Context: an optimization exercise on an open-source flow, tuned for small area and a short achievable clock period. The choices shown serve that exercise and are no tape-out recipe. Where RTL was checked, it was by simulation tests only, not by an equivalence proof against the original. The series may have gaps, and a smaller design here may also do less where the tests do not look. Only the layout flow was run in runs 1, 2 and 4 to 8; the RTL was not checked for function there.

## design/flow/constraint.sdc

```tcl
create_clock -name core_clock -period 8.0 [get_ports {clk}]
set_input_delay 1.6000 -clock core_clock [delete_from_list [all_inputs] [get_ports {clk}]]
set_output_delay 1.6000 -clock core_clock [all_outputs]
set_load 0.01 [all_outputs]
```

## design/flow/design.v

```verilog
`timescale 1ns / 1ps
module pe #(
    parameter WI = 0,       
    parameter WO = 16,      
    parameter SOUTH = 1,    
    parameter LAST = 0      
) (
    input  wire                 clk,
    input  wire                 rst,
    input  wire                 load_weight,
    input  wire                 hold,        
    input  wire [7:0]           in_n,
    input  wire [7:0]           in_m,        
    input  wire [(WI>0?WI:1)-1:0] in_wn,     
    output wire [7:0]           out_s,
    output reg  [WO-1:0]        out_e        
);
    reg  [7:0]    weight_reg;
    wire [WO-1:0] yn;        
    wire [WO-1:0] wn_ext;    
    generate
        if (WI == 0) begin : C0
            assign wn_ext = {WO{1'b1}};
            mac_0_16 mac (.a(in_m), .b(weight_reg), .yn(yn));
        end else begin : CJ
            assign wn_ext = {{(WO-WI){in_wn[WI-1]}}, in_wn};
            if (WI == 16)
                mac_16_17 mac (.a(in_m), .b(weight_reg), .en(in_wn), .yn(yn));
            else if (WO == 17)
                mac_17_17 mac (.a(in_m), .b(weight_reg), .en(in_wn), .yn(yn));
            else
                mac_17_18 mac (.a(in_m), .b(weight_reg), .en(in_wn), .yn(yn));
        end
    endgenerate
    generate
        if (SOUTH) begin : S
            reg [7:0] q;
            always @(posedge clk or posedge rst)
                if (rst) q <= 8'd0;
                else     q <= in_n;
            assign out_s = q;
        end else begin : NS
            assign out_s = 8'd0;
        end
    endgenerate
    always @(posedge clk)
        if (load_weight) weight_reg <= in_n;
    generate
        if (LAST) begin : L
            always @(posedge clk)
                if (rst) out_e <= {WO{1'b0}};
                else     out_e <= ~(hold ? wn_ext : yn);
        end else begin : N
            always @(posedge clk)
                if (rst)       out_e <= {WO{1'b1}};
                else if (hold) out_e <= wn_ext;
                else           out_e <= yn;
        end
    endgenerate
endmodule
module mac_0_16 (
    input  wire [7:0] a,
    input  wire [7:0] b,
    output wire [15:0] yn
);
    wire t0 = ~(a[0] & b[0]);
    wire t1 = ~(a[0] & b[1]);
    wire t2 = ~(a[0] & b[2]);
    wire t3 = ~(a[0] & b[3]);
    wire t4 = ~(a[0] & b[4]);
    wire t5 = ~(a[0] & b[5]);
    wire t6 = ~(a[0] & b[6]);
    wire t7 = a[0] & b[7];
    wire t8 = ~(a[1] & b[0]);
    wire t9 = ~(a[1] & b[1]);
    wire t10 = ~(a[1] & b[2]);
    wire t11 = ~(a[1] & b[3]);
    wire t12 = ~(a[1] & b[4]);
    wire t13 = ~(a[1] & b[5]);
    wire t14 = ~(a[1] & b[6]);
    wire t15 = a[1] & b[7];
    wire t16 = ~(a[2] & b[0]);
    wire t17 = ~(a[2] & b[1]);
    wire t18 = ~(a[2] & b[2]);
    wire t19 = ~(a[2] & b[3]);
    wire t20 = ~(a[2] & b[4]);
    wire t21 = ~(a[2] & b[5]);
    wire t22 = ~(a[2] & b[6]);
    wire t23 = a[2] & b[7];
    wire t24 = ~(a[3] & b[0]);
    wire t25 = ~(a[3] & b[1]);
    wire t26 = ~(a[3] & b[2]);
    wire t27 = ~(a[3] & b[3]);
    wire t28 = ~(a[3] & b[4]);
    wire t29 = ~(a[3] & b[5]);
    wire t30 = ~(a[3] & b[6]);
    wire t31 = a[3] & b[7];
    wire t32 = ~(a[4] & b[0]);
    wire t33 = ~(a[4] & b[1]);
    wire t34 = ~(a[4] & b[2]);
    wire t35 = ~(a[4] & b[3]);
    wire t36 = ~(a[4] & b[4]);
    wire t37 = ~(a[4] & b[5]);
    wire t38 = ~(a[4] & b[6]);
    wire t39 = a[4] & b[7];
    wire t40 = ~(a[5] & b[0]);
    wire t41 = ~(a[5] & b[1]);
    wire t42 = ~(a[5] & b[2]);
    wire t43 = ~(a[5] & b[3]);
    wire t44 = ~(a[5] & b[4]);
    wire t45 = ~(a[5] & b[5]);
    wire t46 = ~(a[5] & b[6]);
    wire t47 = a[5] & b[7];
    wire t48 = ~(a[6] & b[0]);
    wire t49 = ~(a[6] & b[1]);
    wire t50 = ~(a[6] & b[2]);
    wire t51 = ~(a[6] & b[3]);
    wire t52 = ~(a[6] & b[4]);
    wire t53 = ~(a[6] & b[5]);
    wire t54 = ~(a[6] & b[6]);
    wire t55 = a[6] & b[7];
    wire t56 = a[7] & b[0];
    wire t57 = a[7] & b[1];
    wire t58 = a[7] & b[2];
    wire t59 = a[7] & b[3];
    wire t60 = a[7] & b[4];
    wire t61 = a[7] & b[5];
    wire t62 = a[7] & b[6];
    wire t63 = ~(a[7] & b[7]);
    wire t64, t65;
    csa_fa ut64 (.a(t6), .b(t13), .c(1'b1), .s(t64), .co(t65));
    wire t66, t67;
    csa_fa ut66 (.a(t7), .b(t14), .c(t21), .s(t66), .co(t67));
    wire t68, t69;
    csa_fa ut68 (.a(t28), .b(t35), .c(1'b1), .s(t68), .co(t69));
    wire t70, t71;
    csa_ha ut70 (.a(t15), .b(t22), .s(t70), .co(t71));
    wire t72, t73;
    csa_fa ut72 (.a(t29), .b(t36), .c(t43), .s(t72), .co(t73));
    wire t74, t75;
    csa_fa ut74 (.a(t23), .b(t30), .c(t37), .s(t74), .co(t75));
    wire t76, t77;
    csa_fa ut76 (.a(t4), .b(t11), .c(1'b1), .s(t76), .co(t77));
    wire t78, t79;
    csa_fa ut78 (.a(t5), .b(t12), .c(t19), .s(t78), .co(t79));
    wire t80, t81;
    csa_fa ut80 (.a(t26), .b(t33), .c(1'b1), .s(t80), .co(t81));
    wire t82, t83;
    csa_fa ut82 (.a(t20), .b(t27), .c(t34), .s(t82), .co(t83));
    wire t84, t85;
    csa_fa ut84 (.a(t41), .b(t48), .c(t64), .s(t84), .co(t85));
    wire t86, t87;
    csa_fa ut86 (.a(t42), .b(t49), .c(t56), .s(t86), .co(t87));
    wire t88, t89;
    csa_fa ut88 (.a(t66), .b(t68), .c(t65), .s(t88), .co(t89));
    wire t90, t91;
    csa_fa ut90 (.a(t50), .b(t57), .c(t70), .s(t90), .co(t91));
    wire t92, t93;
    csa_fa ut92 (.a(t72), .b(t67), .c(t69), .s(t92), .co(t93));
    wire t94, t95;
    csa_fa ut94 (.a(t44), .b(t51), .c(t58), .s(t94), .co(t95));
    wire t96, t97;
    csa_fa ut96 (.a(t74), .b(t71), .c(t73), .s(t96), .co(t97));
    wire t98, t99;
    csa_fa ut98 (.a(t31), .b(t38), .c(t45), .s(t98), .co(t99));
    wire t100, t101;
    csa_fa ut100 (.a(t52), .b(t59), .c(t75), .s(t100), .co(t101));
    wire t102, t103;
    csa_fa ut102 (.a(t39), .b(t46), .c(t53), .s(t102), .co(t103));
    wire t104, t105;
    csa_fa ut104 (.a(t3), .b(t10), .c(1'b1), .s(t104), .co(t105));
    wire t106, t107;
    csa_fa ut106 (.a(t18), .b(t25), .c(t32), .s(t106), .co(t107));
    wire t108, t109;
    csa_fa ut108 (.a(t40), .b(t78), .c(t80), .s(t108), .co(t109));
    wire t110, t111;
    csa_fa ut110 (.a(t82), .b(t84), .c(t79), .s(t110), .co(t111));
    wire t112, t113;
    csa_fa ut112 (.a(t86), .b(t88), .c(t83), .s(t112), .co(t113));
    wire t114, t115;
    csa_fa ut114 (.a(t90), .b(t92), .c(t87), .s(t114), .co(t115));
    wire t116, t117;
    csa_fa ut116 (.a(t94), .b(t96), .c(t91), .s(t116), .co(t117));
    wire t118, t119;
    csa_fa ut118 (.a(t98), .b(t100), .c(t95), .s(t118), .co(t119));
    wire t120, t121;
    csa_fa ut120 (.a(t60), .b(t102), .c(t99), .s(t120), .co(t121));
    wire t122, t123;
    csa_fa ut122 (.a(t47), .b(t54), .c(t61), .s(t122), .co(t123));
    wire t124, t125;
    csa_fa ut124 (.a(t2), .b(t9), .c(1'b1), .s(t124), .co(t125));
    wire t126, t127;
    csa_fa ut126 (.a(t17), .b(t24), .c(t104), .s(t126), .co(t127));
    wire t128, t129;
    csa_fa ut128 (.a(t76), .b(t106), .c(t105), .s(t128), .co(t129));
    wire t130, t131;
    csa_fa ut130 (.a(t77), .b(t108), .c(t107), .s(t130), .co(t131));
    wire t132, t133;
    csa_fa ut132 (.a(t81), .b(t110), .c(t109), .s(t132), .co(t133));
    wire t134, t135;
    csa_fa ut134 (.a(t85), .b(t112), .c(t111), .s(t134), .co(t135));
    wire t136, t137;
    csa_fa ut136 (.a(t89), .b(t114), .c(t113), .s(t136), .co(t137));
    wire t138, t139;
    csa_fa ut138 (.a(t93), .b(t116), .c(t115), .s(t138), .co(t139));
    wire t140, t141;
    csa_fa ut140 (.a(t97), .b(t118), .c(t117), .s(t140), .co(t141));
    wire t142, t143;
    csa_fa ut142 (.a(t101), .b(t120), .c(t119), .s(t142), .co(t143));
    wire t144, t145;
    csa_fa ut144 (.a(t103), .b(t122), .c(t121), .s(t144), .co(t145));
    wire t146, t147;
    csa_fa ut146 (.a(t55), .b(t62), .c(t123), .s(t146), .co(t147));
    wire [15:0] ra = {1'b0, t63, t146, t144, t142, t140, t138, t136, t134, t132, t130, t128, t126, t16, t1, t0};
    wire [15:0] rb = {1'b1, t147, t145, t143, t141, t139, t137, t135, t133, t131, t129, t127, t125, t124, t8, 1'b1};
    wire [16:0] s1 = {ra, 1'b1} + {rb, 1'b1};
    assign yn = s1[16:1];    
endmodule
module mac_16_17 (
    input  wire [7:0] a,
    input  wire [7:0] b,
    input  wire [15:0] en,
    output wire [16:0] yn
);
    wire t0 = ~(a[0] & b[0]);
    wire t1 = ~(a[0] & b[1]);
    wire t2 = ~(a[0] & b[2]);
    wire t3 = ~(a[0] & b[3]);
    wire t4 = ~(a[0] & b[4]);
    wire t5 = ~(a[0] & b[5]);
    wire t6 = ~(a[0] & b[6]);
    wire t7 = a[0] & b[7];
    wire t8 = ~(a[1] & b[0]);
    wire t9 = ~(a[1] & b[1]);
    wire t10 = ~(a[1] & b[2]);
    wire t11 = ~(a[1] & b[3]);
    wire t12 = ~(a[1] & b[4]);
    wire t13 = ~(a[1] & b[5]);
    wire t14 = ~(a[1] & b[6]);
    wire t15 = a[1] & b[7];
    wire t16 = ~(a[2] & b[0]);
    wire t17 = ~(a[2] & b[1]);
    wire t18 = ~(a[2] & b[2]);
    wire t19 = ~(a[2] & b[3]);
    wire t20 = ~(a[2] & b[4]);
    wire t21 = ~(a[2] & b[5]);
    wire t22 = ~(a[2] & b[6]);
    wire t23 = a[2] & b[7];
    wire t24 = ~(a[3] & b[0]);
    wire t25 = ~(a[3] & b[1]);
    wire t26 = ~(a[3] & b[2]);
    wire t27 = ~(a[3] & b[3]);
    wire t28 = ~(a[3] & b[4]);
    wire t29 = ~(a[3] & b[5]);
    wire t30 = ~(a[3] & b[6]);
    wire t31 = a[3] & b[7];
    wire t32 = ~(a[4] & b[0]);
    wire t33 = ~(a[4] & b[1]);
    wire t34 = ~(a[4] & b[2]);
    wire t35 = ~(a[4] & b[3]);
    wire t36 = ~(a[4] & b[4]);
    wire t37 = ~(a[4] & b[5]);
    wire t38 = ~(a[4] & b[6]);
    wire t39 = a[4] & b[7];
    wire t40 = ~(a[5] & b[0]);
    wire t41 = ~(a[5] & b[1]);
    wire t42 = ~(a[5] & b[2]);
    wire t43 = ~(a[5] & b[3]);
    wire t44 = ~(a[5] & b[4]);
    wire t45 = ~(a[5] & b[5]);
    wire t46 = ~(a[5] & b[6]);
    wire t47 = a[5] & b[7];
    wire t48 = ~(a[6] & b[0]);
    wire t49 = ~(a[6] & b[1]);
    wire t50 = ~(a[6] & b[2]);
    wire t51 = ~(a[6] & b[3]);
    wire t52 = ~(a[6] & b[4]);
    wire t53 = ~(a[6] & b[5]);
    wire t54 = ~(a[6] & b[6]);
    wire t55 = a[6] & b[7];
    wire t56 = a[7] & b[0];
    wire t57 = a[7] & b[1];
    wire t58 = a[7] & b[2];
    wire t59 = a[7] & b[3];
    wire t60 = a[7] & b[4];
    wire t61 = a[7] & b[5];
    wire t62 = a[7] & b[6];
    wire t63 = ~(a[7] & b[7]);
    wire t64 = ~en[15];
    wire t65, t66;
    csa_fa ut65 (.a(t5), .b(t12), .c(1'b1), .s(t65), .co(t66));
    wire t67, t68;
    csa_fa ut67 (.a(t6), .b(t13), .c(t20), .s(t67), .co(t68));
    wire t69, t70;
    csa_fa ut69 (.a(t27), .b(t34), .c(1'b1), .s(t69), .co(t70));
    wire t71, t72;
    csa_fa ut71 (.a(t7), .b(t14), .c(t21), .s(t71), .co(t72));
    wire t73, t74;
    csa_fa ut73 (.a(t28), .b(t35), .c(t42), .s(t73), .co(t74));
    wire t75, t76;
    csa_fa ut75 (.a(t49), .b(t56), .c(1'b1), .s(t75), .co(t76));
    wire t77, t78;
    csa_ha ut77 (.a(t15), .b(t22), .s(t77), .co(t78));
    wire t79, t80;
    csa_fa ut79 (.a(t29), .b(t36), .c(t43), .s(t79), .co(t80));
    wire t81, t82;
    csa_fa ut81 (.a(t50), .b(t57), .c(en[8]), .s(t81), .co(t82));
    wire t83, t84;
    csa_fa ut83 (.a(t23), .b(t30), .c(t37), .s(t83), .co(t84));
    wire t85, t86;
    csa_fa ut85 (.a(t44), .b(t51), .c(t58), .s(t85), .co(t86));
    wire t87, t88;
    csa_fa ut87 (.a(t31), .b(t38), .c(t45), .s(t87), .co(t88));
    wire t89, t90;
    csa_fa ut89 (.a(t3), .b(t10), .c(1'b1), .s(t89), .co(t90));
    wire t91, t92;
    csa_fa ut91 (.a(t4), .b(t11), .c(t18), .s(t91), .co(t92));
    wire t93, t94;
    csa_fa ut93 (.a(t25), .b(t32), .c(1'b1), .s(t93), .co(t94));
    wire t95, t96;
    csa_fa ut95 (.a(t19), .b(t26), .c(t33), .s(t95), .co(t96));
    wire t97, t98;
    csa_fa ut97 (.a(t40), .b(en[5]), .c(t65), .s(t97), .co(t98));
    wire t99, t100;
    csa_fa ut99 (.a(t41), .b(t48), .c(en[6]), .s(t99), .co(t100));
    wire t101, t102;
    csa_fa ut101 (.a(t67), .b(t69), .c(t66), .s(t101), .co(t102));
    wire t103, t104;
    csa_fa ut103 (.a(en[7]), .b(t71), .c(t73), .s(t103), .co(t104));
    wire t105, t106;
    csa_fa ut105 (.a(t75), .b(t68), .c(t70), .s(t105), .co(t106));
    wire t107, t108;
    csa_fa ut107 (.a(t77), .b(t79), .c(t81), .s(t107), .co(t108));
    wire t109, t110;
    csa_fa ut109 (.a(t72), .b(t74), .c(t76), .s(t109), .co(t110));
    wire t111, t112;
    csa_fa ut111 (.a(en[9]), .b(t83), .c(t85), .s(t111), .co(t112));
    wire t113, t114;
    csa_fa ut113 (.a(t78), .b(t80), .c(t82), .s(t113), .co(t114));
    wire t115, t116;
    csa_fa ut115 (.a(t52), .b(t59), .c(en[10]), .s(t115), .co(t116));
    wire t117, t118;
    csa_fa ut117 (.a(t87), .b(t84), .c(t86), .s(t117), .co(t118));
    wire t119, t120;
    csa_fa ut119 (.a(t39), .b(t46), .c(t53), .s(t119), .co(t120));
    wire t121, t122;
    csa_fa ut121 (.a(t60), .b(en[11]), .c(t88), .s(t121), .co(t122));
    wire t123, t124;
    csa_fa ut123 (.a(t47), .b(t54), .c(t61), .s(t123), .co(t124));
    wire t125, t126;
    csa_fa ut125 (.a(t2), .b(t9), .c(1'b1), .s(t125), .co(t126));
    wire t127, t128;
    csa_fa ut127 (.a(t17), .b(t24), .c(en[3]), .s(t127), .co(t128));
    wire t129, t130;
    csa_fa ut129 (.a(en[4]), .b(t91), .c(t93), .s(t129), .co(t130));
    wire t131, t132;
    csa_fa ut131 (.a(t95), .b(t97), .c(t92), .s(t131), .co(t132));
    wire t133, t134;
    csa_fa ut133 (.a(t99), .b(t101), .c(t96), .s(t133), .co(t134));
    wire t135, t136;
    csa_fa ut135 (.a(t103), .b(t105), .c(t100), .s(t135), .co(t136));
    wire t137, t138;
    csa_fa ut137 (.a(t107), .b(t109), .c(t104), .s(t137), .co(t138));
    wire t139, t140;
    csa_fa ut139 (.a(t111), .b(t113), .c(t108), .s(t139), .co(t140));
    wire t141, t142;
    csa_fa ut141 (.a(t115), .b(t117), .c(t112), .s(t141), .co(t142));
    wire t143, t144;
    csa_fa ut143 (.a(t119), .b(t121), .c(t116), .s(t143), .co(t144));
    wire t145, t146;
    csa_fa ut145 (.a(en[12]), .b(t123), .c(t120), .s(t145), .co(t146));
    wire t147, t148;
    csa_fa ut147 (.a(t55), .b(t62), .c(en[13]), .s(t147), .co(t148));
    wire t149, t150;
    csa_fa ut149 (.a(t1), .b(t8), .c(1'b1), .s(t149), .co(t150));
    wire t151, t152;
    csa_fa ut151 (.a(t16), .b(en[2]), .c(t125), .s(t151), .co(t152));
    wire t153, t154;
    csa_fa ut153 (.a(t89), .b(t127), .c(t126), .s(t153), .co(t154));
    wire t155, t156;
    csa_fa ut155 (.a(t90), .b(t129), .c(t128), .s(t155), .co(t156));
    wire t157, t158;
    csa_fa ut157 (.a(t94), .b(t131), .c(t130), .s(t157), .co(t158));
    wire t159, t160;
    csa_fa ut159 (.a(t98), .b(t133), .c(t132), .s(t159), .co(t160));
    wire t161, t162;
    csa_fa ut161 (.a(t102), .b(t135), .c(t134), .s(t161), .co(t162));
    wire t163, t164;
    csa_fa ut163 (.a(t106), .b(t137), .c(t136), .s(t163), .co(t164));
    wire t165, t166;
    csa_fa ut165 (.a(t110), .b(t139), .c(t138), .s(t165), .co(t166));
    wire t167, t168;
    csa_fa ut167 (.a(t114), .b(t141), .c(t140), .s(t167), .co(t168));
    wire t169, t170;
    csa_fa ut169 (.a(t118), .b(t143), .c(t142), .s(t169), .co(t170));
    wire t171, t172;
    csa_fa ut171 (.a(t122), .b(t145), .c(t144), .s(t171), .co(t172));
    wire t173, t174;
    csa_fa ut173 (.a(t124), .b(t147), .c(t146), .s(t173), .co(t174));
    wire t175, t176;
    csa_fa ut175 (.a(t63), .b(en[14]), .c(t148), .s(t175), .co(t176));
    wire [16:0] ra = {1'b0, t64, t175, t173, t171, t169, t167, t165, t163, t161, t159, t157, t155, t153, t151, en[1], t0};
    wire [16:0] rb = {1'b1, t176, t174, t172, t170, t168, t166, t164, t162, t160, t158, t156, t154, t152, t150, t149, en[0]};
    wire [17:0] s1 = {ra, 1'b1} + {rb, 1'b1};
    assign yn = s1[17:1];    
endmodule
module mac_17_17 (
    input  wire [7:0] a,
    input  wire [7:0] b,
    input  wire [16:0] en,
    output wire [16:0] yn
);
    wire t0 = ~(a[0] & b[0]);
    wire t1 = ~(a[0] & b[1]);
    wire t2 = ~(a[0] & b[2]);
    wire t3 = ~(a[0] & b[3]);
    wire t4 = ~(a[0] & b[4]);
    wire t5 = ~(a[0] & b[5]);
    wire t6 = ~(a[0] & b[6]);
    wire t7 = a[0] & b[7];
    wire t8 = ~(a[1] & b[0]);
    wire t9 = ~(a[1] & b[1]);
    wire t10 = ~(a[1] & b[2]);
    wire t11 = ~(a[1] & b[3]);
    wire t12 = ~(a[1] & b[4]);
    wire t13 = ~(a[1] & b[5]);
    wire t14 = ~(a[1] & b[6]);
    wire t15 = a[1] & b[7];
    wire t16 = ~(a[2] & b[0]);
    wire t17 = ~(a[2] & b[1]);
    wire t18 = ~(a[2] & b[2]);
    wire t19 = ~(a[2] & b[3]);
    wire t20 = ~(a[2] & b[4]);
    wire t21 = ~(a[2] & b[5]);
    wire t22 = ~(a[2] & b[6]);
    wire t23 = a[2] & b[7];
    wire t24 = ~(a[3] & b[0]);
    wire t25 = ~(a[3] & b[1]);
    wire t26 = ~(a[3] & b[2]);
    wire t27 = ~(a[3] & b[3]);
    wire t28 = ~(a[3] & b[4]);
    wire t29 = ~(a[3] & b[5]);
    wire t30 = ~(a[3] & b[6]);
    wire t31 = a[3] & b[7];
    wire t32 = ~(a[4] & b[0]);
    wire t33 = ~(a[4] & b[1]);
    wire t34 = ~(a[4] & b[2]);
    wire t35 = ~(a[4] & b[3]);
    wire t36 = ~(a[4] & b[4]);
    wire t37 = ~(a[4] & b[5]);
    wire t38 = ~(a[4] & b[6]);
    wire t39 = a[4] & b[7];
    wire t40 = ~(a[5] & b[0]);
    wire t41 = ~(a[5] & b[1]);
    wire t42 = ~(a[5] & b[2]);
    wire t43 = ~(a[5] & b[3]);
    wire t44 = ~(a[5] & b[4]);
    wire t45 = ~(a[5] & b[5]);
    wire t46 = ~(a[5] & b[6]);
    wire t47 = a[5] & b[7];
    wire t48 = ~(a[6] & b[0]);
    wire t49 = ~(a[6] & b[1]);
    wire t50 = ~(a[6] & b[2]);
    wire t51 = ~(a[6] & b[3]);
    wire t52 = ~(a[6] & b[4]);
    wire t53 = ~(a[6] & b[5]);
    wire t54 = ~(a[6] & b[6]);
    wire t55 = a[6] & b[7];
    wire t56 = a[7] & b[0];
    wire t57 = a[7] & b[1];
    wire t58 = a[7] & b[2];
    wire t59 = a[7] & b[3];
    wire t60 = a[7] & b[4];
    wire t61 = a[7] & b[5];
    wire t62 = a[7] & b[6];
    wire t63 = ~(a[7] & b[7]);
    wire t64 = ~en[16];
    wire t65, t66;
    csa_fa ut65 (.a(t5), .b(t12), .c(1'b1), .s(t65), .co(t66));
    wire t67, t68;
    csa_fa ut67 (.a(t6), .b(t13), .c(t20), .s(t67), .co(t68));
    wire t69, t70;
    csa_fa ut69 (.a(t27), .b(t34), .c(1'b1), .s(t69), .co(t70));
    wire t71, t72;
    csa_fa ut71 (.a(t7), .b(t14), .c(t21), .s(t71), .co(t72));
    wire t73, t74;
    csa_fa ut73 (.a(t28), .b(t35), .c(t42), .s(t73), .co(t74));
    wire t75, t76;
    csa_fa ut75 (.a(t49), .b(t56), .c(1'b1), .s(t75), .co(t76));
    wire t77, t78;
    csa_ha ut77 (.a(t15), .b(t22), .s(t77), .co(t78));
    wire t79, t80;
    csa_fa ut79 (.a(t29), .b(t36), .c(t43), .s(t79), .co(t80));
    wire t81, t82;
    csa_fa ut81 (.a(t50), .b(t57), .c(en[8]), .s(t81), .co(t82));
    wire t83, t84;
    csa_fa ut83 (.a(t23), .b(t30), .c(t37), .s(t83), .co(t84));
    wire t85, t86;
    csa_fa ut85 (.a(t44), .b(t51), .c(t58), .s(t85), .co(t86));
    wire t87, t88;
    csa_fa ut87 (.a(t31), .b(t38), .c(t45), .s(t87), .co(t88));
    wire t89, t90;
    csa_fa ut89 (.a(t3), .b(t10), .c(1'b1), .s(t89), .co(t90));
    wire t91, t92;
    csa_fa ut91 (.a(t4), .b(t11), .c(t18), .s(t91), .co(t92));
    wire t93, t94;
    csa_fa ut93 (.a(t25), .b(t32), .c(1'b1), .s(t93), .co(t94));
    wire t95, t96;
    csa_fa ut95 (.a(t19), .b(t26), .c(t33), .s(t95), .co(t96));
    wire t97, t98;
    csa_fa ut97 (.a(t40), .b(en[5]), .c(t65), .s(t97), .co(t98));
    wire t99, t100;
    csa_fa ut99 (.a(t41), .b(t48), .c(en[6]), .s(t99), .co(t100));
    wire t101, t102;
    csa_fa ut101 (.a(t67), .b(t69), .c(t66), .s(t101), .co(t102));
    wire t103, t104;
    csa_fa ut103 (.a(en[7]), .b(t71), .c(t73), .s(t103), .co(t104));
    wire t105, t106;
    csa_fa ut105 (.a(t75), .b(t68), .c(t70), .s(t105), .co(t106));
    wire t107, t108;
    csa_fa ut107 (.a(t77), .b(t79), .c(t81), .s(t107), .co(t108));
    wire t109, t110;
    csa_fa ut109 (.a(t72), .b(t74), .c(t76), .s(t109), .co(t110));
    wire t111, t112;
    csa_fa ut111 (.a(en[9]), .b(t83), .c(t85), .s(t111), .co(t112));
    wire t113, t114;
    csa_fa ut113 (.a(t78), .b(t80), .c(t82), .s(t113), .co(t114));
    wire t115, t116;
    csa_fa ut115 (.a(t52), .b(t59), .c(en[10]), .s(t115), .co(t116));
    wire t117, t118;
    csa_fa ut117 (.a(t87), .b(t84), .c(t86), .s(t117), .co(t118));
    wire t119, t120;
    csa_fa ut119 (.a(t39), .b(t46), .c(t53), .s(t119), .co(t120));
    wire t121, t122;
    csa_fa ut121 (.a(t60), .b(en[11]), .c(t88), .s(t121), .co(t122));
    wire t123, t124;
    csa_fa ut123 (.a(t47), .b(t54), .c(t61), .s(t123), .co(t124));
    wire t125, t126;
    csa_fa ut125 (.a(t2), .b(t9), .c(1'b1), .s(t125), .co(t126));
    wire t127, t128;
    csa_fa ut127 (.a(t17), .b(t24), .c(en[3]), .s(t127), .co(t128));
    wire t129, t130;
    csa_fa ut129 (.a(en[4]), .b(t91), .c(t93), .s(t129), .co(t130));
    wire t131, t132;
    csa_fa ut131 (.a(t95), .b(t97), .c(t92), .s(t131), .co(t132));
    wire t133, t134;
    csa_fa ut133 (.a(t99), .b(t101), .c(t96), .s(t133), .co(t134));
    wire t135, t136;
    csa_fa ut135 (.a(t103), .b(t105), .c(t100), .s(t135), .co(t136));
    wire t137, t138;
    csa_fa ut137 (.a(t107), .b(t109), .c(t104), .s(t137), .co(t138));
    wire t139, t140;
    csa_fa ut139 (.a(t111), .b(t113), .c(t108), .s(t139), .co(t140));
    wire t141, t142;
    csa_fa ut141 (.a(t115), .b(t117), .c(t112), .s(t141), .co(t142));
    wire t143, t144;
    csa_fa ut143 (.a(t119), .b(t121), .c(t116), .s(t143), .co(t144));
    wire t145, t146;
    csa_fa ut145 (.a(en[12]), .b(t123), .c(t120), .s(t145), .co(t146));
    wire t147, t148;
    csa_fa ut147 (.a(t55), .b(t62), .c(en[13]), .s(t147), .co(t148));
    wire t149, t150;
    csa_fa ut149 (.a(t1), .b(t8), .c(1'b1), .s(t149), .co(t150));
    wire t151, t152;
    csa_fa ut151 (.a(t16), .b(en[2]), .c(t125), .s(t151), .co(t152));
    wire t153, t154;
    csa_fa ut153 (.a(t89), .b(t127), .c(t126), .s(t153), .co(t154));
    wire t155, t156;
    csa_fa ut155 (.a(t90), .b(t129), .c(t128), .s(t155), .co(t156));
    wire t157, t158;
    csa_fa ut157 (.a(t94), .b(t131), .c(t130), .s(t157), .co(t158));
    wire t159, t160;
    csa_fa ut159 (.a(t98), .b(t133), .c(t132), .s(t159), .co(t160));
    wire t161, t162;
    csa_fa ut161 (.a(t102), .b(t135), .c(t134), .s(t161), .co(t162));
    wire t163, t164;
    csa_fa ut163 (.a(t106), .b(t137), .c(t136), .s(t163), .co(t164));
    wire t165, t166;
    csa_fa ut165 (.a(t110), .b(t139), .c(t138), .s(t165), .co(t166));
    wire t167, t168;
    csa_fa ut167 (.a(t114), .b(t141), .c(t140), .s(t167), .co(t168));
    wire t169, t170;
    csa_fa ut169 (.a(t118), .b(t143), .c(t142), .s(t169), .co(t170));
    wire t171, t172;
    csa_fa ut171 (.a(t122), .b(t145), .c(t144), .s(t171), .co(t172));
    wire t173, t174;
    csa_fa ut173 (.a(t124), .b(t147), .c(t146), .s(t173), .co(t174));
    wire t175, t176;
    csa_fa ut175 (.a(t63), .b(en[14]), .c(t148), .s(t175), .co(t176));
    wire t177 = ~en[15];
    wire [16:0] ra = {t64, t177, t175, t173, t171, t169, t167, t165, t163, t161, t159, t157, t155, t153, t151, en[1], t0};
    wire [16:0] rb = {en[15], t176, t174, t172, t170, t168, t166, t164, t162, t160, t158, t156, t154, t152, t150, t149, en[0]};
    wire [17:0] s1 = {ra, 1'b1} + {rb, 1'b1};
    assign yn = s1[17:1];    
endmodule
module mac_17_18 (
    input  wire [7:0] a,
    input  wire [7:0] b,
    input  wire [16:0] en,
    output wire [17:0] yn
);
    wire t0 = ~(a[0] & b[0]);
    wire t1 = ~(a[0] & b[1]);
    wire t2 = ~(a[0] & b[2]);
    wire t3 = ~(a[0] & b[3]);
    wire t4 = ~(a[0] & b[4]);
    wire t5 = ~(a[0] & b[5]);
    wire t6 = ~(a[0] & b[6]);
    wire t7 = a[0] & b[7];
    wire t8 = ~(a[1] & b[0]);
    wire t9 = ~(a[1] & b[1]);
    wire t10 = ~(a[1] & b[2]);
    wire t11 = ~(a[1] & b[3]);
    wire t12 = ~(a[1] & b[4]);
    wire t13 = ~(a[1] & b[5]);
    wire t14 = ~(a[1] & b[6]);
    wire t15 = a[1] & b[7];
    wire t16 = ~(a[2] & b[0]);
    wire t17 = ~(a[2] & b[1]);
    wire t18 = ~(a[2] & b[2]);
    wire t19 = ~(a[2] & b[3]);
    wire t20 = ~(a[2] & b[4]);
    wire t21 = ~(a[2] & b[5]);
    wire t22 = ~(a[2] & b[6]);
    wire t23 = a[2] & b[7];
    wire t24 = ~(a[3] & b[0]);
    wire t25 = ~(a[3] & b[1]);
    wire t26 = ~(a[3] & b[2]);
    wire t27 = ~(a[3] & b[3]);
    wire t28 = ~(a[3] & b[4]);
    wire t29 = ~(a[3] & b[5]);
    wire t30 = ~(a[3] & b[6]);
    wire t31 = a[3] & b[7];
    wire t32 = ~(a[4] & b[0]);
    wire t33 = ~(a[4] & b[1]);
    wire t34 = ~(a[4] & b[2]);
    wire t35 = ~(a[4] & b[3]);
    wire t36 = ~(a[4] & b[4]);
    wire t37 = ~(a[4] & b[5]);
    wire t38 = ~(a[4] & b[6]);
    wire t39 = a[4] & b[7];
    wire t40 = ~(a[5] & b[0]);
    wire t41 = ~(a[5] & b[1]);
    wire t42 = ~(a[5] & b[2]);
    wire t43 = ~(a[5] & b[3]);
    wire t44 = ~(a[5] & b[4]);
    wire t45 = ~(a[5] & b[5]);
    wire t46 = ~(a[5] & b[6]);
    wire t47 = a[5] & b[7];
    wire t48 = ~(a[6] & b[0]);
    wire t49 = ~(a[6] & b[1]);
    wire t50 = ~(a[6] & b[2]);
    wire t51 = ~(a[6] & b[3]);
    wire t52 = ~(a[6] & b[4]);
    wire t53 = ~(a[6] & b[5]);
    wire t54 = ~(a[6] & b[6]);
    wire t55 = a[6] & b[7];
    wire t56 = a[7] & b[0];
    wire t57 = a[7] & b[1];
    wire t58 = a[7] & b[2];
    wire t59 = a[7] & b[3];
    wire t60 = a[7] & b[4];
    wire t61 = a[7] & b[5];
    wire t62 = a[7] & b[6];
    wire t63 = ~(a[7] & b[7]);
    wire t64 = ~en[16];
    wire t65, t66;
    csa_fa ut65 (.a(t5), .b(t12), .c(1'b1), .s(t65), .co(t66));
    wire t67, t68;
    csa_fa ut67 (.a(t6), .b(t13), .c(t20), .s(t67), .co(t68));
    wire t69, t70;
    csa_fa ut69 (.a(t27), .b(t34), .c(1'b1), .s(t69), .co(t70));
    wire t71, t72;
    csa_fa ut71 (.a(t7), .b(t14), .c(t21), .s(t71), .co(t72));
    wire t73, t74;
    csa_fa ut73 (.a(t28), .b(t35), .c(t42), .s(t73), .co(t74));
    wire t75, t76;
    csa_fa ut75 (.a(t49), .b(t56), .c(1'b1), .s(t75), .co(t76));
    wire t77, t78;
    csa_ha ut77 (.a(t15), .b(t22), .s(t77), .co(t78));
    wire t79, t80;
    csa_fa ut79 (.a(t29), .b(t36), .c(t43), .s(t79), .co(t80));
    wire t81, t82;
    csa_fa ut81 (.a(t50), .b(t57), .c(en[8]), .s(t81), .co(t82));
    wire t83, t84;
    csa_fa ut83 (.a(t23), .b(t30), .c(t37), .s(t83), .co(t84));
    wire t85, t86;
    csa_fa ut85 (.a(t44), .b(t51), .c(t58), .s(t85), .co(t86));
    wire t87, t88;
    csa_fa ut87 (.a(t31), .b(t38), .c(t45), .s(t87), .co(t88));
    wire t89, t90;
    csa_fa ut89 (.a(t3), .b(t10), .c(1'b1), .s(t89), .co(t90));
    wire t91, t92;
    csa_fa ut91 (.a(t4), .b(t11), .c(t18), .s(t91), .co(t92));
    wire t93, t94;
    csa_fa ut93 (.a(t25), .b(t32), .c(1'b1), .s(t93), .co(t94));
    wire t95, t96;
    csa_fa ut95 (.a(t19), .b(t26), .c(t33), .s(t95), .co(t96));
    wire t97, t98;
    csa_fa ut97 (.a(t40), .b(en[5]), .c(t65), .s(t97), .co(t98));
    wire t99, t100;
    csa_fa ut99 (.a(t41), .b(t48), .c(en[6]), .s(t99), .co(t100));
    wire t101, t102;
    csa_fa ut101 (.a(t67), .b(t69), .c(t66), .s(t101), .co(t102));
    wire t103, t104;
    csa_fa ut103 (.a(en[7]), .b(t71), .c(t73), .s(t103), .co(t104));
    wire t105, t106;
    csa_fa ut105 (.a(t75), .b(t68), .c(t70), .s(t105), .co(t106));
    wire t107, t108;
    csa_fa ut107 (.a(t77), .b(t79), .c(t81), .s(t107), .co(t108));
    wire t109, t110;
    csa_fa ut109 (.a(t72), .b(t74), .c(t76), .s(t109), .co(t110));
    wire t111, t112;
    csa_fa ut111 (.a(en[9]), .b(t83), .c(t85), .s(t111), .co(t112));
    wire t113, t114;
    csa_fa ut113 (.a(t78), .b(t80), .c(t82), .s(t113), .co(t114));
    wire t115, t116;
    csa_fa ut115 (.a(t52), .b(t59), .c(en[10]), .s(t115), .co(t116));
    wire t117, t118;
    csa_fa ut117 (.a(t87), .b(t84), .c(t86), .s(t117), .co(t118));
    wire t119, t120;
    csa_fa ut119 (.a(t39), .b(t46), .c(t53), .s(t119), .co(t120));
    wire t121, t122;
    csa_fa ut121 (.a(t60), .b(en[11]), .c(t88), .s(t121), .co(t122));
    wire t123, t124;
    csa_fa ut123 (.a(t47), .b(t54), .c(t61), .s(t123), .co(t124));
    wire t125, t126;
    csa_fa ut125 (.a(t2), .b(t9), .c(1'b1), .s(t125), .co(t126));
    wire t127, t128;
    csa_fa ut127 (.a(t17), .b(t24), .c(en[3]), .s(t127), .co(t128));
    wire t129, t130;
    csa_fa ut129 (.a(en[4]), .b(t91), .c(t93), .s(t129), .co(t130));
    wire t131, t132;
    csa_fa ut131 (.a(t95), .b(t97), .c(t92), .s(t131), .co(t132));
    wire t133, t134;
    csa_fa ut133 (.a(t99), .b(t101), .c(t96), .s(t133), .co(t134));
    wire t135, t136;
    csa_fa ut135 (.a(t103), .b(t105), .c(t100), .s(t135), .co(t136));
    wire t137, t138;
    csa_fa ut137 (.a(t107), .b(t109), .c(t104), .s(t137), .co(t138));
    wire t139, t140;
    csa_fa ut139 (.a(t111), .b(t113), .c(t108), .s(t139), .co(t140));
    wire t141, t142;
    csa_fa ut141 (.a(t115), .b(t117), .c(t112), .s(t141), .co(t142));
    wire t143, t144;
    csa_fa ut143 (.a(t119), .b(t121), .c(t116), .s(t143), .co(t144));
    wire t145, t146;
    csa_fa ut145 (.a(en[12]), .b(t123), .c(t120), .s(t145), .co(t146));
    wire t147, t148;
    csa_fa ut147 (.a(t55), .b(t62), .c(en[13]), .s(t147), .co(t148));
    wire t149, t150;
    csa_fa ut149 (.a(t1), .b(t8), .c(1'b1), .s(t149), .co(t150));
    wire t151, t152;
    csa_fa ut151 (.a(t16), .b(en[2]), .c(t125), .s(t151), .co(t152));
    wire t153, t154;
    csa_fa ut153 (.a(t89), .b(t127), .c(t126), .s(t153), .co(t154));
    wire t155, t156;
    csa_fa ut155 (.a(t90), .b(t129), .c(t128), .s(t155), .co(t156));
    wire t157, t158;
    csa_fa ut157 (.a(t94), .b(t131), .c(t130), .s(t157), .co(t158));
    wire t159, t160;
    csa_fa ut159 (.a(t98), .b(t133), .c(t132), .s(t159), .co(t160));
    wire t161, t162;
    csa_fa ut161 (.a(t102), .b(t135), .c(t134), .s(t161), .co(t162));
    wire t163, t164;
    csa_fa ut163 (.a(t106), .b(t137), .c(t136), .s(t163), .co(t164));
    wire t165, t166;
    csa_fa ut165 (.a(t110), .b(t139), .c(t138), .s(t165), .co(t166));
    wire t167, t168;
    csa_fa ut167 (.a(t114), .b(t141), .c(t140), .s(t167), .co(t168));
    wire t169, t170;
    csa_fa ut169 (.a(t118), .b(t143), .c(t142), .s(t169), .co(t170));
    wire t171, t172;
    csa_fa ut171 (.a(t122), .b(t145), .c(t144), .s(t171), .co(t172));
    wire t173, t174;
    csa_fa ut173 (.a(t124), .b(t147), .c(t146), .s(t173), .co(t174));
    wire t175, t176;
    csa_fa ut175 (.a(t63), .b(en[14]), .c(t148), .s(t175), .co(t176));
    wire t177 = ~en[15];
    wire [17:0] ra = {1'b0, t64, t177, t175, t173, t171, t169, t167, t165, t163, t161, t159, t157, t155, t153, t151, en[1], t0};
    wire [17:0] rb = {1'b1, en[15], t176, t174, t172, t170, t168, t166, t164, t162, t160, t158, t156, t154, t152, t150, t149, en[0]};
    wire [18:0] s1 = {ra, 1'b1} + {rb, 1'b1};
    assign yn = s1[18:1];    
endmodule
module csa_fa (input wire a, input wire b, input wire c, output wire s, output wire co);
    assign s  = a ^ b ^ c;
    assign co = (a & b) | (a & c) | (b & c);
endmodule
module csa_ha (input wire a, input wire b, output wire s, output wire co);
    assign s  = a ^ b;
    assign co = a & b;
endmodule
module csa_hn (input wire a, input wire b, output wire s, output wire co);
    assign s  = ~(a ^ b);
    assign co = a | b;
endmodule
`timescale 1ns / 1ps
module skew_buffer(
    input  wire        clk,
    input  wire        rst,
    input  wire [31:0] raw_input,
    output wire [31:0] skewed_output
);
    reg [7:0] d1_1;
    reg [7:0] d2_1, d2_2;
    reg [7:0] d3_1, d3_2, d3_3;
    always @(posedge clk or posedge rst) begin
        if (rst) begin
            d1_1 <= 0;
            d2_1 <= 0; d2_2 <= 0;
            d3_1 <= 0; d3_2 <= 0; d3_3 <= 0;
        end else begin
            d1_1 <= raw_input[15:8];
            d2_1 <= raw_input[23:16];
            d2_2 <= d2_1;
            d3_1 <= raw_input[31:24];
            d3_2 <= d3_1;
            d3_3 <= d3_2;
        end
    end
    assign skewed_output = {d3_3, d2_2, d1_1, raw_input[7:0]};
endmodule
`timescale 1ns / 1ps
module systolic_array(
    input  wire        clk,
    input  wire        rst,
    input  wire        load_weight,
    input  wire        hold,
    input  wire [31:0] in_n,
    input  wire [31:0] in_m,        
    output wire [95:0] out_e
);
    genvar i, j;
    generate
        for (i = 0; i < 4; i = i + 1) begin : ROW
            wire [7:0]  n0, n1, n2, n3;
            wire [7:0]  m0, m1, m2, m3;
            wire [15:0] e0;    
            wire [16:0] e1, e2;
            wire [17:0] e3;
            wire [7:0]  s0, s1, s2, s3;
            if (i == 0) begin : TOP
                assign {n3, n2, n1, n0} = in_n;
                assign {m3, m2, m1, m0} = in_m;
            end else begin : BELOW
                assign {n3, n2, n1, n0} = {ROW[i-1].s3, ROW[i-1].s2, ROW[i-1].s1, ROW[i-1].s0};
                assign {m3, m2, m1, m0} = {n3, n2, n1, n0};
            end
            pe #(.WI(0),  .WO(16), .SOUTH(i < 3)) c0 (clk, rst, load_weight, hold, n0, m0, 1'b0, s0, e0);
            pe #(.WI(16), .WO(17), .SOUTH(i < 3)) c1 (clk, rst, load_weight, hold, n1, m1, e0,   s1, e1);
            pe #(.WI(17), .WO(17), .SOUTH(i < 3)) c2 (clk, rst, load_weight, hold, n2, m2, e1,   s2, e2);
            pe #(.WI(17), .WO(18), .SOUTH(i < 3), .LAST(1)) c3 (clk, rst, load_weight, hold, n3, m3, e2,   s3, e3);
            assign out_e[24*i +: 24] = {{6{e3[17]}}, e3};
        end
    endgenerate
endmodule
`timescale 1ns / 1ps
module matrix_accelerator(
    input  wire        clk,
    input  wire        rst,
    input  wire        load_weight,
    input  wire [31:0] activation_in,
    output wire [95:0] result_out
);
    wire [31:0] skewed;
    skew_buffer skew_unit (
        .clk(clk),
        .rst(rst),
        .raw_input(activation_in),
        .skewed_output(skewed)
    );
    reg valid;
    always @(posedge clk or posedge rst)
        if (rst)              valid <= 1'b0;
        else if (load_weight) valid <= 1'b1;
    wire [31:0] in_n = {load_weight ? activation_in[31:8] : skewed[31:8],
                        activation_in[7:0]};
    systolic_array array_core (
        .clk(clk),
        .rst(rst),
        .load_weight(load_weight),
        .hold(load_weight | ~valid),
        .in_n(in_n),
        .in_m(skewed),   
        .out_e(result_out)
    );
endmodule
```

## design/flow/run.sh

```bash
#!/bin/bash
# synth_recipe.tcl (not shown) runs the flow's synth.tcl, then flattens the netlist and writes it again
# the make line also repeats each setting of config.mk as NAME=value (left out here)
make -C /OpenROAD-flow-scripts/flow DESIGN_CONFIG=/design/flow/config.mk WORK_HOME=/design/flow/orfs CLKGATE_MAP_FILE= SYNTH_SCRIPT=/design/flow/synth_recipe.tcl finish
```

## design/flow/config.mk

```make
export PLATFORM = sky130hd
export DESIGN_NAME = matrix_accelerator
export DESIGN_NICKNAME = matrix_accelerator
export VERILOG_FILES = /design/flow/design.v
export SDC_FILE = /design/flow/constraint.sdc
export NUM_CORES = 4
export LEC_CHECK = 0
export CAP_MARGIN = 20
export CORE_MARGIN = 2
export CORE_UTILIZATION = 40
export CTS_BUF_LIST = sky130_fd_sc_hd__clkbuf_4 sky130_fd_sc_hd__clkbuf_8
export SETUP_SLACK_MARGIN = 3.0
export SLEW_MARGIN = 20
export SYNTH_HIERARCHICAL = 1
export SYNTH_MINIMUM_KEEP_SIZE = 0
```

### Worst path highlighted, run 1

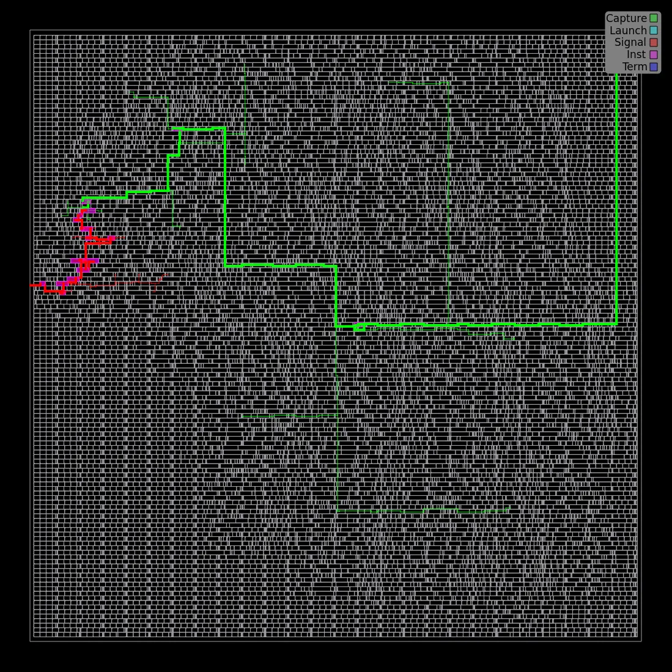
Fin Setup TNS: 0 ps
Layout Utilization: 0.440

### Port wiring, run 1

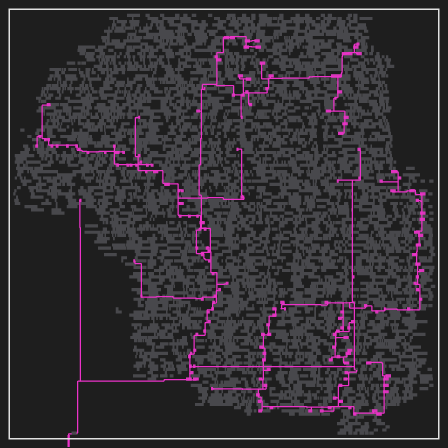
- rst: magenta (bits 1; direction input; end cells 182; buffers 4; wire 2,890 um)
Boundary Pins: 131
port bufs: 130

### Signal wires by layer, run 1

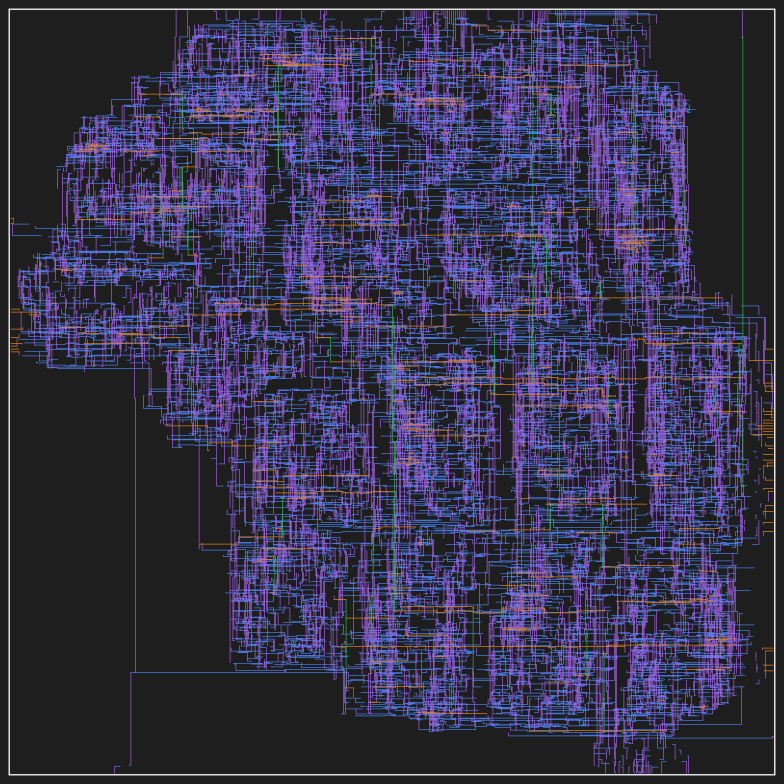
- M1: blue (wire length 56.7 mm)
- M3: orange (wire length 4,430 um)
- M2: purple (wire length 56.3 mm)
- M4: green (wire length 1,900 um)
wire length per cell: 17.5 um
via count: 35,257

==> results.sh, run 1 <==
export IMPL_cpMostUsedCell="fa_1"
export IMPL_final_area_um2=56900
export IMPL_drt_initial_drc_count=2136
export IMPL_top_regs="array_core.ROW.c3.out_e x72, array_core.ROW.c1.out_e x68, array_core.ROW.c2.out_e x68"
export IMPL_finalCritPeriodShare=0.613
export IMPL_vias_per_cell=5.16
export IMPL_start_kind="input port"
export IMPL_die_width_um=365
export IMPL_fp_dieH_um=365
export IMPL_slowest_delay_ps=530
export IMPL_skew_ps=59.7
export IMPL_htreeDepth=3
export IMPL_drive_above_1_share=0.0746
export IMPL_crit_family="adder cells"
export IMPL_setup_violations_final=0
export IMPL_synthToLayoutAreaGrowth_pct=9.28
export IMPL_grt_overflow=0
export IMPL_postRouteAntennaNets=0
export IMPL_hold_start="skew_unit.d3_1[0]"
export IMPL_cp_max_fo=10
export IMPL_cts_tree="built"
export IMPL_status="complete, no violations"
export IMPL_cp_buffers_inverters=1
export IMPL_nNetsFinal=6156
export IMPL_rows=132
export IMPL_clock_sinks=545
export IMPL_syn_avg_cell_area_um2=10.6
export IMPL_rsz0062_at_grt="true"
export IMPL_min_to="skew_unit.d3_2[0]"
export IMPL_layout_setup_ws_ps=3100
export IMPL_root_buffer="clkbuf_8"
export IMPL_drc=0
export IMPL_endpoint_kind="register"
export IMPL_timing_max_cap_violations=0
export IMPL_grt_max_degree=149
export IMPL_r2r_slack_ps=3210
export IMPL_grt_pass1_vias=37336
export IMPL_hp_class="register to register"
export IMPL_worstSetupPathType="input port to register"
export IMPL_clock_path_buffers=3
export IMPL_wl_um=119000
export IMPL_drt_first_pass_iters=5
export IMPL_r2r_cells=13
export IMPL_clock_latency_ps=830
==> run 1: worst reg2reg max path: stages (launching register included) <==
cell       delay (ps)
dfrtp_1           590
nand2_1           160
fa_1              590
fa_1              450
fa_1              570
fa_1              420
ha_1              450
nand4_1           190
or2_2             340
nor3_1            290
nand4bb_1         180
o311ai_1          110
mux2i_1           230
nand2_1            80
==> run 1: cell type report <==
class,count,area [um2]
clock buffer,135,1680
tap,1742,2180
inverter,130,488
clock inverter,44,497
antenna,2,5.00
timing repair buffer,139,1390
sequential,545,12900
fill,12173,72400
multi-input combinational,4102,37800
==> run 1: worst max path at each step <==
stage                      startpoint                        endpoint
detailed placement   activation_in[0]  array_core.ROW[0].c0.out_e[13]
finish               activation_in[2]  array_core.ROW[0].c0.out_e[13]
floorplan            activation_in[0]  array_core.ROW[0].c0.out_e[13]
global route        skew_unit.d1_1[2]  array_core.ROW[0].c1.out_e[14]
CTS                  activation_in[1]  array_core.ROW[0].c0.out_e[13]
global placement     activation_in[0]  array_core.ROW[0].c0.out_e[13]
==> run 1: per-layer routing <==
layer	share of wire	track usage	vias to the layer above
met5	0	0	-
met3	0.037	0.0246	123
met2	0.47	0.302	661
met1	0.48	0.260	17952
met4	0.016	0.0409	0
li1	-	-	16521
==> run 1: layout by cell type (no fill, tap or decap), drive strengths merged, types with 116 or more instances in the layout <==
master and count:
a21oi 240, and2 264, clkbuf 141, clkdlybuf4s50 121, dfrtp 145, dfxtp 272, edfxtp 128, fa 840
ha 268, inv 133, nand2 1036, nor2 136, nor2b 116, xnor2 120
==> run 1: metrics by stage <==
| stage | hold WS (ps) | instances |
|---|---|---|
| after global routing | 351 | 6839 |
| after detailed placement | 335 | 6658 |
| final | 343 | 6839 |
| after CTS | 345 | 6837 |
| after global placement | 333 | 6658 |
| after floorplan | 331 | 5000 |
==> run 1: what timing repair did <==
action,4_1_cts,5_1_grt
hold endpoints to repair,0,0
gates resized for setup,9,19
buffers inserted,0,0
endpoints found under the setup margin,7,8
hold buffers,0,0
### Selected gate families, run 1

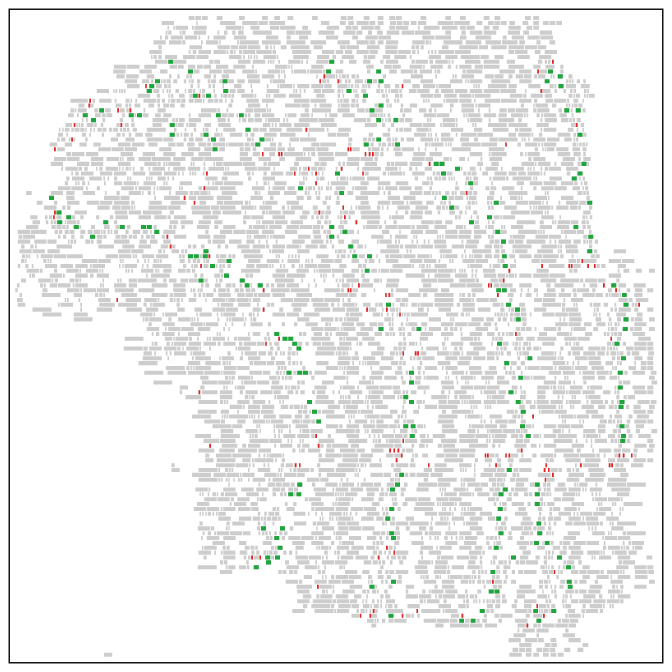

==> run 1 -> run 2 <==
--- a/design/flow/config.mk
+++ b/design/flow/config.mk
@@ -8,7 +8,6 @@
 export CAP_MARGIN = 20
 export CORE_MARGIN = 2
 export CORE_UTILIZATION = 40
-export CTS_BUF_LIST = sky130_fd_sc_hd__clkbuf_4 sky130_fd_sc_hd__clkbuf_8
 export SETUP_SLACK_MARGIN = 3.0
 export SLEW_MARGIN = 20
 export SYNTH_HIERARCHICAL = 1
### Selected gate families, run 2

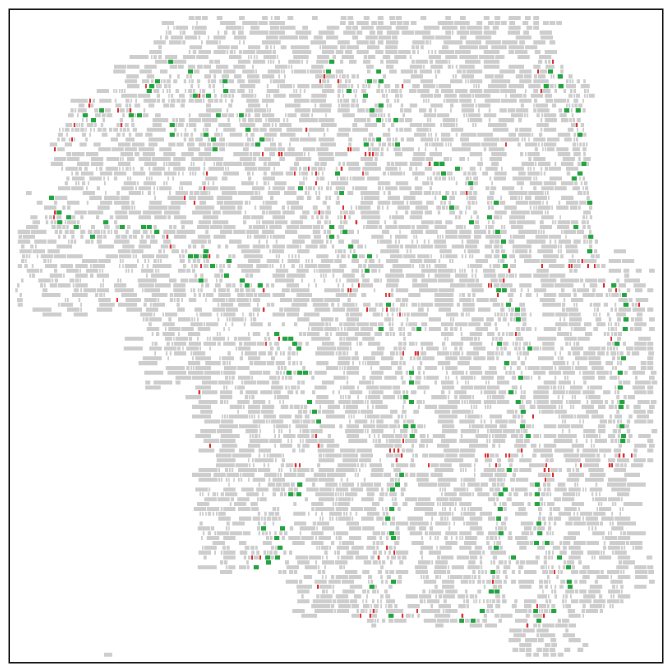
- inv cells: red (cells 130; most used inv_1; where all over the die)
- xor and xnor cells: green (cells 196; most used xnor2_1; where all over the die)
commonest non-fill, non-tap cell in the layout: nand2_1
post-route insts no fill: 6,780
fraction of area in multi-input gates: 0.662

### Worst path highlighted, run 2

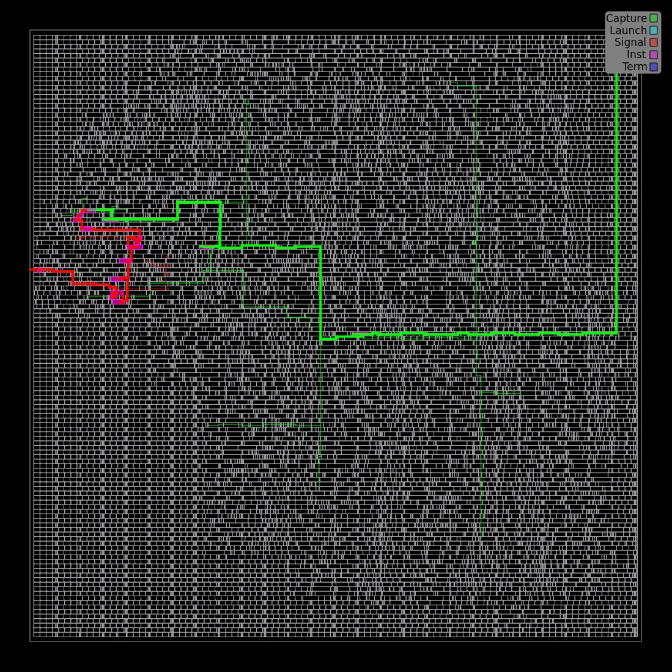
Layout Utilization: 0.441
Final Critical Period: 4930 ps
setup ws final: 3070 ps

==> results.sh, run 2 <==
export IMPL_drt_first_pass_iters=5
export IMPL_endpoint_kind="register"
export IMPL_grt_max_degree=149
export IMPL_rsz0062_at_grt="true"
export IMPL_setup_violations_final=0
export IMPL_root_buffer="clkbuf_16"
export IMPL_final_area_um2=57000
export IMPL_ios=131
export IMPL_r2r_slack_ps=3200
export IMPL_top_regs="array_core.ROW.c3.out_e x72, array_core.ROW.c1.out_e x68, array_core.ROW.c2.out_e x68"
export IMPL_postRouteAntennaNets=0
export IMPL_num_fill_cells=12116
export IMPL_clock_latency_ps=670
export IMPL_r2r_cells=12
export IMPL_port_buffers=130
export IMPL_cpMostUsedCell="fa_1"
export IMPL_slowest_delay_ps=550
export IMPL_hp_class="register to register"
export IMPL_crit_family="adder cells"
export IMPL_fin_setup_tns_ps=0
export IMPL_min_to="skew_unit.d3_2[0]"
export IMPL_clock_sinks=545
export IMPL_vias_per_cell=5.18
export IMPL_drt_initial_drc_count=2144
export IMPL_syn_avg_cell_area_um2=10.6
export IMPL_antenna_cells=0
export IMPL_status="complete, no violations"
### Signal wires by layer, run 2

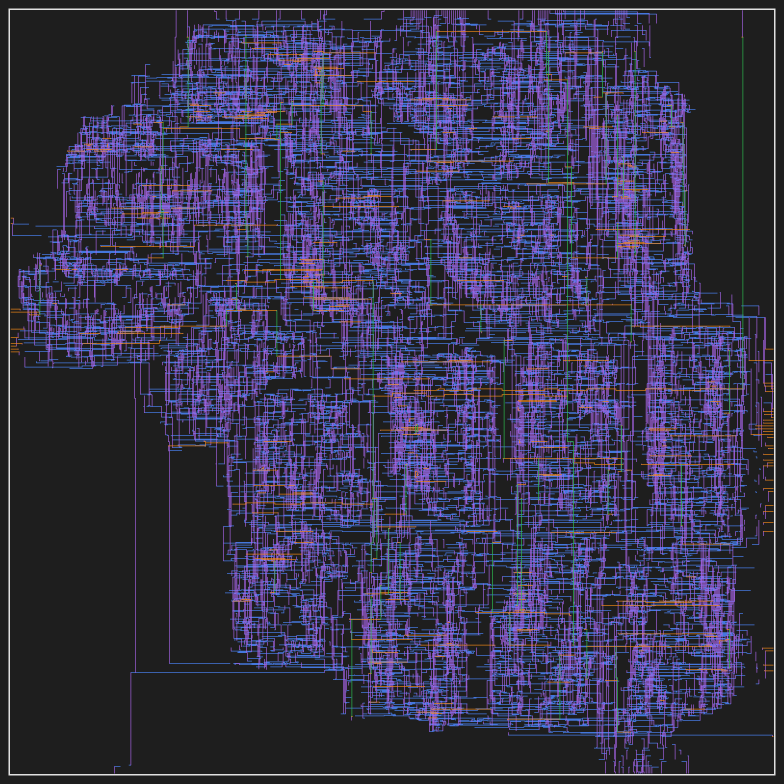
- M4: green (wire length 2,370 um)
- M3: orange (wire length 4,250 um)
- M2: purple (wire length 55.9 mm)
- M1: blue (wire length 56.4 mm)
GRT Overall Usage: 0.184
via count: 35,109
wire length per cell: 17.5 um
final wirelength: 119,000 um

## run 2: routing by layer
| metal | GRT usage | up-vias | share of wire |
|---|---|---|---|
| li1 | - | 16463 | - |
| met1 | 0.259 | 17818 | 0.47 |
| met2 | 0.299 | 691 | 0.47 |
| met3 | 0.0218 | 137 | 0.036 |
| met4 | 0.0502 | 0 | 0.020 |
| met5 | 0 | - | 0 |
## run 2: worst register-to-register path: stages (launching register included)
cell,delay [ps]
dfrtp_1,530
and2_1,260
fa_1,500
fa_1,580
fa_1,440
fa_1,470
ha_1,420
a21oi_1,350
o21ai_0,250
a311oi_1,310
o211ai_1,120
mux2i_1,340
nand2_1,100
## run 2: cell type report
cell class | count | area, um2 | area share
tap | 1742 | 2180 | 0.0382
clock buffer | 86 | 1860 | 0.0326
sequential | 545 | 12900 | 0.227
timing repair buffer | 140 | 1390 | 0.0244
multi-input combinational | 4102 | 37800 | 0.662
clock inverter | 35 | 418 | 0.00733
inverter | 130 | 488 | 0.00856
## run 2: worst max-delay path by stage
stage | startpoint | end | slack (ps) | cells past startpoint
6_report | activation_in[0] | array_core.ROW[0].c0.out_e[13] | 3070 | 13
5_1_grt | activation_in[0] | array_core.ROW[0].c0.out_e[13] | 2920 | 13
2_1_floorplan | activation_in[0] | array_core.ROW[0].c0.out_e[13] | 2690 | 13
3_5_place_dp | activation_in[0] | array_core.ROW[0].c0.out_e[13] | 1780 | 13
4_1_cts | activation_in[1] | array_core.ROW[0].c0.out_e[13] | 3000 | 13
3_3_place_gp | activation_in[0] | array_core.ROW[0].c0.out_e[13] | 1780 | 13
## run 2: per-stage QoR
step | hold WS [ps] | std cells
2_1_floorplan | 331 | 5000
4_1_cts | 348 | 6779
6_report | 348 | 6780
3_5_place_dp | 335 | 6658
5_1_grt | 350 | 6780
3_3_place_gp | 333 | 6658
## run 2: what timing repair did
item | in CTS | in global routing
buffers inserted | 0 | 1
setup endpoints to repair | 8 | 10
gates resized for setup | 19 | 19
gates cloned | 0 | 0
hold endpoints to repair | 0 | 0
pin swaps | 0 | 0
### Cells coloured by class, run 2

The bar under the picture is 100 um long.
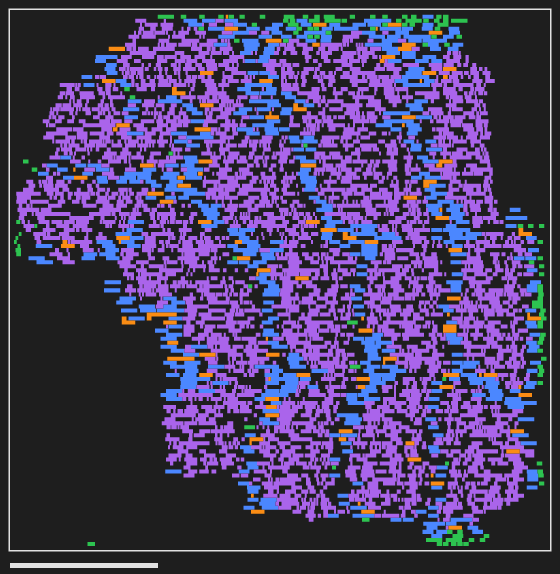

==> run 2 -> run 3 <==
--- a/design/flow/design.v
+++ b/design/flow/design.v
@@ -16,20 +16,17 @@
     output reg  [WO-1:0]        out_e        
 );
     reg  [7:0]    weight_reg;
-    wire [WO-1:0] yn;        
-    wire [WO-1:0] wn_ext;    
+    wire [WO-1:0] d;         
     generate
         if (WI == 0) begin : C0
-            assign wn_ext = {WO{1'b1}};
-            mac_0_16 mac (.a(in_m), .b(weight_reg), .yn(yn));
+            mac_0_16 mac (.a(in_m), .b(weight_reg), .hold(hold), .rst(rst), .d(d));
         end else begin : CJ
-            assign wn_ext = {{(WO-WI){in_wn[WI-1]}}, in_wn};
             if (WI == 16)
-                mac_16_17 mac (.a(in_m), .b(weight_reg), .en(in_wn), .yn(yn));
+                mac_16_17 mac (.a(in_m), .b(weight_reg), .en(in_wn), .hold(hold), .rst(rst), .d(d));
             else if (WO == 17)
-                mac_17_17 mac (.a(in_m), .b(weight_reg), .en(in_wn), .yn(yn));
+                mac_17_17 mac (.a(in_m), .b(weight_reg), .en(in_wn), .hold(hold), .rst(rst), .d(d));
             else
-                mac_17_18 mac (.a(in_m), .b(weight_reg), .en(in_wn), .yn(yn));
+                mac_17_18 mac (.a(in_m), .b(weight_reg), .en(in_wn), .hold(hold), .rst(rst), .d(d));
         end
     endgenerate
     generate
@@ -45,23 +42,15 @@
     endgenerate
     always @(posedge clk)
         if (load_weight) weight_reg <= in_n;
-    generate
-        if (LAST) begin : L
-            always @(posedge clk)
-                if (rst) out_e <= {WO{1'b0}};
-                else     out_e <= ~(hold ? wn_ext : yn);
-        end else begin : N
-            always @(posedge clk)
-                if (rst)       out_e <= {WO{1'b1}};
-                else if (hold) out_e <= wn_ext;
-                else           out_e <= yn;
-        end
-    endgenerate
+    always @(posedge clk)
+        out_e <= d;
 endmodule
 module mac_0_16 (
     input  wire [7:0] a,
     input  wire [7:0] b,
-    output wire [15:0] yn
+    input  wire hold,
+    input  wire rst,
+    output wire [15:0] d
 );
     wire t0 = ~(a[0] & b[0]);
     wire t1 = ~(a[0] & b[1]);
@@ -211,16 +200,131 @@
     csa_fa ut144 (.a(t103), .b(t122), .c(t121), .s(t144), .co(t145));
     wire t146, t147;
     csa_fa ut146 (.a(t55), .b(t62), .c(t123), .s(t146), .co(t147));
-    wire [15:0] ra = {1'b0, t63, t146, t144, t142, t140, t138, t136, t134, t132, t130, t128, t126, t16, t1, t0};
-    wire [15:0] rb = {1'b1, t147, t145, t143, t141, t139, t137, t135, t133, t131, t129, t127, t125, t124, t8, 1'b1};
-    wire [16:0] s1 = {ra, 1'b1} + {rb, 1'b1};
-    assign yn = s1[16:1];    
+    wire t148 = t0 & 1'b1;
+    wire t149 = t1 & t8;
+    wire t150 = t16 & t124;
+    wire t151 = t126 & t125;
+    wire t152 = t128 & t127;
+    wire t153 = t130 & t129;
+    wire t154 = t132 & t131;
+    wire t155 = t134 & t133;
+    wire t156 = t136 & t135;
+    wire t157 = t138 & t137;
+    wire t158 = t140 & t139;
+    wire t159 = t142 & t141;
+    wire t160 = t144 & t143;
+    wire t161 = t146 & t145;
+    wire t162 = t63 & t147;
+    wire t163 = 1'b0 & 1'b1;
+    wire t164 = t0 ^ 1'b1;
+    wire t165 = t1 ^ t8;
+    wire t166 = t16 ^ t124;
+    wire t167 = t126 ^ t125;
+    wire t168 = t128 ^ t127;
+    wire t169 = t130 ^ t129;
+    wire t170 = t132 ^ t131;
+    wire t171 = t134 ^ t133;
+    wire t172 = t136 ^ t135;
+    wire t173 = t138 ^ t137;
+    wire t174 = t140 ^ t139;
+    wire t175 = t142 ^ t141;
+    wire t176 = t144 ^ t143;
+    wire t177 = t146 ^ t145;
+    wire t178 = t63 ^ t147;
+    wire t179 = 1'b0 ^ 1'b1;
+    wire t180 = t0 | 1'b1;
+    wire t181 = t149 | (t165 & t180);
+    wire t182 = t150 | (t166 & t181);
+    wire t183 = t151 | (t167 & t182);
+    wire t184 = t152 | (t168 & t183);
+    wire t185 = t153 | (t169 & t184);
+    wire t186 = t155 | (t171 & t154);
+    wire t187 = t171 & t170;
+    wire t188 = t156 | (t172 & t155);
+    wire t189 = t172 & t171;
+    wire t190 = t157 | (t173 & t156);
+    wire t191 = t173 & t172;
+    wire t192 = t158 | (t174 & t157);
+    wire t193 = t174 & t173;
+    wire t194 = t159 | (t175 & t158);
+    wire t195 = t175 & t174;
+    wire t196 = t160 | (t176 & t159);
+    wire t197 = t176 & t175;
+    wire t198 = t161 | (t177 & t160);
+    wire t199 = t177 & t176;
+    wire t200 = t162 | (t178 & t161);
+    wire t201 = t178 & t177;
+    wire t202 = t163 | (t179 & t162);
+    wire t203 = t179 & t178;
+    wire t204 = t188 | (t189 & t154);
+    wire t205 = t189 & t170;
+    wire t206 = t190 | (t191 & t186);
+    wire t207 = t191 & t187;
+    wire t208 = t192 | (t193 & t188);
+    wire t209 = t193 & t189;
+    wire t210 = t194 | (t195 & t190);
+    wire t211 = t195 & t191;
+    wire t212 = t196 | (t197 & t192);
+    wire t213 = t197 & t193;
+    wire t214 = t198 | (t199 & t194);
+    wire t215 = t199 & t195;
+    wire t216 = t200 | (t201 & t196);
+    wire t217 = t201 & t197;
+    wire t218 = t202 | (t203 & t198);
+    wire t219 = t203 & t199;
+    wire t220 = t208 | (t209 & t154);
+    wire t221 = t209 & t170;
+    wire t222 = t210 | (t211 & t186);
+    wire t223 = t211 & t187;
+    wire t224 = t212 | (t213 & t204);
+    wire t225 = t213 & t205;
+    wire t226 = t214 | (t215 & t206);
+    wire t227 = t215 & t207;
+    wire t228 = t216 | (t217 & t208);
+    wire t229 = t217 & t209;
+    wire t230 = t218 | (t219 & t210);
+    wire t231 = t219 & t211;
+    wire t232 = t228 | (t229 & t154);
+    wire t233 = t229 & t170;
+    wire t234 = t230 | (t231 & t186);
+    wire t235 = t231 & t187;
+    wire t236 = t154 | (t170 & t185);
+    wire t237 = t186 | (t187 & t185);
+    wire t238 = t204 | (t205 & t185);
+    wire t239 = t206 | (t207 & t185);
+    wire t240 = t220 | (t221 & t185);
+    wire t241 = t222 | (t223 & t185);
+    wire t242 = t224 | (t225 & t185);
+    wire t243 = t226 | (t227 & t185);
+    wire t244 = t232 | (t233 & t185);
+    wire t245 = t234 | (t235 & t185);
+    wire t246 = ~t164;
+    wire t247 = t165 ^ t180;
+    wire t248 = t166 ^ t181;
+    wire t249 = t167 ^ t182;
+    wire t250 = t168 ^ t183;
+    wire t251 = t169 ^ t184;
+    wire t252 = t170 ^ t185;
+    wire t253 = t171 ^ t236;
+    wire t254 = t172 ^ t237;
+    wire t255 = t173 ^ t238;
+    wire t256 = t174 ^ t239;
+    wire t257 = t175 ^ t240;
+    wire t258 = t176 ^ t241;
+    wire t259 = t177 ^ t242;
+    wire t260 = t178 ^ t243;
+    wire t261 = t179 ^ t244;
+    wire [15:0] yn = {t261, t260, t259, t258, t257, t256, t255, t254, t253, t252, t251, t250, t249, t248, t247, t246};
+    wire [15:0] wn_ext = {16{1'b1}};
+    assign d = rst ? {16{1'b1}} : hold ? wn_ext : yn;
 endmodule
 module mac_16_17 (
     input  wire [7:0] a,
     input  wire [7:0] b,
     input  wire [15:0] en,
-    output wire [16:0] yn
+    input  wire hold,
+    input  wire rst,
+    output wire [16:0] d
 );
     wire t0 = ~(a[0] & b[0]);
     wire t1 = ~(a[0] & b[1]);
@@ -399,16 +503,143 @@
     csa_fa ut173 (.a(t124), .b(t147), .c(t146), .s(t173), .co(t174));
     wire t175, t176;
     csa_fa ut175 (.a(t63), .b(en[14]), .c(t148), .s(t175), .co(t176));
-    wire [16:0] ra = {1'b0, t64, t175, t173, t171, t169, t167, t165, t163, t161, t159, t157, t155, t153, t151, en[1], t0};
-    wire [16:0] rb = {1'b1, t176, t174, t172, t170, t168, t166, t164, t162, t160, t158, t156, t154, t152, t150, t149, en[0]};
-    wire [17:0] s1 = {ra, 1'b1} + {rb, 1'b1};
-    assign yn = s1[17:1];    
+    wire t177 = t0 & en[0];
+    wire t178 = en[1] & t149;
+    wire t179 = t151 & t150;
+    wire t180 = t153 & t152;
+    wire t181 = t155 & t154;
+    wire t182 = t157 & t156;
+    wire t183 = t159 & t158;
+    wire t184 = t161 & t160;
+    wire t185 = t163 & t162;
+    wire t186 = t165 & t164;
+    wire t187 = t167 & t166;
+    wire t188 = t169 & t168;
+    wire t189 = t171 & t170;
+    wire t190 = t173 & t172;
+    wire t191 = t175 & t174;
+    wire t192 = t64 & t176;
+    wire t193 = 1'b0 & 1'b1;
+    wire t194 = t0 ^ en[0];
+    wire t195 = en[1] ^ t149;
+    wire t196 = t151 ^ t150;
+    wire t197 = t153 ^ t152;
+    wire t198 = t155 ^ t154;
+    wire t199 = t157 ^ t156;
+    wire t200 = t159 ^ t158;
+    wire t201 = t161 ^ t160;
+    wire t202 = t163 ^ t162;
+    wire t203 = t165 ^ t164;
+    wire t204 = t167 ^ t166;
+    wire t205 = t169 ^ t168;
+    wire t206 = t171 ^ t170;
+    wire t207 = t173 ^ t172;
+    wire t208 = t175 ^ t174;
+    wire t209 = t64 ^ t176;
+    wire t210 = 1'b0 ^ 1'b1;
+    wire t211 = t0 | en[0];
+    wire t212 = t178 | (t195 & t211);
+    wire t213 = t179 | (t196 & t212);
+    wire t214 = t180 | (t197 & t213);
+    wire t215 = t181 | (t198 & t214);
+    wire t216 = t182 | (t199 & t215);
+    wire t217 = t184 | (t201 & t183);
+    wire t218 = t201 & t200;
+    wire t219 = t185 | (t202 & t184);
+    wire t220 = t202 & t201;
+    wire t221 = t186 | (t203 & t185);
+    wire t222 = t203 & t202;
+    wire t223 = t187 | (t204 & t186);
+    wire t224 = t204 & t203;
+    wire t225 = t188 | (t205 & t187);
+    wire t226 = t205 & t204;
+    wire t227 = t189 | (t206 & t188);
+    wire t228 = t206 & t205;
+    wire t229 = t190 | (t207 & t189);
+    wire t230 = t207 & t206;
+    wire t231 = t191 | (t208 & t190);
+    wire t232 = t208 & t207;
+    wire t233 = t192 | (t209 & t191);
+    wire t234 = t209 & t208;
+    wire t235 = t193 | (t210 & t192);
+    wire t236 = t210 & t209;
+    wire t237 = t219 | (t220 & t183);
+    wire t238 = t220 & t200;
+    wire t239 = t221 | (t222 & t217);
+    wire t240 = t222 & t218;
+    wire t241 = t223 | (t224 & t219);
+    wire t242 = t224 & t220;
+    wire t243 = t225 | (t226 & t221);
+    wire t244 = t226 & t222;
+    wire t245 = t227 | (t228 & t223);
+    wire t246 = t228 & t224;
+    wire t247 = t229 | (t230 & t225);
+    wire t248 = t230 & t226;
+    wire t249 = t231 | (t232 & t227);
+    wire t250 = t232 & t228;
+    wire t251 = t233 | (t234 & t229);
+    wire t252 = t234 & t230;
+    wire t253 = t235 | (t236 & t231);
+    wire t254 = t236 & t232;
+    wire t255 = t241 | (t242 & t183);
+    wire t256 = t242 & t200;
+    wire t257 = t243 | (t244 & t217);
+    wire t258 = t244 & t218;
+    wire t259 = t245 | (t246 & t237);
+    wire t260 = t246 & t238;
+    wire t261 = t247 | (t248 & t239);
+    wire t262 = t248 & t240;
+    wire t263 = t249 | (t250 & t241);
+    wire t264 = t250 & t242;
+    wire t265 = t251 | (t252 & t243);
+    wire t266 = t252 & t244;
+    wire t267 = t253 | (t254 & t245);
+    wire t268 = t254 & t246;
+    wire t269 = t263 | (t264 & t183);
+    wire t270 = t264 & t200;
+    wire t271 = t265 | (t266 & t217);
+    wire t272 = t266 & t218;
+    wire t273 = t267 | (t268 & t237);
+    wire t274 = t268 & t238;
+    wire t275 = t183 | (t200 & t216);
+    wire t276 = t217 | (t218 & t216);
+    wire t277 = t237 | (t238 & t216);
+    wire t278 = t239 | (t240 & t216);
+    wire t279 = t255 | (t256 & t216);
+    wire t280 = t257 | (t258 & t216);
+    wire t281 = t259 | (t260 & t216);
+    wire t282 = t261 | (t262 & t216);
+    wire t283 = t269 | (t270 & t216);
+    wire t284 = t271 | (t272 & t216);
+    wire t285 = t273 | (t274 & t216);
+    wire t286 = ~t194;
+    wire t287 = t195 ^ t211;
+    wire t288 = t196 ^ t212;
+    wire t289 = t197 ^ t213;
+    wire t290 = t198 ^ t214;
+    wire t291 = t199 ^ t215;
+    wire t292 = t200 ^ t216;
+    wire t293 = t201 ^ t275;
+    wire t294 = t202 ^ t276;
+    wire t295 = t203 ^ t277;
+    wire t296 = t204 ^ t278;
+    wire t297 = t205 ^ t279;
+    wire t298 = t206 ^ t280;
+    wire t299 = t207 ^ t281;
+    wire t300 = t208 ^ t282;
+    wire t301 = t209 ^ t283;
+    wire t302 = t210 ^ t284;
+    wire [16:0] yn = {t302, t301, t300, t299, t298, t297, t296, t295, t294, t293, t292, t291, t290, t289, t288, t287, t286};
+    wire [16:0] wn_ext = {{1{en[15]}}, en};    
+    assign d = rst ? {17{1'b1}} : hold ? wn_ext : yn;
 endmodule
 module mac_17_17 (
     input  wire [7:0] a,
     input  wire [7:0] b,
     input  wire [16:0] en,
-    output wire [16:0] yn
+    input  wire hold,
+    input  wire rst,
+    output wire [16:0] d
 );
     wire t0 = ~(a[0] & b[0]);
     wire t1 = ~(a[0] & b[1]);
@@ -588,16 +819,143 @@
     wire t175, t176;
     csa_fa ut175 (.a(t63), .b(en[14]), .c(t148), .s(t175), .co(t176));
     wire t177 = ~en[15];
-    wire [16:0] ra = {t64, t177, t175, t173, t171, t169, t167, t165, t163, t161, t159, t157, t155, t153, t151, en[1], t0};
-    wire [16:0] rb = {en[15], t176, t174, t172, t170, t168, t166, t164, t162, t160, t158, t156, t154, t152, t150, t149, en[0]};
-    wire [17:0] s1 = {ra, 1'b1} + {rb, 1'b1};
-    assign yn = s1[17:1];    
+    wire t178 = t0 & en[0];
+    wire t179 = en[1] & t149;
+    wire t180 = t151 & t150;
+    wire t181 = t153 & t152;
+    wire t182 = t155 & t154;
+    wire t183 = t157 & t156;
+    wire t184 = t159 & t158;
+    wire t185 = t161 & t160;
+    wire t186 = t163 & t162;
+    wire t187 = t165 & t164;
+    wire t188 = t167 & t166;
+    wire t189 = t169 & t168;
+    wire t190 = t171 & t170;
+    wire t191 = t173 & t172;
+    wire t192 = t175 & t174;
+    wire t193 = t177 & t176;
+    wire t194 = t64 & en[15];
+    wire t195 = t0 ^ en[0];
+    wire t196 = en[1] ^ t149;
+    wire t197 = t151 ^ t150;
+    wire t198 = t153 ^ t152;
+    wire t199 = t155 ^ t154;
+    wire t200 = t157 ^ t156;
+    wire t201 = t159 ^ t158;
+    wire t202 = t161 ^ t160;
+    wire t203 = t163 ^ t162;
+    wire t204 = t165 ^ t164;
+    wire t205 = t167 ^ t166;
+    wire t206 = t169 ^ t168;
+    wire t207 = t171 ^ t170;
+    wire t208 = t173 ^ t172;
+    wire t209 = t175 ^ t174;
+    wire t210 = t177 ^ t176;
+    wire t211 = t64 ^ en[15];
+    wire t212 = t0 | en[0];
+    wire t213 = t179 | (t196 & t212);
+    wire t214 = t180 | (t197 & t213);
+    wire t215 = t181 | (t198 & t214);
+    wire t216 = t182 | (t199 & t215);
+    wire t217 = t183 | (t200 & t216);
+    wire t218 = t185 | (t202 & t184);
+    wire t219 = t202 & t201;
+    wire t220 = t186 | (t203 & t185);
+    wire t221 = t203 & t202;
+    wire t222 = t187 | (t204 & t186);
+    wire t223 = t204 & t203;
+    wire t224 = t188 | (t205 & t187);
+    wire t225 = t205 & t204;
+    wire t226 = t189 | (t206 & t188);
+    wire t227 = t206 & t205;
+    wire t228 = t190 | (t207 & t189);
+    wire t229 = t207 & t206;
+    wire t230 = t191 | (t208 & t190);
+    wire t231 = t208 & t207;
+    wire t232 = t192 | (t209 & t191);
+    wire t233 = t209 & t208;
+    wire t234 = t193 | (t210 & t192);
+    wire t235 = t210 & t209;
+    wire t236 = t194 | (t211 & t193);
+    wire t237 = t211 & t210;
+    wire t238 = t220 | (t221 & t184);
+    wire t239 = t221 & t201;
+    wire t240 = t222 | (t223 & t218);
+    wire t241 = t223 & t219;
+    wire t242 = t224 | (t225 & t220);
+    wire t243 = t225 & t221;
+    wire t244 = t226 | (t227 & t222);
+    wire t245 = t227 & t223;
+    wire t246 = t228 | (t229 & t224);
+    wire t247 = t229 & t225;
+    wire t248 = t230 | (t231 & t226);
+    wire t249 = t231 & t227;
+    wire t250 = t232 | (t233 & t228);
+    wire t251 = t233 & t229;
+    wire t252 = t234 | (t235 & t230);
+    wire t253 = t235 & t231;
+    wire t254 = t236 | (t237 & t232);
+    wire t255 = t237 & t233;
+    wire t256 = t242 | (t243 & t184);
+    wire t257 = t243 & t201;
+    wire t258 = t244 | (t245 & t218);
+    wire t259 = t245 & t219;
+    wire t260 = t246 | (t247 & t238);
+    wire t261 = t247 & t239;
+    wire t262 = t248 | (t249 & t240);
+    wire t263 = t249 & t241;
+    wire t264 = t250 | (t251 & t242);
+    wire t265 = t251 & t243;
+    wire t266 = t252 | (t253 & t244);
+    wire t267 = t253 & t245;
+    wire t268 = t254 | (t255 & t246);
+    wire t269 = t255 & t247;
+    wire t270 = t264 | (t265 & t184);
+    wire t271 = t265 & t201;
+    wire t272 = t266 | (t267 & t218);
+    wire t273 = t267 & t219;
+    wire t274 = t268 | (t269 & t238);
+    wire t275 = t269 & t239;
+    wire t276 = t184 | (t201 & t217);
+    wire t277 = t218 | (t219 & t217);
+    wire t278 = t238 | (t239 & t217);
+    wire t279 = t240 | (t241 & t217);
+    wire t280 = t256 | (t257 & t217);
+    wire t281 = t258 | (t259 & t217);
+    wire t282 = t260 | (t261 & t217);
+    wire t283 = t262 | (t263 & t217);
+    wire t284 = t270 | (t271 & t217);
+    wire t285 = t272 | (t273 & t217);
+    wire t286 = t274 | (t275 & t217);
+    wire t287 = ~t195;
+    wire t288 = t196 ^ t212;
+    wire t289 = t197 ^ t213;
+    wire t290 = t198 ^ t214;
+    wire t291 = t199 ^ t215;
+    wire t292 = t200 ^ t216;
+    wire t293 = t201 ^ t217;
+    wire t294 = t202 ^ t276;
+    wire t295 = t203 ^ t277;
+    wire t296 = t204 ^ t278;
+    wire t297 = t205 ^ t279;
+    wire t298 = t206 ^ t280;
+    wire t299 = t207 ^ t281;
+    wire t300 = t208 ^ t282;
+    wire t301 = t209 ^ t283;
+    wire t302 = t210 ^ t284;
+    wire t303 = t211 ^ t285;
+    wire [16:0] yn = {t303, t302, t301, t300, t299, t298, t297, t296, t295, t294, t293, t292, t291, t290, t289, t288, t287};
+    wire [16:0] wn_ext = {{0{en[16]}}, en};    
+    assign d = rst ? {17{1'b1}} : hold ? wn_ext : yn;
 endmodule
 module mac_17_18 (
     input  wire [7:0] a,
     input  wire [7:0] b,
     input  wire [16:0] en,
-    output wire [17:0] yn
+    input  wire hold,
+    input  wire rst,
+    output wire [17:0] d
 );
     wire t0 = ~(a[0] & b[0]);
     wire t1 = ~(a[0] & b[1]);
@@ -777,10 +1135,147 @@
     wire t175, t176;
     csa_fa ut175 (.a(t63), .b(en[14]), .c(t148), .s(t175), .co(t176));
     wire t177 = ~en[15];
-    wire [17:0] ra = {1'b0, t64, t177, t175, t173, t171, t169, t167, t165, t163, t161, t159, t157, t155, t153, t151, en[1], t0};
-    wire [17:0] rb = {1'b1, en[15], t176, t174, t172, t170, t168, t166, t164, t162, t160, t158, t156, t154, t152, t150, t149, en[0]};
-    wire [18:0] s1 = {ra, 1'b1} + {rb, 1'b1};
-    assign yn = s1[18:1];    
+    wire t178 = t0 & en[0];
+    wire t179 = en[1] & t149;
+    wire t180 = t151 & t150;
+    wire t181 = t153 & t152;
+    wire t182 = t155 & t154;
+    wire t183 = t157 & t156;
+    wire t184 = t159 & t158;
+    wire t185 = t161 & t160;
+    wire t186 = t163 & t162;
+    wire t187 = t165 & t164;
+    wire t188 = t167 & t166;
+    wire t189 = t169 & t168;
+    wire t190 = t171 & t170;
+    wire t191 = t173 & t172;
+    wire t192 = t175 & t174;
+    wire t193 = t177 & t176;
+    wire t194 = t64 & en[15];
+    wire t195 = 1'b0 & 1'b1;
+    wire t196 = t0 ^ en[0];
+    wire t197 = en[1] ^ t149;
+    wire t198 = t151 ^ t150;
+    wire t199 = t153 ^ t152;
+    wire t200 = t155 ^ t154;
+    wire t201 = t157 ^ t156;
+    wire t202 = t159 ^ t158;
+    wire t203 = t161 ^ t160;
+    wire t204 = t163 ^ t162;
+    wire t205 = t165 ^ t164;
+    wire t206 = t167 ^ t166;
+    wire t207 = t169 ^ t168;
+    wire t208 = t171 ^ t170;
+    wire t209 = t173 ^ t172;
+    wire t210 = t175 ^ t174;
+    wire t211 = t177 ^ t176;
+    wire t212 = t64 ^ en[15];
+    wire t213 = 1'b0 ^ 1'b1;
+    wire t214 = t0 | en[0];
+    wire t215 = t179 | (t197 & t214);
+    wire t216 = t180 | (t198 & t215);
+    wire t217 = t181 | (t199 & t216);
+    wire t218 = t182 | (t200 & t217);
+    wire t219 = t183 | (t201 & t218);
+    wire t220 = t185 | (t203 & t184);
+    wire t221 = t203 & t202;
+    wire t222 = t186 | (t204 & t185);
+    wire t223 = t204 & t203;
+    wire t224 = t187 | (t205 & t186);
+    wire t225 = t205 & t204;
+    wire t226 = t188 | (t206 & t187);
+    wire t227 = t206 & t205;
+    wire t228 = t189 | (t207 & t188);
+    wire t229 = t207 & t206;
+    wire t230 = t190 | (t208 & t189);
+    wire t231 = t208 & t207;
+    wire t232 = t191 | (t209 & t190);
+    wire t233 = t209 & t208;
+    wire t234 = t192 | (t210 & t191);
+    wire t235 = t210 & t209;
+    wire t236 = t193 | (t211 & t192);
+    wire t237 = t211 & t210;
+    wire t238 = t194 | (t212 & t193);
+    wire t239 = t212 & t211;
+    wire t240 = t195 | (t213 & t194);
+    wire t241 = t213 & t212;
+    wire t242 = t222 | (t223 & t184);
+    wire t243 = t223 & t202;
+    wire t244 = t224 | (t225 & t220);
+    wire t245 = t225 & t221;
+    wire t246 = t226 | (t227 & t222);
+    wire t247 = t227 & t223;
+    wire t248 = t228 | (t229 & t224);
+    wire t249 = t229 & t225;
+    wire t250 = t230 | (t231 & t226);
+    wire t251 = t231 & t227;
+    wire t252 = t232 | (t233 & t228);
+    wire t253 = t233 & t229;
+    wire t254 = t234 | (t235 & t230);
+    wire t255 = t235 & t231;
+    wire t256 = t236 | (t237 & t232);
+    wire t257 = t237 & t233;
+    wire t258 = t238 | (t239 & t234);
+    wire t259 = t239 & t235;
+    wire t260 = t240 | (t241 & t236);
+    wire t261 = t241 & t237;
+    wire t262 = t246 | (t247 & t184);
+    wire t263 = t247 & t202;
+    wire t264 = t248 | (t249 & t220);
+    wire t265 = t249 & t221;
+    wire t266 = t250 | (t251 & t242);
+    wire t267 = t251 & t243;
+    wire t268 = t252 | (t253 & t244);
+    wire t269 = t253 & t245;
+    wire t270 = t254 | (t255 & t246);
+    wire t271 = t255 & t247;
+    wire t272 = t256 | (t257 & t248);
+    wire t273 = t257 & t249;
+    wire t274 = t258 | (t259 & t250);
+    wire t275 = t259 & t251;
+    wire t276 = t260 | (t261 & t252);
+    wire t277 = t261 & t253;
+    wire t278 = t270 | (t271 & t184);
+    wire t279 = t271 & t202;
+    wire t280 = t272 | (t273 & t220);
+    wire t281 = t273 & t221;
+    wire t282 = t274 | (t275 & t242);
+    wire t283 = t275 & t243;
+    wire t284 = t276 | (t277 & t244);
+    wire t285 = t277 & t245;
+    wire t286 = t184 | (t202 & t219);
+    wire t287 = t220 | (t221 & t219);
+    wire t288 = t242 | (t243 & t219);
+    wire t289 = t244 | (t245 & t219);
+    wire t290 = t262 | (t263 & t219);
+    wire t291 = t264 | (t265 & t219);
+    wire t292 = t266 | (t267 & t219);
+    wire t293 = t268 | (t269 & t219);
+    wire t294 = t278 | (t279 & t219);
+    wire t295 = t280 | (t281 & t219);
+    wire t296 = t282 | (t283 & t219);
+    wire t297 = t284 | (t285 & t219);
+    wire t298 = ~t196;
+    wire t299 = t197 ^ t214;
+    wire t300 = t198 ^ t215;
+    wire t301 = t199 ^ t216;
+    wire t302 = t200 ^ t217;
+    wire t303 = t201 ^ t218;
+    wire t304 = t202 ^ t219;
+    wire t305 = t203 ^ t286;
+    wire t306 = t204 ^ t287;
+    wire t307 = t205 ^ t288;
+    wire t308 = t206 ^ t289;
+    wire t309 = t207 ^ t290;
+    wire t310 = t208 ^ t291;
+    wire t311 = t209 ^ t292;
+    wire t312 = t210 ^ t293;
+    wire t313 = t211 ^ t294;
+    wire t314 = t212 ^ t295;
+    wire t315 = t213 ^ t296;
+    wire [17:0] yn = {t315, t314, t313, t312, t311, t310, t309, t308, t307, t306, t305, t304, t303, t302, t301, t300, t299, t298};
+    wire [17:0] wn_ext = {{1{en[16]}}, en};    
+    assign d = rst ? 18'd0 : ~(hold ? wn_ext : yn);
 endmodule
 module csa_fa (input wire a, input wire b, input wire c, output wire s, output wire co);
     assign s  = a ^ b ^ c;
@@ -790,6 +1285,10 @@
     assign s  = a ^ b;
     assign co = a & b;
 endmodule
+module booth_sel (input wire one, input wire two, input wire neg,
+                  input wire x, input wire y, output wire pn);
+    assign pn = ~(((one & x) | (two & y)) ^ neg);
+endmodule
 module csa_hn (input wire a, input wire b, output wire s, output wire co);
     assign s  = ~(a ^ b);
     assign co = a | b;
--- a/design/flow/config.mk
+++ b/design/flow/config.mk
@@ -8,7 +8,7 @@
 export CAP_MARGIN = 20
 export CORE_MARGIN = 2
 export CORE_UTILIZATION = 40
-export SETUP_SLACK_MARGIN = 3.0
+export SETUP_SLACK_MARGIN = 3.5
 export SLEW_MARGIN = 20
 export SYNTH_HIERARCHICAL = 1
 export SYNTH_MINIMUM_KEEP_SIZE = 0
### Cells coloured by class, run 3

The bar under the picture is 100 um long.
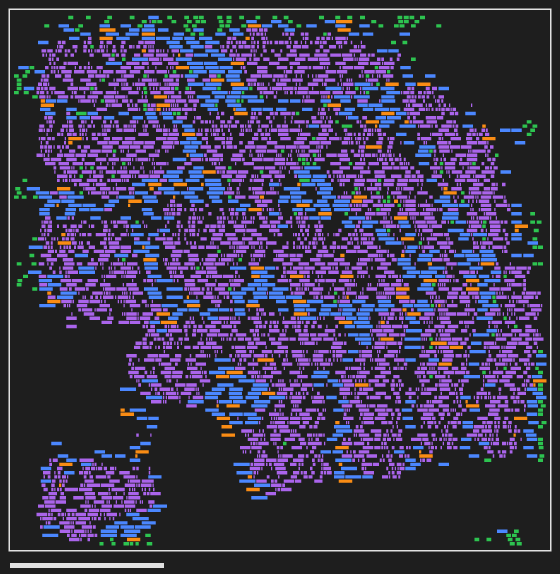
- clock drivers and dummy loads: orange (cells 126)
- registers: blue (cells 545)
- remaining buffers and delay cells: green (cells 236)
- remaining logic cells: purple (cells 3,648)

### Port wiring, run 3

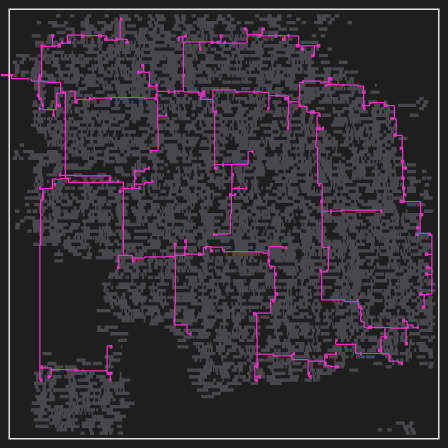
- rst: magenta (bits 1; direction input; end cells 174; buffers 3; wire 3,030 um)

### Selected gate families, run 3

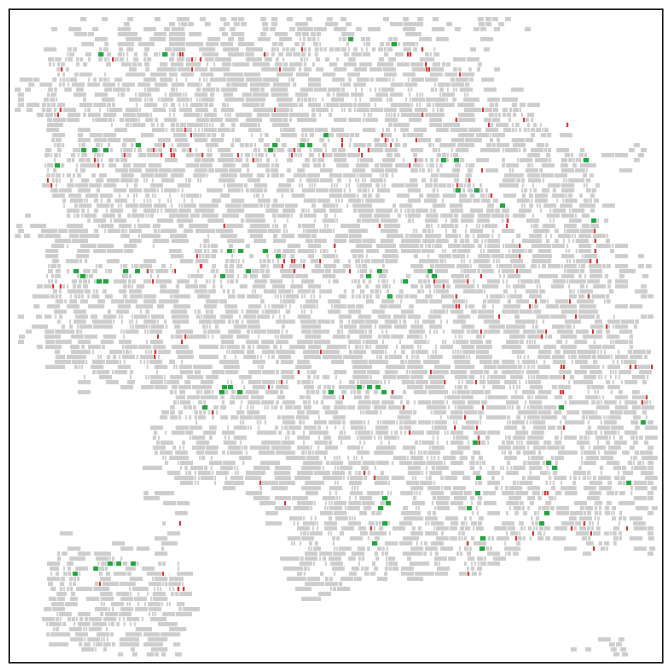
- xor and xnor cells: green (cells 72; most used xor2_1; where all over the die)
- inv cells: red (cells 162; most used inv_1; where all over the die)

==> results.sh, run 3 <==
export IMPL_drc=0
export IMPL_rows=127
export IMPL_antenna_cells=0
export IMPL_dr_wl_met3_um=4270
export IMPL_fin_setup_tns_ps=0
export IMPL_grt_usage=0.187
export IMPL_timing_max_cap_violations=0
export IMPL_wl_per_cell_um=17.9
export IMPL_drt_initial_drc_count=1574
export IMPL_synthToLayoutAreaGrowth_pct=12.4
export IMPL_start_kind="input port"
export IMPL_via_count=31562
export IMPL_drt_first_pass_iters=5
export IMPL_vias_per_cell=5.12
export IMPL_r2r_cells=12
export IMPL_num_fill_cells=11093
export IMPL_fin_cells=6167
export IMPL_postRouteAntennaNets=0
export IMPL_layout_setup_ws_ps=3530
export IMPL_skew_ps=50.6
export IMPL_ff_latch_area_um2=13000
export IMPL_crit_cells=11
export IMPL_nNetsFinal=5638
export IMPL_htreeDepth=3
export IMPL_grt_pass1_vias=34539
export IMPL_m1WireLength_um=45900
export IMPL_finalCritPeriodShare=0.558
export IMPL_clock_latency_ps=660
export IMPL_rsz0062_at_grt="true"
export IMPL_period_needed_ps=4470
export IMPL_min_to="skew_unit.d3_3[5]"
export IMPL_cp_max_fo=10
export IMPL_r2r_slack_ps=3630
export IMPL_syn_avg_cell_area_um2=11.0
export IMPL_ios=131
export IMPL_status="complete, no violations"
export IMPL_cpMostUsedCell="fa_1"
export IMPL_fp_dieH_um=352
export IMPL_clock_path_buffers=3
export IMPL_slowest_delay_ps=560
export IMPL_endpoint_kind="register"
export IMPL_place_inst=5945
export IMPL_layout_common_cells="nand2_1 (963), fa_1 (905), dfxtp_1 (272), and2_1 (256), ha_1 (183)"
export IMPL_hp_class="register to register"
export IMPL_root_buffer="clkbuf_16"
export IMPL_top_regs="array_core.ROW.c3.out_e x72, array_core.ROW.c1.out_e x68, array_core.ROW.c2.out_e x68"
export IMPL_crit_family="adder cells"
export IMPL_clock_sinks=545
export IMPL_worstSetupPathType="input port to register"
export IMPL_drive_above_1_share=0.0997
export IMPL_top_layer="met4"
export IMPL_grt_overflow=0
export IMPL_grt_max_degree=153
export IMPL_multi_input_area_um2=34200
-- run 3: worst register-to-register path, delay by kind of cell (launching register included) --
family	cells	cell delay, ps
DFF	1	530
and+or+nand+nor	2	330
buffers and inverters	1	200
AOI/OAI and AO/OA	4	960
adders and majority gates	5	2250
-- run 3: area by class of cell --
type                       count  area share
multi-input combinational   3486       0.630
clock buffer                  79      0.0337
sequential                   545       0.239
inverter                     162      0.0112
clock inverter                47     0.00981
tap                         1612      0.0371
timing repair buffer         236      0.0391
-- run 3: repair_timing --
item,4_1_cts,5_1_grt
pin swaps,1,17
hold buffers,0,0
gates resized for setup,46,92
setup buffers,4,92
setup endpoints to repair,26,70
-- run 3: worst max-delay path by stage --
stage	from	to	slack, ps
after CTS	activation_in[1]	array_core.ROW[0].c0.out_e[12]	3470
after detailed placement	activation_in[0]	array_core.ROW[0].c0.out_e[12]	2170
after global placement	activation_in[4]	array_core.ROW[0].c0.out_e[13]	2270
after floorplan	activation_in[4]	array_core.ROW[0].c0.out_e[13]	3050
after global routing	array_core.ROW[1].c2.weight_reg[4]	array_core.ROW[1].c2.out_e[16]	3460
final	activation_in[0]	array_core.ROW[0].c0.out_e[13]	3530
-- run 3: metal layers --
| layer | GRT usage | vias to the layer above |
|---|---|---|
| li1 | - | 14474 |
| met1 | 0.235 | 16331 |
| met2 | 0.332 | 589 |
| met3 | 0.0257 | 168 |
| met4 | 0.0584 | 0 |
| met5 | 0 | - |
-- run 3: through the flow --
stage	hold WS [ps]	utilization
2_1_floorplan	331	-
3_3_place_gp	332	0.425
3_5_place_dp	336	0.425
4_1_cts	348	0.445
5_1_grt	353	0.453
6_report	346	0.453
### Worst path highlighted, run 3

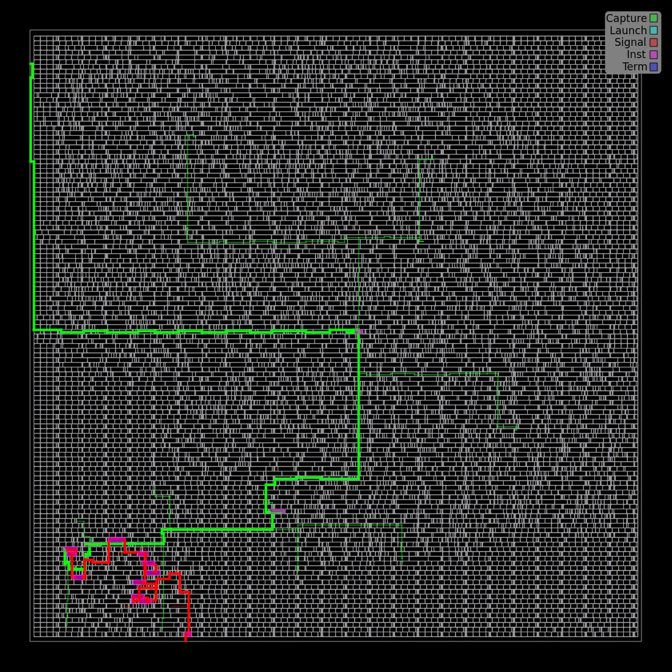

## Run 4: files that changed since run 3, shown whole
==> design/flow/design.v <==
`timescale 1ns / 1ps
module pe #(
    parameter WI = 0,       
    parameter WO = 16,      
    parameter SOUTH = 1     
) (
    input  wire                 clk,
    input  wire                 rst,
    input  wire                 load_weight,
    input  wire                 hold,        
    input  wire [7:0]           in_n,
    input  wire [7:0]           in_m,        
    input  wire [(WI>0?WI:1)-1:0] in_w,
    output wire [7:0]           out_s,
    output reg  [WO-1:0]        out_e
);
    reg  [7:0]    weight_reg;
    wire [WO-1:0] d;         
    generate
        if (WI == 0) begin : C0
            mac_0_16 mac (.a(in_m), .b(weight_reg), .hold(hold), .rst(rst), .d(d));
        end else begin : CJ
            if (WI == 16)
                mac_16_17 mac (.a(in_m), .b(weight_reg), .e(in_w), .hold(hold), .rst(rst), .d(d));
            else if (WO == 17)
                mac_17_17 mac (.a(in_m), .b(weight_reg), .e(in_w), .hold(hold), .rst(rst), .d(d));
            else
                mac_17_18 mac (.a(in_m), .b(weight_reg), .e(in_w), .hold(hold), .rst(rst), .d(d));
        end
    endgenerate
    generate
        if (SOUTH) begin : S
            reg [7:0] q;
            always @(posedge clk or posedge rst)
                if (rst) q <= 8'd0;
                else     q <= in_n;
            assign out_s = q;
        end else begin : NS
            assign out_s = 8'd0;
        end
    endgenerate
    always @(posedge clk)
        if (load_weight) weight_reg <= in_n;
    always @(posedge clk)
        out_e <= d;
endmodule
module mac_0_16 (
    input  wire [7:0] a,
    input  wire [7:0] b,
    input  wire hold,
    input  wire rst,
    output wire [15:0] d
);
    wire t0 = a[0] & b[0];
    wire t1 = a[0] & b[1];
    wire t2 = a[0] & b[2];
    wire t3 = a[0] & b[3];
    wire t4 = a[0] & b[4];
    wire t5 = a[0] & b[5];
    wire t6 = a[0] & b[6];
    wire t7 = ~(a[0] & b[7]);
    wire t8 = a[1] & b[0];
    wire t9 = a[1] & b[1];
    wire t10 = a[1] & b[2];
    wire t11 = a[1] & b[3];
    wire t12 = a[1] & b[4];
    wire t13 = a[1] & b[5];
    wire t14 = a[1] & b[6];
    wire t15 = ~(a[1] & b[7]);
    wire t16 = a[2] & b[0];
    wire t17 = a[2] & b[1];
    wire t18 = a[2] & b[2];
    wire t19 = a[2] & b[3];
    wire t20 = a[2] & b[4];
    wire t21 = a[2] & b[5];
    wire t22 = a[2] & b[6];
    wire t23 = ~(a[2] & b[7]);
    wire t24 = a[3] & b[0];
    wire t25 = a[3] & b[1];
    wire t26 = a[3] & b[2];
    wire t27 = a[3] & b[3];
    wire t28 = a[3] & b[4];
    wire t29 = a[3] & b[5];
    wire t30 = a[3] & b[6];
    wire t31 = ~(a[3] & b[7]);
    wire t32 = a[4] & b[0];
    wire t33 = a[4] & b[1];
    wire t34 = a[4] & b[2];
    wire t35 = a[4] & b[3];
    wire t36 = a[4] & b[4];
    wire t37 = a[4] & b[5];
    wire t38 = a[4] & b[6];
    wire t39 = ~(a[4] & b[7]);
    wire t40 = a[5] & b[0];
    wire t41 = a[5] & b[1];
    wire t42 = a[5] & b[2];
    wire t43 = a[5] & b[3];
    wire t44 = a[5] & b[4];
    wire t45 = a[5] & b[5];
    wire t46 = a[5] & b[6];
    wire t47 = ~(a[5] & b[7]);
    wire t48 = a[6] & b[0];
    wire t49 = a[6] & b[1];
    wire t50 = a[6] & b[2];
    wire t51 = a[6] & b[3];
    wire t52 = a[6] & b[4];
    wire t53 = a[6] & b[5];
    wire t54 = a[6] & b[6];
    wire t55 = ~(a[6] & b[7]);
    wire t56 = ~(a[7] & b[0]);
    wire t57 = ~(a[7] & b[1]);
    wire t58 = ~(a[7] & b[2]);
    wire t59 = ~(a[7] & b[3]);
    wire t60 = ~(a[7] & b[4]);
    wire t61 = ~(a[7] & b[5]);
    wire t62 = ~(a[7] & b[6]);
    wire t63 = a[7] & b[7];
    wire t64, t65;
    csa_ha ut64 (.a(t6), .b(t13), .s(t64), .co(t65));
    wire t66, t67;
    csa_fa ut66 (.a(t7), .b(t14), .c(t21), .s(t66), .co(t67));
    wire t68, t69;
    csa_ha ut68 (.a(t28), .b(t35), .s(t68), .co(t69));
    wire t70, t71;
    csa_fa ut70 (.a(t15), .b(t22), .c(t29), .s(t70), .co(t71));
    wire t72, t73;
    csa_fa ut72 (.a(t36), .b(t43), .c(t50), .s(t72), .co(t73));
    wire t74, t75;
    csa_fa ut74 (.a(t23), .b(t30), .c(t37), .s(t74), .co(t75));
    wire t76, t77;
    csa_ha ut76 (.a(t4), .b(t11), .s(t76), .co(t77));
    wire t78, t79;
    csa_fa ut78 (.a(t5), .b(t12), .c(t19), .s(t78), .co(t79));
    wire t80, t81;
    csa_ha ut80 (.a(t26), .b(t33), .s(t80), .co(t81));
    wire t82, t83;
    csa_fa ut82 (.a(t20), .b(t27), .c(t34), .s(t82), .co(t83));
    wire t84, t85;
    csa_fa ut84 (.a(t41), .b(t48), .c(t64), .s(t84), .co(t85));
    wire t86, t87;
    csa_fa ut86 (.a(t42), .b(t49), .c(t56), .s(t86), .co(t87));
    wire t88, t89;
    csa_fa ut88 (.a(t66), .b(t68), .c(t65), .s(t88), .co(t89));
    wire t90 = ~(t57 ^ t70);
    wire t91 = t57 | t70;
    wire t92, t93;
    csa_fa ut92 (.a(t72), .b(t67), .c(t69), .s(t92), .co(t93));
    wire t94, t95;
    csa_fa ut94 (.a(t44), .b(t51), .c(t58), .s(t94), .co(t95));
    wire t96, t97;
    csa_fa ut96 (.a(t74), .b(t71), .c(t73), .s(t96), .co(t97));
    wire t98, t99;
    csa_fa ut98 (.a(t31), .b(t38), .c(t45), .s(t98), .co(t99));
    wire t100, t101;
    csa_fa ut100 (.a(t52), .b(t59), .c(t75), .s(t100), .co(t101));
    wire t102, t103;
    csa_fa ut102 (.a(t39), .b(t46), .c(t53), .s(t102), .co(t103));
    wire t104, t105;
    csa_ha ut104 (.a(t3), .b(t10), .s(t104), .co(t105));
    wire t106, t107;
    csa_fa ut106 (.a(t18), .b(t25), .c(t32), .s(t106), .co(t107));
    wire t108, t109;
    csa_fa ut108 (.a(t40), .b(t78), .c(t80), .s(t108), .co(t109));
    wire t110, t111;
    csa_fa ut110 (.a(t82), .b(t84), .c(t79), .s(t110), .co(t111));
    wire t112, t113;
    csa_fa ut112 (.a(t86), .b(t88), .c(t83), .s(t112), .co(t113));
    wire t114, t115;
    csa_fa ut114 (.a(t90), .b(t92), .c(t87), .s(t114), .co(t115));
    wire t116, t117;
    csa_fa ut116 (.a(t94), .b(t96), .c(t91), .s(t116), .co(t117));
    wire t118, t119;
    csa_fa ut118 (.a(t98), .b(t100), .c(t95), .s(t118), .co(t119));
    wire t120, t121;
    csa_fa ut120 (.a(t60), .b(t102), .c(t99), .s(t120), .co(t121));
    wire t122, t123;
    csa_fa ut122 (.a(t47), .b(t54), .c(t61), .s(t122), .co(t123));
    wire t124, t125;
    csa_ha ut124 (.a(t2), .b(t9), .s(t124), .co(t125));
    wire t126, t127;
    csa_fa ut126 (.a(t17), .b(t24), .c(t104), .s(t126), .co(t127));
    wire t128, t129;
    csa_fa ut128 (.a(t76), .b(t106), .c(t105), .s(t128), .co(t129));
    wire t130, t131;
    csa_fa ut130 (.a(t77), .b(t108), .c(t107), .s(t130), .co(t131));
    wire t132, t133;
    csa_fa ut132 (.a(t81), .b(t110), .c(t109), .s(t132), .co(t133));
    wire t134, t135;
    csa_fa ut134 (.a(t85), .b(t112), .c(t111), .s(t134), .co(t135));
    wire t136, t137;
    csa_fa ut136 (.a(t89), .b(t114), .c(t113), .s(t136), .co(t137));
    wire t138, t139;
    csa_fa ut138 (.a(t93), .b(t116), .c(t115), .s(t138), .co(t139));
    wire t140, t141;
    csa_fa ut140 (.a(t97), .b(t118), .c(t117), .s(t140), .co(t141));
    wire t142, t143;
    csa_fa ut142 (.a(t101), .b(t120), .c(t119), .s(t142), .co(t143));
    wire t144, t145;
    csa_fa ut144 (.a(t103), .b(t122), .c(t121), .s(t144), .co(t145));
    wire t146, t147;
    csa_fa ut146 (.a(t55), .b(t62), .c(t123), .s(t146), .co(t147));
    wire t148 = t0 & 1'b0;
    wire t149 = t1 & t8;
    wire t150 = t16 & t124;
    wire t151 = t126 & t125;
    wire t152 = t128 & t127;
    wire t153 = t130 & t129;
    wire t154 = t132 & t131;
    wire t155 = t134 & t133;
    wire t156 = t136 & t135;
    wire t157 = t138 & t137;
    wire t158 = t140 & t139;
    wire t159 = t142 & t141;
    wire t160 = t144 & t143;
    wire t161 = t146 & t145;
    wire t162 = t63 & t147;
    wire t163 = 1'b1 & 1'b0;
    wire t164 = t0 ^ 1'b0;
    wire t165 = t1 ^ t8;
    wire t166 = t16 ^ t124;
    wire t167 = t126 ^ t125;
    wire t168 = t128 ^ t127;
    wire t169 = t130 ^ t129;
    wire t170 = t132 ^ t131;
    wire t171 = t134 ^ t133;
    wire t172 = t136 ^ t135;
    wire t173 = t138 ^ t137;
    wire t174 = t140 ^ t139;
    wire t175 = t142 ^ t141;
    wire t176 = t144 ^ t143;
    wire t177 = t146 ^ t145;
    wire t178 = t63 ^ t147;
    wire t179 = 1'b1 ^ 1'b0;
    wire t180 = t149 | (t165 & t148);
    wire t181 = t150 | (t166 & t180);
    wire t182 = t151 | (t167 & t181);
    wire t183 = t152 | (t168 & t182);
    wire t184 = t153 | (t169 & t183);
    wire t185 = t155 | (t171 & t154);
    wire t186 = t171 & t170;
    wire t187 = t156 | (t172 & t155);
    wire t188 = t172 & t171;
    wire t189 = t157 | (t173 & t156);
    wire t190 = t173 & t172;
    wire t191 = t158 | (t174 & t157);
    wire t192 = t174 & t173;
    wire t193 = t159 | (t175 & t158);
    wire t194 = t175 & t174;
    wire t195 = t160 | (t176 & t159);
    wire t196 = t176 & t175;
    wire t197 = t161 | (t177 & t160);
    wire t198 = t177 & t176;
    wire t199 = t162 | (t178 & t161);
    wire t200 = t178 & t177;
    wire t201 = t163 | (t179 & t162);
    wire t202 = t179 & t178;
    wire t203 = t187 | (t188 & t154);
    wire t204 = t188 & t170;
    wire t205 = t189 | (t190 & t185);
    wire t206 = t190 & t186;
    wire t207 = t191 | (t192 & t187);
    wire t208 = t192 & t188;
    wire t209 = t193 | (t194 & t189);
    wire t210 = t194 & t190;
    wire t211 = t195 | (t196 & t191);
    wire t212 = t196 & t192;
    wire t213 = t197 | (t198 & t193);
    wire t214 = t198 & t194;
    wire t215 = t199 | (t200 & t195);
    wire t216 = t200 & t196;
    wire t217 = t201 | (t202 & t197);
    wire t218 = t202 & t198;
    wire t219 = t207 | (t208 & t154);
    wire t220 = t208 & t170;
    wire t221 = t209 | (t210 & t185);
    wire t222 = t210 & t186;
    wire t223 = t211 | (t212 & t203);
    wire t224 = t212 & t204;
    wire t225 = t213 | (t214 & t205);
    wire t226 = t214 & t206;
    wire t227 = t215 | (t216 & t207);
    wire t228 = t216 & t208;
    wire t229 = t217 | (t218 & t209);
    wire t230 = t218 & t210;
    wire t231 = t227 | (t228 & t154);
    wire t232 = t228 & t170;
    wire t233 = t229 | (t230 & t185);
    wire t234 = t230 & t186;
    wire t235 = t154 | (t170 & t184);
    wire t236 = t185 | (t186 & t184);
    wire t237 = t203 | (t204 & t184);
    wire t238 = t205 | (t206 & t184);
    wire t239 = t219 | (t220 & t184);
    wire t240 = t221 | (t222 & t184);
    wire t241 = t223 | (t224 & t184);
    wire t242 = t225 | (t226 & t184);
    wire t243 = t231 | (t232 & t184);
    wire t244 = t233 | (t234 & t184);
    wire t245 = t165 ^ t148;
    wire t246 = t166 ^ t180;
    wire t247 = t167 ^ t181;
    wire t248 = t168 ^ t182;
    wire t249 = t169 ^ t183;
    wire t250 = t170 ^ t184;
    wire t251 = t171 ^ t235;
    wire t252 = t172 ^ t236;
    wire t253 = t173 ^ t237;
    wire t254 = t174 ^ t238;
    wire t255 = t175 ^ t239;
    wire t256 = t176 ^ t240;
    wire t257 = t177 ^ t241;
    wire t258 = t178 ^ t242;
    wire t259 = t179 ^ t243;
    wire [15:0] ra = {1'b1, t63, t146, t144, t142, t140, t138, t136, t134, t132, t130, t128, t126, t16, t1, t0};
    wire [15:0] rb = {1'b0, t147, t145, t143, t141, t139, t137, t135, t133, t131, t129, t127, t125, t124, t8, 1'b0};
    wire [15:0] y = {t259, t258, t257, t256, t255, t254, t253, t252, t251, t250, t249, t248, t247, t246, t245, t164};
    wire [15:0] e_ext = 16'd0;
    assign d = rst ? 16'd0 : hold ? e_ext : y;
endmodule
module mac_16_17 (
    input  wire [7:0] a,
    input  wire [7:0] b,
    input  wire [15:0] e,
    input  wire hold,
    input  wire rst,
    output wire [16:0] d
);
    wire t0 = a[0] & b[0];
    wire t1 = a[0] & b[1];
    wire t2 = a[0] & b[2];
    wire t3 = a[0] & b[3];
    wire t4 = a[0] & b[4];
    wire t5 = a[0] & b[5];
    wire t6 = a[0] & b[6];
    wire t7 = ~(a[0] & b[7]);
    wire t8 = a[1] & b[0];
    wire t9 = a[1] & b[1];
    wire t10 = a[1] & b[2];
    wire t11 = a[1] & b[3];
    wire t12 = a[1] & b[4];
    wire t13 = a[1] & b[5];
    wire t14 = a[1] & b[6];
    wire t15 = ~(a[1] & b[7]);
    wire t16 = a[2] & b[0];
    wire t17 = a[2] & b[1];
    wire t18 = a[2] & b[2];
    wire t19 = a[2] & b[3];
    wire t20 = a[2] & b[4];
    wire t21 = a[2] & b[5];
    wire t22 = a[2] & b[6];
    wire t23 = ~(a[2] & b[7]);
    wire t24 = a[3] & b[0];
    wire t25 = a[3] & b[1];
    wire t26 = a[3] & b[2];
    wire t27 = a[3] & b[3];
    wire t28 = a[3] & b[4];
    wire t29 = a[3] & b[5];
    wire t30 = a[3] & b[6];
    wire t31 = ~(a[3] & b[7]);
    wire t32 = a[4] & b[0];
    wire t33 = a[4] & b[1];
    wire t34 = a[4] & b[2];
    wire t35 = a[4] & b[3];
    wire t36 = a[4] & b[4];
    wire t37 = a[4] & b[5];
    wire t38 = a[4] & b[6];
    wire t39 = ~(a[4] & b[7]);
    wire t40 = a[5] & b[0];
    wire t41 = a[5] & b[1];
    wire t42 = a[5] & b[2];
    wire t43 = a[5] & b[3];
    wire t44 = a[5] & b[4];
    wire t45 = a[5] & b[5];
    wire t46 = a[5] & b[6];
    wire t47 = ~(a[5] & b[7]);
    wire t48 = a[6] & b[0];
    wire t49 = a[6] & b[1];
    wire t50 = a[6] & b[2];
    wire t51 = a[6] & b[3];
    wire t52 = a[6] & b[4];
    wire t53 = a[6] & b[5];
    wire t54 = a[6] & b[6];
    wire t55 = ~(a[6] & b[7]);
    wire t56 = ~(a[7] & b[0]);
    wire t57 = ~(a[7] & b[1]);
    wire t58 = ~(a[7] & b[2]);
    wire t59 = ~(a[7] & b[3]);
    wire t60 = ~(a[7] & b[4]);
    wire t61 = ~(a[7] & b[5]);
    wire t62 = ~(a[7] & b[6]);
    wire t63 = a[7] & b[7];
    wire t64 = ~e[15];
    wire t65, t66;
    csa_ha ut65 (.a(t5), .b(t12), .s(t65), .co(t66));
    wire t67, t68;
    csa_fa ut67 (.a(t6), .b(t13), .c(t20), .s(t67), .co(t68));
    wire t69, t70;
    csa_ha ut69 (.a(t27), .b(t34), .s(t69), .co(t70));
    wire t71, t72;
    csa_fa ut71 (.a(t7), .b(t14), .c(t21), .s(t71), .co(t72));
    wire t73, t74;
    csa_fa ut73 (.a(t28), .b(t35), .c(t42), .s(t73), .co(t74));
    wire t75, t76;
    csa_ha ut75 (.a(t49), .b(t56), .s(t75), .co(t76));
    wire t77, t78;
    csa_fa ut77 (.a(t15), .b(t22), .c(t29), .s(t77), .co(t78));
    wire t79, t80;
    csa_fa ut79 (.a(t36), .b(t43), .c(t50), .s(t79), .co(t80));
    wire t81 = ~(t57 ^ e[8]);
    wire t82 = t57 | e[8];
    wire t83, t84;
    csa_fa ut83 (.a(t23), .b(t30), .c(t37), .s(t83), .co(t84));
    wire t85, t86;
    csa_fa ut85 (.a(t44), .b(t51), .c(t58), .s(t85), .co(t86));
    wire t87, t88;
    csa_fa ut87 (.a(t31), .b(t38), .c(t45), .s(t87), .co(t88));
    wire t89, t90;
    csa_ha ut89 (.a(t3), .b(t10), .s(t89), .co(t90));
    wire t91, t92;
    csa_fa ut91 (.a(t4), .b(t11), .c(t18), .s(t91), .co(t92));
    wire t93, t94;
    csa_ha ut93 (.a(t25), .b(t32), .s(t93), .co(t94));
    wire t95, t96;
    csa_fa ut95 (.a(t19), .b(t26), .c(t33), .s(t95), .co(t96));
    wire t97, t98;
    csa_fa ut97 (.a(t40), .b(e[5]), .c(t65), .s(t97), .co(t98));
    wire t99, t100;
    csa_fa ut99 (.a(t41), .b(t48), .c(e[6]), .s(t99), .co(t100));
    wire t101, t102;
    csa_fa ut101 (.a(t67), .b(t69), .c(t66), .s(t101), .co(t102));
    wire t103, t104;
    csa_fa ut103 (.a(e[7]), .b(t71), .c(t73), .s(t103), .co(t104));
    wire t105, t106;
    csa_fa ut105 (.a(t75), .b(t68), .c(t70), .s(t105), .co(t106));
    wire t107, t108;
    csa_fa ut107 (.a(t77), .b(t79), .c(t81), .s(t107), .co(t108));
    wire t109, t110;
    csa_fa ut109 (.a(t72), .b(t74), .c(t76), .s(t109), .co(t110));
    wire t111, t112;
    csa_fa ut111 (.a(e[9]), .b(t83), .c(t85), .s(t111), .co(t112));
    wire t113, t114;
    csa_fa ut113 (.a(t78), .b(t80), .c(t82), .s(t113), .co(t114));
    wire t115, t116;
    csa_fa ut115 (.a(t52), .b(t59), .c(e[10]), .s(t115), .co(t116));
    wire t117, t118;
    csa_fa ut117 (.a(t87), .b(t84), .c(t86), .s(t117), .co(t118));
    wire t119, t120;
    csa_fa ut119 (.a(t39), .b(t46), .c(t53), .s(t119), .co(t120));
    wire t121, t122;
    csa_fa ut121 (.a(t60), .b(e[11]), .c(t88), .s(t121), .co(t122));
    wire t123, t124;
    csa_fa ut123 (.a(t47), .b(t54), .c(t61), .s(t123), .co(t124));
    wire t125, t126;
    csa_ha ut125 (.a(t2), .b(t9), .s(t125), .co(t126));
    wire t127, t128;
    csa_fa ut127 (.a(t17), .b(t24), .c(e[3]), .s(t127), .co(t128));
    wire t129, t130;
    csa_fa ut129 (.a(e[4]), .b(t91), .c(t93), .s(t129), .co(t130));
    wire t131, t132;
    csa_fa ut131 (.a(t95), .b(t97), .c(t92), .s(t131), .co(t132));
    wire t133, t134;
    csa_fa ut133 (.a(t99), .b(t101), .c(t96), .s(t133), .co(t134));
    wire t135, t136;
    csa_fa ut135 (.a(t103), .b(t105), .c(t100), .s(t135), .co(t136));
    wire t137, t138;
    csa_fa ut137 (.a(t107), .b(t109), .c(t104), .s(t137), .co(t138));
    wire t139, t140;
    csa_fa ut139 (.a(t111), .b(t113), .c(t108), .s(t139), .co(t140));
    wire t141, t142;
    csa_fa ut141 (.a(t115), .b(t117), .c(t112), .s(t141), .co(t142));
    wire t143, t144;
    csa_fa ut143 (.a(t119), .b(t121), .c(t116), .s(t143), .co(t144));
    wire t145, t146;
    csa_fa ut145 (.a(e[12]), .b(t123), .c(t120), .s(t145), .co(t146));
    wire t147, t148;
    csa_fa ut147 (.a(t55), .b(t62), .c(e[13]), .s(t147), .co(t148));
    wire t149, t150;
    csa_ha ut149 (.a(t1), .b(t8), .s(t149), .co(t150));
    wire t151, t152;
    csa_fa ut151 (.a(t16), .b(e[2]), .c(t125), .s(t151), .co(t152));
    wire t153, t154;
    csa_fa ut153 (.a(t89), .b(t127), .c(t126), .s(t153), .co(t154));
    wire t155, t156;
    csa_fa ut155 (.a(t90), .b(t129), .c(t128), .s(t155), .co(t156));
    wire t157, t158;
    csa_fa ut157 (.a(t94), .b(t131), .c(t130), .s(t157), .co(t158));
    wire t159, t160;
    csa_fa ut159 (.a(t98), .b(t133), .c(t132), .s(t159), .co(t160));
    wire t161, t162;
    csa_fa ut161 (.a(t102), .b(t135), .c(t134), .s(t161), .co(t162));
    wire t163, t164;
    csa_fa ut163 (.a(t106), .b(t137), .c(t136), .s(t163), .co(t164));
    wire t165, t166;
    csa_fa ut165 (.a(t110), .b(t139), .c(t138), .s(t165), .co(t166));
    wire t167, t168;
    csa_fa ut167 (.a(t114), .b(t141), .c(t140), .s(t167), .co(t168));
    wire t169, t170;
    csa_fa ut169 (.a(t118), .b(t143), .c(t142), .s(t169), .co(t170));
    wire t171, t172;
    csa_fa ut171 (.a(t122), .b(t145), .c(t144), .s(t171), .co(t172));
    wire t173, t174;
    csa_fa ut173 (.a(t124), .b(t147), .c(t146), .s(t173), .co(t174));
    wire t175, t176;
    csa_fa ut175 (.a(t63), .b(e[14]), .c(t148), .s(t175), .co(t176));
    wire t177 = t0 & e[0];
    wire t178 = e[1] & t149;
    wire t179 = t151 & t150;
    wire t180 = t153 & t152;
    wire t181 = t155 & t154;
    wire t182 = t157 & t156;
    wire t183 = t159 & t158;
    wire t184 = t161 & t160;
    wire t185 = t163 & t162;
    wire t186 = t165 & t164;
    wire t187 = t167 & t166;
    wire t188 = t169 & t168;
    wire t189 = t171 & t170;
    wire t190 = t173 & t172;
    wire t191 = t175 & t174;
    wire t192 = t64 & t176;
    wire t193 = 1'b1 & 1'b0;
    wire t194 = t0 ^ e[0];
    wire t195 = e[1] ^ t149;
    wire t196 = t151 ^ t150;
    wire t197 = t153 ^ t152;
    wire t198 = t155 ^ t154;
    wire t199 = t157 ^ t156;
    wire t200 = t159 ^ t158;
    wire t201 = t161 ^ t160;
    wire t202 = t163 ^ t162;
    wire t203 = t165 ^ t164;
    wire t204 = t167 ^ t166;
    wire t205 = t169 ^ t168;
    wire t206 = t171 ^ t170;
    wire t207 = t173 ^ t172;
    wire t208 = t175 ^ t174;
    wire t209 = t64 ^ t176;
    wire t210 = 1'b1 ^ 1'b0;
    wire t211 = t178 | (t195 & t177);
    wire t212 = t179 | (t196 & t211);
    wire t213 = t180 | (t197 & t212);
    wire t214 = t181 | (t198 & t213);
    wire t215 = t182 | (t199 & t214);
    wire t216 = t184 | (t201 & t183);
    wire t217 = t201 & t200;
    wire t218 = t185 | (t202 & t184);
    wire t219 = t202 & t201;
    wire t220 = t186 | (t203 & t185);
    wire t221 = t203 & t202;
    wire t222 = t187 | (t204 & t186);
    wire t223 = t204 & t203;
    wire t224 = t188 | (t205 & t187);
    wire t225 = t205 & t204;
    wire t226 = t189 | (t206 & t188);
    wire t227 = t206 & t205;
    wire t228 = t190 | (t207 & t189);
    wire t229 = t207 & t206;
    wire t230 = t191 | (t208 & t190);
    wire t231 = t208 & t207;
    wire t232 = t192 | (t209 & t191);
    wire t233 = t209 & t208;
    wire t234 = t193 | (t210 & t192);
    wire t235 = t210 & t209;
    wire t236 = t218 | (t219 & t183);
    wire t237 = t219 & t200;
    wire t238 = t220 | (t221 & t216);
    wire t239 = t221 & t217;
    wire t240 = t222 | (t223 & t218);
    wire t241 = t223 & t219;
    wire t242 = t224 | (t225 & t220);
    wire t243 = t225 & t221;
    wire t244 = t226 | (t227 & t222);
    wire t245 = t227 & t223;
    wire t246 = t228 | (t229 & t224);
    wire t247 = t229 & t225;
    wire t248 = t230 | (t231 & t226);
    wire t249 = t231 & t227;
    wire t250 = t232 | (t233 & t228);
    wire t251 = t233 & t229;
    wire t252 = t234 | (t235 & t230);
    wire t253 = t235 & t231;
    wire t254 = t240 | (t241 & t183);
    wire t255 = t241 & t200;
    wire t256 = t242 | (t243 & t216);
    wire t257 = t243 & t217;
    wire t258 = t244 | (t245 & t236);
    wire t259 = t245 & t237;
    wire t260 = t246 | (t247 & t238);
    wire t261 = t247 & t239;
    wire t262 = t248 | (t249 & t240);
    wire t263 = t249 & t241;
    wire t264 = t250 | (t251 & t242);
    wire t265 = t251 & t243;
    wire t266 = t252 | (t253 & t244);
    wire t267 = t253 & t245;
    wire t268 = t262 | (t263 & t183);
    wire t269 = t263 & t200;
    wire t270 = t264 | (t265 & t216);
    wire t271 = t265 & t217;
    wire t272 = t266 | (t267 & t236);
    wire t273 = t267 & t237;
    wire t274 = t183 | (t200 & t215);
    wire t275 = t216 | (t217 & t215);
    wire t276 = t236 | (t237 & t215);
    wire t277 = t238 | (t239 & t215);
    wire t278 = t254 | (t255 & t215);
    wire t279 = t256 | (t257 & t215);
    wire t280 = t258 | (t259 & t215);
    wire t281 = t260 | (t261 & t215);
    wire t282 = t268 | (t269 & t215);
    wire t283 = t270 | (t271 & t215);
    wire t284 = t272 | (t273 & t215);
    wire t285 = t195 ^ t177;
    wire t286 = t196 ^ t211;
    wire t287 = t197 ^ t212;
    wire t288 = t198 ^ t213;
    wire t289 = t199 ^ t214;
    wire t290 = t200 ^ t215;
    wire t291 = t201 ^ t274;
    wire t292 = t202 ^ t275;
    wire t293 = t203 ^ t276;
    wire t294 = t204 ^ t277;
    wire t295 = t205 ^ t278;
    wire t296 = t206 ^ t279;
    wire t297 = t207 ^ t280;
    wire t298 = t208 ^ t281;
    wire t299 = t209 ^ t282;
    wire t300 = t210 ^ t283;
    wire [16:0] ra = {1'b1, t64, t175, t173, t171, t169, t167, t165, t163, t161, t159, t157, t155, t153, t151, e[1], t0};
    wire [16:0] rb = {1'b0, t176, t174, t172, t170, t168, t166, t164, t162, t160, t158, t156, t154, t152, t150, t149, e[0]};
    wire [16:0] y = {t300, t299, t298, t297, t296, t295, t294, t293, t292, t291, t290, t289, t288, t287, t286, t285, t194};
    wire [16:0] e_ext = {{1{e[15]}}, e};
    assign d = rst ? 17'd0 : hold ? e_ext : y;
endmodule
module mac_17_17 (
    input  wire [7:0] a,
    input  wire [7:0] b,
    input  wire [16:0] e,
    input  wire hold,
    input  wire rst,
    output wire [16:0] d
);
    wire t0 = a[0] & b[0];
    wire t1 = a[0] & b[1];
    wire t2 = a[0] & b[2];
    wire t3 = a[0] & b[3];
    wire t4 = a[0] & b[4];
    wire t5 = a[0] & b[5];
    wire t6 = a[0] & b[6];
    wire t7 = ~(a[0] & b[7]);
    wire t8 = a[1] & b[0];
    wire t9 = a[1] & b[1];
    wire t10 = a[1] & b[2];
    wire t11 = a[1] & b[3];
    wire t12 = a[1] & b[4];
    wire t13 = a[1] & b[5];
    wire t14 = a[1] & b[6];
    wire t15 = ~(a[1] & b[7]);
    wire t16 = a[2] & b[0];
    wire t17 = a[2] & b[1];
    wire t18 = a[2] & b[2];
    wire t19 = a[2] & b[3];
    wire t20 = a[2] & b[4];
    wire t21 = a[2] & b[5];
    wire t22 = a[2] & b[6];
    wire t23 = ~(a[2] & b[7]);
    wire t24 = a[3] & b[0];
    wire t25 = a[3] & b[1];
    wire t26 = a[3] & b[2];
    wire t27 = a[3] & b[3];
    wire t28 = a[3] & b[4];
    wire t29 = a[3] & b[5];
    wire t30 = a[3] & b[6];
    wire t31 = ~(a[3] & b[7]);
    wire t32 = a[4] & b[0];
    wire t33 = a[4] & b[1];
    wire t34 = a[4] & b[2];
    wire t35 = a[4] & b[3];
    wire t36 = a[4] & b[4];
    wire t37 = a[4] & b[5];
    wire t38 = a[4] & b[6];
    wire t39 = ~(a[4] & b[7]);
    wire t40 = a[5] & b[0];
    wire t41 = a[5] & b[1];
    wire t42 = a[5] & b[2];
    wire t43 = a[5] & b[3];
    wire t44 = a[5] & b[4];
    wire t45 = a[5] & b[5];
    wire t46 = a[5] & b[6];
    wire t47 = ~(a[5] & b[7]);
    wire t48 = a[6] & b[0];
    wire t49 = a[6] & b[1];
    wire t50 = a[6] & b[2];
    wire t51 = a[6] & b[3];
    wire t52 = a[6] & b[4];
    wire t53 = a[6] & b[5];
    wire t54 = a[6] & b[6];
    wire t55 = ~(a[6] & b[7]);
    wire t56 = ~(a[7] & b[0]);
    wire t57 = ~(a[7] & b[1]);
    wire t58 = ~(a[7] & b[2]);
    wire t59 = ~(a[7] & b[3]);
    wire t60 = ~(a[7] & b[4]);
    wire t61 = ~(a[7] & b[5]);
    wire t62 = ~(a[7] & b[6]);
    wire t63 = a[7] & b[7];
    wire t64 = ~e[16];
    wire t65, t66;
    csa_ha ut65 (.a(t5), .b(t12), .s(t65), .co(t66));
    wire t67, t68;
    csa_fa ut67 (.a(t6), .b(t13), .c(t20), .s(t67), .co(t68));
    wire t69, t70;
    csa_ha ut69 (.a(t27), .b(t34), .s(t69), .co(t70));
    wire t71, t72;
    csa_fa ut71 (.a(t7), .b(t14), .c(t21), .s(t71), .co(t72));
    wire t73, t74;
    csa_fa ut73 (.a(t28), .b(t35), .c(t42), .s(t73), .co(t74));
    wire t75, t76;
    csa_ha ut75 (.a(t49), .b(t56), .s(t75), .co(t76));
    wire t77, t78;
    csa_fa ut77 (.a(t15), .b(t22), .c(t29), .s(t77), .co(t78));
    wire t79, t80;
    csa_fa ut79 (.a(t36), .b(t43), .c(t50), .s(t79), .co(t80));
    wire t81 = ~(t57 ^ e[8]);
    wire t82 = t57 | e[8];
    wire t83, t84;
    csa_fa ut83 (.a(t23), .b(t30), .c(t37), .s(t83), .co(t84));
    wire t85, t86;
    csa_fa ut85 (.a(t44), .b(t51), .c(t58), .s(t85), .co(t86));
    wire t87, t88;
    csa_fa ut87 (.a(t31), .b(t38), .c(t45), .s(t87), .co(t88));
    wire t89, t90;
    csa_ha ut89 (.a(t3), .b(t10), .s(t89), .co(t90));
    wire t91, t92;
    csa_fa ut91 (.a(t4), .b(t11), .c(t18), .s(t91), .co(t92));
    wire t93, t94;
    csa_ha ut93 (.a(t25), .b(t32), .s(t93), .co(t94));
    wire t95, t96;
    csa_fa ut95 (.a(t19), .b(t26), .c(t33), .s(t95), .co(t96));
    wire t97, t98;
    csa_fa ut97 (.a(t40), .b(e[5]), .c(t65), .s(t97), .co(t98));
    wire t99, t100;
    csa_fa ut99 (.a(t41), .b(t48), .c(e[6]), .s(t99), .co(t100));
    wire t101, t102;
    csa_fa ut101 (.a(t67), .b(t69), .c(t66), .s(t101), .co(t102));
    wire t103, t104;
    csa_fa ut103 (.a(e[7]), .b(t71), .c(t73), .s(t103), .co(t104));
    wire t105, t106;
    csa_fa ut105 (.a(t75), .b(t68), .c(t70), .s(t105), .co(t106));
    wire t107, t108;
    csa_fa ut107 (.a(t77), .b(t79), .c(t81), .s(t107), .co(t108));
    wire t109, t110;
    csa_fa ut109 (.a(t72), .b(t74), .c(t76), .s(t109), .co(t110));
    wire t111, t112;
    csa_fa ut111 (.a(e[9]), .b(t83), .c(t85), .s(t111), .co(t112));
    wire t113, t114;
    csa_fa ut113 (.a(t78), .b(t80), .c(t82), .s(t113), .co(t114));
    wire t115, t116;
    csa_fa ut115 (.a(t52), .b(t59), .c(e[10]), .s(t115), .co(t116));
    wire t117, t118;
    csa_fa ut117 (.a(t87), .b(t84), .c(t86), .s(t117), .co(t118));
    wire t119, t120;
    csa_fa ut119 (.a(t39), .b(t46), .c(t53), .s(t119), .co(t120));
    wire t121, t122;
    csa_fa ut121 (.a(t60), .b(e[11]), .c(t88), .s(t121), .co(t122));
    wire t123, t124;
    csa_fa ut123 (.a(t47), .b(t54), .c(t61), .s(t123), .co(t124));
    wire t125, t126;
    csa_ha ut125 (.a(t2), .b(t9), .s(t125), .co(t126));
    wire t127, t128;
    csa_fa ut127 (.a(t17), .b(t24), .c(e[3]), .s(t127), .co(t128));
    wire t129, t130;
    csa_fa ut129 (.a(e[4]), .b(t91), .c(t93), .s(t129), .co(t130));
    wire t131, t132;
    csa_fa ut131 (.a(t95), .b(t97), .c(t92), .s(t131), .co(t132));
    wire t133, t134;
    csa_fa ut133 (.a(t99), .b(t101), .c(t96), .s(t133), .co(t134));
    wire t135, t136;
    csa_fa ut135 (.a(t103), .b(t105), .c(t100), .s(t135), .co(t136));
    wire t137, t138;
    csa_fa ut137 (.a(t107), .b(t109), .c(t104), .s(t137), .co(t138));
    wire t139, t140;
    csa_fa ut139 (.a(t111), .b(t113), .c(t108), .s(t139), .co(t140));
    wire t141, t142;
    csa_fa ut141 (.a(t115), .b(t117), .c(t112), .s(t141), .co(t142));
    wire t143, t144;
    csa_fa ut143 (.a(t119), .b(t121), .c(t116), .s(t143), .co(t144));
    wire t145, t146;
    csa_fa ut145 (.a(e[12]), .b(t123), .c(t120), .s(t145), .co(t146));
    wire t147, t148;
    csa_fa ut147 (.a(t55), .b(t62), .c(e[13]), .s(t147), .co(t148));
    wire t149, t150;
    csa_ha ut149 (.a(t1), .b(t8), .s(t149), .co(t150));
    wire t151, t152;
    csa_fa ut151 (.a(t16), .b(e[2]), .c(t125), .s(t151), .co(t152));
    wire t153, t154;
    csa_fa ut153 (.a(t89), .b(t127), .c(t126), .s(t153), .co(t154));
    wire t155, t156;
    csa_fa ut155 (.a(t90), .b(t129), .c(t128), .s(t155), .co(t156));
    wire t157, t158;
    csa_fa ut157 (.a(t94), .b(t131), .c(t130), .s(t157), .co(t158));
    wire t159, t160;
    csa_fa ut159 (.a(t98), .b(t133), .c(t132), .s(t159), .co(t160));
    wire t161, t162;
    csa_fa ut161 (.a(t102), .b(t135), .c(t134), .s(t161), .co(t162));
    wire t163, t164;
    csa_fa ut163 (.a(t106), .b(t137), .c(t136), .s(t163), .co(t164));
    wire t165, t166;
    csa_fa ut165 (.a(t110), .b(t139), .c(t138), .s(t165), .co(t166));
    wire t167, t168;
    csa_fa ut167 (.a(t114), .b(t141), .c(t140), .s(t167), .co(t168));
    wire t169, t170;
    csa_fa ut169 (.a(t118), .b(t143), .c(t142), .s(t169), .co(t170));
    wire t171, t172;
    csa_fa ut171 (.a(t122), .b(t145), .c(t144), .s(t171), .co(t172));
    wire t173, t174;
    csa_fa ut173 (.a(t124), .b(t147), .c(t146), .s(t173), .co(t174));
    wire t175, t176;
    csa_fa ut175 (.a(t63), .b(e[14]), .c(t148), .s(t175), .co(t176));
    wire t177 = ~e[15];
    wire t178 = t0 & e[0];
    wire t179 = e[1] & t149;
    wire t180 = t151 & t150;
    wire t181 = t153 & t152;
    wire t182 = t155 & t154;
    wire t183 = t157 & t156;
    wire t184 = t159 & t158;
    wire t185 = t161 & t160;
    wire t186 = t163 & t162;
    wire t187 = t165 & t164;
    wire t188 = t167 & t166;
    wire t189 = t169 & t168;
    wire t190 = t171 & t170;
    wire t191 = t173 & t172;
    wire t192 = t175 & t174;
    wire t193 = t177 & t176;
    wire t194 = t64 & e[15];
    wire t195 = t0 ^ e[0];
    wire t196 = e[1] ^ t149;
    wire t197 = t151 ^ t150;
    wire t198 = t153 ^ t152;
    wire t199 = t155 ^ t154;
    wire t200 = t157 ^ t156;
    wire t201 = t159 ^ t158;
    wire t202 = t161 ^ t160;
    wire t203 = t163 ^ t162;
    wire t204 = t165 ^ t164;
    wire t205 = t167 ^ t166;
    wire t206 = t169 ^ t168;
    wire t207 = t171 ^ t170;
    wire t208 = t173 ^ t172;
    wire t209 = t175 ^ t174;
    wire t210 = t177 ^ t176;
    wire t211 = t64 ^ e[15];
    wire t212 = t179 | (t196 & t178);
    wire t213 = t180 | (t197 & t212);
    wire t214 = t181 | (t198 & t213);
    wire t215 = t182 | (t199 & t214);
    wire t216 = t183 | (t200 & t215);
    wire t217 = t185 | (t202 & t184);
    wire t218 = t202 & t201;
    wire t219 = t186 | (t203 & t185);
    wire t220 = t203 & t202;
    wire t221 = t187 | (t204 & t186);
    wire t222 = t204 & t203;
    wire t223 = t188 | (t205 & t187);
    wire t224 = t205 & t204;
    wire t225 = t189 | (t206 & t188);
    wire t226 = t206 & t205;
    wire t227 = t190 | (t207 & t189);
    wire t228 = t207 & t206;
    wire t229 = t191 | (t208 & t190);
    wire t230 = t208 & t207;
    wire t231 = t192 | (t209 & t191);
    wire t232 = t209 & t208;
    wire t233 = t193 | (t210 & t192);
    wire t234 = t210 & t209;
    wire t235 = t194 | (t211 & t193);
    wire t236 = t211 & t210;
    wire t237 = t219 | (t220 & t184);
    wire t238 = t220 & t201;
    wire t239 = t221 | (t222 & t217);
    wire t240 = t222 & t218;
    wire t241 = t223 | (t224 & t219);
    wire t242 = t224 & t220;
    wire t243 = t225 | (t226 & t221);
    wire t244 = t226 & t222;
    wire t245 = t227 | (t228 & t223);
    wire t246 = t228 & t224;
    wire t247 = t229 | (t230 & t225);
    wire t248 = t230 & t226;
    wire t249 = t231 | (t232 & t227);
    wire t250 = t232 & t228;
    wire t251 = t233 | (t234 & t229);
    wire t252 = t234 & t230;
    wire t253 = t235 | (t236 & t231);
    wire t254 = t236 & t232;
    wire t255 = t241 | (t242 & t184);
    wire t256 = t242 & t201;
    wire t257 = t243 | (t244 & t217);
    wire t258 = t244 & t218;
    wire t259 = t245 | (t246 & t237);
    wire t260 = t246 & t238;
    wire t261 = t247 | (t248 & t239);
    wire t262 = t248 & t240;
    wire t263 = t249 | (t250 & t241);
    wire t264 = t250 & t242;
    wire t265 = t251 | (t252 & t243);
    wire t266 = t252 & t244;
    wire t267 = t253 | (t254 & t245);
    wire t268 = t254 & t246;
    wire t269 = t263 | (t264 & t184);
    wire t270 = t264 & t201;
    wire t271 = t265 | (t266 & t217);
    wire t272 = t266 & t218;
    wire t273 = t267 | (t268 & t237);
    wire t274 = t268 & t238;
    wire t275 = t184 | (t201 & t216);
    wire t276 = t217 | (t218 & t216);
    wire t277 = t237 | (t238 & t216);
    wire t278 = t239 | (t240 & t216);
    wire t279 = t255 | (t256 & t216);
    wire t280 = t257 | (t258 & t216);
    wire t281 = t259 | (t260 & t216);
    wire t282 = t261 | (t262 & t216);
    wire t283 = t269 | (t270 & t216);
    wire t284 = t271 | (t272 & t216);
    wire t285 = t273 | (t274 & t216);
    wire t286 = t196 ^ t178;
    wire t287 = t197 ^ t212;
    wire t288 = t198 ^ t213;
    wire t289 = t199 ^ t214;
    wire t290 = t200 ^ t215;
    wire t291 = t201 ^ t216;
    wire t292 = t202 ^ t275;
    wire t293 = t203 ^ t276;
    wire t294 = t204 ^ t277;
    wire t295 = t205 ^ t278;
    wire t296 = t206 ^ t279;
    wire t297 = t207 ^ t280;
    wire t298 = t208 ^ t281;
    wire t299 = t209 ^ t282;
    wire t300 = t210 ^ t283;
    wire t301 = t211 ^ t284;
    wire [16:0] ra = {t64, t177, t175, t173, t171, t169, t167, t165, t163, t161, t159, t157, t155, t153, t151, e[1], t0};
    wire [16:0] rb = {e[15], t176, t174, t172, t170, t168, t166, t164, t162, t160, t158, t156, t154, t152, t150, t149, e[0]};
    wire [16:0] y = {t301, t300, t299, t298, t297, t296, t295, t294, t293, t292, t291, t290, t289, t288, t287, t286, t195};
    wire [16:0] e_ext = {{0{e[16]}}, e};
    assign d = rst ? 17'd0 : hold ? e_ext : y;
endmodule
module mac_17_18 (
    input  wire [7:0] a,
    input  wire [7:0] b,
    input  wire [16:0] e,
    input  wire hold,
    input  wire rst,
    output wire [17:0] d
);
    wire t0 = a[0] & b[0];
    wire t1 = a[0] & b[1];
    wire t2 = a[0] & b[2];
    wire t3 = a[0] & b[3];
    wire t4 = a[0] & b[4];
    wire t5 = a[0] & b[5];
    wire t6 = a[0] & b[6];
    wire t7 = ~(a[0] & b[7]);
    wire t8 = a[1] & b[0];
    wire t9 = a[1] & b[1];
    wire t10 = a[1] & b[2];
    wire t11 = a[1] & b[3];
    wire t12 = a[1] & b[4];
    wire t13 = a[1] & b[5];
    wire t14 = a[1] & b[6];
    wire t15 = ~(a[1] & b[7]);
    wire t16 = a[2] & b[0];
    wire t17 = a[2] & b[1];
    wire t18 = a[2] & b[2];
    wire t19 = a[2] & b[3];
    wire t20 = a[2] & b[4];
    wire t21 = a[2] & b[5];
    wire t22 = a[2] & b[6];
    wire t23 = ~(a[2] & b[7]);
    wire t24 = a[3] & b[0];
    wire t25 = a[3] & b[1];
    wire t26 = a[3] & b[2];
    wire t27 = a[3] & b[3];
    wire t28 = a[3] & b[4];
    wire t29 = a[3] & b[5];
    wire t30 = a[3] & b[6];
    wire t31 = ~(a[3] & b[7]);
    wire t32 = a[4] & b[0];
    wire t33 = a[4] & b[1];
    wire t34 = a[4] & b[2];
    wire t35 = a[4] & b[3];
    wire t36 = a[4] & b[4];
    wire t37 = a[4] & b[5];
    wire t38 = a[4] & b[6];
    wire t39 = ~(a[4] & b[7]);
    wire t40 = a[5] & b[0];
    wire t41 = a[5] & b[1];
    wire t42 = a[5] & b[2];
    wire t43 = a[5] & b[3];
    wire t44 = a[5] & b[4];
    wire t45 = a[5] & b[5];
    wire t46 = a[5] & b[6];
    wire t47 = ~(a[5] & b[7]);
    wire t48 = a[6] & b[0];
    wire t49 = a[6] & b[1];
    wire t50 = a[6] & b[2];
    wire t51 = a[6] & b[3];
    wire t52 = a[6] & b[4];
    wire t53 = a[6] & b[5];
    wire t54 = a[6] & b[6];
    wire t55 = ~(a[6] & b[7]);
    wire t56 = ~(a[7] & b[0]);
    wire t57 = ~(a[7] & b[1]);
    wire t58 = ~(a[7] & b[2]);
    wire t59 = ~(a[7] & b[3]);
    wire t60 = ~(a[7] & b[4]);
    wire t61 = ~(a[7] & b[5]);
    wire t62 = ~(a[7] & b[6]);
    wire t63 = a[7] & b[7];
    wire t64 = ~e[16];
    wire t65, t66;
    csa_ha ut65 (.a(t5), .b(t12), .s(t65), .co(t66));
    wire t67, t68;
    csa_fa ut67 (.a(t6), .b(t13), .c(t20), .s(t67), .co(t68));
    wire t69, t70;
    csa_ha ut69 (.a(t27), .b(t34), .s(t69), .co(t70));
    wire t71, t72;
    csa_fa ut71 (.a(t7), .b(t14), .c(t21), .s(t71), .co(t72));
    wire t73, t74;
    csa_fa ut73 (.a(t28), .b(t35), .c(t42), .s(t73), .co(t74));
    wire t75, t76;
    csa_ha ut75 (.a(t49), .b(t56), .s(t75), .co(t76));
    wire t77, t78;
    csa_fa ut77 (.a(t15), .b(t22), .c(t29), .s(t77), .co(t78));
    wire t79, t80;
    csa_fa ut79 (.a(t36), .b(t43), .c(t50), .s(t79), .co(t80));
    wire t81 = ~(t57 ^ e[8]);
    wire t82 = t57 | e[8];
    wire t83, t84;
    csa_fa ut83 (.a(t23), .b(t30), .c(t37), .s(t83), .co(t84));
    wire t85, t86;
    csa_fa ut85 (.a(t44), .b(t51), .c(t58), .s(t85), .co(t86));
    wire t87, t88;
    csa_fa ut87 (.a(t31), .b(t38), .c(t45), .s(t87), .co(t88));
    wire t89, t90;
    csa_ha ut89 (.a(t3), .b(t10), .s(t89), .co(t90));
    wire t91, t92;
    csa_fa ut91 (.a(t4), .b(t11), .c(t18), .s(t91), .co(t92));
    wire t93, t94;
    csa_ha ut93 (.a(t25), .b(t32), .s(t93), .co(t94));
    wire t95, t96;
    csa_fa ut95 (.a(t19), .b(t26), .c(t33), .s(t95), .co(t96));
    wire t97, t98;
    csa_fa ut97 (.a(t40), .b(e[5]), .c(t65), .s(t97), .co(t98));
    wire t99, t100;
    csa_fa ut99 (.a(t41), .b(t48), .c(e[6]), .s(t99), .co(t100));
    wire t101, t102;
    csa_fa ut101 (.a(t67), .b(t69), .c(t66), .s(t101), .co(t102));
    wire t103, t104;
    csa_fa ut103 (.a(e[7]), .b(t71), .c(t73), .s(t103), .co(t104));
    wire t105, t106;
    csa_fa ut105 (.a(t75), .b(t68), .c(t70), .s(t105), .co(t106));
    wire t107, t108;
    csa_fa ut107 (.a(t77), .b(t79), .c(t81), .s(t107), .co(t108));
    wire t109, t110;
    csa_fa ut109 (.a(t72), .b(t74), .c(t76), .s(t109), .co(t110));
    wire t111, t112;
    csa_fa ut111 (.a(e[9]), .b(t83), .c(t85), .s(t111), .co(t112));
    wire t113, t114;
    csa_fa ut113 (.a(t78), .b(t80), .c(t82), .s(t113), .co(t114));
    wire t115, t116;
    csa_fa ut115 (.a(t52), .b(t59), .c(e[10]), .s(t115), .co(t116));
    wire t117, t118;
    csa_fa ut117 (.a(t87), .b(t84), .c(t86), .s(t117), .co(t118));
    wire t119, t120;
    csa_fa ut119 (.a(t39), .b(t46), .c(t53), .s(t119), .co(t120));
    wire t121, t122;
    csa_fa ut121 (.a(t60), .b(e[11]), .c(t88), .s(t121), .co(t122));
    wire t123, t124;
    csa_fa ut123 (.a(t47), .b(t54), .c(t61), .s(t123), .co(t124));
    wire t125, t126;
    csa_ha ut125 (.a(t2), .b(t9), .s(t125), .co(t126));
    wire t127, t128;
    csa_fa ut127 (.a(t17), .b(t24), .c(e[3]), .s(t127), .co(t128));
    wire t129, t130;
    csa_fa ut129 (.a(e[4]), .b(t91), .c(t93), .s(t129), .co(t130));
    wire t131, t132;
    csa_fa ut131 (.a(t95), .b(t97), .c(t92), .s(t131), .co(t132));
    wire t133, t134;
    csa_fa ut133 (.a(t99), .b(t101), .c(t96), .s(t133), .co(t134));
    wire t135, t136;
    csa_fa ut135 (.a(t103), .b(t105), .c(t100), .s(t135), .co(t136));
    wire t137, t138;
    csa_fa ut137 (.a(t107), .b(t109), .c(t104), .s(t137), .co(t138));
    wire t139, t140;
    csa_fa ut139 (.a(t111), .b(t113), .c(t108), .s(t139), .co(t140));
    wire t141, t142;
    csa_fa ut141 (.a(t115), .b(t117), .c(t112), .s(t141), .co(t142));
    wire t143, t144;
    csa_fa ut143 (.a(t119), .b(t121), .c(t116), .s(t143), .co(t144));
    wire t145, t146;
    csa_fa ut145 (.a(e[12]), .b(t123), .c(t120), .s(t145), .co(t146));
    wire t147, t148;
    csa_fa ut147 (.a(t55), .b(t62), .c(e[13]), .s(t147), .co(t148));
    wire t149, t150;
    csa_ha ut149 (.a(t1), .b(t8), .s(t149), .co(t150));
    wire t151, t152;
    csa_fa ut151 (.a(t16), .b(e[2]), .c(t125), .s(t151), .co(t152));
    wire t153, t154;
    csa_fa ut153 (.a(t89), .b(t127), .c(t126), .s(t153), .co(t154));
    wire t155, t156;
    csa_fa ut155 (.a(t90), .b(t129), .c(t128), .s(t155), .co(t156));
    wire t157, t158;
    csa_fa ut157 (.a(t94), .b(t131), .c(t130), .s(t157), .co(t158));
    wire t159, t160;
    csa_fa ut159 (.a(t98), .b(t133), .c(t132), .s(t159), .co(t160));
    wire t161, t162;
    csa_fa ut161 (.a(t102), .b(t135), .c(t134), .s(t161), .co(t162));
    wire t163, t164;
    csa_fa ut163 (.a(t106), .b(t137), .c(t136), .s(t163), .co(t164));
    wire t165, t166;
    csa_fa ut165 (.a(t110), .b(t139), .c(t138), .s(t165), .co(t166));
    wire t167, t168;
    csa_fa ut167 (.a(t114), .b(t141), .c(t140), .s(t167), .co(t168));
    wire t169, t170;
    csa_fa ut169 (.a(t118), .b(t143), .c(t142), .s(t169), .co(t170));
    wire t171, t172;
    csa_fa ut171 (.a(t122), .b(t145), .c(t144), .s(t171), .co(t172));
    wire t173, t174;
    csa_fa ut173 (.a(t124), .b(t147), .c(t146), .s(t173), .co(t174));
    wire t175, t176;
    csa_fa ut175 (.a(t63), .b(e[14]), .c(t148), .s(t175), .co(t176));
    wire t177 = ~e[15];
    wire t178 = t0 & e[0];
    wire t179 = e[1] & t149;
    wire t180 = t151 & t150;
    wire t181 = t153 & t152;
    wire t182 = t155 & t154;
    wire t183 = t157 & t156;
    wire t184 = t159 & t158;
    wire t185 = t161 & t160;
    wire t186 = t163 & t162;
    wire t187 = t165 & t164;
    wire t188 = t167 & t166;
    wire t189 = t169 & t168;
    wire t190 = t171 & t170;
    wire t191 = t173 & t172;
    wire t192 = t175 & t174;
    wire t193 = t177 & t176;
    wire t194 = t64 & e[15];
    wire t195 = 1'b1 & 1'b0;
    wire t196 = t0 ^ e[0];
    wire t197 = e[1] ^ t149;
    wire t198 = t151 ^ t150;
    wire t199 = t153 ^ t152;
    wire t200 = t155 ^ t154;
    wire t201 = t157 ^ t156;
    wire t202 = t159 ^ t158;
    wire t203 = t161 ^ t160;
    wire t204 = t163 ^ t162;
    wire t205 = t165 ^ t164;
    wire t206 = t167 ^ t166;
    wire t207 = t169 ^ t168;
    wire t208 = t171 ^ t170;
    wire t209 = t173 ^ t172;
    wire t210 = t175 ^ t174;
    wire t211 = t177 ^ t176;
    wire t212 = t64 ^ e[15];
    wire t213 = 1'b1 ^ 1'b0;
    wire t214 = t179 | (t197 & t178);
    wire t215 = t180 | (t198 & t214);
    wire t216 = t181 | (t199 & t215);
    wire t217 = t182 | (t200 & t216);
    wire t218 = t183 | (t201 & t217);
    wire t219 = t185 | (t203 & t184);
    wire t220 = t203 & t202;
    wire t221 = t186 | (t204 & t185);
    wire t222 = t204 & t203;
    wire t223 = t187 | (t205 & t186);
    wire t224 = t205 & t204;
    wire t225 = t188 | (t206 & t187);
    wire t226 = t206 & t205;
    wire t227 = t189 | (t207 & t188);
    wire t228 = t207 & t206;
    wire t229 = t190 | (t208 & t189);
    wire t230 = t208 & t207;
    wire t231 = t191 | (t209 & t190);
    wire t232 = t209 & t208;
    wire t233 = t192 | (t210 & t191);
    wire t234 = t210 & t209;
    wire t235 = t193 | (t211 & t192);
    wire t236 = t211 & t210;
    wire t237 = t194 | (t212 & t193);
    wire t238 = t212 & t211;
    wire t239 = t195 | (t213 & t194);
    wire t240 = t213 & t212;
    wire t241 = t221 | (t222 & t184);
    wire t242 = t222 & t202;
    wire t243 = t223 | (t224 & t219);
    wire t244 = t224 & t220;
    wire t245 = t225 | (t226 & t221);
    wire t246 = t226 & t222;
    wire t247 = t227 | (t228 & t223);
    wire t248 = t228 & t224;
    wire t249 = t229 | (t230 & t225);
    wire t250 = t230 & t226;
    wire t251 = t231 | (t232 & t227);
    wire t252 = t232 & t228;
    wire t253 = t233 | (t234 & t229);
    wire t254 = t234 & t230;
    wire t255 = t235 | (t236 & t231);
    wire t256 = t236 & t232;
    wire t257 = t237 | (t238 & t233);
    wire t258 = t238 & t234;
    wire t259 = t239 | (t240 & t235);
    wire t260 = t240 & t236;
    wire t261 = t245 | (t246 & t184);
    wire t262 = t246 & t202;
    wire t263 = t247 | (t248 & t219);
    wire t264 = t248 & t220;
    wire t265 = t249 | (t250 & t241);
    wire t266 = t250 & t242;
    wire t267 = t251 | (t252 & t243);
    wire t268 = t252 & t244;
    wire t269 = t253 | (t254 & t245);
    wire t270 = t254 & t246;
    wire t271 = t255 | (t256 & t247);
    wire t272 = t256 & t248;
    wire t273 = t257 | (t258 & t249);
    wire t274 = t258 & t250;
    wire t275 = t259 | (t260 & t251);
    wire t276 = t260 & t252;
    wire t277 = t269 | (t270 & t184);
    wire t278 = t270 & t202;
    wire t279 = t271 | (t272 & t219);
    wire t280 = t272 & t220;
    wire t281 = t273 | (t274 & t241);
    wire t282 = t274 & t242;
    wire t283 = t275 | (t276 & t243);
    wire t284 = t276 & t244;
    wire t285 = t184 | (t202 & t218);
    wire t286 = t219 | (t220 & t218);
    wire t287 = t241 | (t242 & t218);
    wire t288 = t243 | (t244 & t218);
    wire t289 = t261 | (t262 & t218);
    wire t290 = t263 | (t264 & t218);
    wire t291 = t265 | (t266 & t218);
    wire t292 = t267 | (t268 & t218);
    wire t293 = t277 | (t278 & t218);
    wire t294 = t279 | (t280 & t218);
    wire t295 = t281 | (t282 & t218);
    wire t296 = t283 | (t284 & t218);
    wire t297 = t197 ^ t178;
    wire t298 = t198 ^ t214;
    wire t299 = t199 ^ t215;
    wire t300 = t200 ^ t216;
    wire t301 = t201 ^ t217;
    wire t302 = t202 ^ t218;
    wire t303 = t203 ^ t285;
    wire t304 = t204 ^ t286;
    wire t305 = t205 ^ t287;
    wire t306 = t206 ^ t288;
    wire t307 = t207 ^ t289;
    wire t308 = t208 ^ t290;
    wire t309 = t209 ^ t291;
    wire t310 = t210 ^ t292;
    wire t311 = t211 ^ t293;
    wire t312 = t212 ^ t294;
    wire t313 = t213 ^ t295;
    wire [17:0] ra = {1'b1, t64, t177, t175, t173, t171, t169, t167, t165, t163, t161, t159, t157, t155, t153, t151, e[1], t0};
    wire [17:0] rb = {1'b0, e[15], t176, t174, t172, t170, t168, t166, t164, t162, t160, t158, t156, t154, t152, t150, t149, e[0]};
    wire [17:0] y = {t313, t312, t311, t310, t309, t308, t307, t306, t305, t304, t303, t302, t301, t300, t299, t298, t297, t196};
    wire [17:0] e_ext = {{1{e[16]}}, e};
    assign d = rst ? 18'd0 : hold ? e_ext : y;
endmodule
module csa_fa (input wire a, input wire b, input wire c, output wire s, output wire co);
    assign s  = a ^ b ^ c;
    assign co = (a & b) | (a & c) | (b & c);
endmodule
module csa_ha (input wire a, input wire b, output wire s, output wire co);
    assign s  = a ^ b;
    assign co = a & b;
endmodule
`timescale 1ns / 1ps
module skew_buffer(
    input  wire        clk,
    input  wire        rst,
    input  wire [31:0] raw_input,
    output wire [31:0] skewed_output
);
    reg [7:0] d1_1;
    reg [7:0] d2_1, d2_2;
    reg [7:0] d3_1, d3_2, d3_3;
    always @(posedge clk or posedge rst) begin
        if (rst) begin
            d1_1 <= 0;
            d2_1 <= 0; d2_2 <= 0;
            d3_1 <= 0; d3_2 <= 0; d3_3 <= 0;
        end else begin
            d1_1 <= raw_input[15:8];
            d2_1 <= raw_input[23:16];
            d2_2 <= d2_1;
            d3_1 <= raw_input[31:24];
            d3_2 <= d3_1;
            d3_3 <= d3_2;
        end
    end
    assign skewed_output = {d3_3, d2_2, d1_1, raw_input[7:0]};
endmodule
`timescale 1ns / 1ps
module systolic_array(
    input  wire        clk,
    input  wire        rst,
    input  wire        load_weight,
    input  wire        hold,
    input  wire [31:0] in_n,
    input  wire [31:0] in_m,        
    output wire [95:0] out_e
);
    genvar i, j;
    generate
        for (i = 0; i < 4; i = i + 1) begin : ROW
            wire [7:0]  n0, n1, n2, n3;
            wire [7:0]  m0, m1, m2, m3;
            wire [15:0] e0;
            wire [16:0] e1, e2;
            wire [17:0] e3;
            wire [7:0]  s0, s1, s2, s3;
            if (i == 0) begin : TOP
                assign {n3, n2, n1, n0} = in_n;
                assign {m3, m2, m1, m0} = in_m;
            end else begin : BELOW
                assign {n3, n2, n1, n0} = {ROW[i-1].s3, ROW[i-1].s2, ROW[i-1].s1, ROW[i-1].s0};
                assign {m3, m2, m1, m0} = {n3, n2, n1, n0};
            end
            pe #(.WI(0),  .WO(16), .SOUTH(i < 3)) c0 (clk, rst, load_weight, hold, n0, m0, 1'b0, s0, e0);
            pe #(.WI(16), .WO(17), .SOUTH(i < 3)) c1 (clk, rst, load_weight, hold, n1, m1, e0,   s1, e1);
            pe #(.WI(17), .WO(17), .SOUTH(i < 3)) c2 (clk, rst, load_weight, hold, n2, m2, e1,   s2, e2);
            pe #(.WI(17), .WO(18), .SOUTH(i < 3)) c3 (clk, rst, load_weight, hold, n3, m3, e2,   s3, e3);
            assign out_e[24*i +: 24] = {{6{e3[17]}}, e3};
        end
    endgenerate
endmodule
`timescale 1ns / 1ps
module matrix_accelerator(
    input  wire        clk,
    input  wire        rst,
    input  wire        load_weight,
    input  wire [31:0] activation_in,
    output wire [95:0] result_out
);
    wire [31:0] skewed;
    skew_buffer skew_unit (
        .clk(clk),
        .rst(rst),
        .raw_input(activation_in),
        .skewed_output(skewed)
    );
    reg valid;
    always @(posedge clk or posedge rst)
        if (rst)              valid <= 1'b0;
        else if (load_weight) valid <= 1'b1;
    wire [31:0] in_n = {load_weight ? activation_in[31:8] : skewed[31:8],
                        activation_in[7:0]};
    systolic_array array_core (
        .clk(clk),
        .rst(rst),
        .load_weight(load_weight),
        .hold(load_weight | ~valid),
        .in_n(in_n),
        .in_m(skewed),   
        .out_e(result_out)
    );
endmodule
### Worst path highlighted, run 4

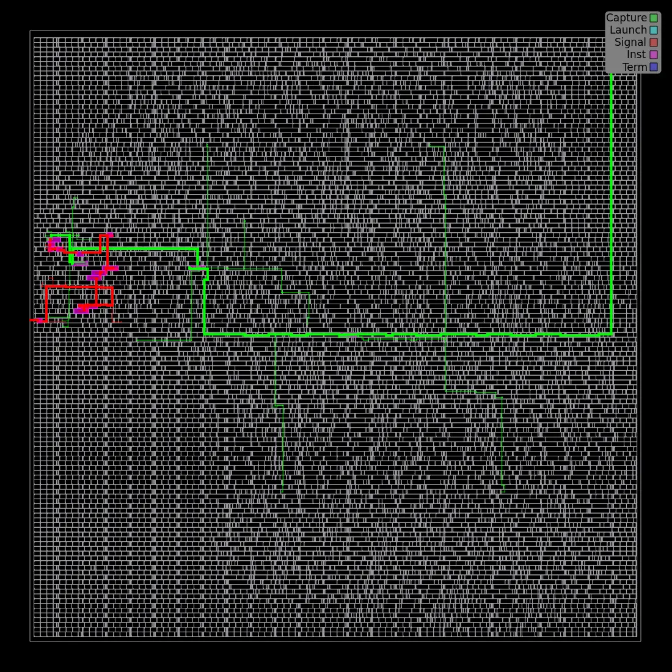
Layout Utilization: 0.462
post-route insts no fill: 5,992

### Selected gate families, run 4

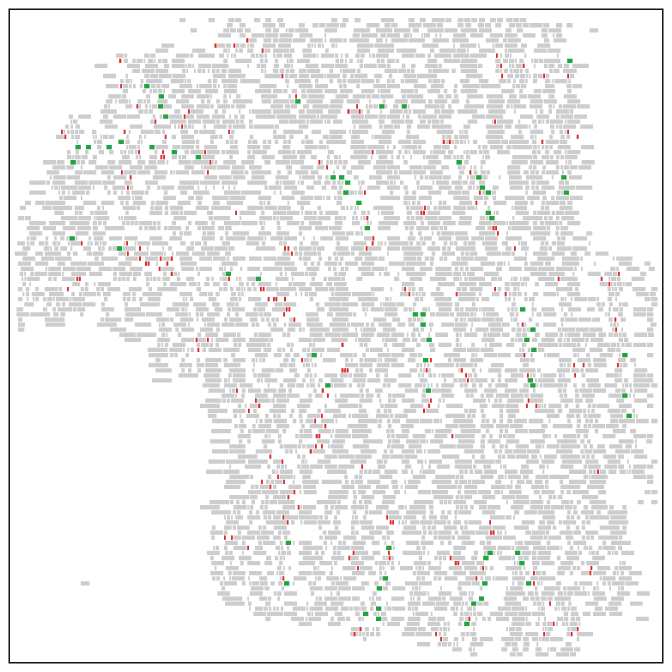
- inv cells: red (cells 190; most used inv_1; where all over the die)
- xor and xnor cells: green (cells 68; most used xnor2_1; where all over the die)
fraction of area in multi-input gates: 0.628
commonest non-fill, non-tap cell in the layout: and2_1

==> results.sh, run 4 <==
export IMPL_status="complete, no violations"
export IMPL_endpoint_kind="register"
export IMPL_hold_viol=0
export IMPL_port_buffers=130
export IMPL_vias_per_cell=5.13
export IMPL_core_area_um2=118000
export IMPL_fp_dieH_um=350
export IMPL_antenna_cells=0
export IMPL_drc=0
export IMPL_drt_initial_drc_count=1546
export IMPL_ios=131
export IMPL_layout_common_cells="and2_1 (807), fa_1 (776), nand2_1 (299), dfxtp_1 (272), ha_1 (268)"
export IMPL_clock_sinks=545
export IMPL_setup_violations_final=0
export IMPL_synthToLayoutAreaGrowth_pct=14.3
export IMPL_start_kind="input port"
export IMPL_grt_overflow=0
export IMPL_rsz0062_at_grt="true"
export IMPL_grt_pass1_vias=32779
export IMPL_r2r_cells=13
export IMPL_clock_latency_ps=640
export IMPL_clock_path_buffers=3
export IMPL_min_to="skew_unit.d3_3[3]"
export IMPL_hold_start="skew_unit.d3_2[3]"
export IMPL_worstSetupPathType="input port to register"
export IMPL_nNetsFinal=5540
export IMPL_timing_max_cap_violations=0
export IMPL_place_inst=5736
export IMPL_cts_hold_fix_buffers=0
export IMPL_hp_class="register to register"
export IMPL_root_buffer="clkbuf_16"
export IMPL_drive_above_1_share=0.111
export IMPL_cts_tree="built"
export IMPL_grt_max_degree=123
export IMPL_rows=126
export IMPL_r2r_slack_ps=3600
export IMPL_htreeDepth=3
export IMPL_die_width_um=350
export IMPL_skew_ps=32.4
export IMPL_drt_first_pass_iters=6
export IMPL_period_needed_ps=4490
export IMPL_top_regs="array_core.ROW.c3.out_e x72, array_core.ROW.c1.out_e x68, array_core.ROW.c2.out_e x68"
export IMPL_cp_max_fo=10
export IMPL_num_fill_cells=10872
export IMPL_cts_made_buffers=67
export IMPL_fin_setup_tns_ps=0
### Signal wires by layer, run 4

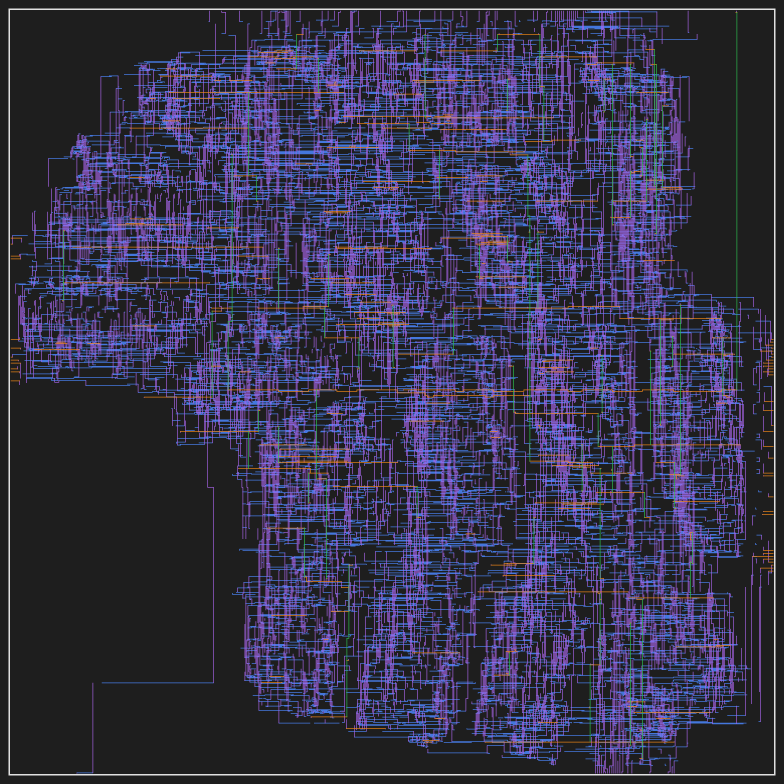
- M3: orange (wire length 3,700 um)
- M1: blue (wire length 51.0 mm)
- M2: purple (wire length 50.4 mm)
- M4: green (wire length 2,190 um)
GRT Overall Usage: 0.181
final wirelength: 107,000 um
via count: 30,741
wire length per cell: 17.9 um

==> run 4: worst max-delay path, stage by stage <==
cell and delay, ps:
buf_4 150, and2_1 150, fa_2 530, fa_1 440, fa_2 550, fa_2 450, ha_4 180, and2_4 150
o2111a_1 250, o31a_1 270, o21a_1 200, nor3_2 160
==> run 4: metal layers <==
layer  track usage  part of all wire  vias to the layer above
met1         0.261              0.48                    15761
met4        0.0443             0.020                        0
met3        0.0214             0.034                      141
met2         0.292              0.47                      506
met5             0                 0                        -
li1              -                 -                    14333
==> run 4: layout make-up <==
| type | instances | area (um2) | area share |
|---|---|---|---|
| clock buffers | 84 | 1860 | 0.0341 |
| clock inverters | 40 | 438 | 0.00802 |
| inverters | 190 | 713 | 0.0131 |
| multi-input cells | 3326 | 34300 | 0.628 |
| flip-flops and latches | 545 | 13000 | 0.237 |
| well taps | 1536 | 1920 | 0.0352 |
| repair buffers | 271 | 2390 | 0.0438 |
==> run 4: per-stage QoR <==
stage / hold slack, ps / instance area [um2] / util
after floorplan: 331 / 47900 / -
after global placement: 332 / 50600 / 0.428
after detailed placement: 335 / 50600 / 0.428
after CTS: 347 / 53600 / 0.453
after global routing: 359 / 54600 / 0.462
final: 346 / 54600 / 0.462
==> run 4: how the worst max path moves through the flow <==
| stage | from | endpoint | slack [ps] | cells past startpoint |
|---|---|---|---|---|
| final | activation_in[6] | array_core.ROW[0].c0.out_e[15] | 3510 | 12 |
| after floorplan | activation_in[4] | array_core.ROW[0].c0.out_e[15] | 3010 | 12 |
| after detailed placement | activation_in[2] | array_core.ROW[0].c0.out_e[14] | 2230 | 12 |
| after global routing | activation_in[4] | array_core.ROW[0].c0.out_e[15] | 3450 | 12 |
| after global placement | activation_in[2] | array_core.ROW[0].c0.out_e[15] | 2290 | 12 |
| after CTS | activation_in[4] | array_core.ROW[0].c0.out_e[14] | 3490 | 12 |
==> run 4: timing repair <==
item                                    in CTS  in global routing
gates cloned                                 0                  0
gates resized for setup                     88                134
pin swaps                                   14                 80
buffers inserted                            77                 55
endpoints found under the setup margin      33                 52
### Cells coloured by class, run 4

The bar under the picture is 100 um long.
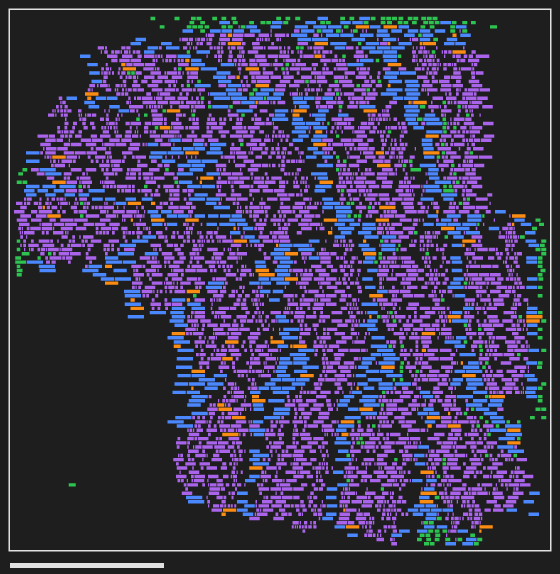

==> run 5: too many edits to list; what changed since run 4 <==
design/flow/design.v: 1377 -> 1377 lines; modules unchanged: 6
  mac_0_16: edited, 273 -> 273 lines
  mac_16_17: edited, 315 -> 315 lines
  mac_17_17: edited, 316 -> 316 lines
  mac_17_18: edited, 328 -> 328 lines
==> module mac_17_18 as of run 5 <==
module mac_17_18 (
    input  wire [7:0] a,
    input  wire [7:0] b,
    input  wire [16:0] e,
    input  wire hold,
    input  wire rst,
    output wire [17:0] d
);
    wire t0 = a[0] & b[0];
    wire t1 = a[0] & b[1];
    wire t2 = a[0] & b[2];
    wire t3 = a[0] & b[3];
    wire t4 = a[0] & b[4];
    wire t5 = a[0] & b[5];
    wire t6 = a[0] & b[6];
    wire t7 = ~(a[0] & b[7]);
    wire t8 = a[1] & b[0];
    wire t9 = a[1] & b[1];
    wire t10 = a[1] & b[2];
    wire t11 = a[1] & b[3];
    wire t12 = a[1] & b[4];
    wire t13 = a[1] & b[5];
    wire t14 = a[1] & b[6];
    wire t15 = ~(a[1] & b[7]);
    wire t16 = a[2] & b[0];
    wire t17 = a[2] & b[1];
    wire t18 = a[2] & b[2];
    wire t19 = a[2] & b[3];
    wire t20 = a[2] & b[4];
    wire t21 = a[2] & b[5];
    wire t22 = a[2] & b[6];
    wire t23 = ~(a[2] & b[7]);
    wire t24 = a[3] & b[0];
    wire t25 = a[3] & b[1];
    wire t26 = a[3] & b[2];
    wire t27 = a[3] & b[3];
    wire t28 = a[3] & b[4];
    wire t29 = a[3] & b[5];
    wire t30 = a[3] & b[6];
    wire t31 = ~(a[3] & b[7]);
    wire t32 = a[4] & b[0];
    wire t33 = a[4] & b[1];
    wire t34 = a[4] & b[2];
    wire t35 = a[4] & b[3];
    wire t36 = a[4] & b[4];
    wire t37 = a[4] & b[5];
    wire t38 = a[4] & b[6];
    wire t39 = ~(a[4] & b[7]);
    wire t40 = a[5] & b[0];
    wire t41 = a[5] & b[1];
    wire t42 = a[5] & b[2];
    wire t43 = a[5] & b[3];
    wire t44 = a[5] & b[4];
    wire t45 = a[5] & b[5];
    wire t46 = a[5] & b[6];
    wire t47 = ~(a[5] & b[7]);
    wire t48 = a[6] & b[0];
    wire t49 = a[6] & b[1];
    wire t50 = a[6] & b[2];
    wire t51 = a[6] & b[3];
    wire t52 = a[6] & b[4];
    wire t53 = a[6] & b[5];
    wire t54 = a[6] & b[6];
    wire t55 = ~(a[6] & b[7]);
    wire t56 = ~(a[7] & b[0]);
    wire t57 = ~(a[7] & b[1]);
    wire t58 = ~(a[7] & b[2]);
    wire t59 = ~(a[7] & b[3]);
    wire t60 = ~(a[7] & b[4]);
    wire t61 = ~(a[7] & b[5]);
    wire t62 = ~(a[7] & b[6]);
    wire t63 = a[7] & b[7];
    wire t64 = ~e[16];
    wire t65, t66;
    csa_ha ut65 (.a(e[1]), .b(t1), .s(t65), .co(t66));
    wire t67, t68;
    csa_fa ut67 (.a(e[2]), .b(t2), .c(t9), .s(t67), .co(t68));
    wire t69, t70;
    csa_ha ut69 (.a(t16), .b(t66), .s(t69), .co(t70));
    wire t71, t72;
    csa_fa ut71 (.a(e[3]), .b(t3), .c(t10), .s(t71), .co(t72));
    wire t73, t74;
    csa_fa ut73 (.a(t17), .b(t24), .c(t68), .s(t73), .co(t74));
    wire t75, t76;
    csa_ha ut75 (.a(t70), .b(t71), .s(t75), .co(t76));
    wire t77, t78;
    csa_fa ut77 (.a(e[4]), .b(t4), .c(t11), .s(t77), .co(t78));
    wire t79, t80;
    csa_fa ut79 (.a(t18), .b(t25), .c(t32), .s(t79), .co(t80));
    wire t81, t82;
    csa_fa ut81 (.a(t72), .b(t77), .c(t79), .s(t81), .co(t82));
    wire t83, t84;
    csa_ha ut83 (.a(t76), .b(t74), .s(t83), .co(t84));
    wire t85, t86;
    csa_fa ut85 (.a(e[5]), .b(t5), .c(t12), .s(t85), .co(t86));
    wire t87, t88;
    csa_fa ut87 (.a(t19), .b(t26), .c(t33), .s(t87), .co(t88));
    wire t89, t90;
    csa_fa ut89 (.a(t40), .b(t78), .c(t80), .s(t89), .co(t90));
    wire t91, t92;
    csa_fa ut91 (.a(t85), .b(t87), .c(t82), .s(t91), .co(t92));
    wire t93, t94;
    csa_ha ut93 (.a(t89), .b(t84), .s(t93), .co(t94));
    wire t95, t96;
    csa_fa ut95 (.a(e[6]), .b(t6), .c(t13), .s(t95), .co(t96));
    wire t97, t98;
    csa_fa ut97 (.a(t20), .b(t27), .c(t34), .s(t97), .co(t98));
    wire t99, t100;
    csa_fa ut99 (.a(t41), .b(t48), .c(t86), .s(t99), .co(t100));
    wire t101, t102;
    csa_fa ut101 (.a(t88), .b(t95), .c(t97), .s(t101), .co(t102));
    wire t103, t104;
    csa_fa ut103 (.a(t90), .b(t99), .c(t101), .s(t103), .co(t104));
    wire t105, t106;
    csa_ha ut105 (.a(t92), .b(t94), .s(t105), .co(t106));
    wire t107, t108;
    csa_fa ut107 (.a(e[7]), .b(t7), .c(t14), .s(t107), .co(t108));
    wire t109, t110;
    csa_fa ut109 (.a(t21), .b(t28), .c(t35), .s(t109), .co(t110));
    wire t111, t112;
    csa_fa ut111 (.a(t42), .b(t49), .c(t56), .s(t111), .co(t112));
    wire t113, t114;
    csa_fa ut113 (.a(t96), .b(t98), .c(t107), .s(t113), .co(t114));
    wire t115, t116;
    csa_fa ut115 (.a(t109), .b(t111), .c(t100), .s(t115), .co(t116));
    wire t117, t118;
    csa_fa ut117 (.a(t102), .b(t113), .c(t115), .s(t117), .co(t118));
    wire t119, t120;
    csa_ha ut119 (.a(t104), .b(t106), .s(t119), .co(t120));
    wire t121 = ~(e[8] ^ t15);
    wire t122 = e[8] | t15;
    wire t123, t124;
    csa_fa ut123 (.a(t22), .b(t29), .c(t36), .s(t123), .co(t124));
    wire t125, t126;
    csa_fa ut125 (.a(t43), .b(t50), .c(t57), .s(t125), .co(t126));
    wire t127, t128;
    csa_fa ut127 (.a(t108), .b(t110), .c(t112), .s(t127), .co(t128));
    wire t129, t130;
    csa_fa ut129 (.a(t121), .b(t123), .c(t125), .s(t129), .co(t130));
    wire t131, t132;
    csa_fa ut131 (.a(t114), .b(t127), .c(t129), .s(t131), .co(t132));
    wire t133, t134;
    csa_fa ut133 (.a(t116), .b(t131), .c(t118), .s(t133), .co(t134));
    wire t135, t136;
    csa_fa ut135 (.a(e[9]), .b(t23), .c(t30), .s(t135), .co(t136));
    wire t137, t138;
    csa_fa ut137 (.a(t37), .b(t44), .c(t51), .s(t137), .co(t138));
    wire t139, t140;
    csa_fa ut139 (.a(t58), .b(t122), .c(t124), .s(t139), .co(t140));
    wire t141, t142;
    csa_fa ut141 (.a(t126), .b(t135), .c(t137), .s(t141), .co(t142));
    wire t143, t144;
    csa_fa ut143 (.a(t128), .b(t130), .c(t139), .s(t143), .co(t144));
    wire t145, t146;
    csa_fa ut145 (.a(t141), .b(t132), .c(t143), .s(t145), .co(t146));
    wire t147, t148;
    csa_fa ut147 (.a(e[10]), .b(t31), .c(t38), .s(t147), .co(t148));
    wire t149, t150;
    csa_fa ut149 (.a(t45), .b(t52), .c(t59), .s(t149), .co(t150));
    wire t151, t152;
    csa_fa ut151 (.a(t136), .b(t138), .c(t147), .s(t151), .co(t152));
    wire t153, t154;
    csa_fa ut153 (.a(t149), .b(t140), .c(t142), .s(t153), .co(t154));
    wire t155, t156;
    csa_fa ut155 (.a(t151), .b(t144), .c(t153), .s(t155), .co(t156));
    wire t157, t158;
    csa_fa ut157 (.a(e[11]), .b(t39), .c(t46), .s(t157), .co(t158));
    wire t159, t160;
    csa_fa ut159 (.a(t53), .b(t60), .c(t148), .s(t159), .co(t160));
    wire t161, t162;
    csa_fa ut161 (.a(t150), .b(t157), .c(t152), .s(t161), .co(t162));
    wire t163, t164;
    csa_fa ut163 (.a(t159), .b(t154), .c(t161), .s(t163), .co(t164));
    wire t165, t166;
    csa_fa ut165 (.a(e[12]), .b(t47), .c(t54), .s(t165), .co(t166));
    wire t167, t168;
    csa_fa ut167 (.a(t61), .b(t158), .c(t165), .s(t167), .co(t168));
    wire t169, t170;
    csa_fa ut169 (.a(t160), .b(t167), .c(t162), .s(t169), .co(t170));
    wire t171, t172;
    csa_fa ut171 (.a(e[13]), .b(t55), .c(t62), .s(t171), .co(t172));
    wire t173, t174;
    csa_fa ut173 (.a(t166), .b(t171), .c(t168), .s(t173), .co(t174));
    wire t175, t176;
    csa_fa ut175 (.a(e[14]), .b(t63), .c(t172), .s(t175), .co(t176));
    wire t177 = ~e[15];
    wire t178 = t0 & e[0];
    wire t179 = t8 & t65;
    wire t180 = t67 & t69;
    wire t181 = t73 & t75;
    wire t182 = t81 & t83;
    wire t183 = t91 & t93;
    wire t184 = t103 & t105;
    wire t185 = t117 & t119;
    wire t186 = t120 & t133;
    wire t187 = t134 & t145;
    wire t188 = t146 & t155;
    wire t189 = t156 & t163;
    wire t190 = t164 & t169;
    wire t191 = t170 & t173;
    wire t192 = t174 & t175;
    wire t193 = t176 & t177;
    wire t194 = t64 & e[15];
    wire t195 = 1'b1 & 1'b0;
    wire t196 = t0 ^ e[0];
    wire t197 = t8 ^ t65;
    wire t198 = t67 ^ t69;
    wire t199 = t73 ^ t75;
    wire t200 = t81 ^ t83;
    wire t201 = t91 ^ t93;
    wire t202 = t103 ^ t105;
    wire t203 = t117 ^ t119;
    wire t204 = t120 ^ t133;
    wire t205 = t134 ^ t145;
    wire t206 = t146 ^ t155;
    wire t207 = t156 ^ t163;
    wire t208 = t164 ^ t169;
    wire t209 = t170 ^ t173;
    wire t210 = t174 ^ t175;
    wire t211 = t176 ^ t177;
    wire t212 = t64 ^ e[15];
    wire t213 = 1'b1 ^ 1'b0;
    wire t214 = t179 | (t197 & t178);
    wire t215 = t180 | (t198 & t214);
    wire t216 = t181 | (t199 & t215);
    wire t217 = t182 | (t200 & t216);
    wire t218 = t183 | (t201 & t217);
    wire t219 = t185 | (t203 & t184);
    wire t220 = t203 & t202;
    wire t221 = t186 | (t204 & t185);
    wire t222 = t204 & t203;
    wire t223 = t187 | (t205 & t186);
    wire t224 = t205 & t204;
    wire t225 = t188 | (t206 & t187);
    wire t226 = t206 & t205;
    wire t227 = t189 | (t207 & t188);
    wire t228 = t207 & t206;
    wire t229 = t190 | (t208 & t189);
    wire t230 = t208 & t207;
    wire t231 = t191 | (t209 & t190);
    wire t232 = t209 & t208;
    wire t233 = t192 | (t210 & t191);
    wire t234 = t210 & t209;
    wire t235 = t193 | (t211 & t192);
    wire t236 = t211 & t210;
    wire t237 = t194 | (t212 & t193);
    wire t238 = t212 & t211;
    wire t239 = t195 | (t213 & t194);
    wire t240 = t213 & t212;
    wire t241 = t221 | (t222 & t184);
    wire t242 = t222 & t202;
    wire t243 = t223 | (t224 & t219);
    wire t244 = t224 & t220;
    wire t245 = t225 | (t226 & t221);
    wire t246 = t226 & t222;
    wire t247 = t227 | (t228 & t223);
    wire t248 = t228 & t224;
    wire t249 = t229 | (t230 & t225);
    wire t250 = t230 & t226;
    wire t251 = t231 | (t232 & t227);
    wire t252 = t232 & t228;
    wire t253 = t233 | (t234 & t229);
    wire t254 = t234 & t230;
    wire t255 = t235 | (t236 & t231);
    wire t256 = t236 & t232;
    wire t257 = t237 | (t238 & t233);
    wire t258 = t238 & t234;
    wire t259 = t239 | (t240 & t235);
    wire t260 = t240 & t236;
    wire t261 = t245 | (t246 & t184);
    wire t262 = t246 & t202;
    wire t263 = t247 | (t248 & t219);
    wire t264 = t248 & t220;
    wire t265 = t249 | (t250 & t241);
    wire t266 = t250 & t242;
    wire t267 = t251 | (t252 & t243);
    wire t268 = t252 & t244;
    wire t269 = t253 | (t254 & t245);
    wire t270 = t254 & t246;
    wire t271 = t255 | (t256 & t247);
    wire t272 = t256 & t248;
    wire t273 = t257 | (t258 & t249);
    wire t274 = t258 & t250;
    wire t275 = t259 | (t260 & t251);
    wire t276 = t260 & t252;
    wire t277 = t269 | (t270 & t184);
    wire t278 = t270 & t202;
    wire t279 = t271 | (t272 & t219);
    wire t280 = t272 & t220;
    wire t281 = t273 | (t274 & t241);
    wire t282 = t274 & t242;
    wire t283 = t275 | (t276 & t243);
    wire t284 = t276 & t244;
    wire t285 = t184 | (t202 & t218);
    wire t286 = t219 | (t220 & t218);
    wire t287 = t241 | (t242 & t218);
    wire t288 = t243 | (t244 & t218);
    wire t289 = t261 | (t262 & t218);
    wire t290 = t263 | (t264 & t218);
    wire t291 = t265 | (t266 & t218);
    wire t292 = t267 | (t268 & t218);
    wire t293 = t277 | (t278 & t218);
    wire t294 = t279 | (t280 & t218);
    wire t295 = t281 | (t282 & t218);
    wire t296 = t283 | (t284 & t218);
    wire t297 = t197 ^ t178;
    wire t298 = t198 ^ t214;
    wire t299 = t199 ^ t215;
    wire t300 = t200 ^ t216;
    wire t301 = t201 ^ t217;
    wire t302 = t202 ^ t218;
    wire t303 = t203 ^ t285;
    wire t304 = t204 ^ t286;
    wire t305 = t205 ^ t287;
    wire t306 = t206 ^ t288;
    wire t307 = t207 ^ t289;
    wire t308 = t208 ^ t290;
    wire t309 = t209 ^ t291;
    wire t310 = t210 ^ t292;
    wire t311 = t211 ^ t293;
    wire t312 = t212 ^ t294;
    wire t313 = t213 ^ t295;
    wire [17:0] ra = {1'b1, t64, t176, t174, t170, t164, t156, t146, t134, t120, t117, t103, t91, t81, t73, t67, t8, t0};
    wire [17:0] rb = {1'b0, e[15], t177, t175, t173, t169, t163, t155, t145, t133, t119, t105, t93, t83, t75, t69, t65, e[0]};
    wire [17:0] y = {t313, t312, t311, t310, t309, t308, t307, t306, t305, t304, t303, t302, t301, t300, t299, t298, t297, t196};
    wire [17:0] e_ext = {{1{e[16]}}, e};
    assign d = rst ? 18'd0 : hold ? e_ext : y;
endmodule
### Cells coloured by class, run 5

The bar under the picture is 100 um long.
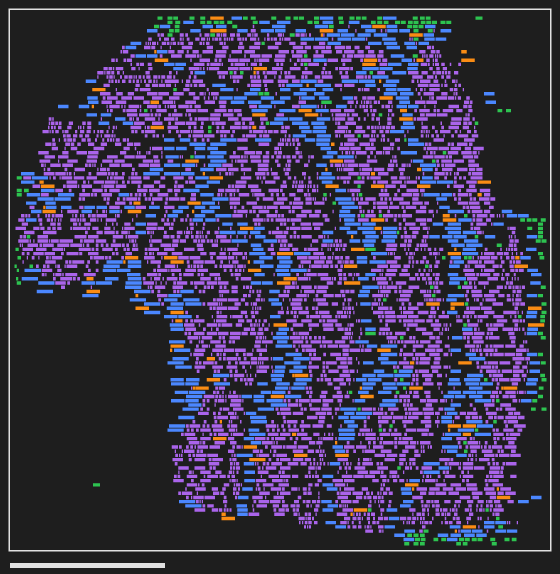
- registers: blue (cells 545)
- clock drivers and dummy loads: orange (cells 122)
- remaining buffers and delay cells: green (cells 192)
- remaining logic cells: purple (cells 3,512)

### Port wiring, run 5

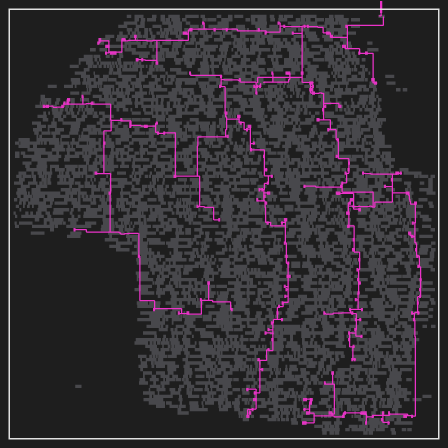
- rst: magenta (bits 1; direction input; end cells 210; buffers 4; wire 2,790 um)

==> results.sh, run 5 <==
export IMPL_fin_setup_tns_ps=0
export IMPL_drt_first_pass_iters=6
export IMPL_clock_path_buffers=3
export IMPL_setup_violations_final=0
export IMPL_die_width_um=349
export IMPL_final_area_um2=53400
export IMPL_grt_pass1_vias=32994
export IMPL_layout_setup_ws_ps=3570
export IMPL_period_needed_ps=4430
export IMPL_layout_common_cells="and2_1 (810), fa_1 (785), nand2_1 (304), ha_1 (295), dfxtp_1 (272)"
export IMPL_status="complete, no violations"
export IMPL_htreeDepth=3
export IMPL_syn_avg_cell_area_um2=11.5
export IMPL_min_to="skew_unit.d2_2[4]"
export IMPL_nNetsFinal=5456
export IMPL_mostFrequentLayoutCell="and2_1"
export IMPL_r2r_cells=12
export IMPL_cp_max_fo=10
export IMPL_grt_usage=0.179
export IMPL_r2r_slack_ps=3610
export IMPL_top_regs="array_core.ROW.c3.out_e x72, array_core.ROW.c1.out_e x68, array_core.ROW.c2.out_e x68"
export IMPL_antenna_cells=0
export IMPL_rsz0062_at_grt="true"
export IMPL_hold_viol=0
export IMPL_postRouteAntennaNets=0
export IMPL_finalCritPeriodShare=0.554
export IMPL_start_kind="input port"
export IMPL_drc=0
export IMPL_root_buffer="clkbuf_16"
export IMPL_wl_per_cell_um=17.8
export IMPL_hp_class="register to register"
export IMPL_drt_initial_drc_count=1601
export IMPL_drive_above_1_share=0.0714
export IMPL_port_buffers=130
export IMPL_num_fill_cells=10952
export IMPL_clock_sinks=545
export IMPL_endpoint_kind="register"
export IMPL_core_area_um2=118000
export IMPL_rows=126
### Selected gate families, run 5

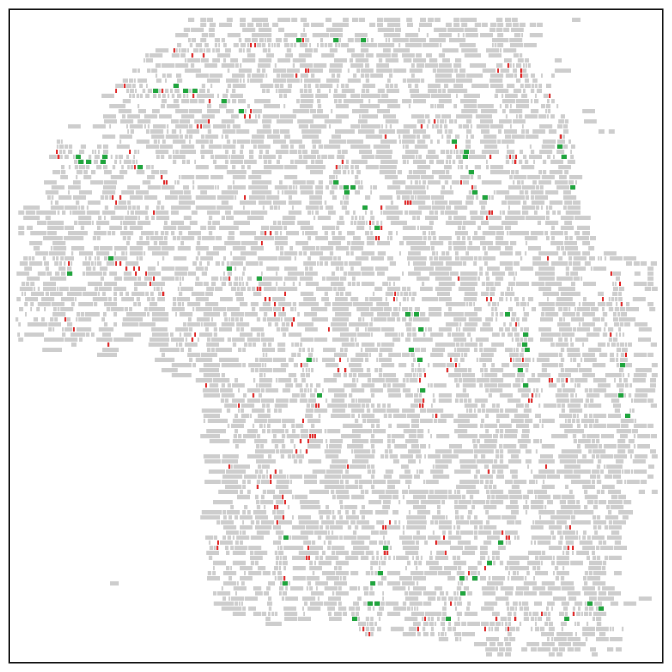
- xor and xnor cells: green (cells 68; most used xnor2_1; where all over the die)
- inv cells: red (cells 186; most used inv_1)

[run 5: critical path, stage by stage]
cell and delay, ps:
buf_2 160, and2_4 180, fa_1 460, fa_2 360
fa_1 450, fa_1 540, ha_4 230, and2_4 180
o2111a_1 240, o31a_1 270, o21a_1 200, nor3_1 130
[run 5: timing repair]
action / CTS / global route
gates resized for setup: 42 / 56
pin swaps: 7 / 15
setup endpoints to repair: 19 / 34
buffers inserted: 15 / 37
[run 5: cell type report]
| cell class | count | area (um2) | area share |
|---|---|---|---|
| multi-input combinational | 3326 | 33800 | 0.634 |
| sequential | 545 | 12900 | 0.242 |
| tap | 1536 | 1920 | 0.0360 |
| clock buffer | 88 | 1850 | 0.0346 |
| timing repair buffer | 192 | 1780 | 0.0334 |
| inverter | 186 | 698 | 0.0131 |
| clock inverter | 34 | 370 | 0.00694 |
[run 5: per-layer routing]
| layer | track usage | share of wire | up-vias |
|---|---|---|---|
| met5 | 0 | 0 | - |
| met4 | 0.0409 | 0.015 | 0 |
| met3 | 0.0251 | 0.038 | 103 |
| met2 | 0.294 | 0.48 | 439 |
| met1 | 0.251 | 0.47 | 15703 |
| li1 | - | - | 14163 |
[run 5: worst max-delay path by stage]
| stage | start | end | slack, ps | depth (start not counted) |
|---|---|---|---|---|
| 5_1_grt | array_core.ROW[0].c2.S.q[0] | array_core.ROW[1].c2.out_e[16] | 3470 | 12 |
| 4_1_cts | array_core.ROW[0].c2.weight_reg[5] | array_core.ROW[0].c2.out_e[16] | 3500 | 12 |
| 2_1_floorplan | activation_in[3] | array_core.ROW[0].c0.out_e[15] | 3050 | 12 |
| 3_5_place_dp | activation_in[2] | array_core.ROW[0].c0.out_e[14] | 2260 | 12 |
| 3_3_place_gp | activation_in[2] | array_core.ROW[0].c0.out_e[14] | 2280 | 12 |
| 6_report | activation_in[4] | array_core.ROW[0].c0.out_e[14] | 3570 | 12 |
[run 5: metrics by stage]
step                cells  utilization  hold slack, ps
floorplan            4148            -             331
global placement     5733        0.428             332
detailed placement   5733        0.428             336
CTS                  5870        0.447             326
global route         5907        0.451             344
finish               5907        0.451             332
### Worst path highlighted, run 5

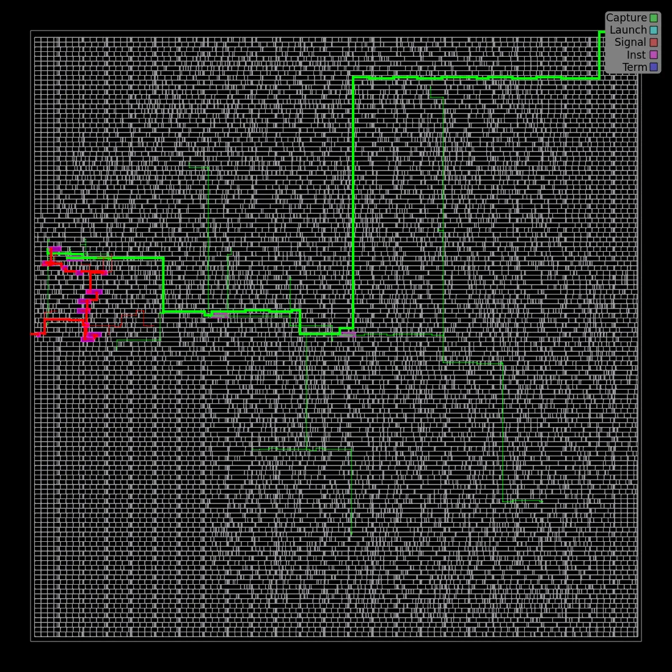

==> run 5 -> run 6 <==
--- a/design/flow/config.mk
+++ b/design/flow/config.mk
@@ -8,6 +8,8 @@
 export CAP_MARGIN = 20
 export CORE_MARGIN = 2
 export CORE_UTILIZATION = 40
+export CTS_CLUSTER_DIAMETER = 120
+export CTS_CLUSTER_SIZE = 22
 export SETUP_SLACK_MARGIN = 3.5
 export SLEW_MARGIN = 20
 export SYNTH_HIERARCHICAL = 1
### Worst path highlighted, run 6

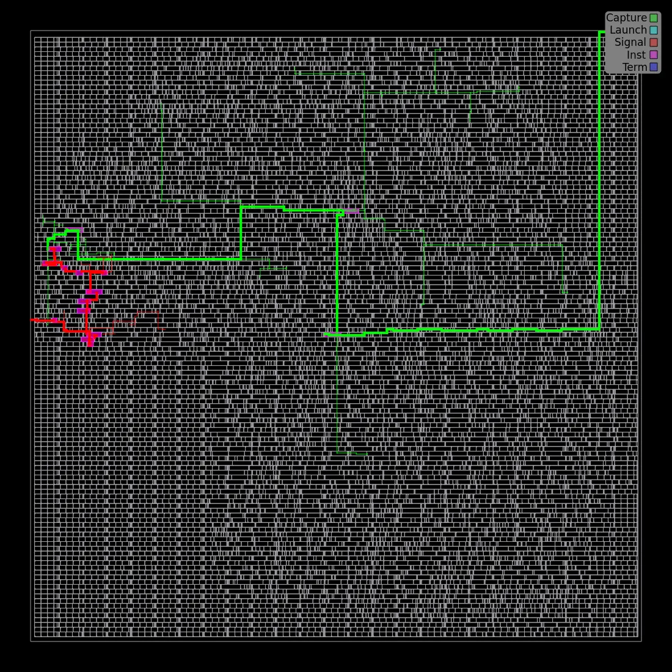
Final Critical Period: 4410 ps
setup ws final: 3590 ps
post-route insts no fill: 5,841

### Port wiring, run 6

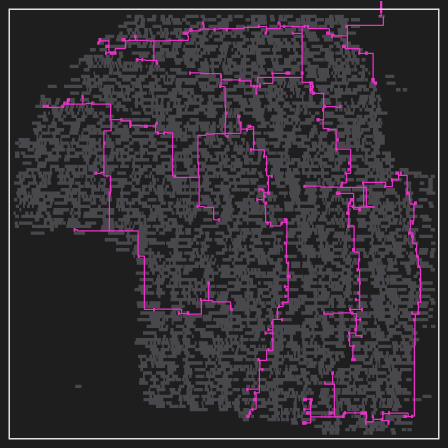
- rst: magenta (bits 1; direction input; end cells 210; buffers 4; wire 2,800 um)

### Signal wires by layer, run 6

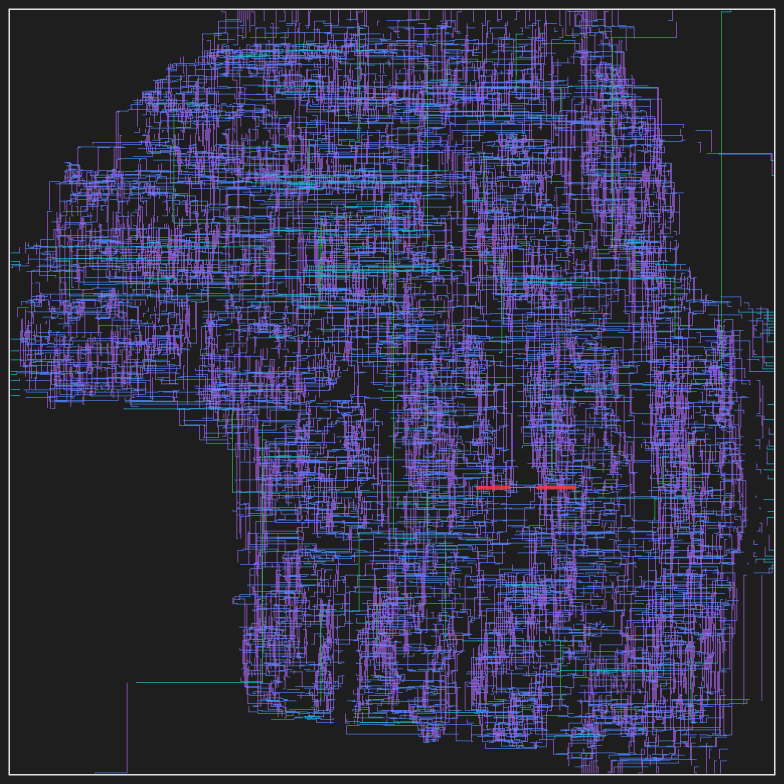
- M2: purple (wire length 49.8 mm)
- M1: blue (wire length 49.2 mm)
- M5: red (wire length 30.4 um)
- M3: cyan (wire length 3,730 um)
- M4: green (wire length 1,360 um)

==> results.sh, run 6 <==
export IMPL_top_usage_layer="met2"
export IMPL_syn_avg_cell_area_um2=11.5
export IMPL_port_buffers=130
export IMPL_start_kind="input port"
export IMPL_postRouteAntennaNets=0
export IMPL_r2r_cells=12
export IMPL_ios=131
export IMPL_drive_above_1_share=0.0588
export IMPL_crit_family="adder cells"
export IMPL_grtUsageMet3=0.0206
export IMPL_cts_tree="built"
export IMPL_crit_cells=12
export IMPL_timing_max_cap_violations=0
export IMPL_r2r_slack_ps=3610
export IMPL_grt_pass1_vias=32678
export IMPL_cp_cell_sequence="clkbuf_4 > and2_4 > fa_1 > fa_2 > fa_1 > fa_1 > ha_4 > and2_4 > o2111a_1 > o31a_1 > o21a_1 > nor3_2"
export IMPL_worstSetupPathType="input port to register"
export IMPL_layout_common_cells="and2_1 (810), fa_1 (783), nand2_1 (304), ha_1 (296), dfxtp_1 (272)"
export IMPL_die_width_um=349
export IMPL_drc=0
export IMPL_critPathSlowestCell="fa_1"
export IMPL_top_regs="array_core.ROW.c3.out_e x72, array_core.ROW.c1.out_e x68, array_core.ROW.c2.out_e x68"
export IMPL_vias_per_cell=5.17
export IMPL_wl_um=104000
export IMPL_fin_setup_tns_ps=0
export IMPL_rsz0062_at_grt="true"
export IMPL_drt_first_pass_iters=5
export IMPL_endpoint_kind="register"
export IMPL_status="complete, no violations"
export IMPL_nNetsFinal=5418
export IMPL_grt_usage=0.175
export IMPL_skew_ps=34.7
export IMPL_rows=126
export IMPL_cp_max_fo=10
export IMPL_mostFrequentLayoutCell="and2_1"
export IMPL_clock_latency_ps=670
export IMPL_hp_class="register to register"
export IMPL_met2_usage=0.293
export IMPL_synthToLayoutAreaGrowth_pct=9.23
export IMPL_slowest_delay_ps=540
export IMPL_root_buffer="clkbuf_16"
export IMPL_htreeDepth=1
-- run 6: cell types whose count changed in the layout (fill, tap and decap cells not counted), sizes merged --
| cell | previous run | this run |
|---|---|---|
| buf | 65 | 59 |
| bufinv | 5 | 0 |
| clkbuf | 94 | 56 |
| clkinv | 21 | 5 |
| clkinvlp | 1 | 0 |
| diode | 0 | 1 |
| dlygate4sd2 | 1 | 2 |
| inv | 193 | 191 |
-- run 6: final cells by class --
type	count	area, um2
diodes	1	2.50
flip-flops and latches	545	12900
clock inverters	10	105
well taps	1536	1920
repair buffers	189	1760
fillers	11038	66100
multi-input cells	3326	33800
inverters	186	698
clock buffers	48	871
-- run 6: worst paths after layout --
check | end | startpoint
setup / recovery | array_core.ROW[0].c0.out_e[14] | activation_in[3]
hold / removal | skew_unit.d2_2[7] | skew_unit.d2_1[7]
min in group asynchronous | array_core.ROW[1].c2.S.q[5] | rst
hold reg to reg | skew_unit.d2_2[7] | skew_unit.d2_1[7]
max in group asynchronous | skew_unit.d3_3[0] | rst
setup reg to reg | array_core.ROW[0].c3.out_e[13] | skew_unit.d3_3[0]
-- run 6: timing repair --
item                                    4_1_cts  5_1_grt
endpoints found under the setup margin       19       37
resized for setup                            40       64
setup buffers                                12       37
hold buffers                                  0        0
pin swaps                                     3       17
-- run 6: layer usage --
layer  share of wire  vias up
met5         0.00029        -
met4           0.013        4
met3           0.036       80
met2            0.48      426
met1            0.47    15651
li1                -    14054
-- run 6: stage by stage --
| step | hold slack (ps) | setup slack [ps] | cells | utilization | area, um2 |
|---|---|---|---|---|---|
| 2_1_floorplan | 331 | 3050 | 4148 | - | 47800 |
| 3_3_place_gp | 332 | 2280 | 5733 | 0.428 | 50600 |
| 5_1_grt | 357 | 3470 | 5840 | 0.441 | 52100 |
| 6_report | 354 | 3590 | 5841 | 0.441 | 52100 |
| 4_1_cts | 356 | 3500 | 5803 | 0.437 | 51600 |
| 3_5_place_dp | 336 | 2260 | 5733 | 0.428 | 50600 |
### Cells coloured by class, run 6

The bar under the picture is 100 um long.
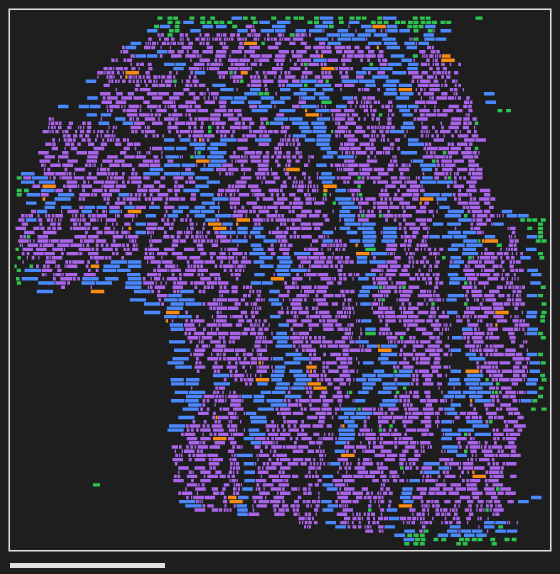

==> run 6 -> run 7 <==
--- a/design/flow/config.mk
+++ b/design/flow/config.mk
@@ -8,9 +8,7 @@
 export CAP_MARGIN = 20
 export CORE_MARGIN = 2
 export CORE_UTILIZATION = 40
-export CTS_CLUSTER_DIAMETER = 120
-export CTS_CLUSTER_SIZE = 22
-export SETUP_SLACK_MARGIN = 3.5
+export SETUP_SLACK_MARGIN = 3.8
 export SLEW_MARGIN = 20
 export SYNTH_HIERARCHICAL = 1
 export SYNTH_MINIMUM_KEEP_SIZE = 0
### Cells coloured by class, run 7

The bar under the picture is 100 um long.
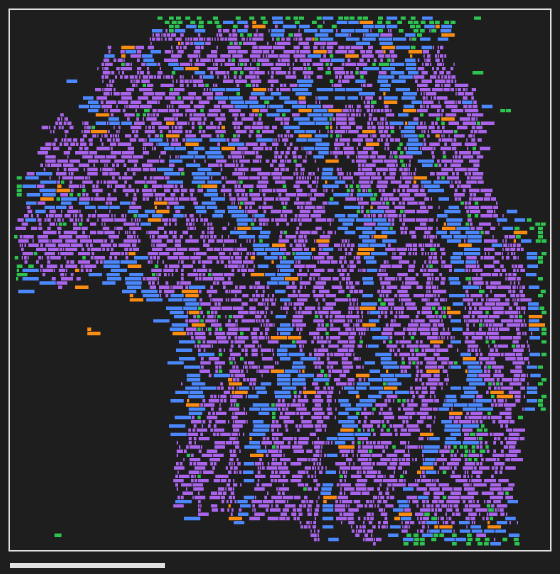
- remaining buffers and delay cells: green (cells 340)
- clock drivers and dummy loads: orange (cells 127)
- remaining logic cells: purple (cells 3,512)
- registers: blue (cells 545)

### Worst path highlighted, run 7

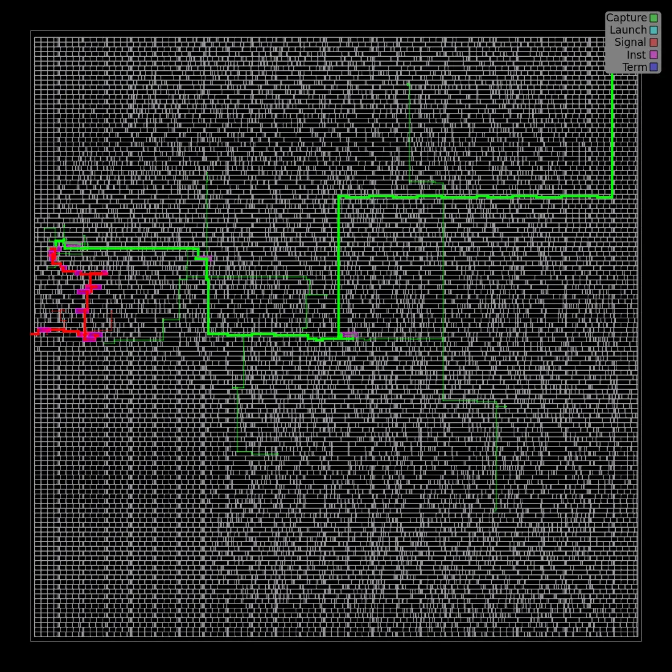
Layout Utilization: 0.476
post-route insts no fill: 6,061
setup ws final: 3610 ps

==> results.sh, run 7 <==
export IMPL_synthToLayoutAreaGrowth_pct=18.0
export IMPL_skew_ps=24.4
export IMPL_clock_latency_ps=640
export IMPL_ff_latch_area_um2=13000
export IMPL_cts_made_buffers=69
export IMPL_cp_max_fo=8
export IMPL_dr_wl_met3_um=4100
export IMPL_m1WireLength_um=50400
export IMPL_via_count=31228
export IMPL_postRouteAntennaNets=0
export IMPL_place_area_um2=50600
export IMPL_top_regs="array_core.ROW.c3.out_e x72, array_core.ROW.c1.out_e x68, array_core.ROW.c2.out_e x68"
export IMPL_ios=131
export IMPL_syn_avg_cell_area_um2=11.5
export IMPL_top_layer="met4"
export IMPL_place_inst=5734
export IMPL_root_buffer="clkbuf_16"
export IMPL_r2r_cells=13
export IMPL_final_area_um2=56300
export IMPL_hold_start="skew_unit.d3_2[6]"
export IMPL_grt_overflow=0
export IMPL_r2r_start="array_core.ROW[1].c2.S.q[0]"
export IMPL_grt_usage=0.184
export IMPL_drive_above_1_share=0.179
export IMPL_status="complete, no violations"
export IMPL_cts_hold_fix_buffers=0
export IMPL_num_fill_cells=10644
export IMPL_dr_wl_met2_um=52700
export IMPL_rr_endpoint="array_core.ROW[2].c2.out_e[16]"
export IMPL_hp_class="register to register"
export IMPL_clock_sinks=545
export IMPL_nNetsFinal=5607
export IMPL_wl_um=109000
export IMPL_period_needed_ps=4390
export IMPL_grt_max_degree=135
export IMPL_rsz0062_at_grt="true"
export IMPL_timing_hold_ws_ps=334
export IMPL_r2r_slack_ps=3720
export IMPL_endpoint_kind="register"
export IMPL_layout_common_cells="and2_1 (781), fa_1 (677), nand2_1 (301), dfxtp_1 (272), ha_1 (245)"
export IMPL_die_width_um=349
export IMPL_multi_input_area_um2=35300
export IMPL_hold_viol=0
export IMPL_clock_path_buffers=3
export IMPL_drt_first_pass_iters=5
export IMPL_min_to="skew_unit.d3_3[6]"
export IMPL_core_area_um2=118000
export IMPL_fp_dieH_um=349
export IMPL_fin_setup_tns_ps=0
export IMPL_timing_max_cap_violations=0
export IMPL_drt_initial_drc_count=1566
export IMPL_vias_per_cell=5.15
export IMPL_cts_tree="built"
export IMPL_wl_per_cell_um=18.0
export IMPL_rows=126
### Selected gate families, run 7

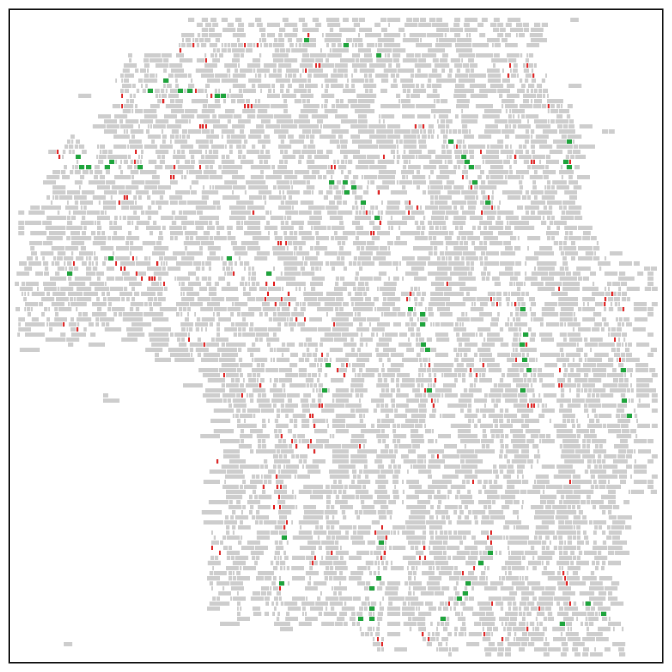
- xor and xnor cells: green (cells 68; most used xnor2_1; where all over the die)
- inv cells: red (cells 186; most used inv_1)
fraction of area in multi-input gates: 0.627

run 7: final cells by class:
cell class / instances / area share
Multi-Input combinational cell: 3326 / 0.627
Sequential cell: 545 / 0.231
Timing Repair Buffer: 340 / 0.0526
Tap cell: 1536 / 0.0342
Clock buffer: 90 / 0.0338
Inverter: 186 / 0.0124
Clock inverter: 37 / 0.00847
Antenna cell: 1 / 0.0000445
run 7: per-layer routing:
metal | vias up | global-route usage
met3 | 136 | 0.0226
met2 | 499 | 0.304
met1 | 16137 | 0.257
li1 | 14456 | -
met5 | - | 0
met4 | 0 | 0.0442
run 7: worst max-delay path by stage:
stage                     start                        endpoint  cells after the start
4_1_cts        activation_in[4]  array_core.ROW[0].c0.out_e[14]                     12
3_5_place_dp   activation_in[2]  array_core.ROW[0].c0.out_e[14]                     12
2_1_floorplan  activation_in[3]  array_core.ROW[0].c0.out_e[15]                     12
5_1_grt        activation_in[4]  array_core.ROW[0].c0.out_e[14]                     13
3_3_place_gp   activation_in[2]  array_core.ROW[0].c0.out_e[14]                     12
6_report       activation_in[4]  array_core.ROW[0].c0.out_e[14]                     12
run 7: timing repair:
| item | in CTS | in global routing |
|---|---|---|
| endpoints found under the setup margin | 75 | 91 |
| resized for setup | 248 | 251 |
| pin swaps | 99 | 182 |
| buffers inserted | 108 | 91 |
| endpoints found under the hold margin | 0 | 0 |
run 7: worst max-delay path, stage by stage:
cell and delay, ps:
buf_12 110, and2_4 150, fa_1 480, fa_2 360
fa_1 470, fa_1 560, ha_4 210, and2_4 140
o2111a_1 240, o31a_1 330, o21a_1 210, nor3_2 100
run 7: stage by stage:
step / setup slack, ps
after floorplan: 3050
after global placement: 2290
after detailed placement: 2300
after CTS: 3590
after global routing: 3530
final: 3610
### Port wiring, run 7

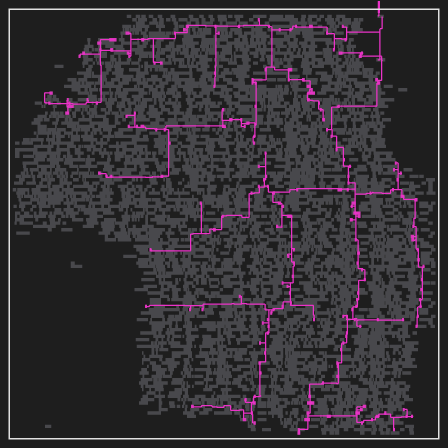

==> run 7 -> run 8 <==
--- a/design/flow/design.v
+++ b/design/flow/design.v
@@ -2,7 +2,8 @@
 module pe #(
     parameter WI = 0,       
     parameter WO = 16,      
-    parameter SOUTH = 1     
+    parameter SOUTH = 1,    
+    parameter FAST = 0      
 ) (
     input  wire                 clk,
     input  wire                 rst,
@@ -18,7 +19,10 @@
     wire [WO-1:0] d;         
     generate
         if (WI == 0) begin : C0
-            mac_0_16 mac (.a(in_m), .b(weight_reg), .hold(hold), .rst(rst), .d(d));
+            if (FAST)
+                mac_0_16f mac (.a(in_m), .b(weight_reg), .hold(hold), .rst(rst), .d(d));
+            else
+                mac_0_16 mac (.a(in_m), .b(weight_reg), .hold(hold), .rst(rst), .d(d));
         end else begin : CJ
             if (WI == 16)
                 mac_16_17 mac (.a(in_m), .b(weight_reg), .e(in_w), .hold(hold), .rst(rst), .d(d));
@@ -1276,6 +1280,311 @@
     wire [17:0] e_ext = {{1{e[16]}}, e};
     assign d = rst ? 18'd0 : hold ? e_ext : y;
 endmodule
+module mac_0_16f (
+    input  wire [7:0] a,
+    input  wire [7:0] b,
+    input  wire hold,
+    input  wire rst,
+    output wire [15:0] d
+);
+    wire t0 = a[0] & b[0];
+    wire t1 = a[0] & b[1];
+    wire t2 = a[0] & b[2];
+    wire t3 = a[0] & b[3];
+    wire t4 = a[0] & b[4];
+    wire t5 = a[0] & b[5];
+    wire t6 = a[0] & b[6];
+    wire t7 = ~(a[0] & b[7]);
+    wire t8 = a[1] & b[0];
+    wire t9 = a[1] & b[1];
+    wire t10 = a[1] & b[2];
+    wire t11 = a[1] & b[3];
+    wire t12 = a[1] & b[4];
+    wire t13 = a[1] & b[5];
+    wire t14 = a[1] & b[6];
+    wire t15 = ~(a[1] & b[7]);
+    wire t16 = a[2] & b[0];
+    wire t17 = a[2] & b[1];
+    wire t18 = a[2] & b[2];
+    wire t19 = a[2] & b[3];
+    wire t20 = a[2] & b[4];
+    wire t21 = a[2] & b[5];
+    wire t22 = a[2] & b[6];
+    wire t23 = ~(a[2] & b[7]);
+    wire t24 = a[3] & b[0];
+    wire t25 = a[3] & b[1];
+    wire t26 = a[3] & b[2];
+    wire t27 = a[3] & b[3];
+    wire t28 = a[3] & b[4];
+    wire t29 = a[3] & b[5];
+    wire t30 = a[3] & b[6];
+    wire t31 = ~(a[3] & b[7]);
+    wire t32 = a[4] & b[0];
+    wire t33 = a[4] & b[1];
+    wire t34 = a[4] & b[2];
+    wire t35 = a[4] & b[3];
+    wire t36 = a[4] & b[4];
+    wire t37 = a[4] & b[5];
+    wire t38 = a[4] & b[6];
+    wire t39 = ~(a[4] & b[7]);
+    wire t40 = a[5] & b[0];
+    wire t41 = a[5] & b[1];
+    wire t42 = a[5] & b[2];
+    wire t43 = a[5] & b[3];
+    wire t44 = a[5] & b[4];
+    wire t45 = a[5] & b[5];
+    wire t46 = a[5] & b[6];
+    wire t47 = ~(a[5] & b[7]);
+    wire t48 = a[6] & b[0];
+    wire t49 = a[6] & b[1];
+    wire t50 = a[6] & b[2];
+    wire t51 = a[6] & b[3];
+    wire t52 = a[6] & b[4];
+    wire t53 = a[6] & b[5];
+    wire t54 = a[6] & b[6];
+    wire t55 = ~(a[6] & b[7]);
+    wire t56 = ~(a[7] & b[0]);
+    wire t57 = ~(a[7] & b[1]);
+    wire t58 = ~(a[7] & b[2]);
+    wire t59 = ~(a[7] & b[3]);
+    wire t60 = ~(a[7] & b[4]);
+    wire t61 = ~(a[7] & b[5]);
+    wire t62 = ~(a[7] & b[6]);
+    wire t63 = a[7] & b[7];
+    wire t64, t65;
+    csa_ha ut64 (.a(t2), .b(t9), .s(t64), .co(t65));
+    wire t66, t67;
+    csa_fa ut66 (.a(t3), .b(t10), .c(t17), .s(t66), .co(t67));
+    wire t68, t69;
+    csa_ha ut68 (.a(t24), .b(t65), .s(t68), .co(t69));
+    wire t70, t71;
+    csa_fa ut70 (.a(t4), .b(t11), .c(t18), .s(t70), .co(t71));
+    wire t72, t73;
+    csa_fa ut72 (.a(t25), .b(t32), .c(t67), .s(t72), .co(t73));
+    wire t74, t75;
+    csa_ha ut74 (.a(t69), .b(t70), .s(t74), .co(t75));
+    wire t76, t77;
+    csa_fa ut76 (.a(t5), .b(t12), .c(t19), .s(t76), .co(t77));
+    wire t78, t79;
+    csa_fa ut78 (.a(t26), .b(t33), .c(t40), .s(t78), .co(t79));
+    wire t80, t81;
+    csa_fa ut80 (.a(t71), .b(t76), .c(t78), .s(t80), .co(t81));
+    wire t82, t83;
+    csa_ha ut82 (.a(t75), .b(t73), .s(t82), .co(t83));
+    wire t84, t85;
+    csa_fa ut84 (.a(t6), .b(t13), .c(t20), .s(t84), .co(t85));
+    wire t86, t87;
+    csa_fa ut86 (.a(t27), .b(t34), .c(t41), .s(t86), .co(t87));
+    wire t88, t89;
+    csa_fa ut88 (.a(t48), .b(t77), .c(t79), .s(t88), .co(t89));
+    wire t90, t91;
+    csa_fa ut90 (.a(t84), .b(t86), .c(t81), .s(t90), .co(t91));
+    wire t92, t93;
+    csa_ha ut92 (.a(t88), .b(t83), .s(t92), .co(t93));
+    wire t94, t95;
+    csa_fa ut94 (.a(t7), .b(t14), .c(t21), .s(t94), .co(t95));
+    wire t96, t97;
+    csa_fa ut96 (.a(t28), .b(t35), .c(t42), .s(t96), .co(t97));
+    wire t98, t99;
+    csa_fa ut98 (.a(t49), .b(t56), .c(t85), .s(t98), .co(t99));
+    wire t100, t101;
+    csa_fa ut100 (.a(t87), .b(t94), .c(t96), .s(t100), .co(t101));
+    wire t102, t103;
+    csa_fa ut102 (.a(t89), .b(t98), .c(t100), .s(t102), .co(t103));
+    wire t104, t105;
+    csa_ha ut104 (.a(t91), .b(t93), .s(t104), .co(t105));
+    wire t106 = ~(t15 ^ t22);
+    wire t107 = t15 | t22;
+    wire t108, t109;
+    csa_fa ut108 (.a(t29), .b(t36), .c(t43), .s(t108), .co(t109));
+    wire t110, t111;
+    csa_fa ut110 (.a(t50), .b(t57), .c(t95), .s(t110), .co(t111));
+    wire t112, t113;
+    csa_fa ut112 (.a(t97), .b(t106), .c(t108), .s(t112), .co(t113));
+    wire t114, t115;
+    csa_fa ut114 (.a(t99), .b(t101), .c(t110), .s(t114), .co(t115));
+    wire t116, t117;
+    csa_fa ut116 (.a(t112), .b(t103), .c(t114), .s(t116), .co(t117));
+    wire t118, t119;
+    csa_fa ut118 (.a(t23), .b(t30), .c(t37), .s(t118), .co(t119));
+    wire t120, t121;
+    csa_fa ut120 (.a(t44), .b(t51), .c(t58), .s(t120), .co(t121));
+    wire t122, t123;
+    csa_fa ut122 (.a(t107), .b(t109), .c(t118), .s(t122), .co(t123));
+    wire t124, t125;
+    csa_fa ut124 (.a(t120), .b(t111), .c(t113), .s(t124), .co(t125));
+    wire t126, t127;
+    csa_fa ut126 (.a(t122), .b(t115), .c(t124), .s(t126), .co(t127));
+    wire t128, t129;
+    csa_fa ut128 (.a(t31), .b(t38), .c(t45), .s(t128), .co(t129));
+    wire t130, t131;
+    csa_fa ut130 (.a(t52), .b(t59), .c(t119), .s(t130), .co(t131));
+    wire t132, t133;
+    csa_fa ut132 (.a(t121), .b(t128), .c(t123), .s(t132), .co(t133));
+    wire t134, t135;
+    csa_fa ut134 (.a(t130), .b(t125), .c(t132), .s(t134), .co(t135));
+    wire t136, t137;
+    csa_fa ut136 (.a(t39), .b(t46), .c(t53), .s(t136), .co(t137));
+    wire t138, t139;
+    csa_fa ut138 (.a(t60), .b(t129), .c(t136), .s(t138), .co(t139));
+    wire t140, t141;
+    csa_fa ut140 (.a(t131), .b(t138), .c(t133), .s(t140), .co(t141));
+    wire t142, t143;
+    csa_fa ut142 (.a(t47), .b(t54), .c(t61), .s(t142), .co(t143));
+    wire t144, t145;
+    csa_fa ut144 (.a(t137), .b(t142), .c(t139), .s(t144), .co(t145));
+    wire t146, t147;
+    csa_fa ut146 (.a(t55), .b(t62), .c(t143), .s(t146), .co(t147));
+    wire t148 = t0 & 1'b0;
+    wire t149 = t1 & t8;
+    wire t150 = t16 & t64;
+    wire t151 = t66 & t68;
+    wire t152 = t72 & t74;
+    wire t153 = t80 & t82;
+    wire t154 = t90 & t92;
+    wire t155 = t102 & t104;
+    wire t156 = t105 & t116;
+    wire t157 = t117 & t126;
+    wire t158 = t127 & t134;
+    wire t159 = t135 & t140;
+    wire t160 = t141 & t144;
+    wire t161 = t145 & t146;
+    wire t162 = t63 & t147;
+    wire t163 = 1'b1 & 1'b0;
+    wire t164 = t0 ^ 1'b0;
+    wire t165 = t1 ^ t8;
+    wire t166 = t16 ^ t64;
+    wire t167 = t66 ^ t68;
+    wire t168 = t72 ^ t74;
+    wire t169 = t80 ^ t82;
+    wire t170 = t90 ^ t92;
+    wire t171 = t102 ^ t104;
+    wire t172 = t105 ^ t116;
+    wire t173 = t117 ^ t126;
+    wire t174 = t127 ^ t134;
+    wire t175 = t135 ^ t140;
+    wire t176 = t141 ^ t144;
+    wire t177 = t145 ^ t146;
+    wire t178 = t63 ^ t147;
+    wire t179 = 1'b1 ^ 1'b0;
+    wire t180 = t149 | (t165 & t148);
+    wire t181 = t151 | (t167 & t150);
+    wire t182 = t167 & t166;
+    wire t183 = t152 | (t168 & t151);
+    wire t184 = t168 & t167;
+    wire t185 = t153 | (t169 & t152);
+    wire t186 = t169 & t168;
+    wire t187 = t154 | (t170 & t153);
+    wire t188 = t170 & t169;
+    wire t189 = t155 | (t171 & t154);
+    wire t190 = t171 & t170;
+    wire t191 = t156 | (t172 & t155);
+    wire t192 = t172 & t171;
+    wire t193 = t157 | (t173 & t156);
+    wire t194 = t173 & t172;
+    wire t195 = t158 | (t174 & t157);
+    wire t196 = t174 & t173;
+    wire t197 = t159 | (t175 & t158);
+    wire t198 = t175 & t174;
+    wire t199 = t160 | (t176 & t159);
+    wire t200 = t176 & t175;
+    wire t201 = t161 | (t177 & t160);
+    wire t202 = t177 & t176;
+    wire t203 = t162 | (t178 & t161);
+    wire t204 = t178 & t177;
+    wire t205 = t163 | (t179 & t162);
+    wire t206 = t179 & t178;
+    wire t207 = t183 | (t184 & t150);
+    wire t208 = t184 & t166;
+    wire t209 = t185 | (t186 & t181);
+    wire t210 = t186 & t182;
+    wire t211 = t187 | (t188 & t183);
+    wire t212 = t188 & t184;
+    wire t213 = t189 | (t190 & t185);
+    wire t214 = t190 & t186;
+    wire t215 = t191 | (t192 & t187);
+    wire t216 = t192 & t188;
+    wire t217 = t193 | (t194 & t189);
+    wire t218 = t194 & t190;
+    wire t219 = t195 | (t196 & t191);
+    wire t220 = t196 & t192;
+    wire t221 = t197 | (t198 & t193);
+    wire t222 = t198 & t194;
+    wire t223 = t199 | (t200 & t195);
+    wire t224 = t200 & t196;
+    wire t225 = t201 | (t202 & t197);
+    wire t226 = t202 & t198;
+    wire t227 = t203 | (t204 & t199);
+    wire t228 = t204 & t200;
+    wire t229 = t205 | (t206 & t201);
+    wire t230 = t206 & t202;
+    wire t231 = t211 | (t212 & t150);
+    wire t232 = t212 & t166;
+    wire t233 = t213 | (t214 & t181);
+    wire t234 = t214 & t182;
+    wire t235 = t215 | (t216 & t207);
+    wire t236 = t216 & t208;
+    wire t237 = t217 | (t218 & t209);
+    wire t238 = t218 & t210;
+    wire t239 = t219 | (t220 & t211);
+    wire t240 = t220 & t212;
+    wire t241 = t221 | (t222 & t213);
+    wire t242 = t222 & t214;
+    wire t243 = t223 | (t224 & t215);
+    wire t244 = t224 & t216;
+    wire t245 = t225 | (t226 & t217);
+    wire t246 = t226 & t218;
+    wire t247 = t227 | (t228 & t219);
+    wire t248 = t228 & t220;
+    wire t249 = t229 | (t230 & t221);
+    wire t250 = t230 & t222;
+    wire t251 = t239 | (t240 & t150);
+    wire t252 = t240 & t166;
+    wire t253 = t241 | (t242 & t181);
+    wire t254 = t242 & t182;
+    wire t255 = t243 | (t244 & t207);
+    wire t256 = t244 & t208;
+    wire t257 = t245 | (t246 & t209);
+    wire t258 = t246 & t210;
+    wire t259 = t247 | (t248 & t231);
+    wire t260 = t248 & t232;
+    wire t261 = t249 | (t250 & t233);
+    wire t262 = t250 & t234;
+    wire t263 = t150 | (t166 & t180);
+    wire t264 = t181 | (t182 & t180);
+    wire t265 = t207 | (t208 & t180);
+    wire t266 = t209 | (t210 & t180);
+    wire t267 = t231 | (t232 & t180);
+    wire t268 = t233 | (t234 & t180);
+    wire t269 = t235 | (t236 & t180);
+    wire t270 = t237 | (t238 & t180);
+    wire t271 = t251 | (t252 & t180);
+    wire t272 = t253 | (t254 & t180);
+    wire t273 = t255 | (t256 & t180);
+    wire t274 = t257 | (t258 & t180);
+    wire t275 = t259 | (t260 & t180);
+    wire t276 = t261 | (t262 & t180);
+    wire t277 = t165 ^ t148;
+    wire t278 = t166 ^ t180;
+    wire t279 = t167 ^ t263;
+    wire t280 = t168 ^ t264;
+    wire t281 = t169 ^ t265;
+    wire t282 = t170 ^ t266;
+    wire t283 = t171 ^ t267;
+    wire t284 = t172 ^ t268;
+    wire t285 = t173 ^ t269;
+    wire t286 = t174 ^ t270;
+    wire t287 = t175 ^ t271;
+    wire t288 = t176 ^ t272;
+    wire t289 = t177 ^ t273;
+    wire t290 = t178 ^ t274;
+    wire t291 = t179 ^ t275;
+    wire [15:0] ra = {1'b1, t63, t145, t141, t135, t127, t117, t105, t102, t90, t80, t72, t66, t16, t1, t0};
+    wire [15:0] rb = {1'b0, t147, t146, t144, t140, t134, t126, t116, t104, t92, t82, t74, t68, t64, t8, 1'b0};
+    wire [15:0] y = {t291, t290, t289, t288, t287, t286, t285, t284, t283, t282, t281, t280, t279, t278, t277, t164};
+    wire [15:0] e_ext = 16'd0;
+    assign d = rst ? 16'd0 : hold ? e_ext : y;
+endmodule
 module csa_fa (input wire a, input wire b, input wire c, output wire s, output wire co);
     assign s  = a ^ b ^ c;
     assign co = (a & b) | (a & c) | (b & c);
@@ -1336,7 +1645,7 @@
                 assign {n3, n2, n1, n0} = {ROW[i-1].s3, ROW[i-1].s2, ROW[i-1].s1, ROW[i-1].s0};
                 assign {m3, m2, m1, m0} = {n3, n2, n1, n0};
             end
-            pe #(.WI(0),  .WO(16), .SOUTH(i < 3)) c0 (clk, rst, load_weight, hold, n0, m0, 1'b0, s0, e0);
+            pe #(.WI(0),  .WO(16), .SOUTH(i < 3), .FAST(i == 0)) c0 (clk, rst, load_weight, hold, n0, m0, 1'b0, s0, e0);
             pe #(.WI(16), .WO(17), .SOUTH(i < 3)) c1 (clk, rst, load_weight, hold, n1, m1, e0,   s1, e1);
             pe #(.WI(17), .WO(17), .SOUTH(i < 3)) c2 (clk, rst, load_weight, hold, n2, m2, e1,   s2, e2);
             pe #(.WI(17), .WO(18), .SOUTH(i < 3)) c3 (clk, rst, load_weight, hold, n3, m3, e2,   s3, e3);
--- a/design/flow/config.mk
+++ b/design/flow/config.mk
@@ -8,7 +8,7 @@
 export CAP_MARGIN = 20
 export CORE_MARGIN = 2
 export CORE_UTILIZATION = 40
-export SETUP_SLACK_MARGIN = 3.8
+export SETUP_SLACK_MARGIN = 3.5
 export SLEW_MARGIN = 20
 export SYNTH_HIERARCHICAL = 1
 export SYNTH_MINIMUM_KEEP_SIZE = 0
### Port wiring, run 8

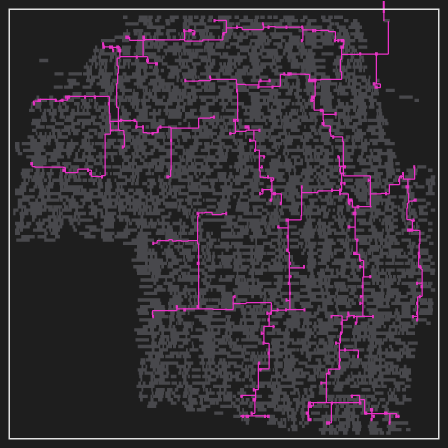
- rst: magenta (bits 1; direction input; end cells 212; buffers 4; wire 2,880 um)

### Selected gate families, run 8

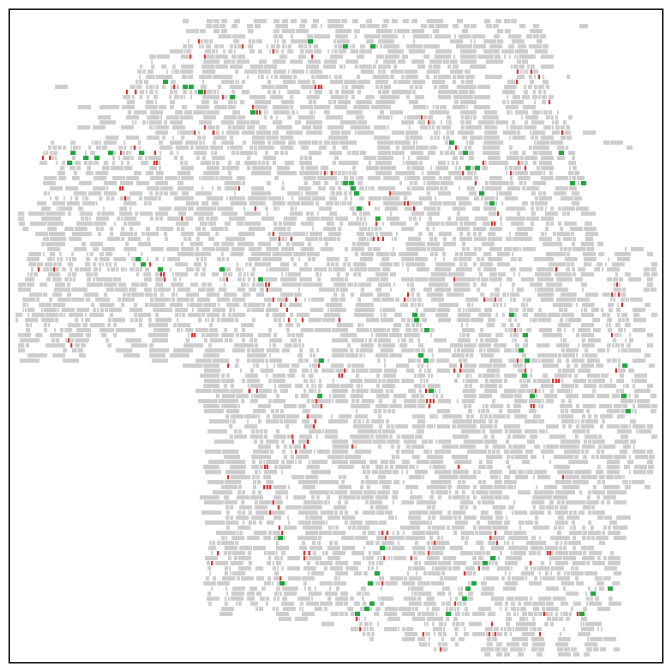
- xor and xnor cells: green (cells 69; most used xnor2_1; where all over the die)
- inv cells: red (cells 180; most used inv_1)
fraction of area in multi-input gates: 0.632
post-route insts no fill: 6,011

==> results.sh, run 8 <==
export IMPL_status="complete, no violations"
export IMPL_clock_sinks=545
export IMPL_place_inst=5826
export IMPL_timing_max_cap_violations=0
export IMPL_via_count=30761
export IMPL_start_kind="input port"
export IMPL_worstSetupPathType="input port to register"
export IMPL_drt_initial_drc_count=1623
export IMPL_ff_latch_area_um2=12900
export IMPL_ios=131
export IMPL_rows=126
export IMPL_cp_max_fo=4
export IMPL_fp_dieH_um=350
export IMPL_setup_violations_final=0
export IMPL_hp_class="register to register"
export IMPL_layout_common_cells="and2_1 (806), fa_1 (777), nand2_1 (309), ha_1 (299), dfxtp_1 (272)"
export IMPL_port_buffers=130
export IMPL_drc=0
export IMPL_root_buffer="clkbuf_16"
export IMPL_die_width_um=350
export IMPL_cts_tree="built"
export IMPL_nNetsFinal=5494
export IMPL_finalCritPeriodShare=0.561
export IMPL_htreeDepth=3
export IMPL_multi_input_area_um2=34100
export IMPL_grt_usage=0.181
export IMPL_hold_viol=0
export IMPL_cts_hold_fix_buffers=0
export IMPL_rsz0062_at_grt="true"
export IMPL_vias_per_cell=5.12
export IMPL_syn_avg_cell_area_um2=11.5
export IMPL_skew_ps=32.7
export IMPL_top_regs="array_core.ROW.c3.out_e x72, array_core.ROW.c1.out_e x68, array_core.ROW.c2.out_e x68"
export IMPL_num_fill_cells=10875
export IMPL_wl_per_cell_um=17.7
export IMPL_postRouteAntennaNets=0
export IMPL_drt_first_pass_iters=7
export IMPL_timing_hold_ws_ps=346
export IMPL_core_area_um2=118000
export IMPL_grt_overflow=0
export IMPL_endpoint_kind="register"
export IMPL_wl_um=106000
export IMPL_synthToLayoutAreaGrowth_pct=12.5
export IMPL_drive_above_1_share=0.0792
### Worst path highlighted, run 8

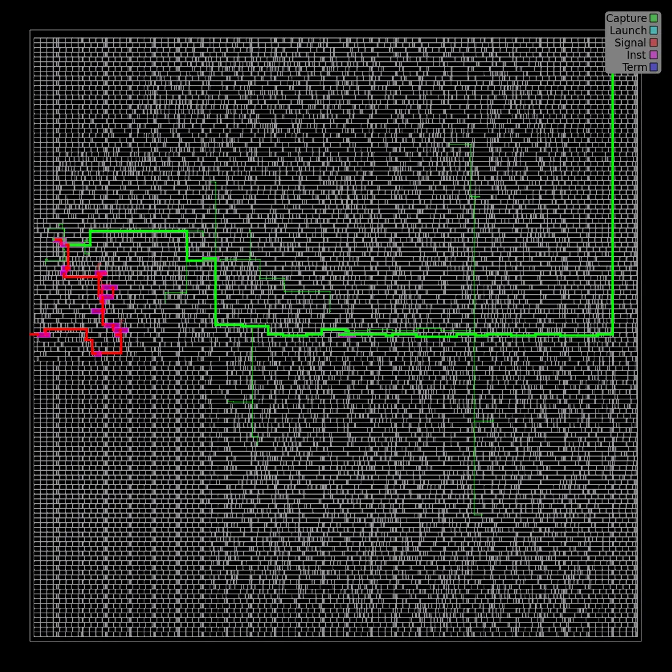
Final Critical Period: 4490 ps
Layout Utilization: 0.455
setup ws final: 3510 ps

run 8: cell types whose count changed in the layout (fill, tap and decap cells not counted), sizes merged, moves of 3 or more:
cell / previous run / this run
a211oi: 48 / 45
a21o: 36 / 39
a21oi: 100 / 108
buf: 215 / 78
clkbuf: 95 / 91
fa: 804 / 800
ha: 300 / 304
inv: 195 / 189
nand2: 304 / 311
nand3: 12 / 17
nor2: 232 / 225
nor3b: 12 / 16
run 8: layout make-up:
class                   instances  area share
flip-flops and latches        545       0.240
repair buffers                203      0.0352
inverters                     180      0.0125
well taps                    1600      0.0372
clock inverters                35     0.00880
diodes                          2   0.0000929
clock buffers                  87      0.0336
multi-input cells            3359       0.632
run 8: critical path: stages:
cell	delay, ps
buf_12	100
buf_6	110
and2_4	150
fa_2	360
fa_2	400
fa_1	490
fa_2	580
ha_4	210
buf_4	140
a31o_4	220
a221o_1	320
a31oi_2	170
mux2i_1	190
run 8: layer usage:
metal  global-route usage  vias to the layer above  share of wire
met2                0.294                      485           0.47
met5                    0                        -              0
met4               0.0435                        0          0.019
met1                0.259                    15850           0.47
met3               0.0230                      108          0.036
li1                     -                    14318              -
run 8: path summary, 6_finish.rpt:
kind	slack (ps)	cells past startpoint	from	end
setup / recovery	3510	13	activation_in[5]	array_core.ROW[0].c0.out_e[14]
hold / removal	350	0	skew_unit.d3_1[5]	skew_unit.d3_2[5]
setup reg to reg	3530	12	array_core.ROW[1].c2.S.q[0]	array_core.ROW[2].c2.out_e[16]
hold reg to reg	350	0	skew_unit.d3_1[5]	skew_unit.d3_2[5]
max in group asynchronous	5730	3	rst	skew_unit.d3_3[0]
min in group asynchronous	1390	2	rst	skew_unit.d1_1[7]
run 8: repair_timing:
action                                  CTS  global route
resized for setup                        59            61
pin swaps                                17            27
endpoints found under the setup margin   19            37
buffers inserted                         30            30
run 8: stage by stage:
| stage | setup WS (ps) | instance area [um2] | utilization |
|---|---|---|---|
| 3_5_place_dp | 2170 | 50900 | 0.430 |
| 2_1_floorplan | 3000 | 48000 | - |
| 3_3_place_gp | 2240 | 50900 | 0.430 |
| 6_report | 3510 | 53900 | 0.455 |
| 4_1_cts | 3450 | 53400 | 0.451 |
| 5_1_grt | 3360 | 53900 | 0.455 |
### Signal wires by layer, run 8

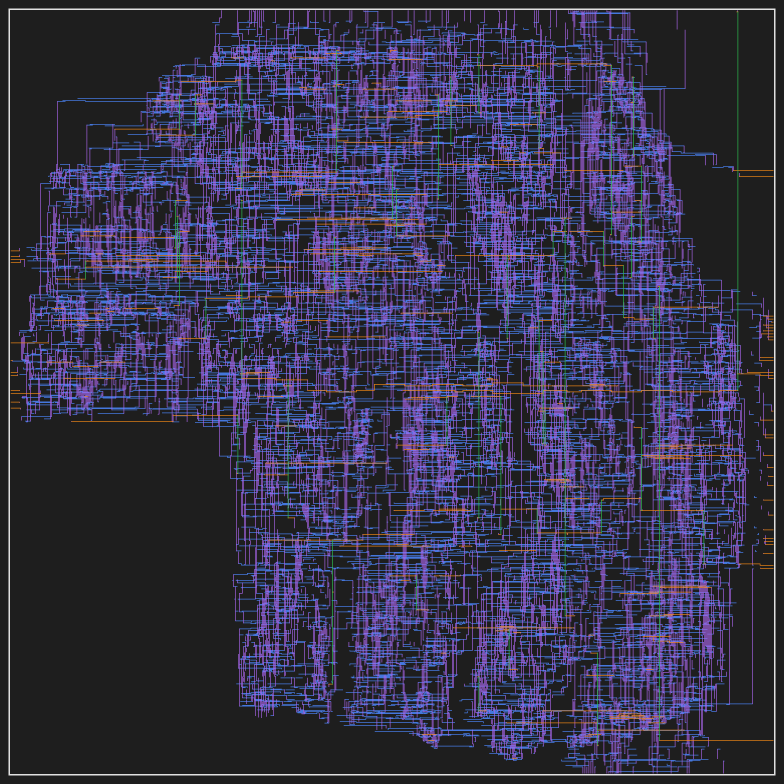

==> run 9: too many edits to list; what changed since run 8 <==
design/flow/design.v: 1686 -> 1595 lines; modules unchanged: 4
  pe: edited, 49 -> 45 lines
  mac_0_16: edited, 273 -> 326 lines
  mac_16_17: edited, 315 -> 368 lines
  mac_17_17: edited, 316 -> 369 lines
  mac_17_18: edited, 328 -> 381 lines
  pp_nor: new, 3 lines
  inv8: new, 3 lines
  systolic_array: edited, 33 -> 33 lines
  removed: mac_0_16f
==> module pe as of run 9 <==
module pe #(
    parameter WI = 0,       
    parameter WO = 16,      
    parameter SOUTH = 1     
) (
    input  wire                 clk,
    input  wire                 rst,
    input  wire                 load_weight,
    input  wire                 hold,        
    input  wire [7:0]           in_n,
    input  wire [7:0]           in_m,        
    input  wire [(WI>0?WI:1)-1:0] in_w,
    output wire [7:0]           out_s,
    output reg  [WO-1:0]        out_e
);
    reg  [7:0]    weight_reg;
    wire [WO-1:0] d;         
    generate
        if (WI == 0) begin : C0
            mac_0_16 mac (.a(in_m), .b(weight_reg), .hold(hold), .rst(rst), .d(d));
        end else begin : CJ
            if (WI == 16)
                mac_16_17 mac (.a(in_m), .b(weight_reg), .e(in_w), .hold(hold), .rst(rst), .d(d));
            else if (WO == 17)
                mac_17_17 mac (.a(in_m), .b(weight_reg), .e(in_w), .hold(hold), .rst(rst), .d(d));
            else
                mac_17_18 mac (.a(in_m), .b(weight_reg), .e(in_w), .hold(hold), .rst(rst), .d(d));
        end
    endgenerate
    generate
        if (SOUTH) begin : S
            reg [7:0] q;
            always @(posedge clk or posedge rst)
                if (rst) q <= 8'd0;
                else     q <= in_n;
            assign out_s = q;
        end else begin : NS
            assign out_s = 8'd0;
        end
    endgenerate
    always @(posedge clk)
        if (load_weight) weight_reg <= in_n;
    always @(posedge clk)
        out_e <= d;
endmodule
==> module systolic_array as of run 9 <==
module systolic_array(
    input  wire        clk,
    input  wire        rst,
    input  wire        load_weight,
    input  wire        hold,
    input  wire [31:0] in_n,
    input  wire [31:0] in_m,        
    output wire [95:0] out_e
);
    genvar i, j;
    generate
        for (i = 0; i < 4; i = i + 1) begin : ROW
            wire [7:0]  n0, n1, n2, n3;
            wire [7:0]  m0, m1, m2, m3;
            wire [15:0] e0;
            wire [16:0] e1, e2;
            wire [17:0] e3;
            wire [7:0]  s0, s1, s2, s3;
            if (i == 0) begin : TOP
                assign {n3, n2, n1, n0} = in_n;
                assign {m3, m2, m1, m0} = in_m;
            end else begin : BELOW
                assign {n3, n2, n1, n0} = {ROW[i-1].s3, ROW[i-1].s2, ROW[i-1].s1, ROW[i-1].s0};
                assign {m3, m2, m1, m0} = {n3, n2, n1, n0};
            end
            pe #(.WI(0),  .WO(16), .SOUTH(i < 3)) c0 (clk, rst, load_weight, hold, n0, m0, 1'b0, s0, e0);
            pe #(.WI(16), .WO(17), .SOUTH(i < 3)) c1 (clk, rst, load_weight, hold, n1, m1, e0,   s1, e1);
            pe #(.WI(17), .WO(17), .SOUTH(i < 3)) c2 (clk, rst, load_weight, hold, n2, m2, e1,   s2, e2);
            pe #(.WI(17), .WO(18), .SOUTH(i < 3)) c3 (clk, rst, load_weight, hold, n3, m3, e2,   s3, e3);
            assign out_e[24*i +: 24] = {{6{e3[17]}}, e3};
        end
    endgenerate
endmodule
==> module pp_nor as of run 9 <==
module pp_nor (input wire a, input wire b, output wire y);
    assign y = ~(a | b);
endmodule
==> module inv8 as of run 9 <==
module inv8 (input wire [7:0] a, output wire [7:0] y);
    assign y = ~a;
endmodule
==> design/flow/flow/run.sh (new file) <==
#!/bin/bash
# The standard layout (standard.sh), with plain buffers on the ports in place
# of the delay cells that buffer_ports picks by default. Every port still gets
# its own buffer. make's full output goes to standard.log in this folder.
set -euo pipefail
export BUFFER_PORTS_ARGS="-buffer_cell sky130_fd_sc_hd__buf_2"
bash standard.sh > standard.log 2>&1
==> design/flow/standard.sh (new file) <==
#!/bin/bash
# synth_recipe.tcl (not shown) runs the flow's synth.tcl, then flattens the netlist and writes it again
# the make line also repeats each setting of config.mk as NAME=value (left out here)
make -C /OpenROAD-flow-scripts/flow DESIGN_CONFIG=/design/flow/config.mk WORK_HOME=/design/flow/orfs CLKGATE_MAP_FILE= SYNTH_SCRIPT=/design/flow/synth_recipe.tcl "${@:-finish}"
--- a/design/flow/config.mk
+++ b/design/flow/config.mk
@@ -9,4 +9,6 @@
 export CORE_MARGIN = 2
 export CORE_UTILIZATION = 40
+export CTS_CLUSTER_DIAMETER = 120
+export CTS_CLUSTER_SIZE = 22
 export SETUP_SLACK_MARGIN = 3.5
 export SLEW_MARGIN = 20
removed: design/flow/run.sh
### Signal wires by layer, run 9

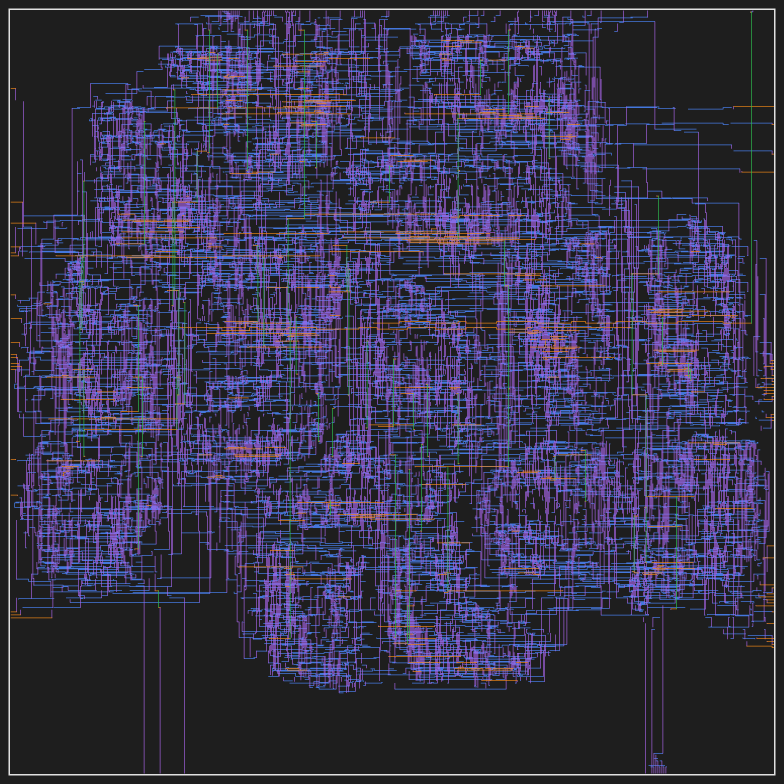
- M2: purple (wire length 52.6 mm)
- M1: blue (wire length 49.7 mm)
- M3: orange (wire length 4,330 um)
- M4: green (wire length 2,470 um)
wire length per cell: 17.8 um
final wirelength: 109,000 um
via count: 31,799
GRT Overall Usage: 0.185

### Worst path highlighted, run 9

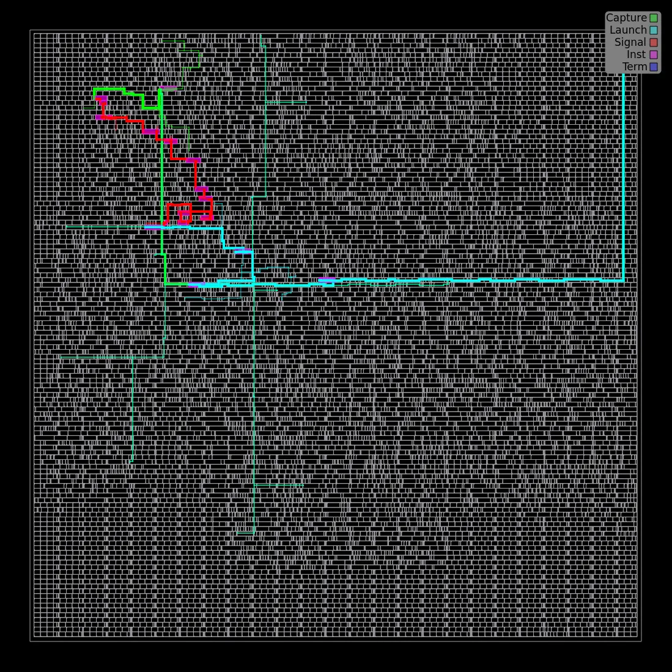
Final Critical Period: 4360 ps
setup ws final: 3640 ps
Layout Utilization: 0.432
post-route insts no fill: 6,142

### Port wiring, run 9

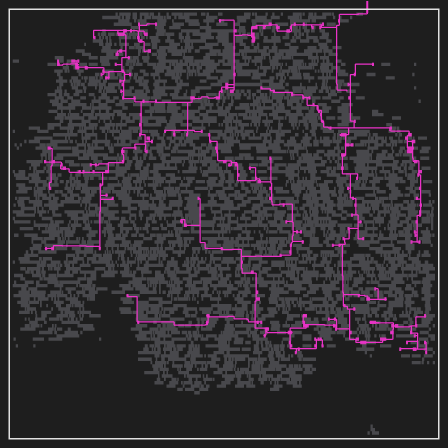
- rst: magenta (bits 1; direction input; end cells 234; buffers 2; wire 2,760 um)

==> results.sh, run 9 <==
export IMPL_rr_endpoint="array_core.ROW[0].c2.out_e[16]"
export IMPL_clock_sinks=545
export IMPL_cp_cell_sequence="inv_2 > nor2_1 > ha_1 > fa_1 > fa_1 > fa_1 > fa_1 > fa_2 > a211oi_4 > o2111ai_4 > and3_1 > a311oi_2 > mux2_1"
export IMPL_grt_overflow=0
export IMPL_htreeDepth=1
export IMPL_grt_pass1_vias=34052
export IMPL_grt_max_degree=149
export IMPL_vias_per_cell=5.18
export IMPL_syn_avg_cell_area_um2=10.5
export IMPL_clock_latency_ps=660
export IMPL_hold_start="skew_unit.d2_1[1]"
export IMPL_layout_common_cells="nor2_1 (1,023), fa_1 (788), inv_1 (416), nand2_1 (316), ha_1 (295)"
export IMPL_rows=126
export IMPL_endpoint_kind="register"
export IMPL_startpoint="array_core.ROW[0].c2.weight_reg[1]"
export IMPL_critPathSlowestCell="fa_1"
export IMPL_cpMostUsedCell="fa_1"
export IMPL_port_buffers=130
export IMPL_top_regs="array_core.ROW.c3.out_e x72, array_core.ROW.c1.out_e x68, array_core.ROW.c2.out_e x68"
export IMPL_drt_first_pass_iters=7
export IMPL_die_width_um=347
export IMPL_crit_cells=13
export IMPL_r2r_start="array_core.ROW[0].c2.weight_reg[1]"
export IMPL_place_congestion=0.893
export IMPL_worstSetupEndpoint="array_core.ROW[0].c2.out_e[16]"
export IMPL_cp_buffers_inverters=1
export IMPL_root_buffer="clkbuf_16"
export IMPL_core_area_um2=117000
export IMPL_cts_tree="built"
export IMPL_drc=0
export IMPL_drive_above_1_share=0.0877
export IMPL_antenna_found_initial=1
export IMPL_fin_setup_tns_ps=0
export IMPL_ios=131
export IMPL_hp_class="register to register"
export IMPL_drt_initial_drc_count=2219
export IMPL_r2r_cells=13
export IMPL_synth_cells=4476
export IMPL_fp_dieH_um=347
export IMPL_postRouteAntennaNets=0
export IMPL_mostFrequentLayoutCell="nor2_1"
export IMPL_cts_made_buffers=31
export IMPL_worstSetupPathType="register to register"
export IMPL_synthToLayoutAreaGrowth_pct=7.49
export IMPL_r2r_slack_ps=3640
export IMPL_status="complete, no violations"
export IMPL_skew_ps=17.9
export IMPL_place_inst=6058
export IMPL_hold_viol=0
export IMPL_nNetsFinal=5720
export IMPL_start_kind="register"
export IMPL_cts_hold_fix_buffers=0
==> run 9: cell count changes in the layout (fill, tap and decap cells not counted), sizes merged, moves of 15 or more <==
cell           before   now
clkbuf             91    51
or3                18     0
and2              821    28
clkdlybuf4s50     120     0
a21oi             108   128
inv               189   469
clkinv             15     0
nor2              225  1032
buf                78   162
==> run 9: how the worst min path moves through the flow <==
stage	endpoint	slack (ps)	depth (start not counted)
finish	skew_unit.d2_2[1]	350	0
floorplan	skew_unit.d2_2[0]	330	0
detailed placement	skew_unit.d2_2[1]	330	0
CTS	skew_unit.d2_2[6]	360	0
global placement	skew_unit.d3_2[6]	330	0
global route	skew_unit.d3_3[3]	360	0
==> run 9: area by class of cell <==
class | instances | area [um2] | share of cell area
diodes | 1 | 2.50 | 0.0000493
clock inverters | 7 | 76.3 | 0.00150
clock buffers | 50 | 871 | 0.0172
repair buffers | 163 | 942 | 0.0186
multi-input cells | 3378 | 32200 | 0.635
inverters | 462 | 1760 | 0.0346
flip-flops and latches | 545 | 12900 | 0.255
well taps | 1536 | 1920 | 0.0379
==> run 9: layer usage <==
metal | routed length [um] | track usage | vias to the layer above
met5 | 0 | 0 | -
met1 | 49700 | 0.258 | 16240
li1 | - | - | 14737
met3 | 4330 | 0.0197 | 131
met4 | 2470 | 0.0372 | 0
met2 | 52600 | 0.314 | 691
==> run 9: timing repair <==
item / in CTS / in global routing
pin swaps: 0 / 6
buffers inserted: 0 / 26
cloned: 0 / 0
setup endpoints to repair: 4 / 32
gates resized for setup: 6 / 68
==> run 9: stage by stage <==
| step | instance area (um2) | worst slack [ps] | hold slack, ps |
|---|---|---|---|
| 2_1_floorplan | 47400 | 3220 | 331 |
| 3_3_place_gp | 49400 | 3020 | 332 |
| 3_5_place_dp | 49400 | 2990 | 335 |
| 6_report | 50700 | 3640 | 352 |
| 4_1_cts | 50400 | 3500 | 356 |
| 5_1_grt | 50700 | 3460 | 359 |
### Cells coloured by class, run 9

The bar under the picture is 100 um long.
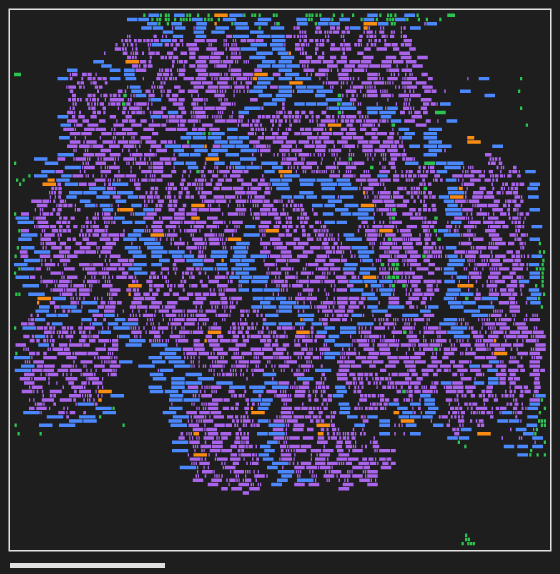

==> run 9 -> run 10 <==
==> design/flow/run.sh (new file) <==
#!/bin/bash
# synth_recipe.tcl (not shown) runs the flow's synth.tcl, then flattens the netlist and writes it again
# the make line also repeats each setting of config.mk as NAME=value (left out here)
make -C /OpenROAD-flow-scripts/flow DESIGN_CONFIG=/design/flow/config.mk WORK_HOME=/design/flow/orfs CLKGATE_MAP_FILE= SYNTH_SCRIPT=/design/flow/synth_recipe.tcl finish
--- a/design/flow/config.mk
+++ b/design/flow/config.mk
@@ -10,7 +10,7 @@
 export CORE_UTILIZATION = 40
 export CTS_CLUSTER_DIAMETER = 120
 export CTS_CLUSTER_SIZE = 22
-export SETUP_SLACK_MARGIN = 3.5
+export SETUP_SLACK_MARGIN = 3.3
 export SLEW_MARGIN = 20
 export SYNTH_HIERARCHICAL = 1
 export SYNTH_MINIMUM_KEEP_SIZE = 0
removed: design/flow/flow/run.sh
removed: design/flow/standard.sh
### Cells coloured by class, run 10

The bar under the picture is 100 um long.
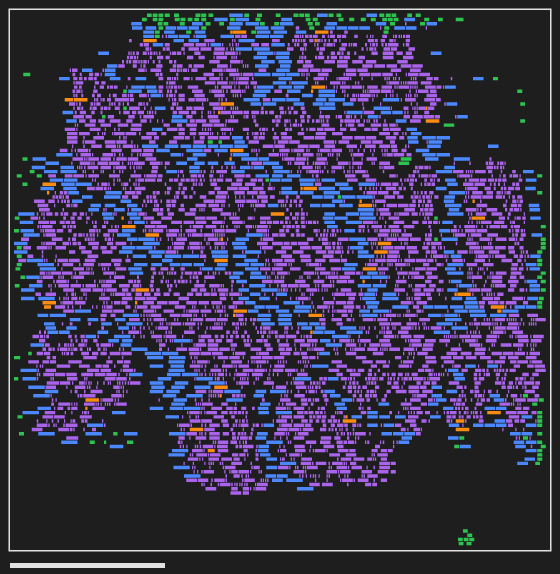
- clock drivers and dummy loads: orange (cells 56)
- remaining logic cells: purple (cells 3,840)
- remaining buffers and delay cells: green (cells 142)
- registers: blue (cells 545)
Seq/total area: 0.253
Design Area, Final: 51,000 um2
core footprint: 117,000 um2
Layout Utilization: 0.434
Cell Rows: 126

### Selected gate families, run 10

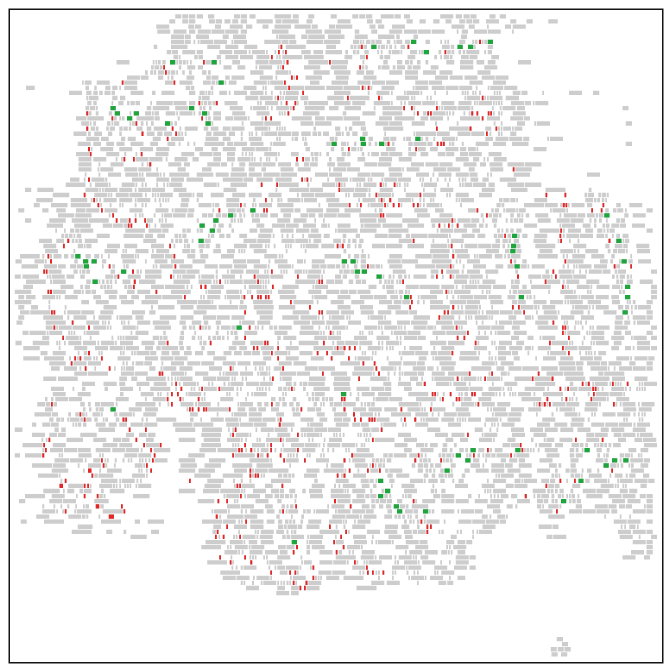
- inv cells: red (cells 462; most used inv_1)
- xor and xnor cells: green (cells 72; most used xor2_1; where all over the die)

==> results.sh, run 10 <==
export IMPL_grt_max_degree=137
export IMPL_die_width_um=347
export IMPL_hp_class="register to register"
export IMPL_cts_tree="built"
export IMPL_skew_ps=24.7
export IMPL_fin_setup_tns_ps=0
export IMPL_cts_made_buffers=30
export IMPL_fp_dieH_um=347
export IMPL_synth_cells=4476
export IMPL_worstSetupEndpoint="array_core.ROW[0].c0.out_e[13]"
export IMPL_critPathSlowestCell="fa_1"
export IMPL_num_fill_cells=11119
export IMPL_place_area_um2=50000
export IMPL_start_kind="input port"
export IMPL_wl_per_cell_um=17.8
export IMPL_drive_above_1_share=0.0425
export IMPL_antenna_found_initial=3
export IMPL_ios=131
export IMPL_vias_per_cell=5.18
export IMPL_cp_cell_sequence="dlygate4sd2_1 > inv_2 > nor2_1 > fa_2 > fa_2 > fa_1 > fa_1 > ha_4 > nand4_1 > o21ai_1 > or4_1 > and3_1"
export IMPL_drt_first_pass_iters=6
export IMPL_setup_violations_final=0
export IMPL_drt_initial_drc_count=1987
export IMPL_r2r_start="skew_unit.d2_2[0]"
export IMPL_layout_setup_ws_ps=3400
export IMPL_period_needed_ps=4600
export IMPL_clock_path_buffers=3
export IMPL_top_usage_layer="met2"
export IMPL_grt_usage=0.185
export IMPL_status="complete, no violations"
export IMPL_rsz0062_at_grt="true"
export IMPL_htreeDepth=1
export IMPL_startpoint="activation_in[5]"
export IMPL_place_congestion=0.896
export IMPL_met2_usage=0.313
export IMPL_crit_family="adder cells"
export IMPL_wl_um=109000
export IMPL_crit_cells=12
export IMPL_timing_hold_ws_ps=350
export IMPL_r2r_slack_ps=3480
export IMPL_hold_viol=0
export IMPL_via_count=31697
export IMPL_mostFrequentLayoutCell="nor2_1"
### Port wiring, run 10

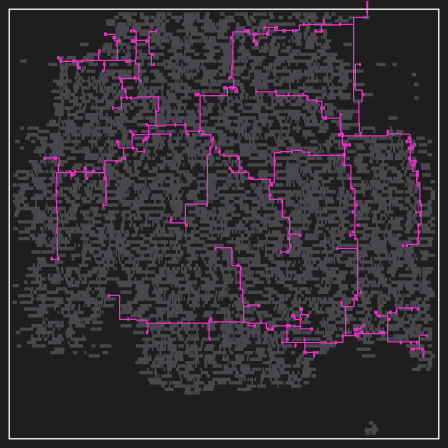
- rst: magenta (bits 1; direction input; end cells 234; buffers 2; wire 2,730 um)

## run 10: worst min path at each step
stage / cells past startpoint / start / to / slack [ps]
final: 0 / skew_unit.d3_1[2] / skew_unit.d3_2[2] / 350
after global routing: 0 / skew_unit.d3_1[7] / skew_unit.d3_2[7] / 360
after CTS: 0 / skew_unit.d2_1[0] / skew_unit.d2_2[0] / 350
after detailed placement: 0 / skew_unit.d3_1[4] / skew_unit.d3_2[4] / 330
after global placement: 0 / skew_unit.d2_1[1] / skew_unit.d2_2[1] / 330
after floorplan: 0 / skew_unit.d2_1[0] / skew_unit.d2_2[0] / 330
## run 10: final cells by class
class / instances / area [um2] / area share
clock buffers: 51 / 871 / 0.0171
clock inverters: 5 / 51.3 / 0.00101
inverters: 462 / 1750 / 0.0342
multi-input cells: 3378 / 32100 / 0.629
flip-flops and latches: 545 / 12900 / 0.253
well taps: 1536 / 1920 / 0.0377
repair buffers: 142 / 1440 / 0.0281
## run 10: timing repair
action                     4_1_cts  5_1_grt
buffers inserted                 0        5
pin swaps                        1        2
setup endpoints to repair        5        9
hold buffers                     0        0
gates resized for setup          6       20
## run 10: metal layers
metal / up-vias / part of all wire
met4: 0 / 0.027
met1: 16206 / 0.46
met3: 147 / 0.036
li1: 14690 / -
met2: 654 / 0.48
met5: - / 0

separate check: timing with driven ports:
Ports are ideal in the flow. The routed layouts listed here were re-timed in OpenROAD.
Step 1 sets driving cells, clkbuf_16 on the clock port and buf_2 on the other inputs (assumed; they add their load-dependent delay and slew).
Step 2, shift: input delay + t, output delay - t, t = (earliest + latest rising clock arrival at the registers) / 2. This alone moves slack from input paths to output paths.
Three values: ideal, step 1, step 2; two values: the first two.
run	t, ns	setup WS [ns]	hold WS [ns]	pins driven straight from the clock port
run 1	0.873	3.099 / 3.151 / 2.279	0.343 / 0.343 / 0.343	1
run 2	0.718	3.073 / 3.124 / 2.406	0.348 / 0.348 / 0.348	1
run 3	0.709	3.534 / 3.572 / 2.863	0.346 / 0.346 / 0.346	1
run 4	0.703	3.506 / 3.539 / 2.836	0.346 / 0.346 / 0.346	1
run 5	0.714	3.568 / 3.611 / 2.905	0.332 / 0.332 / 0.332	1
run 6	0.730	3.586 / 3.612 / 2.902	0.354 / 0.354 / 0.354	1
run 7	0.706	3.607 / 3.635 / 2.930	0.334 / 0.334 / 0.334	1
run 8	0.696	3.513 / 3.534 / 2.845	0.346 / 0.346 / 0.346	1
run 9	0.725	3.638 / 3.638 / 2.990	0.352 / 0.352 / 0.352	1
run 10	0.710	3.402 / 3.411 / 2.701	0.350 / 0.350 / 0.350	1
After both steps every run listed still meets setup and hold. For run 1, which loses most, drivers alone change the setup slack by +0.052 ns; drivers and shift together by -0.820 ns.
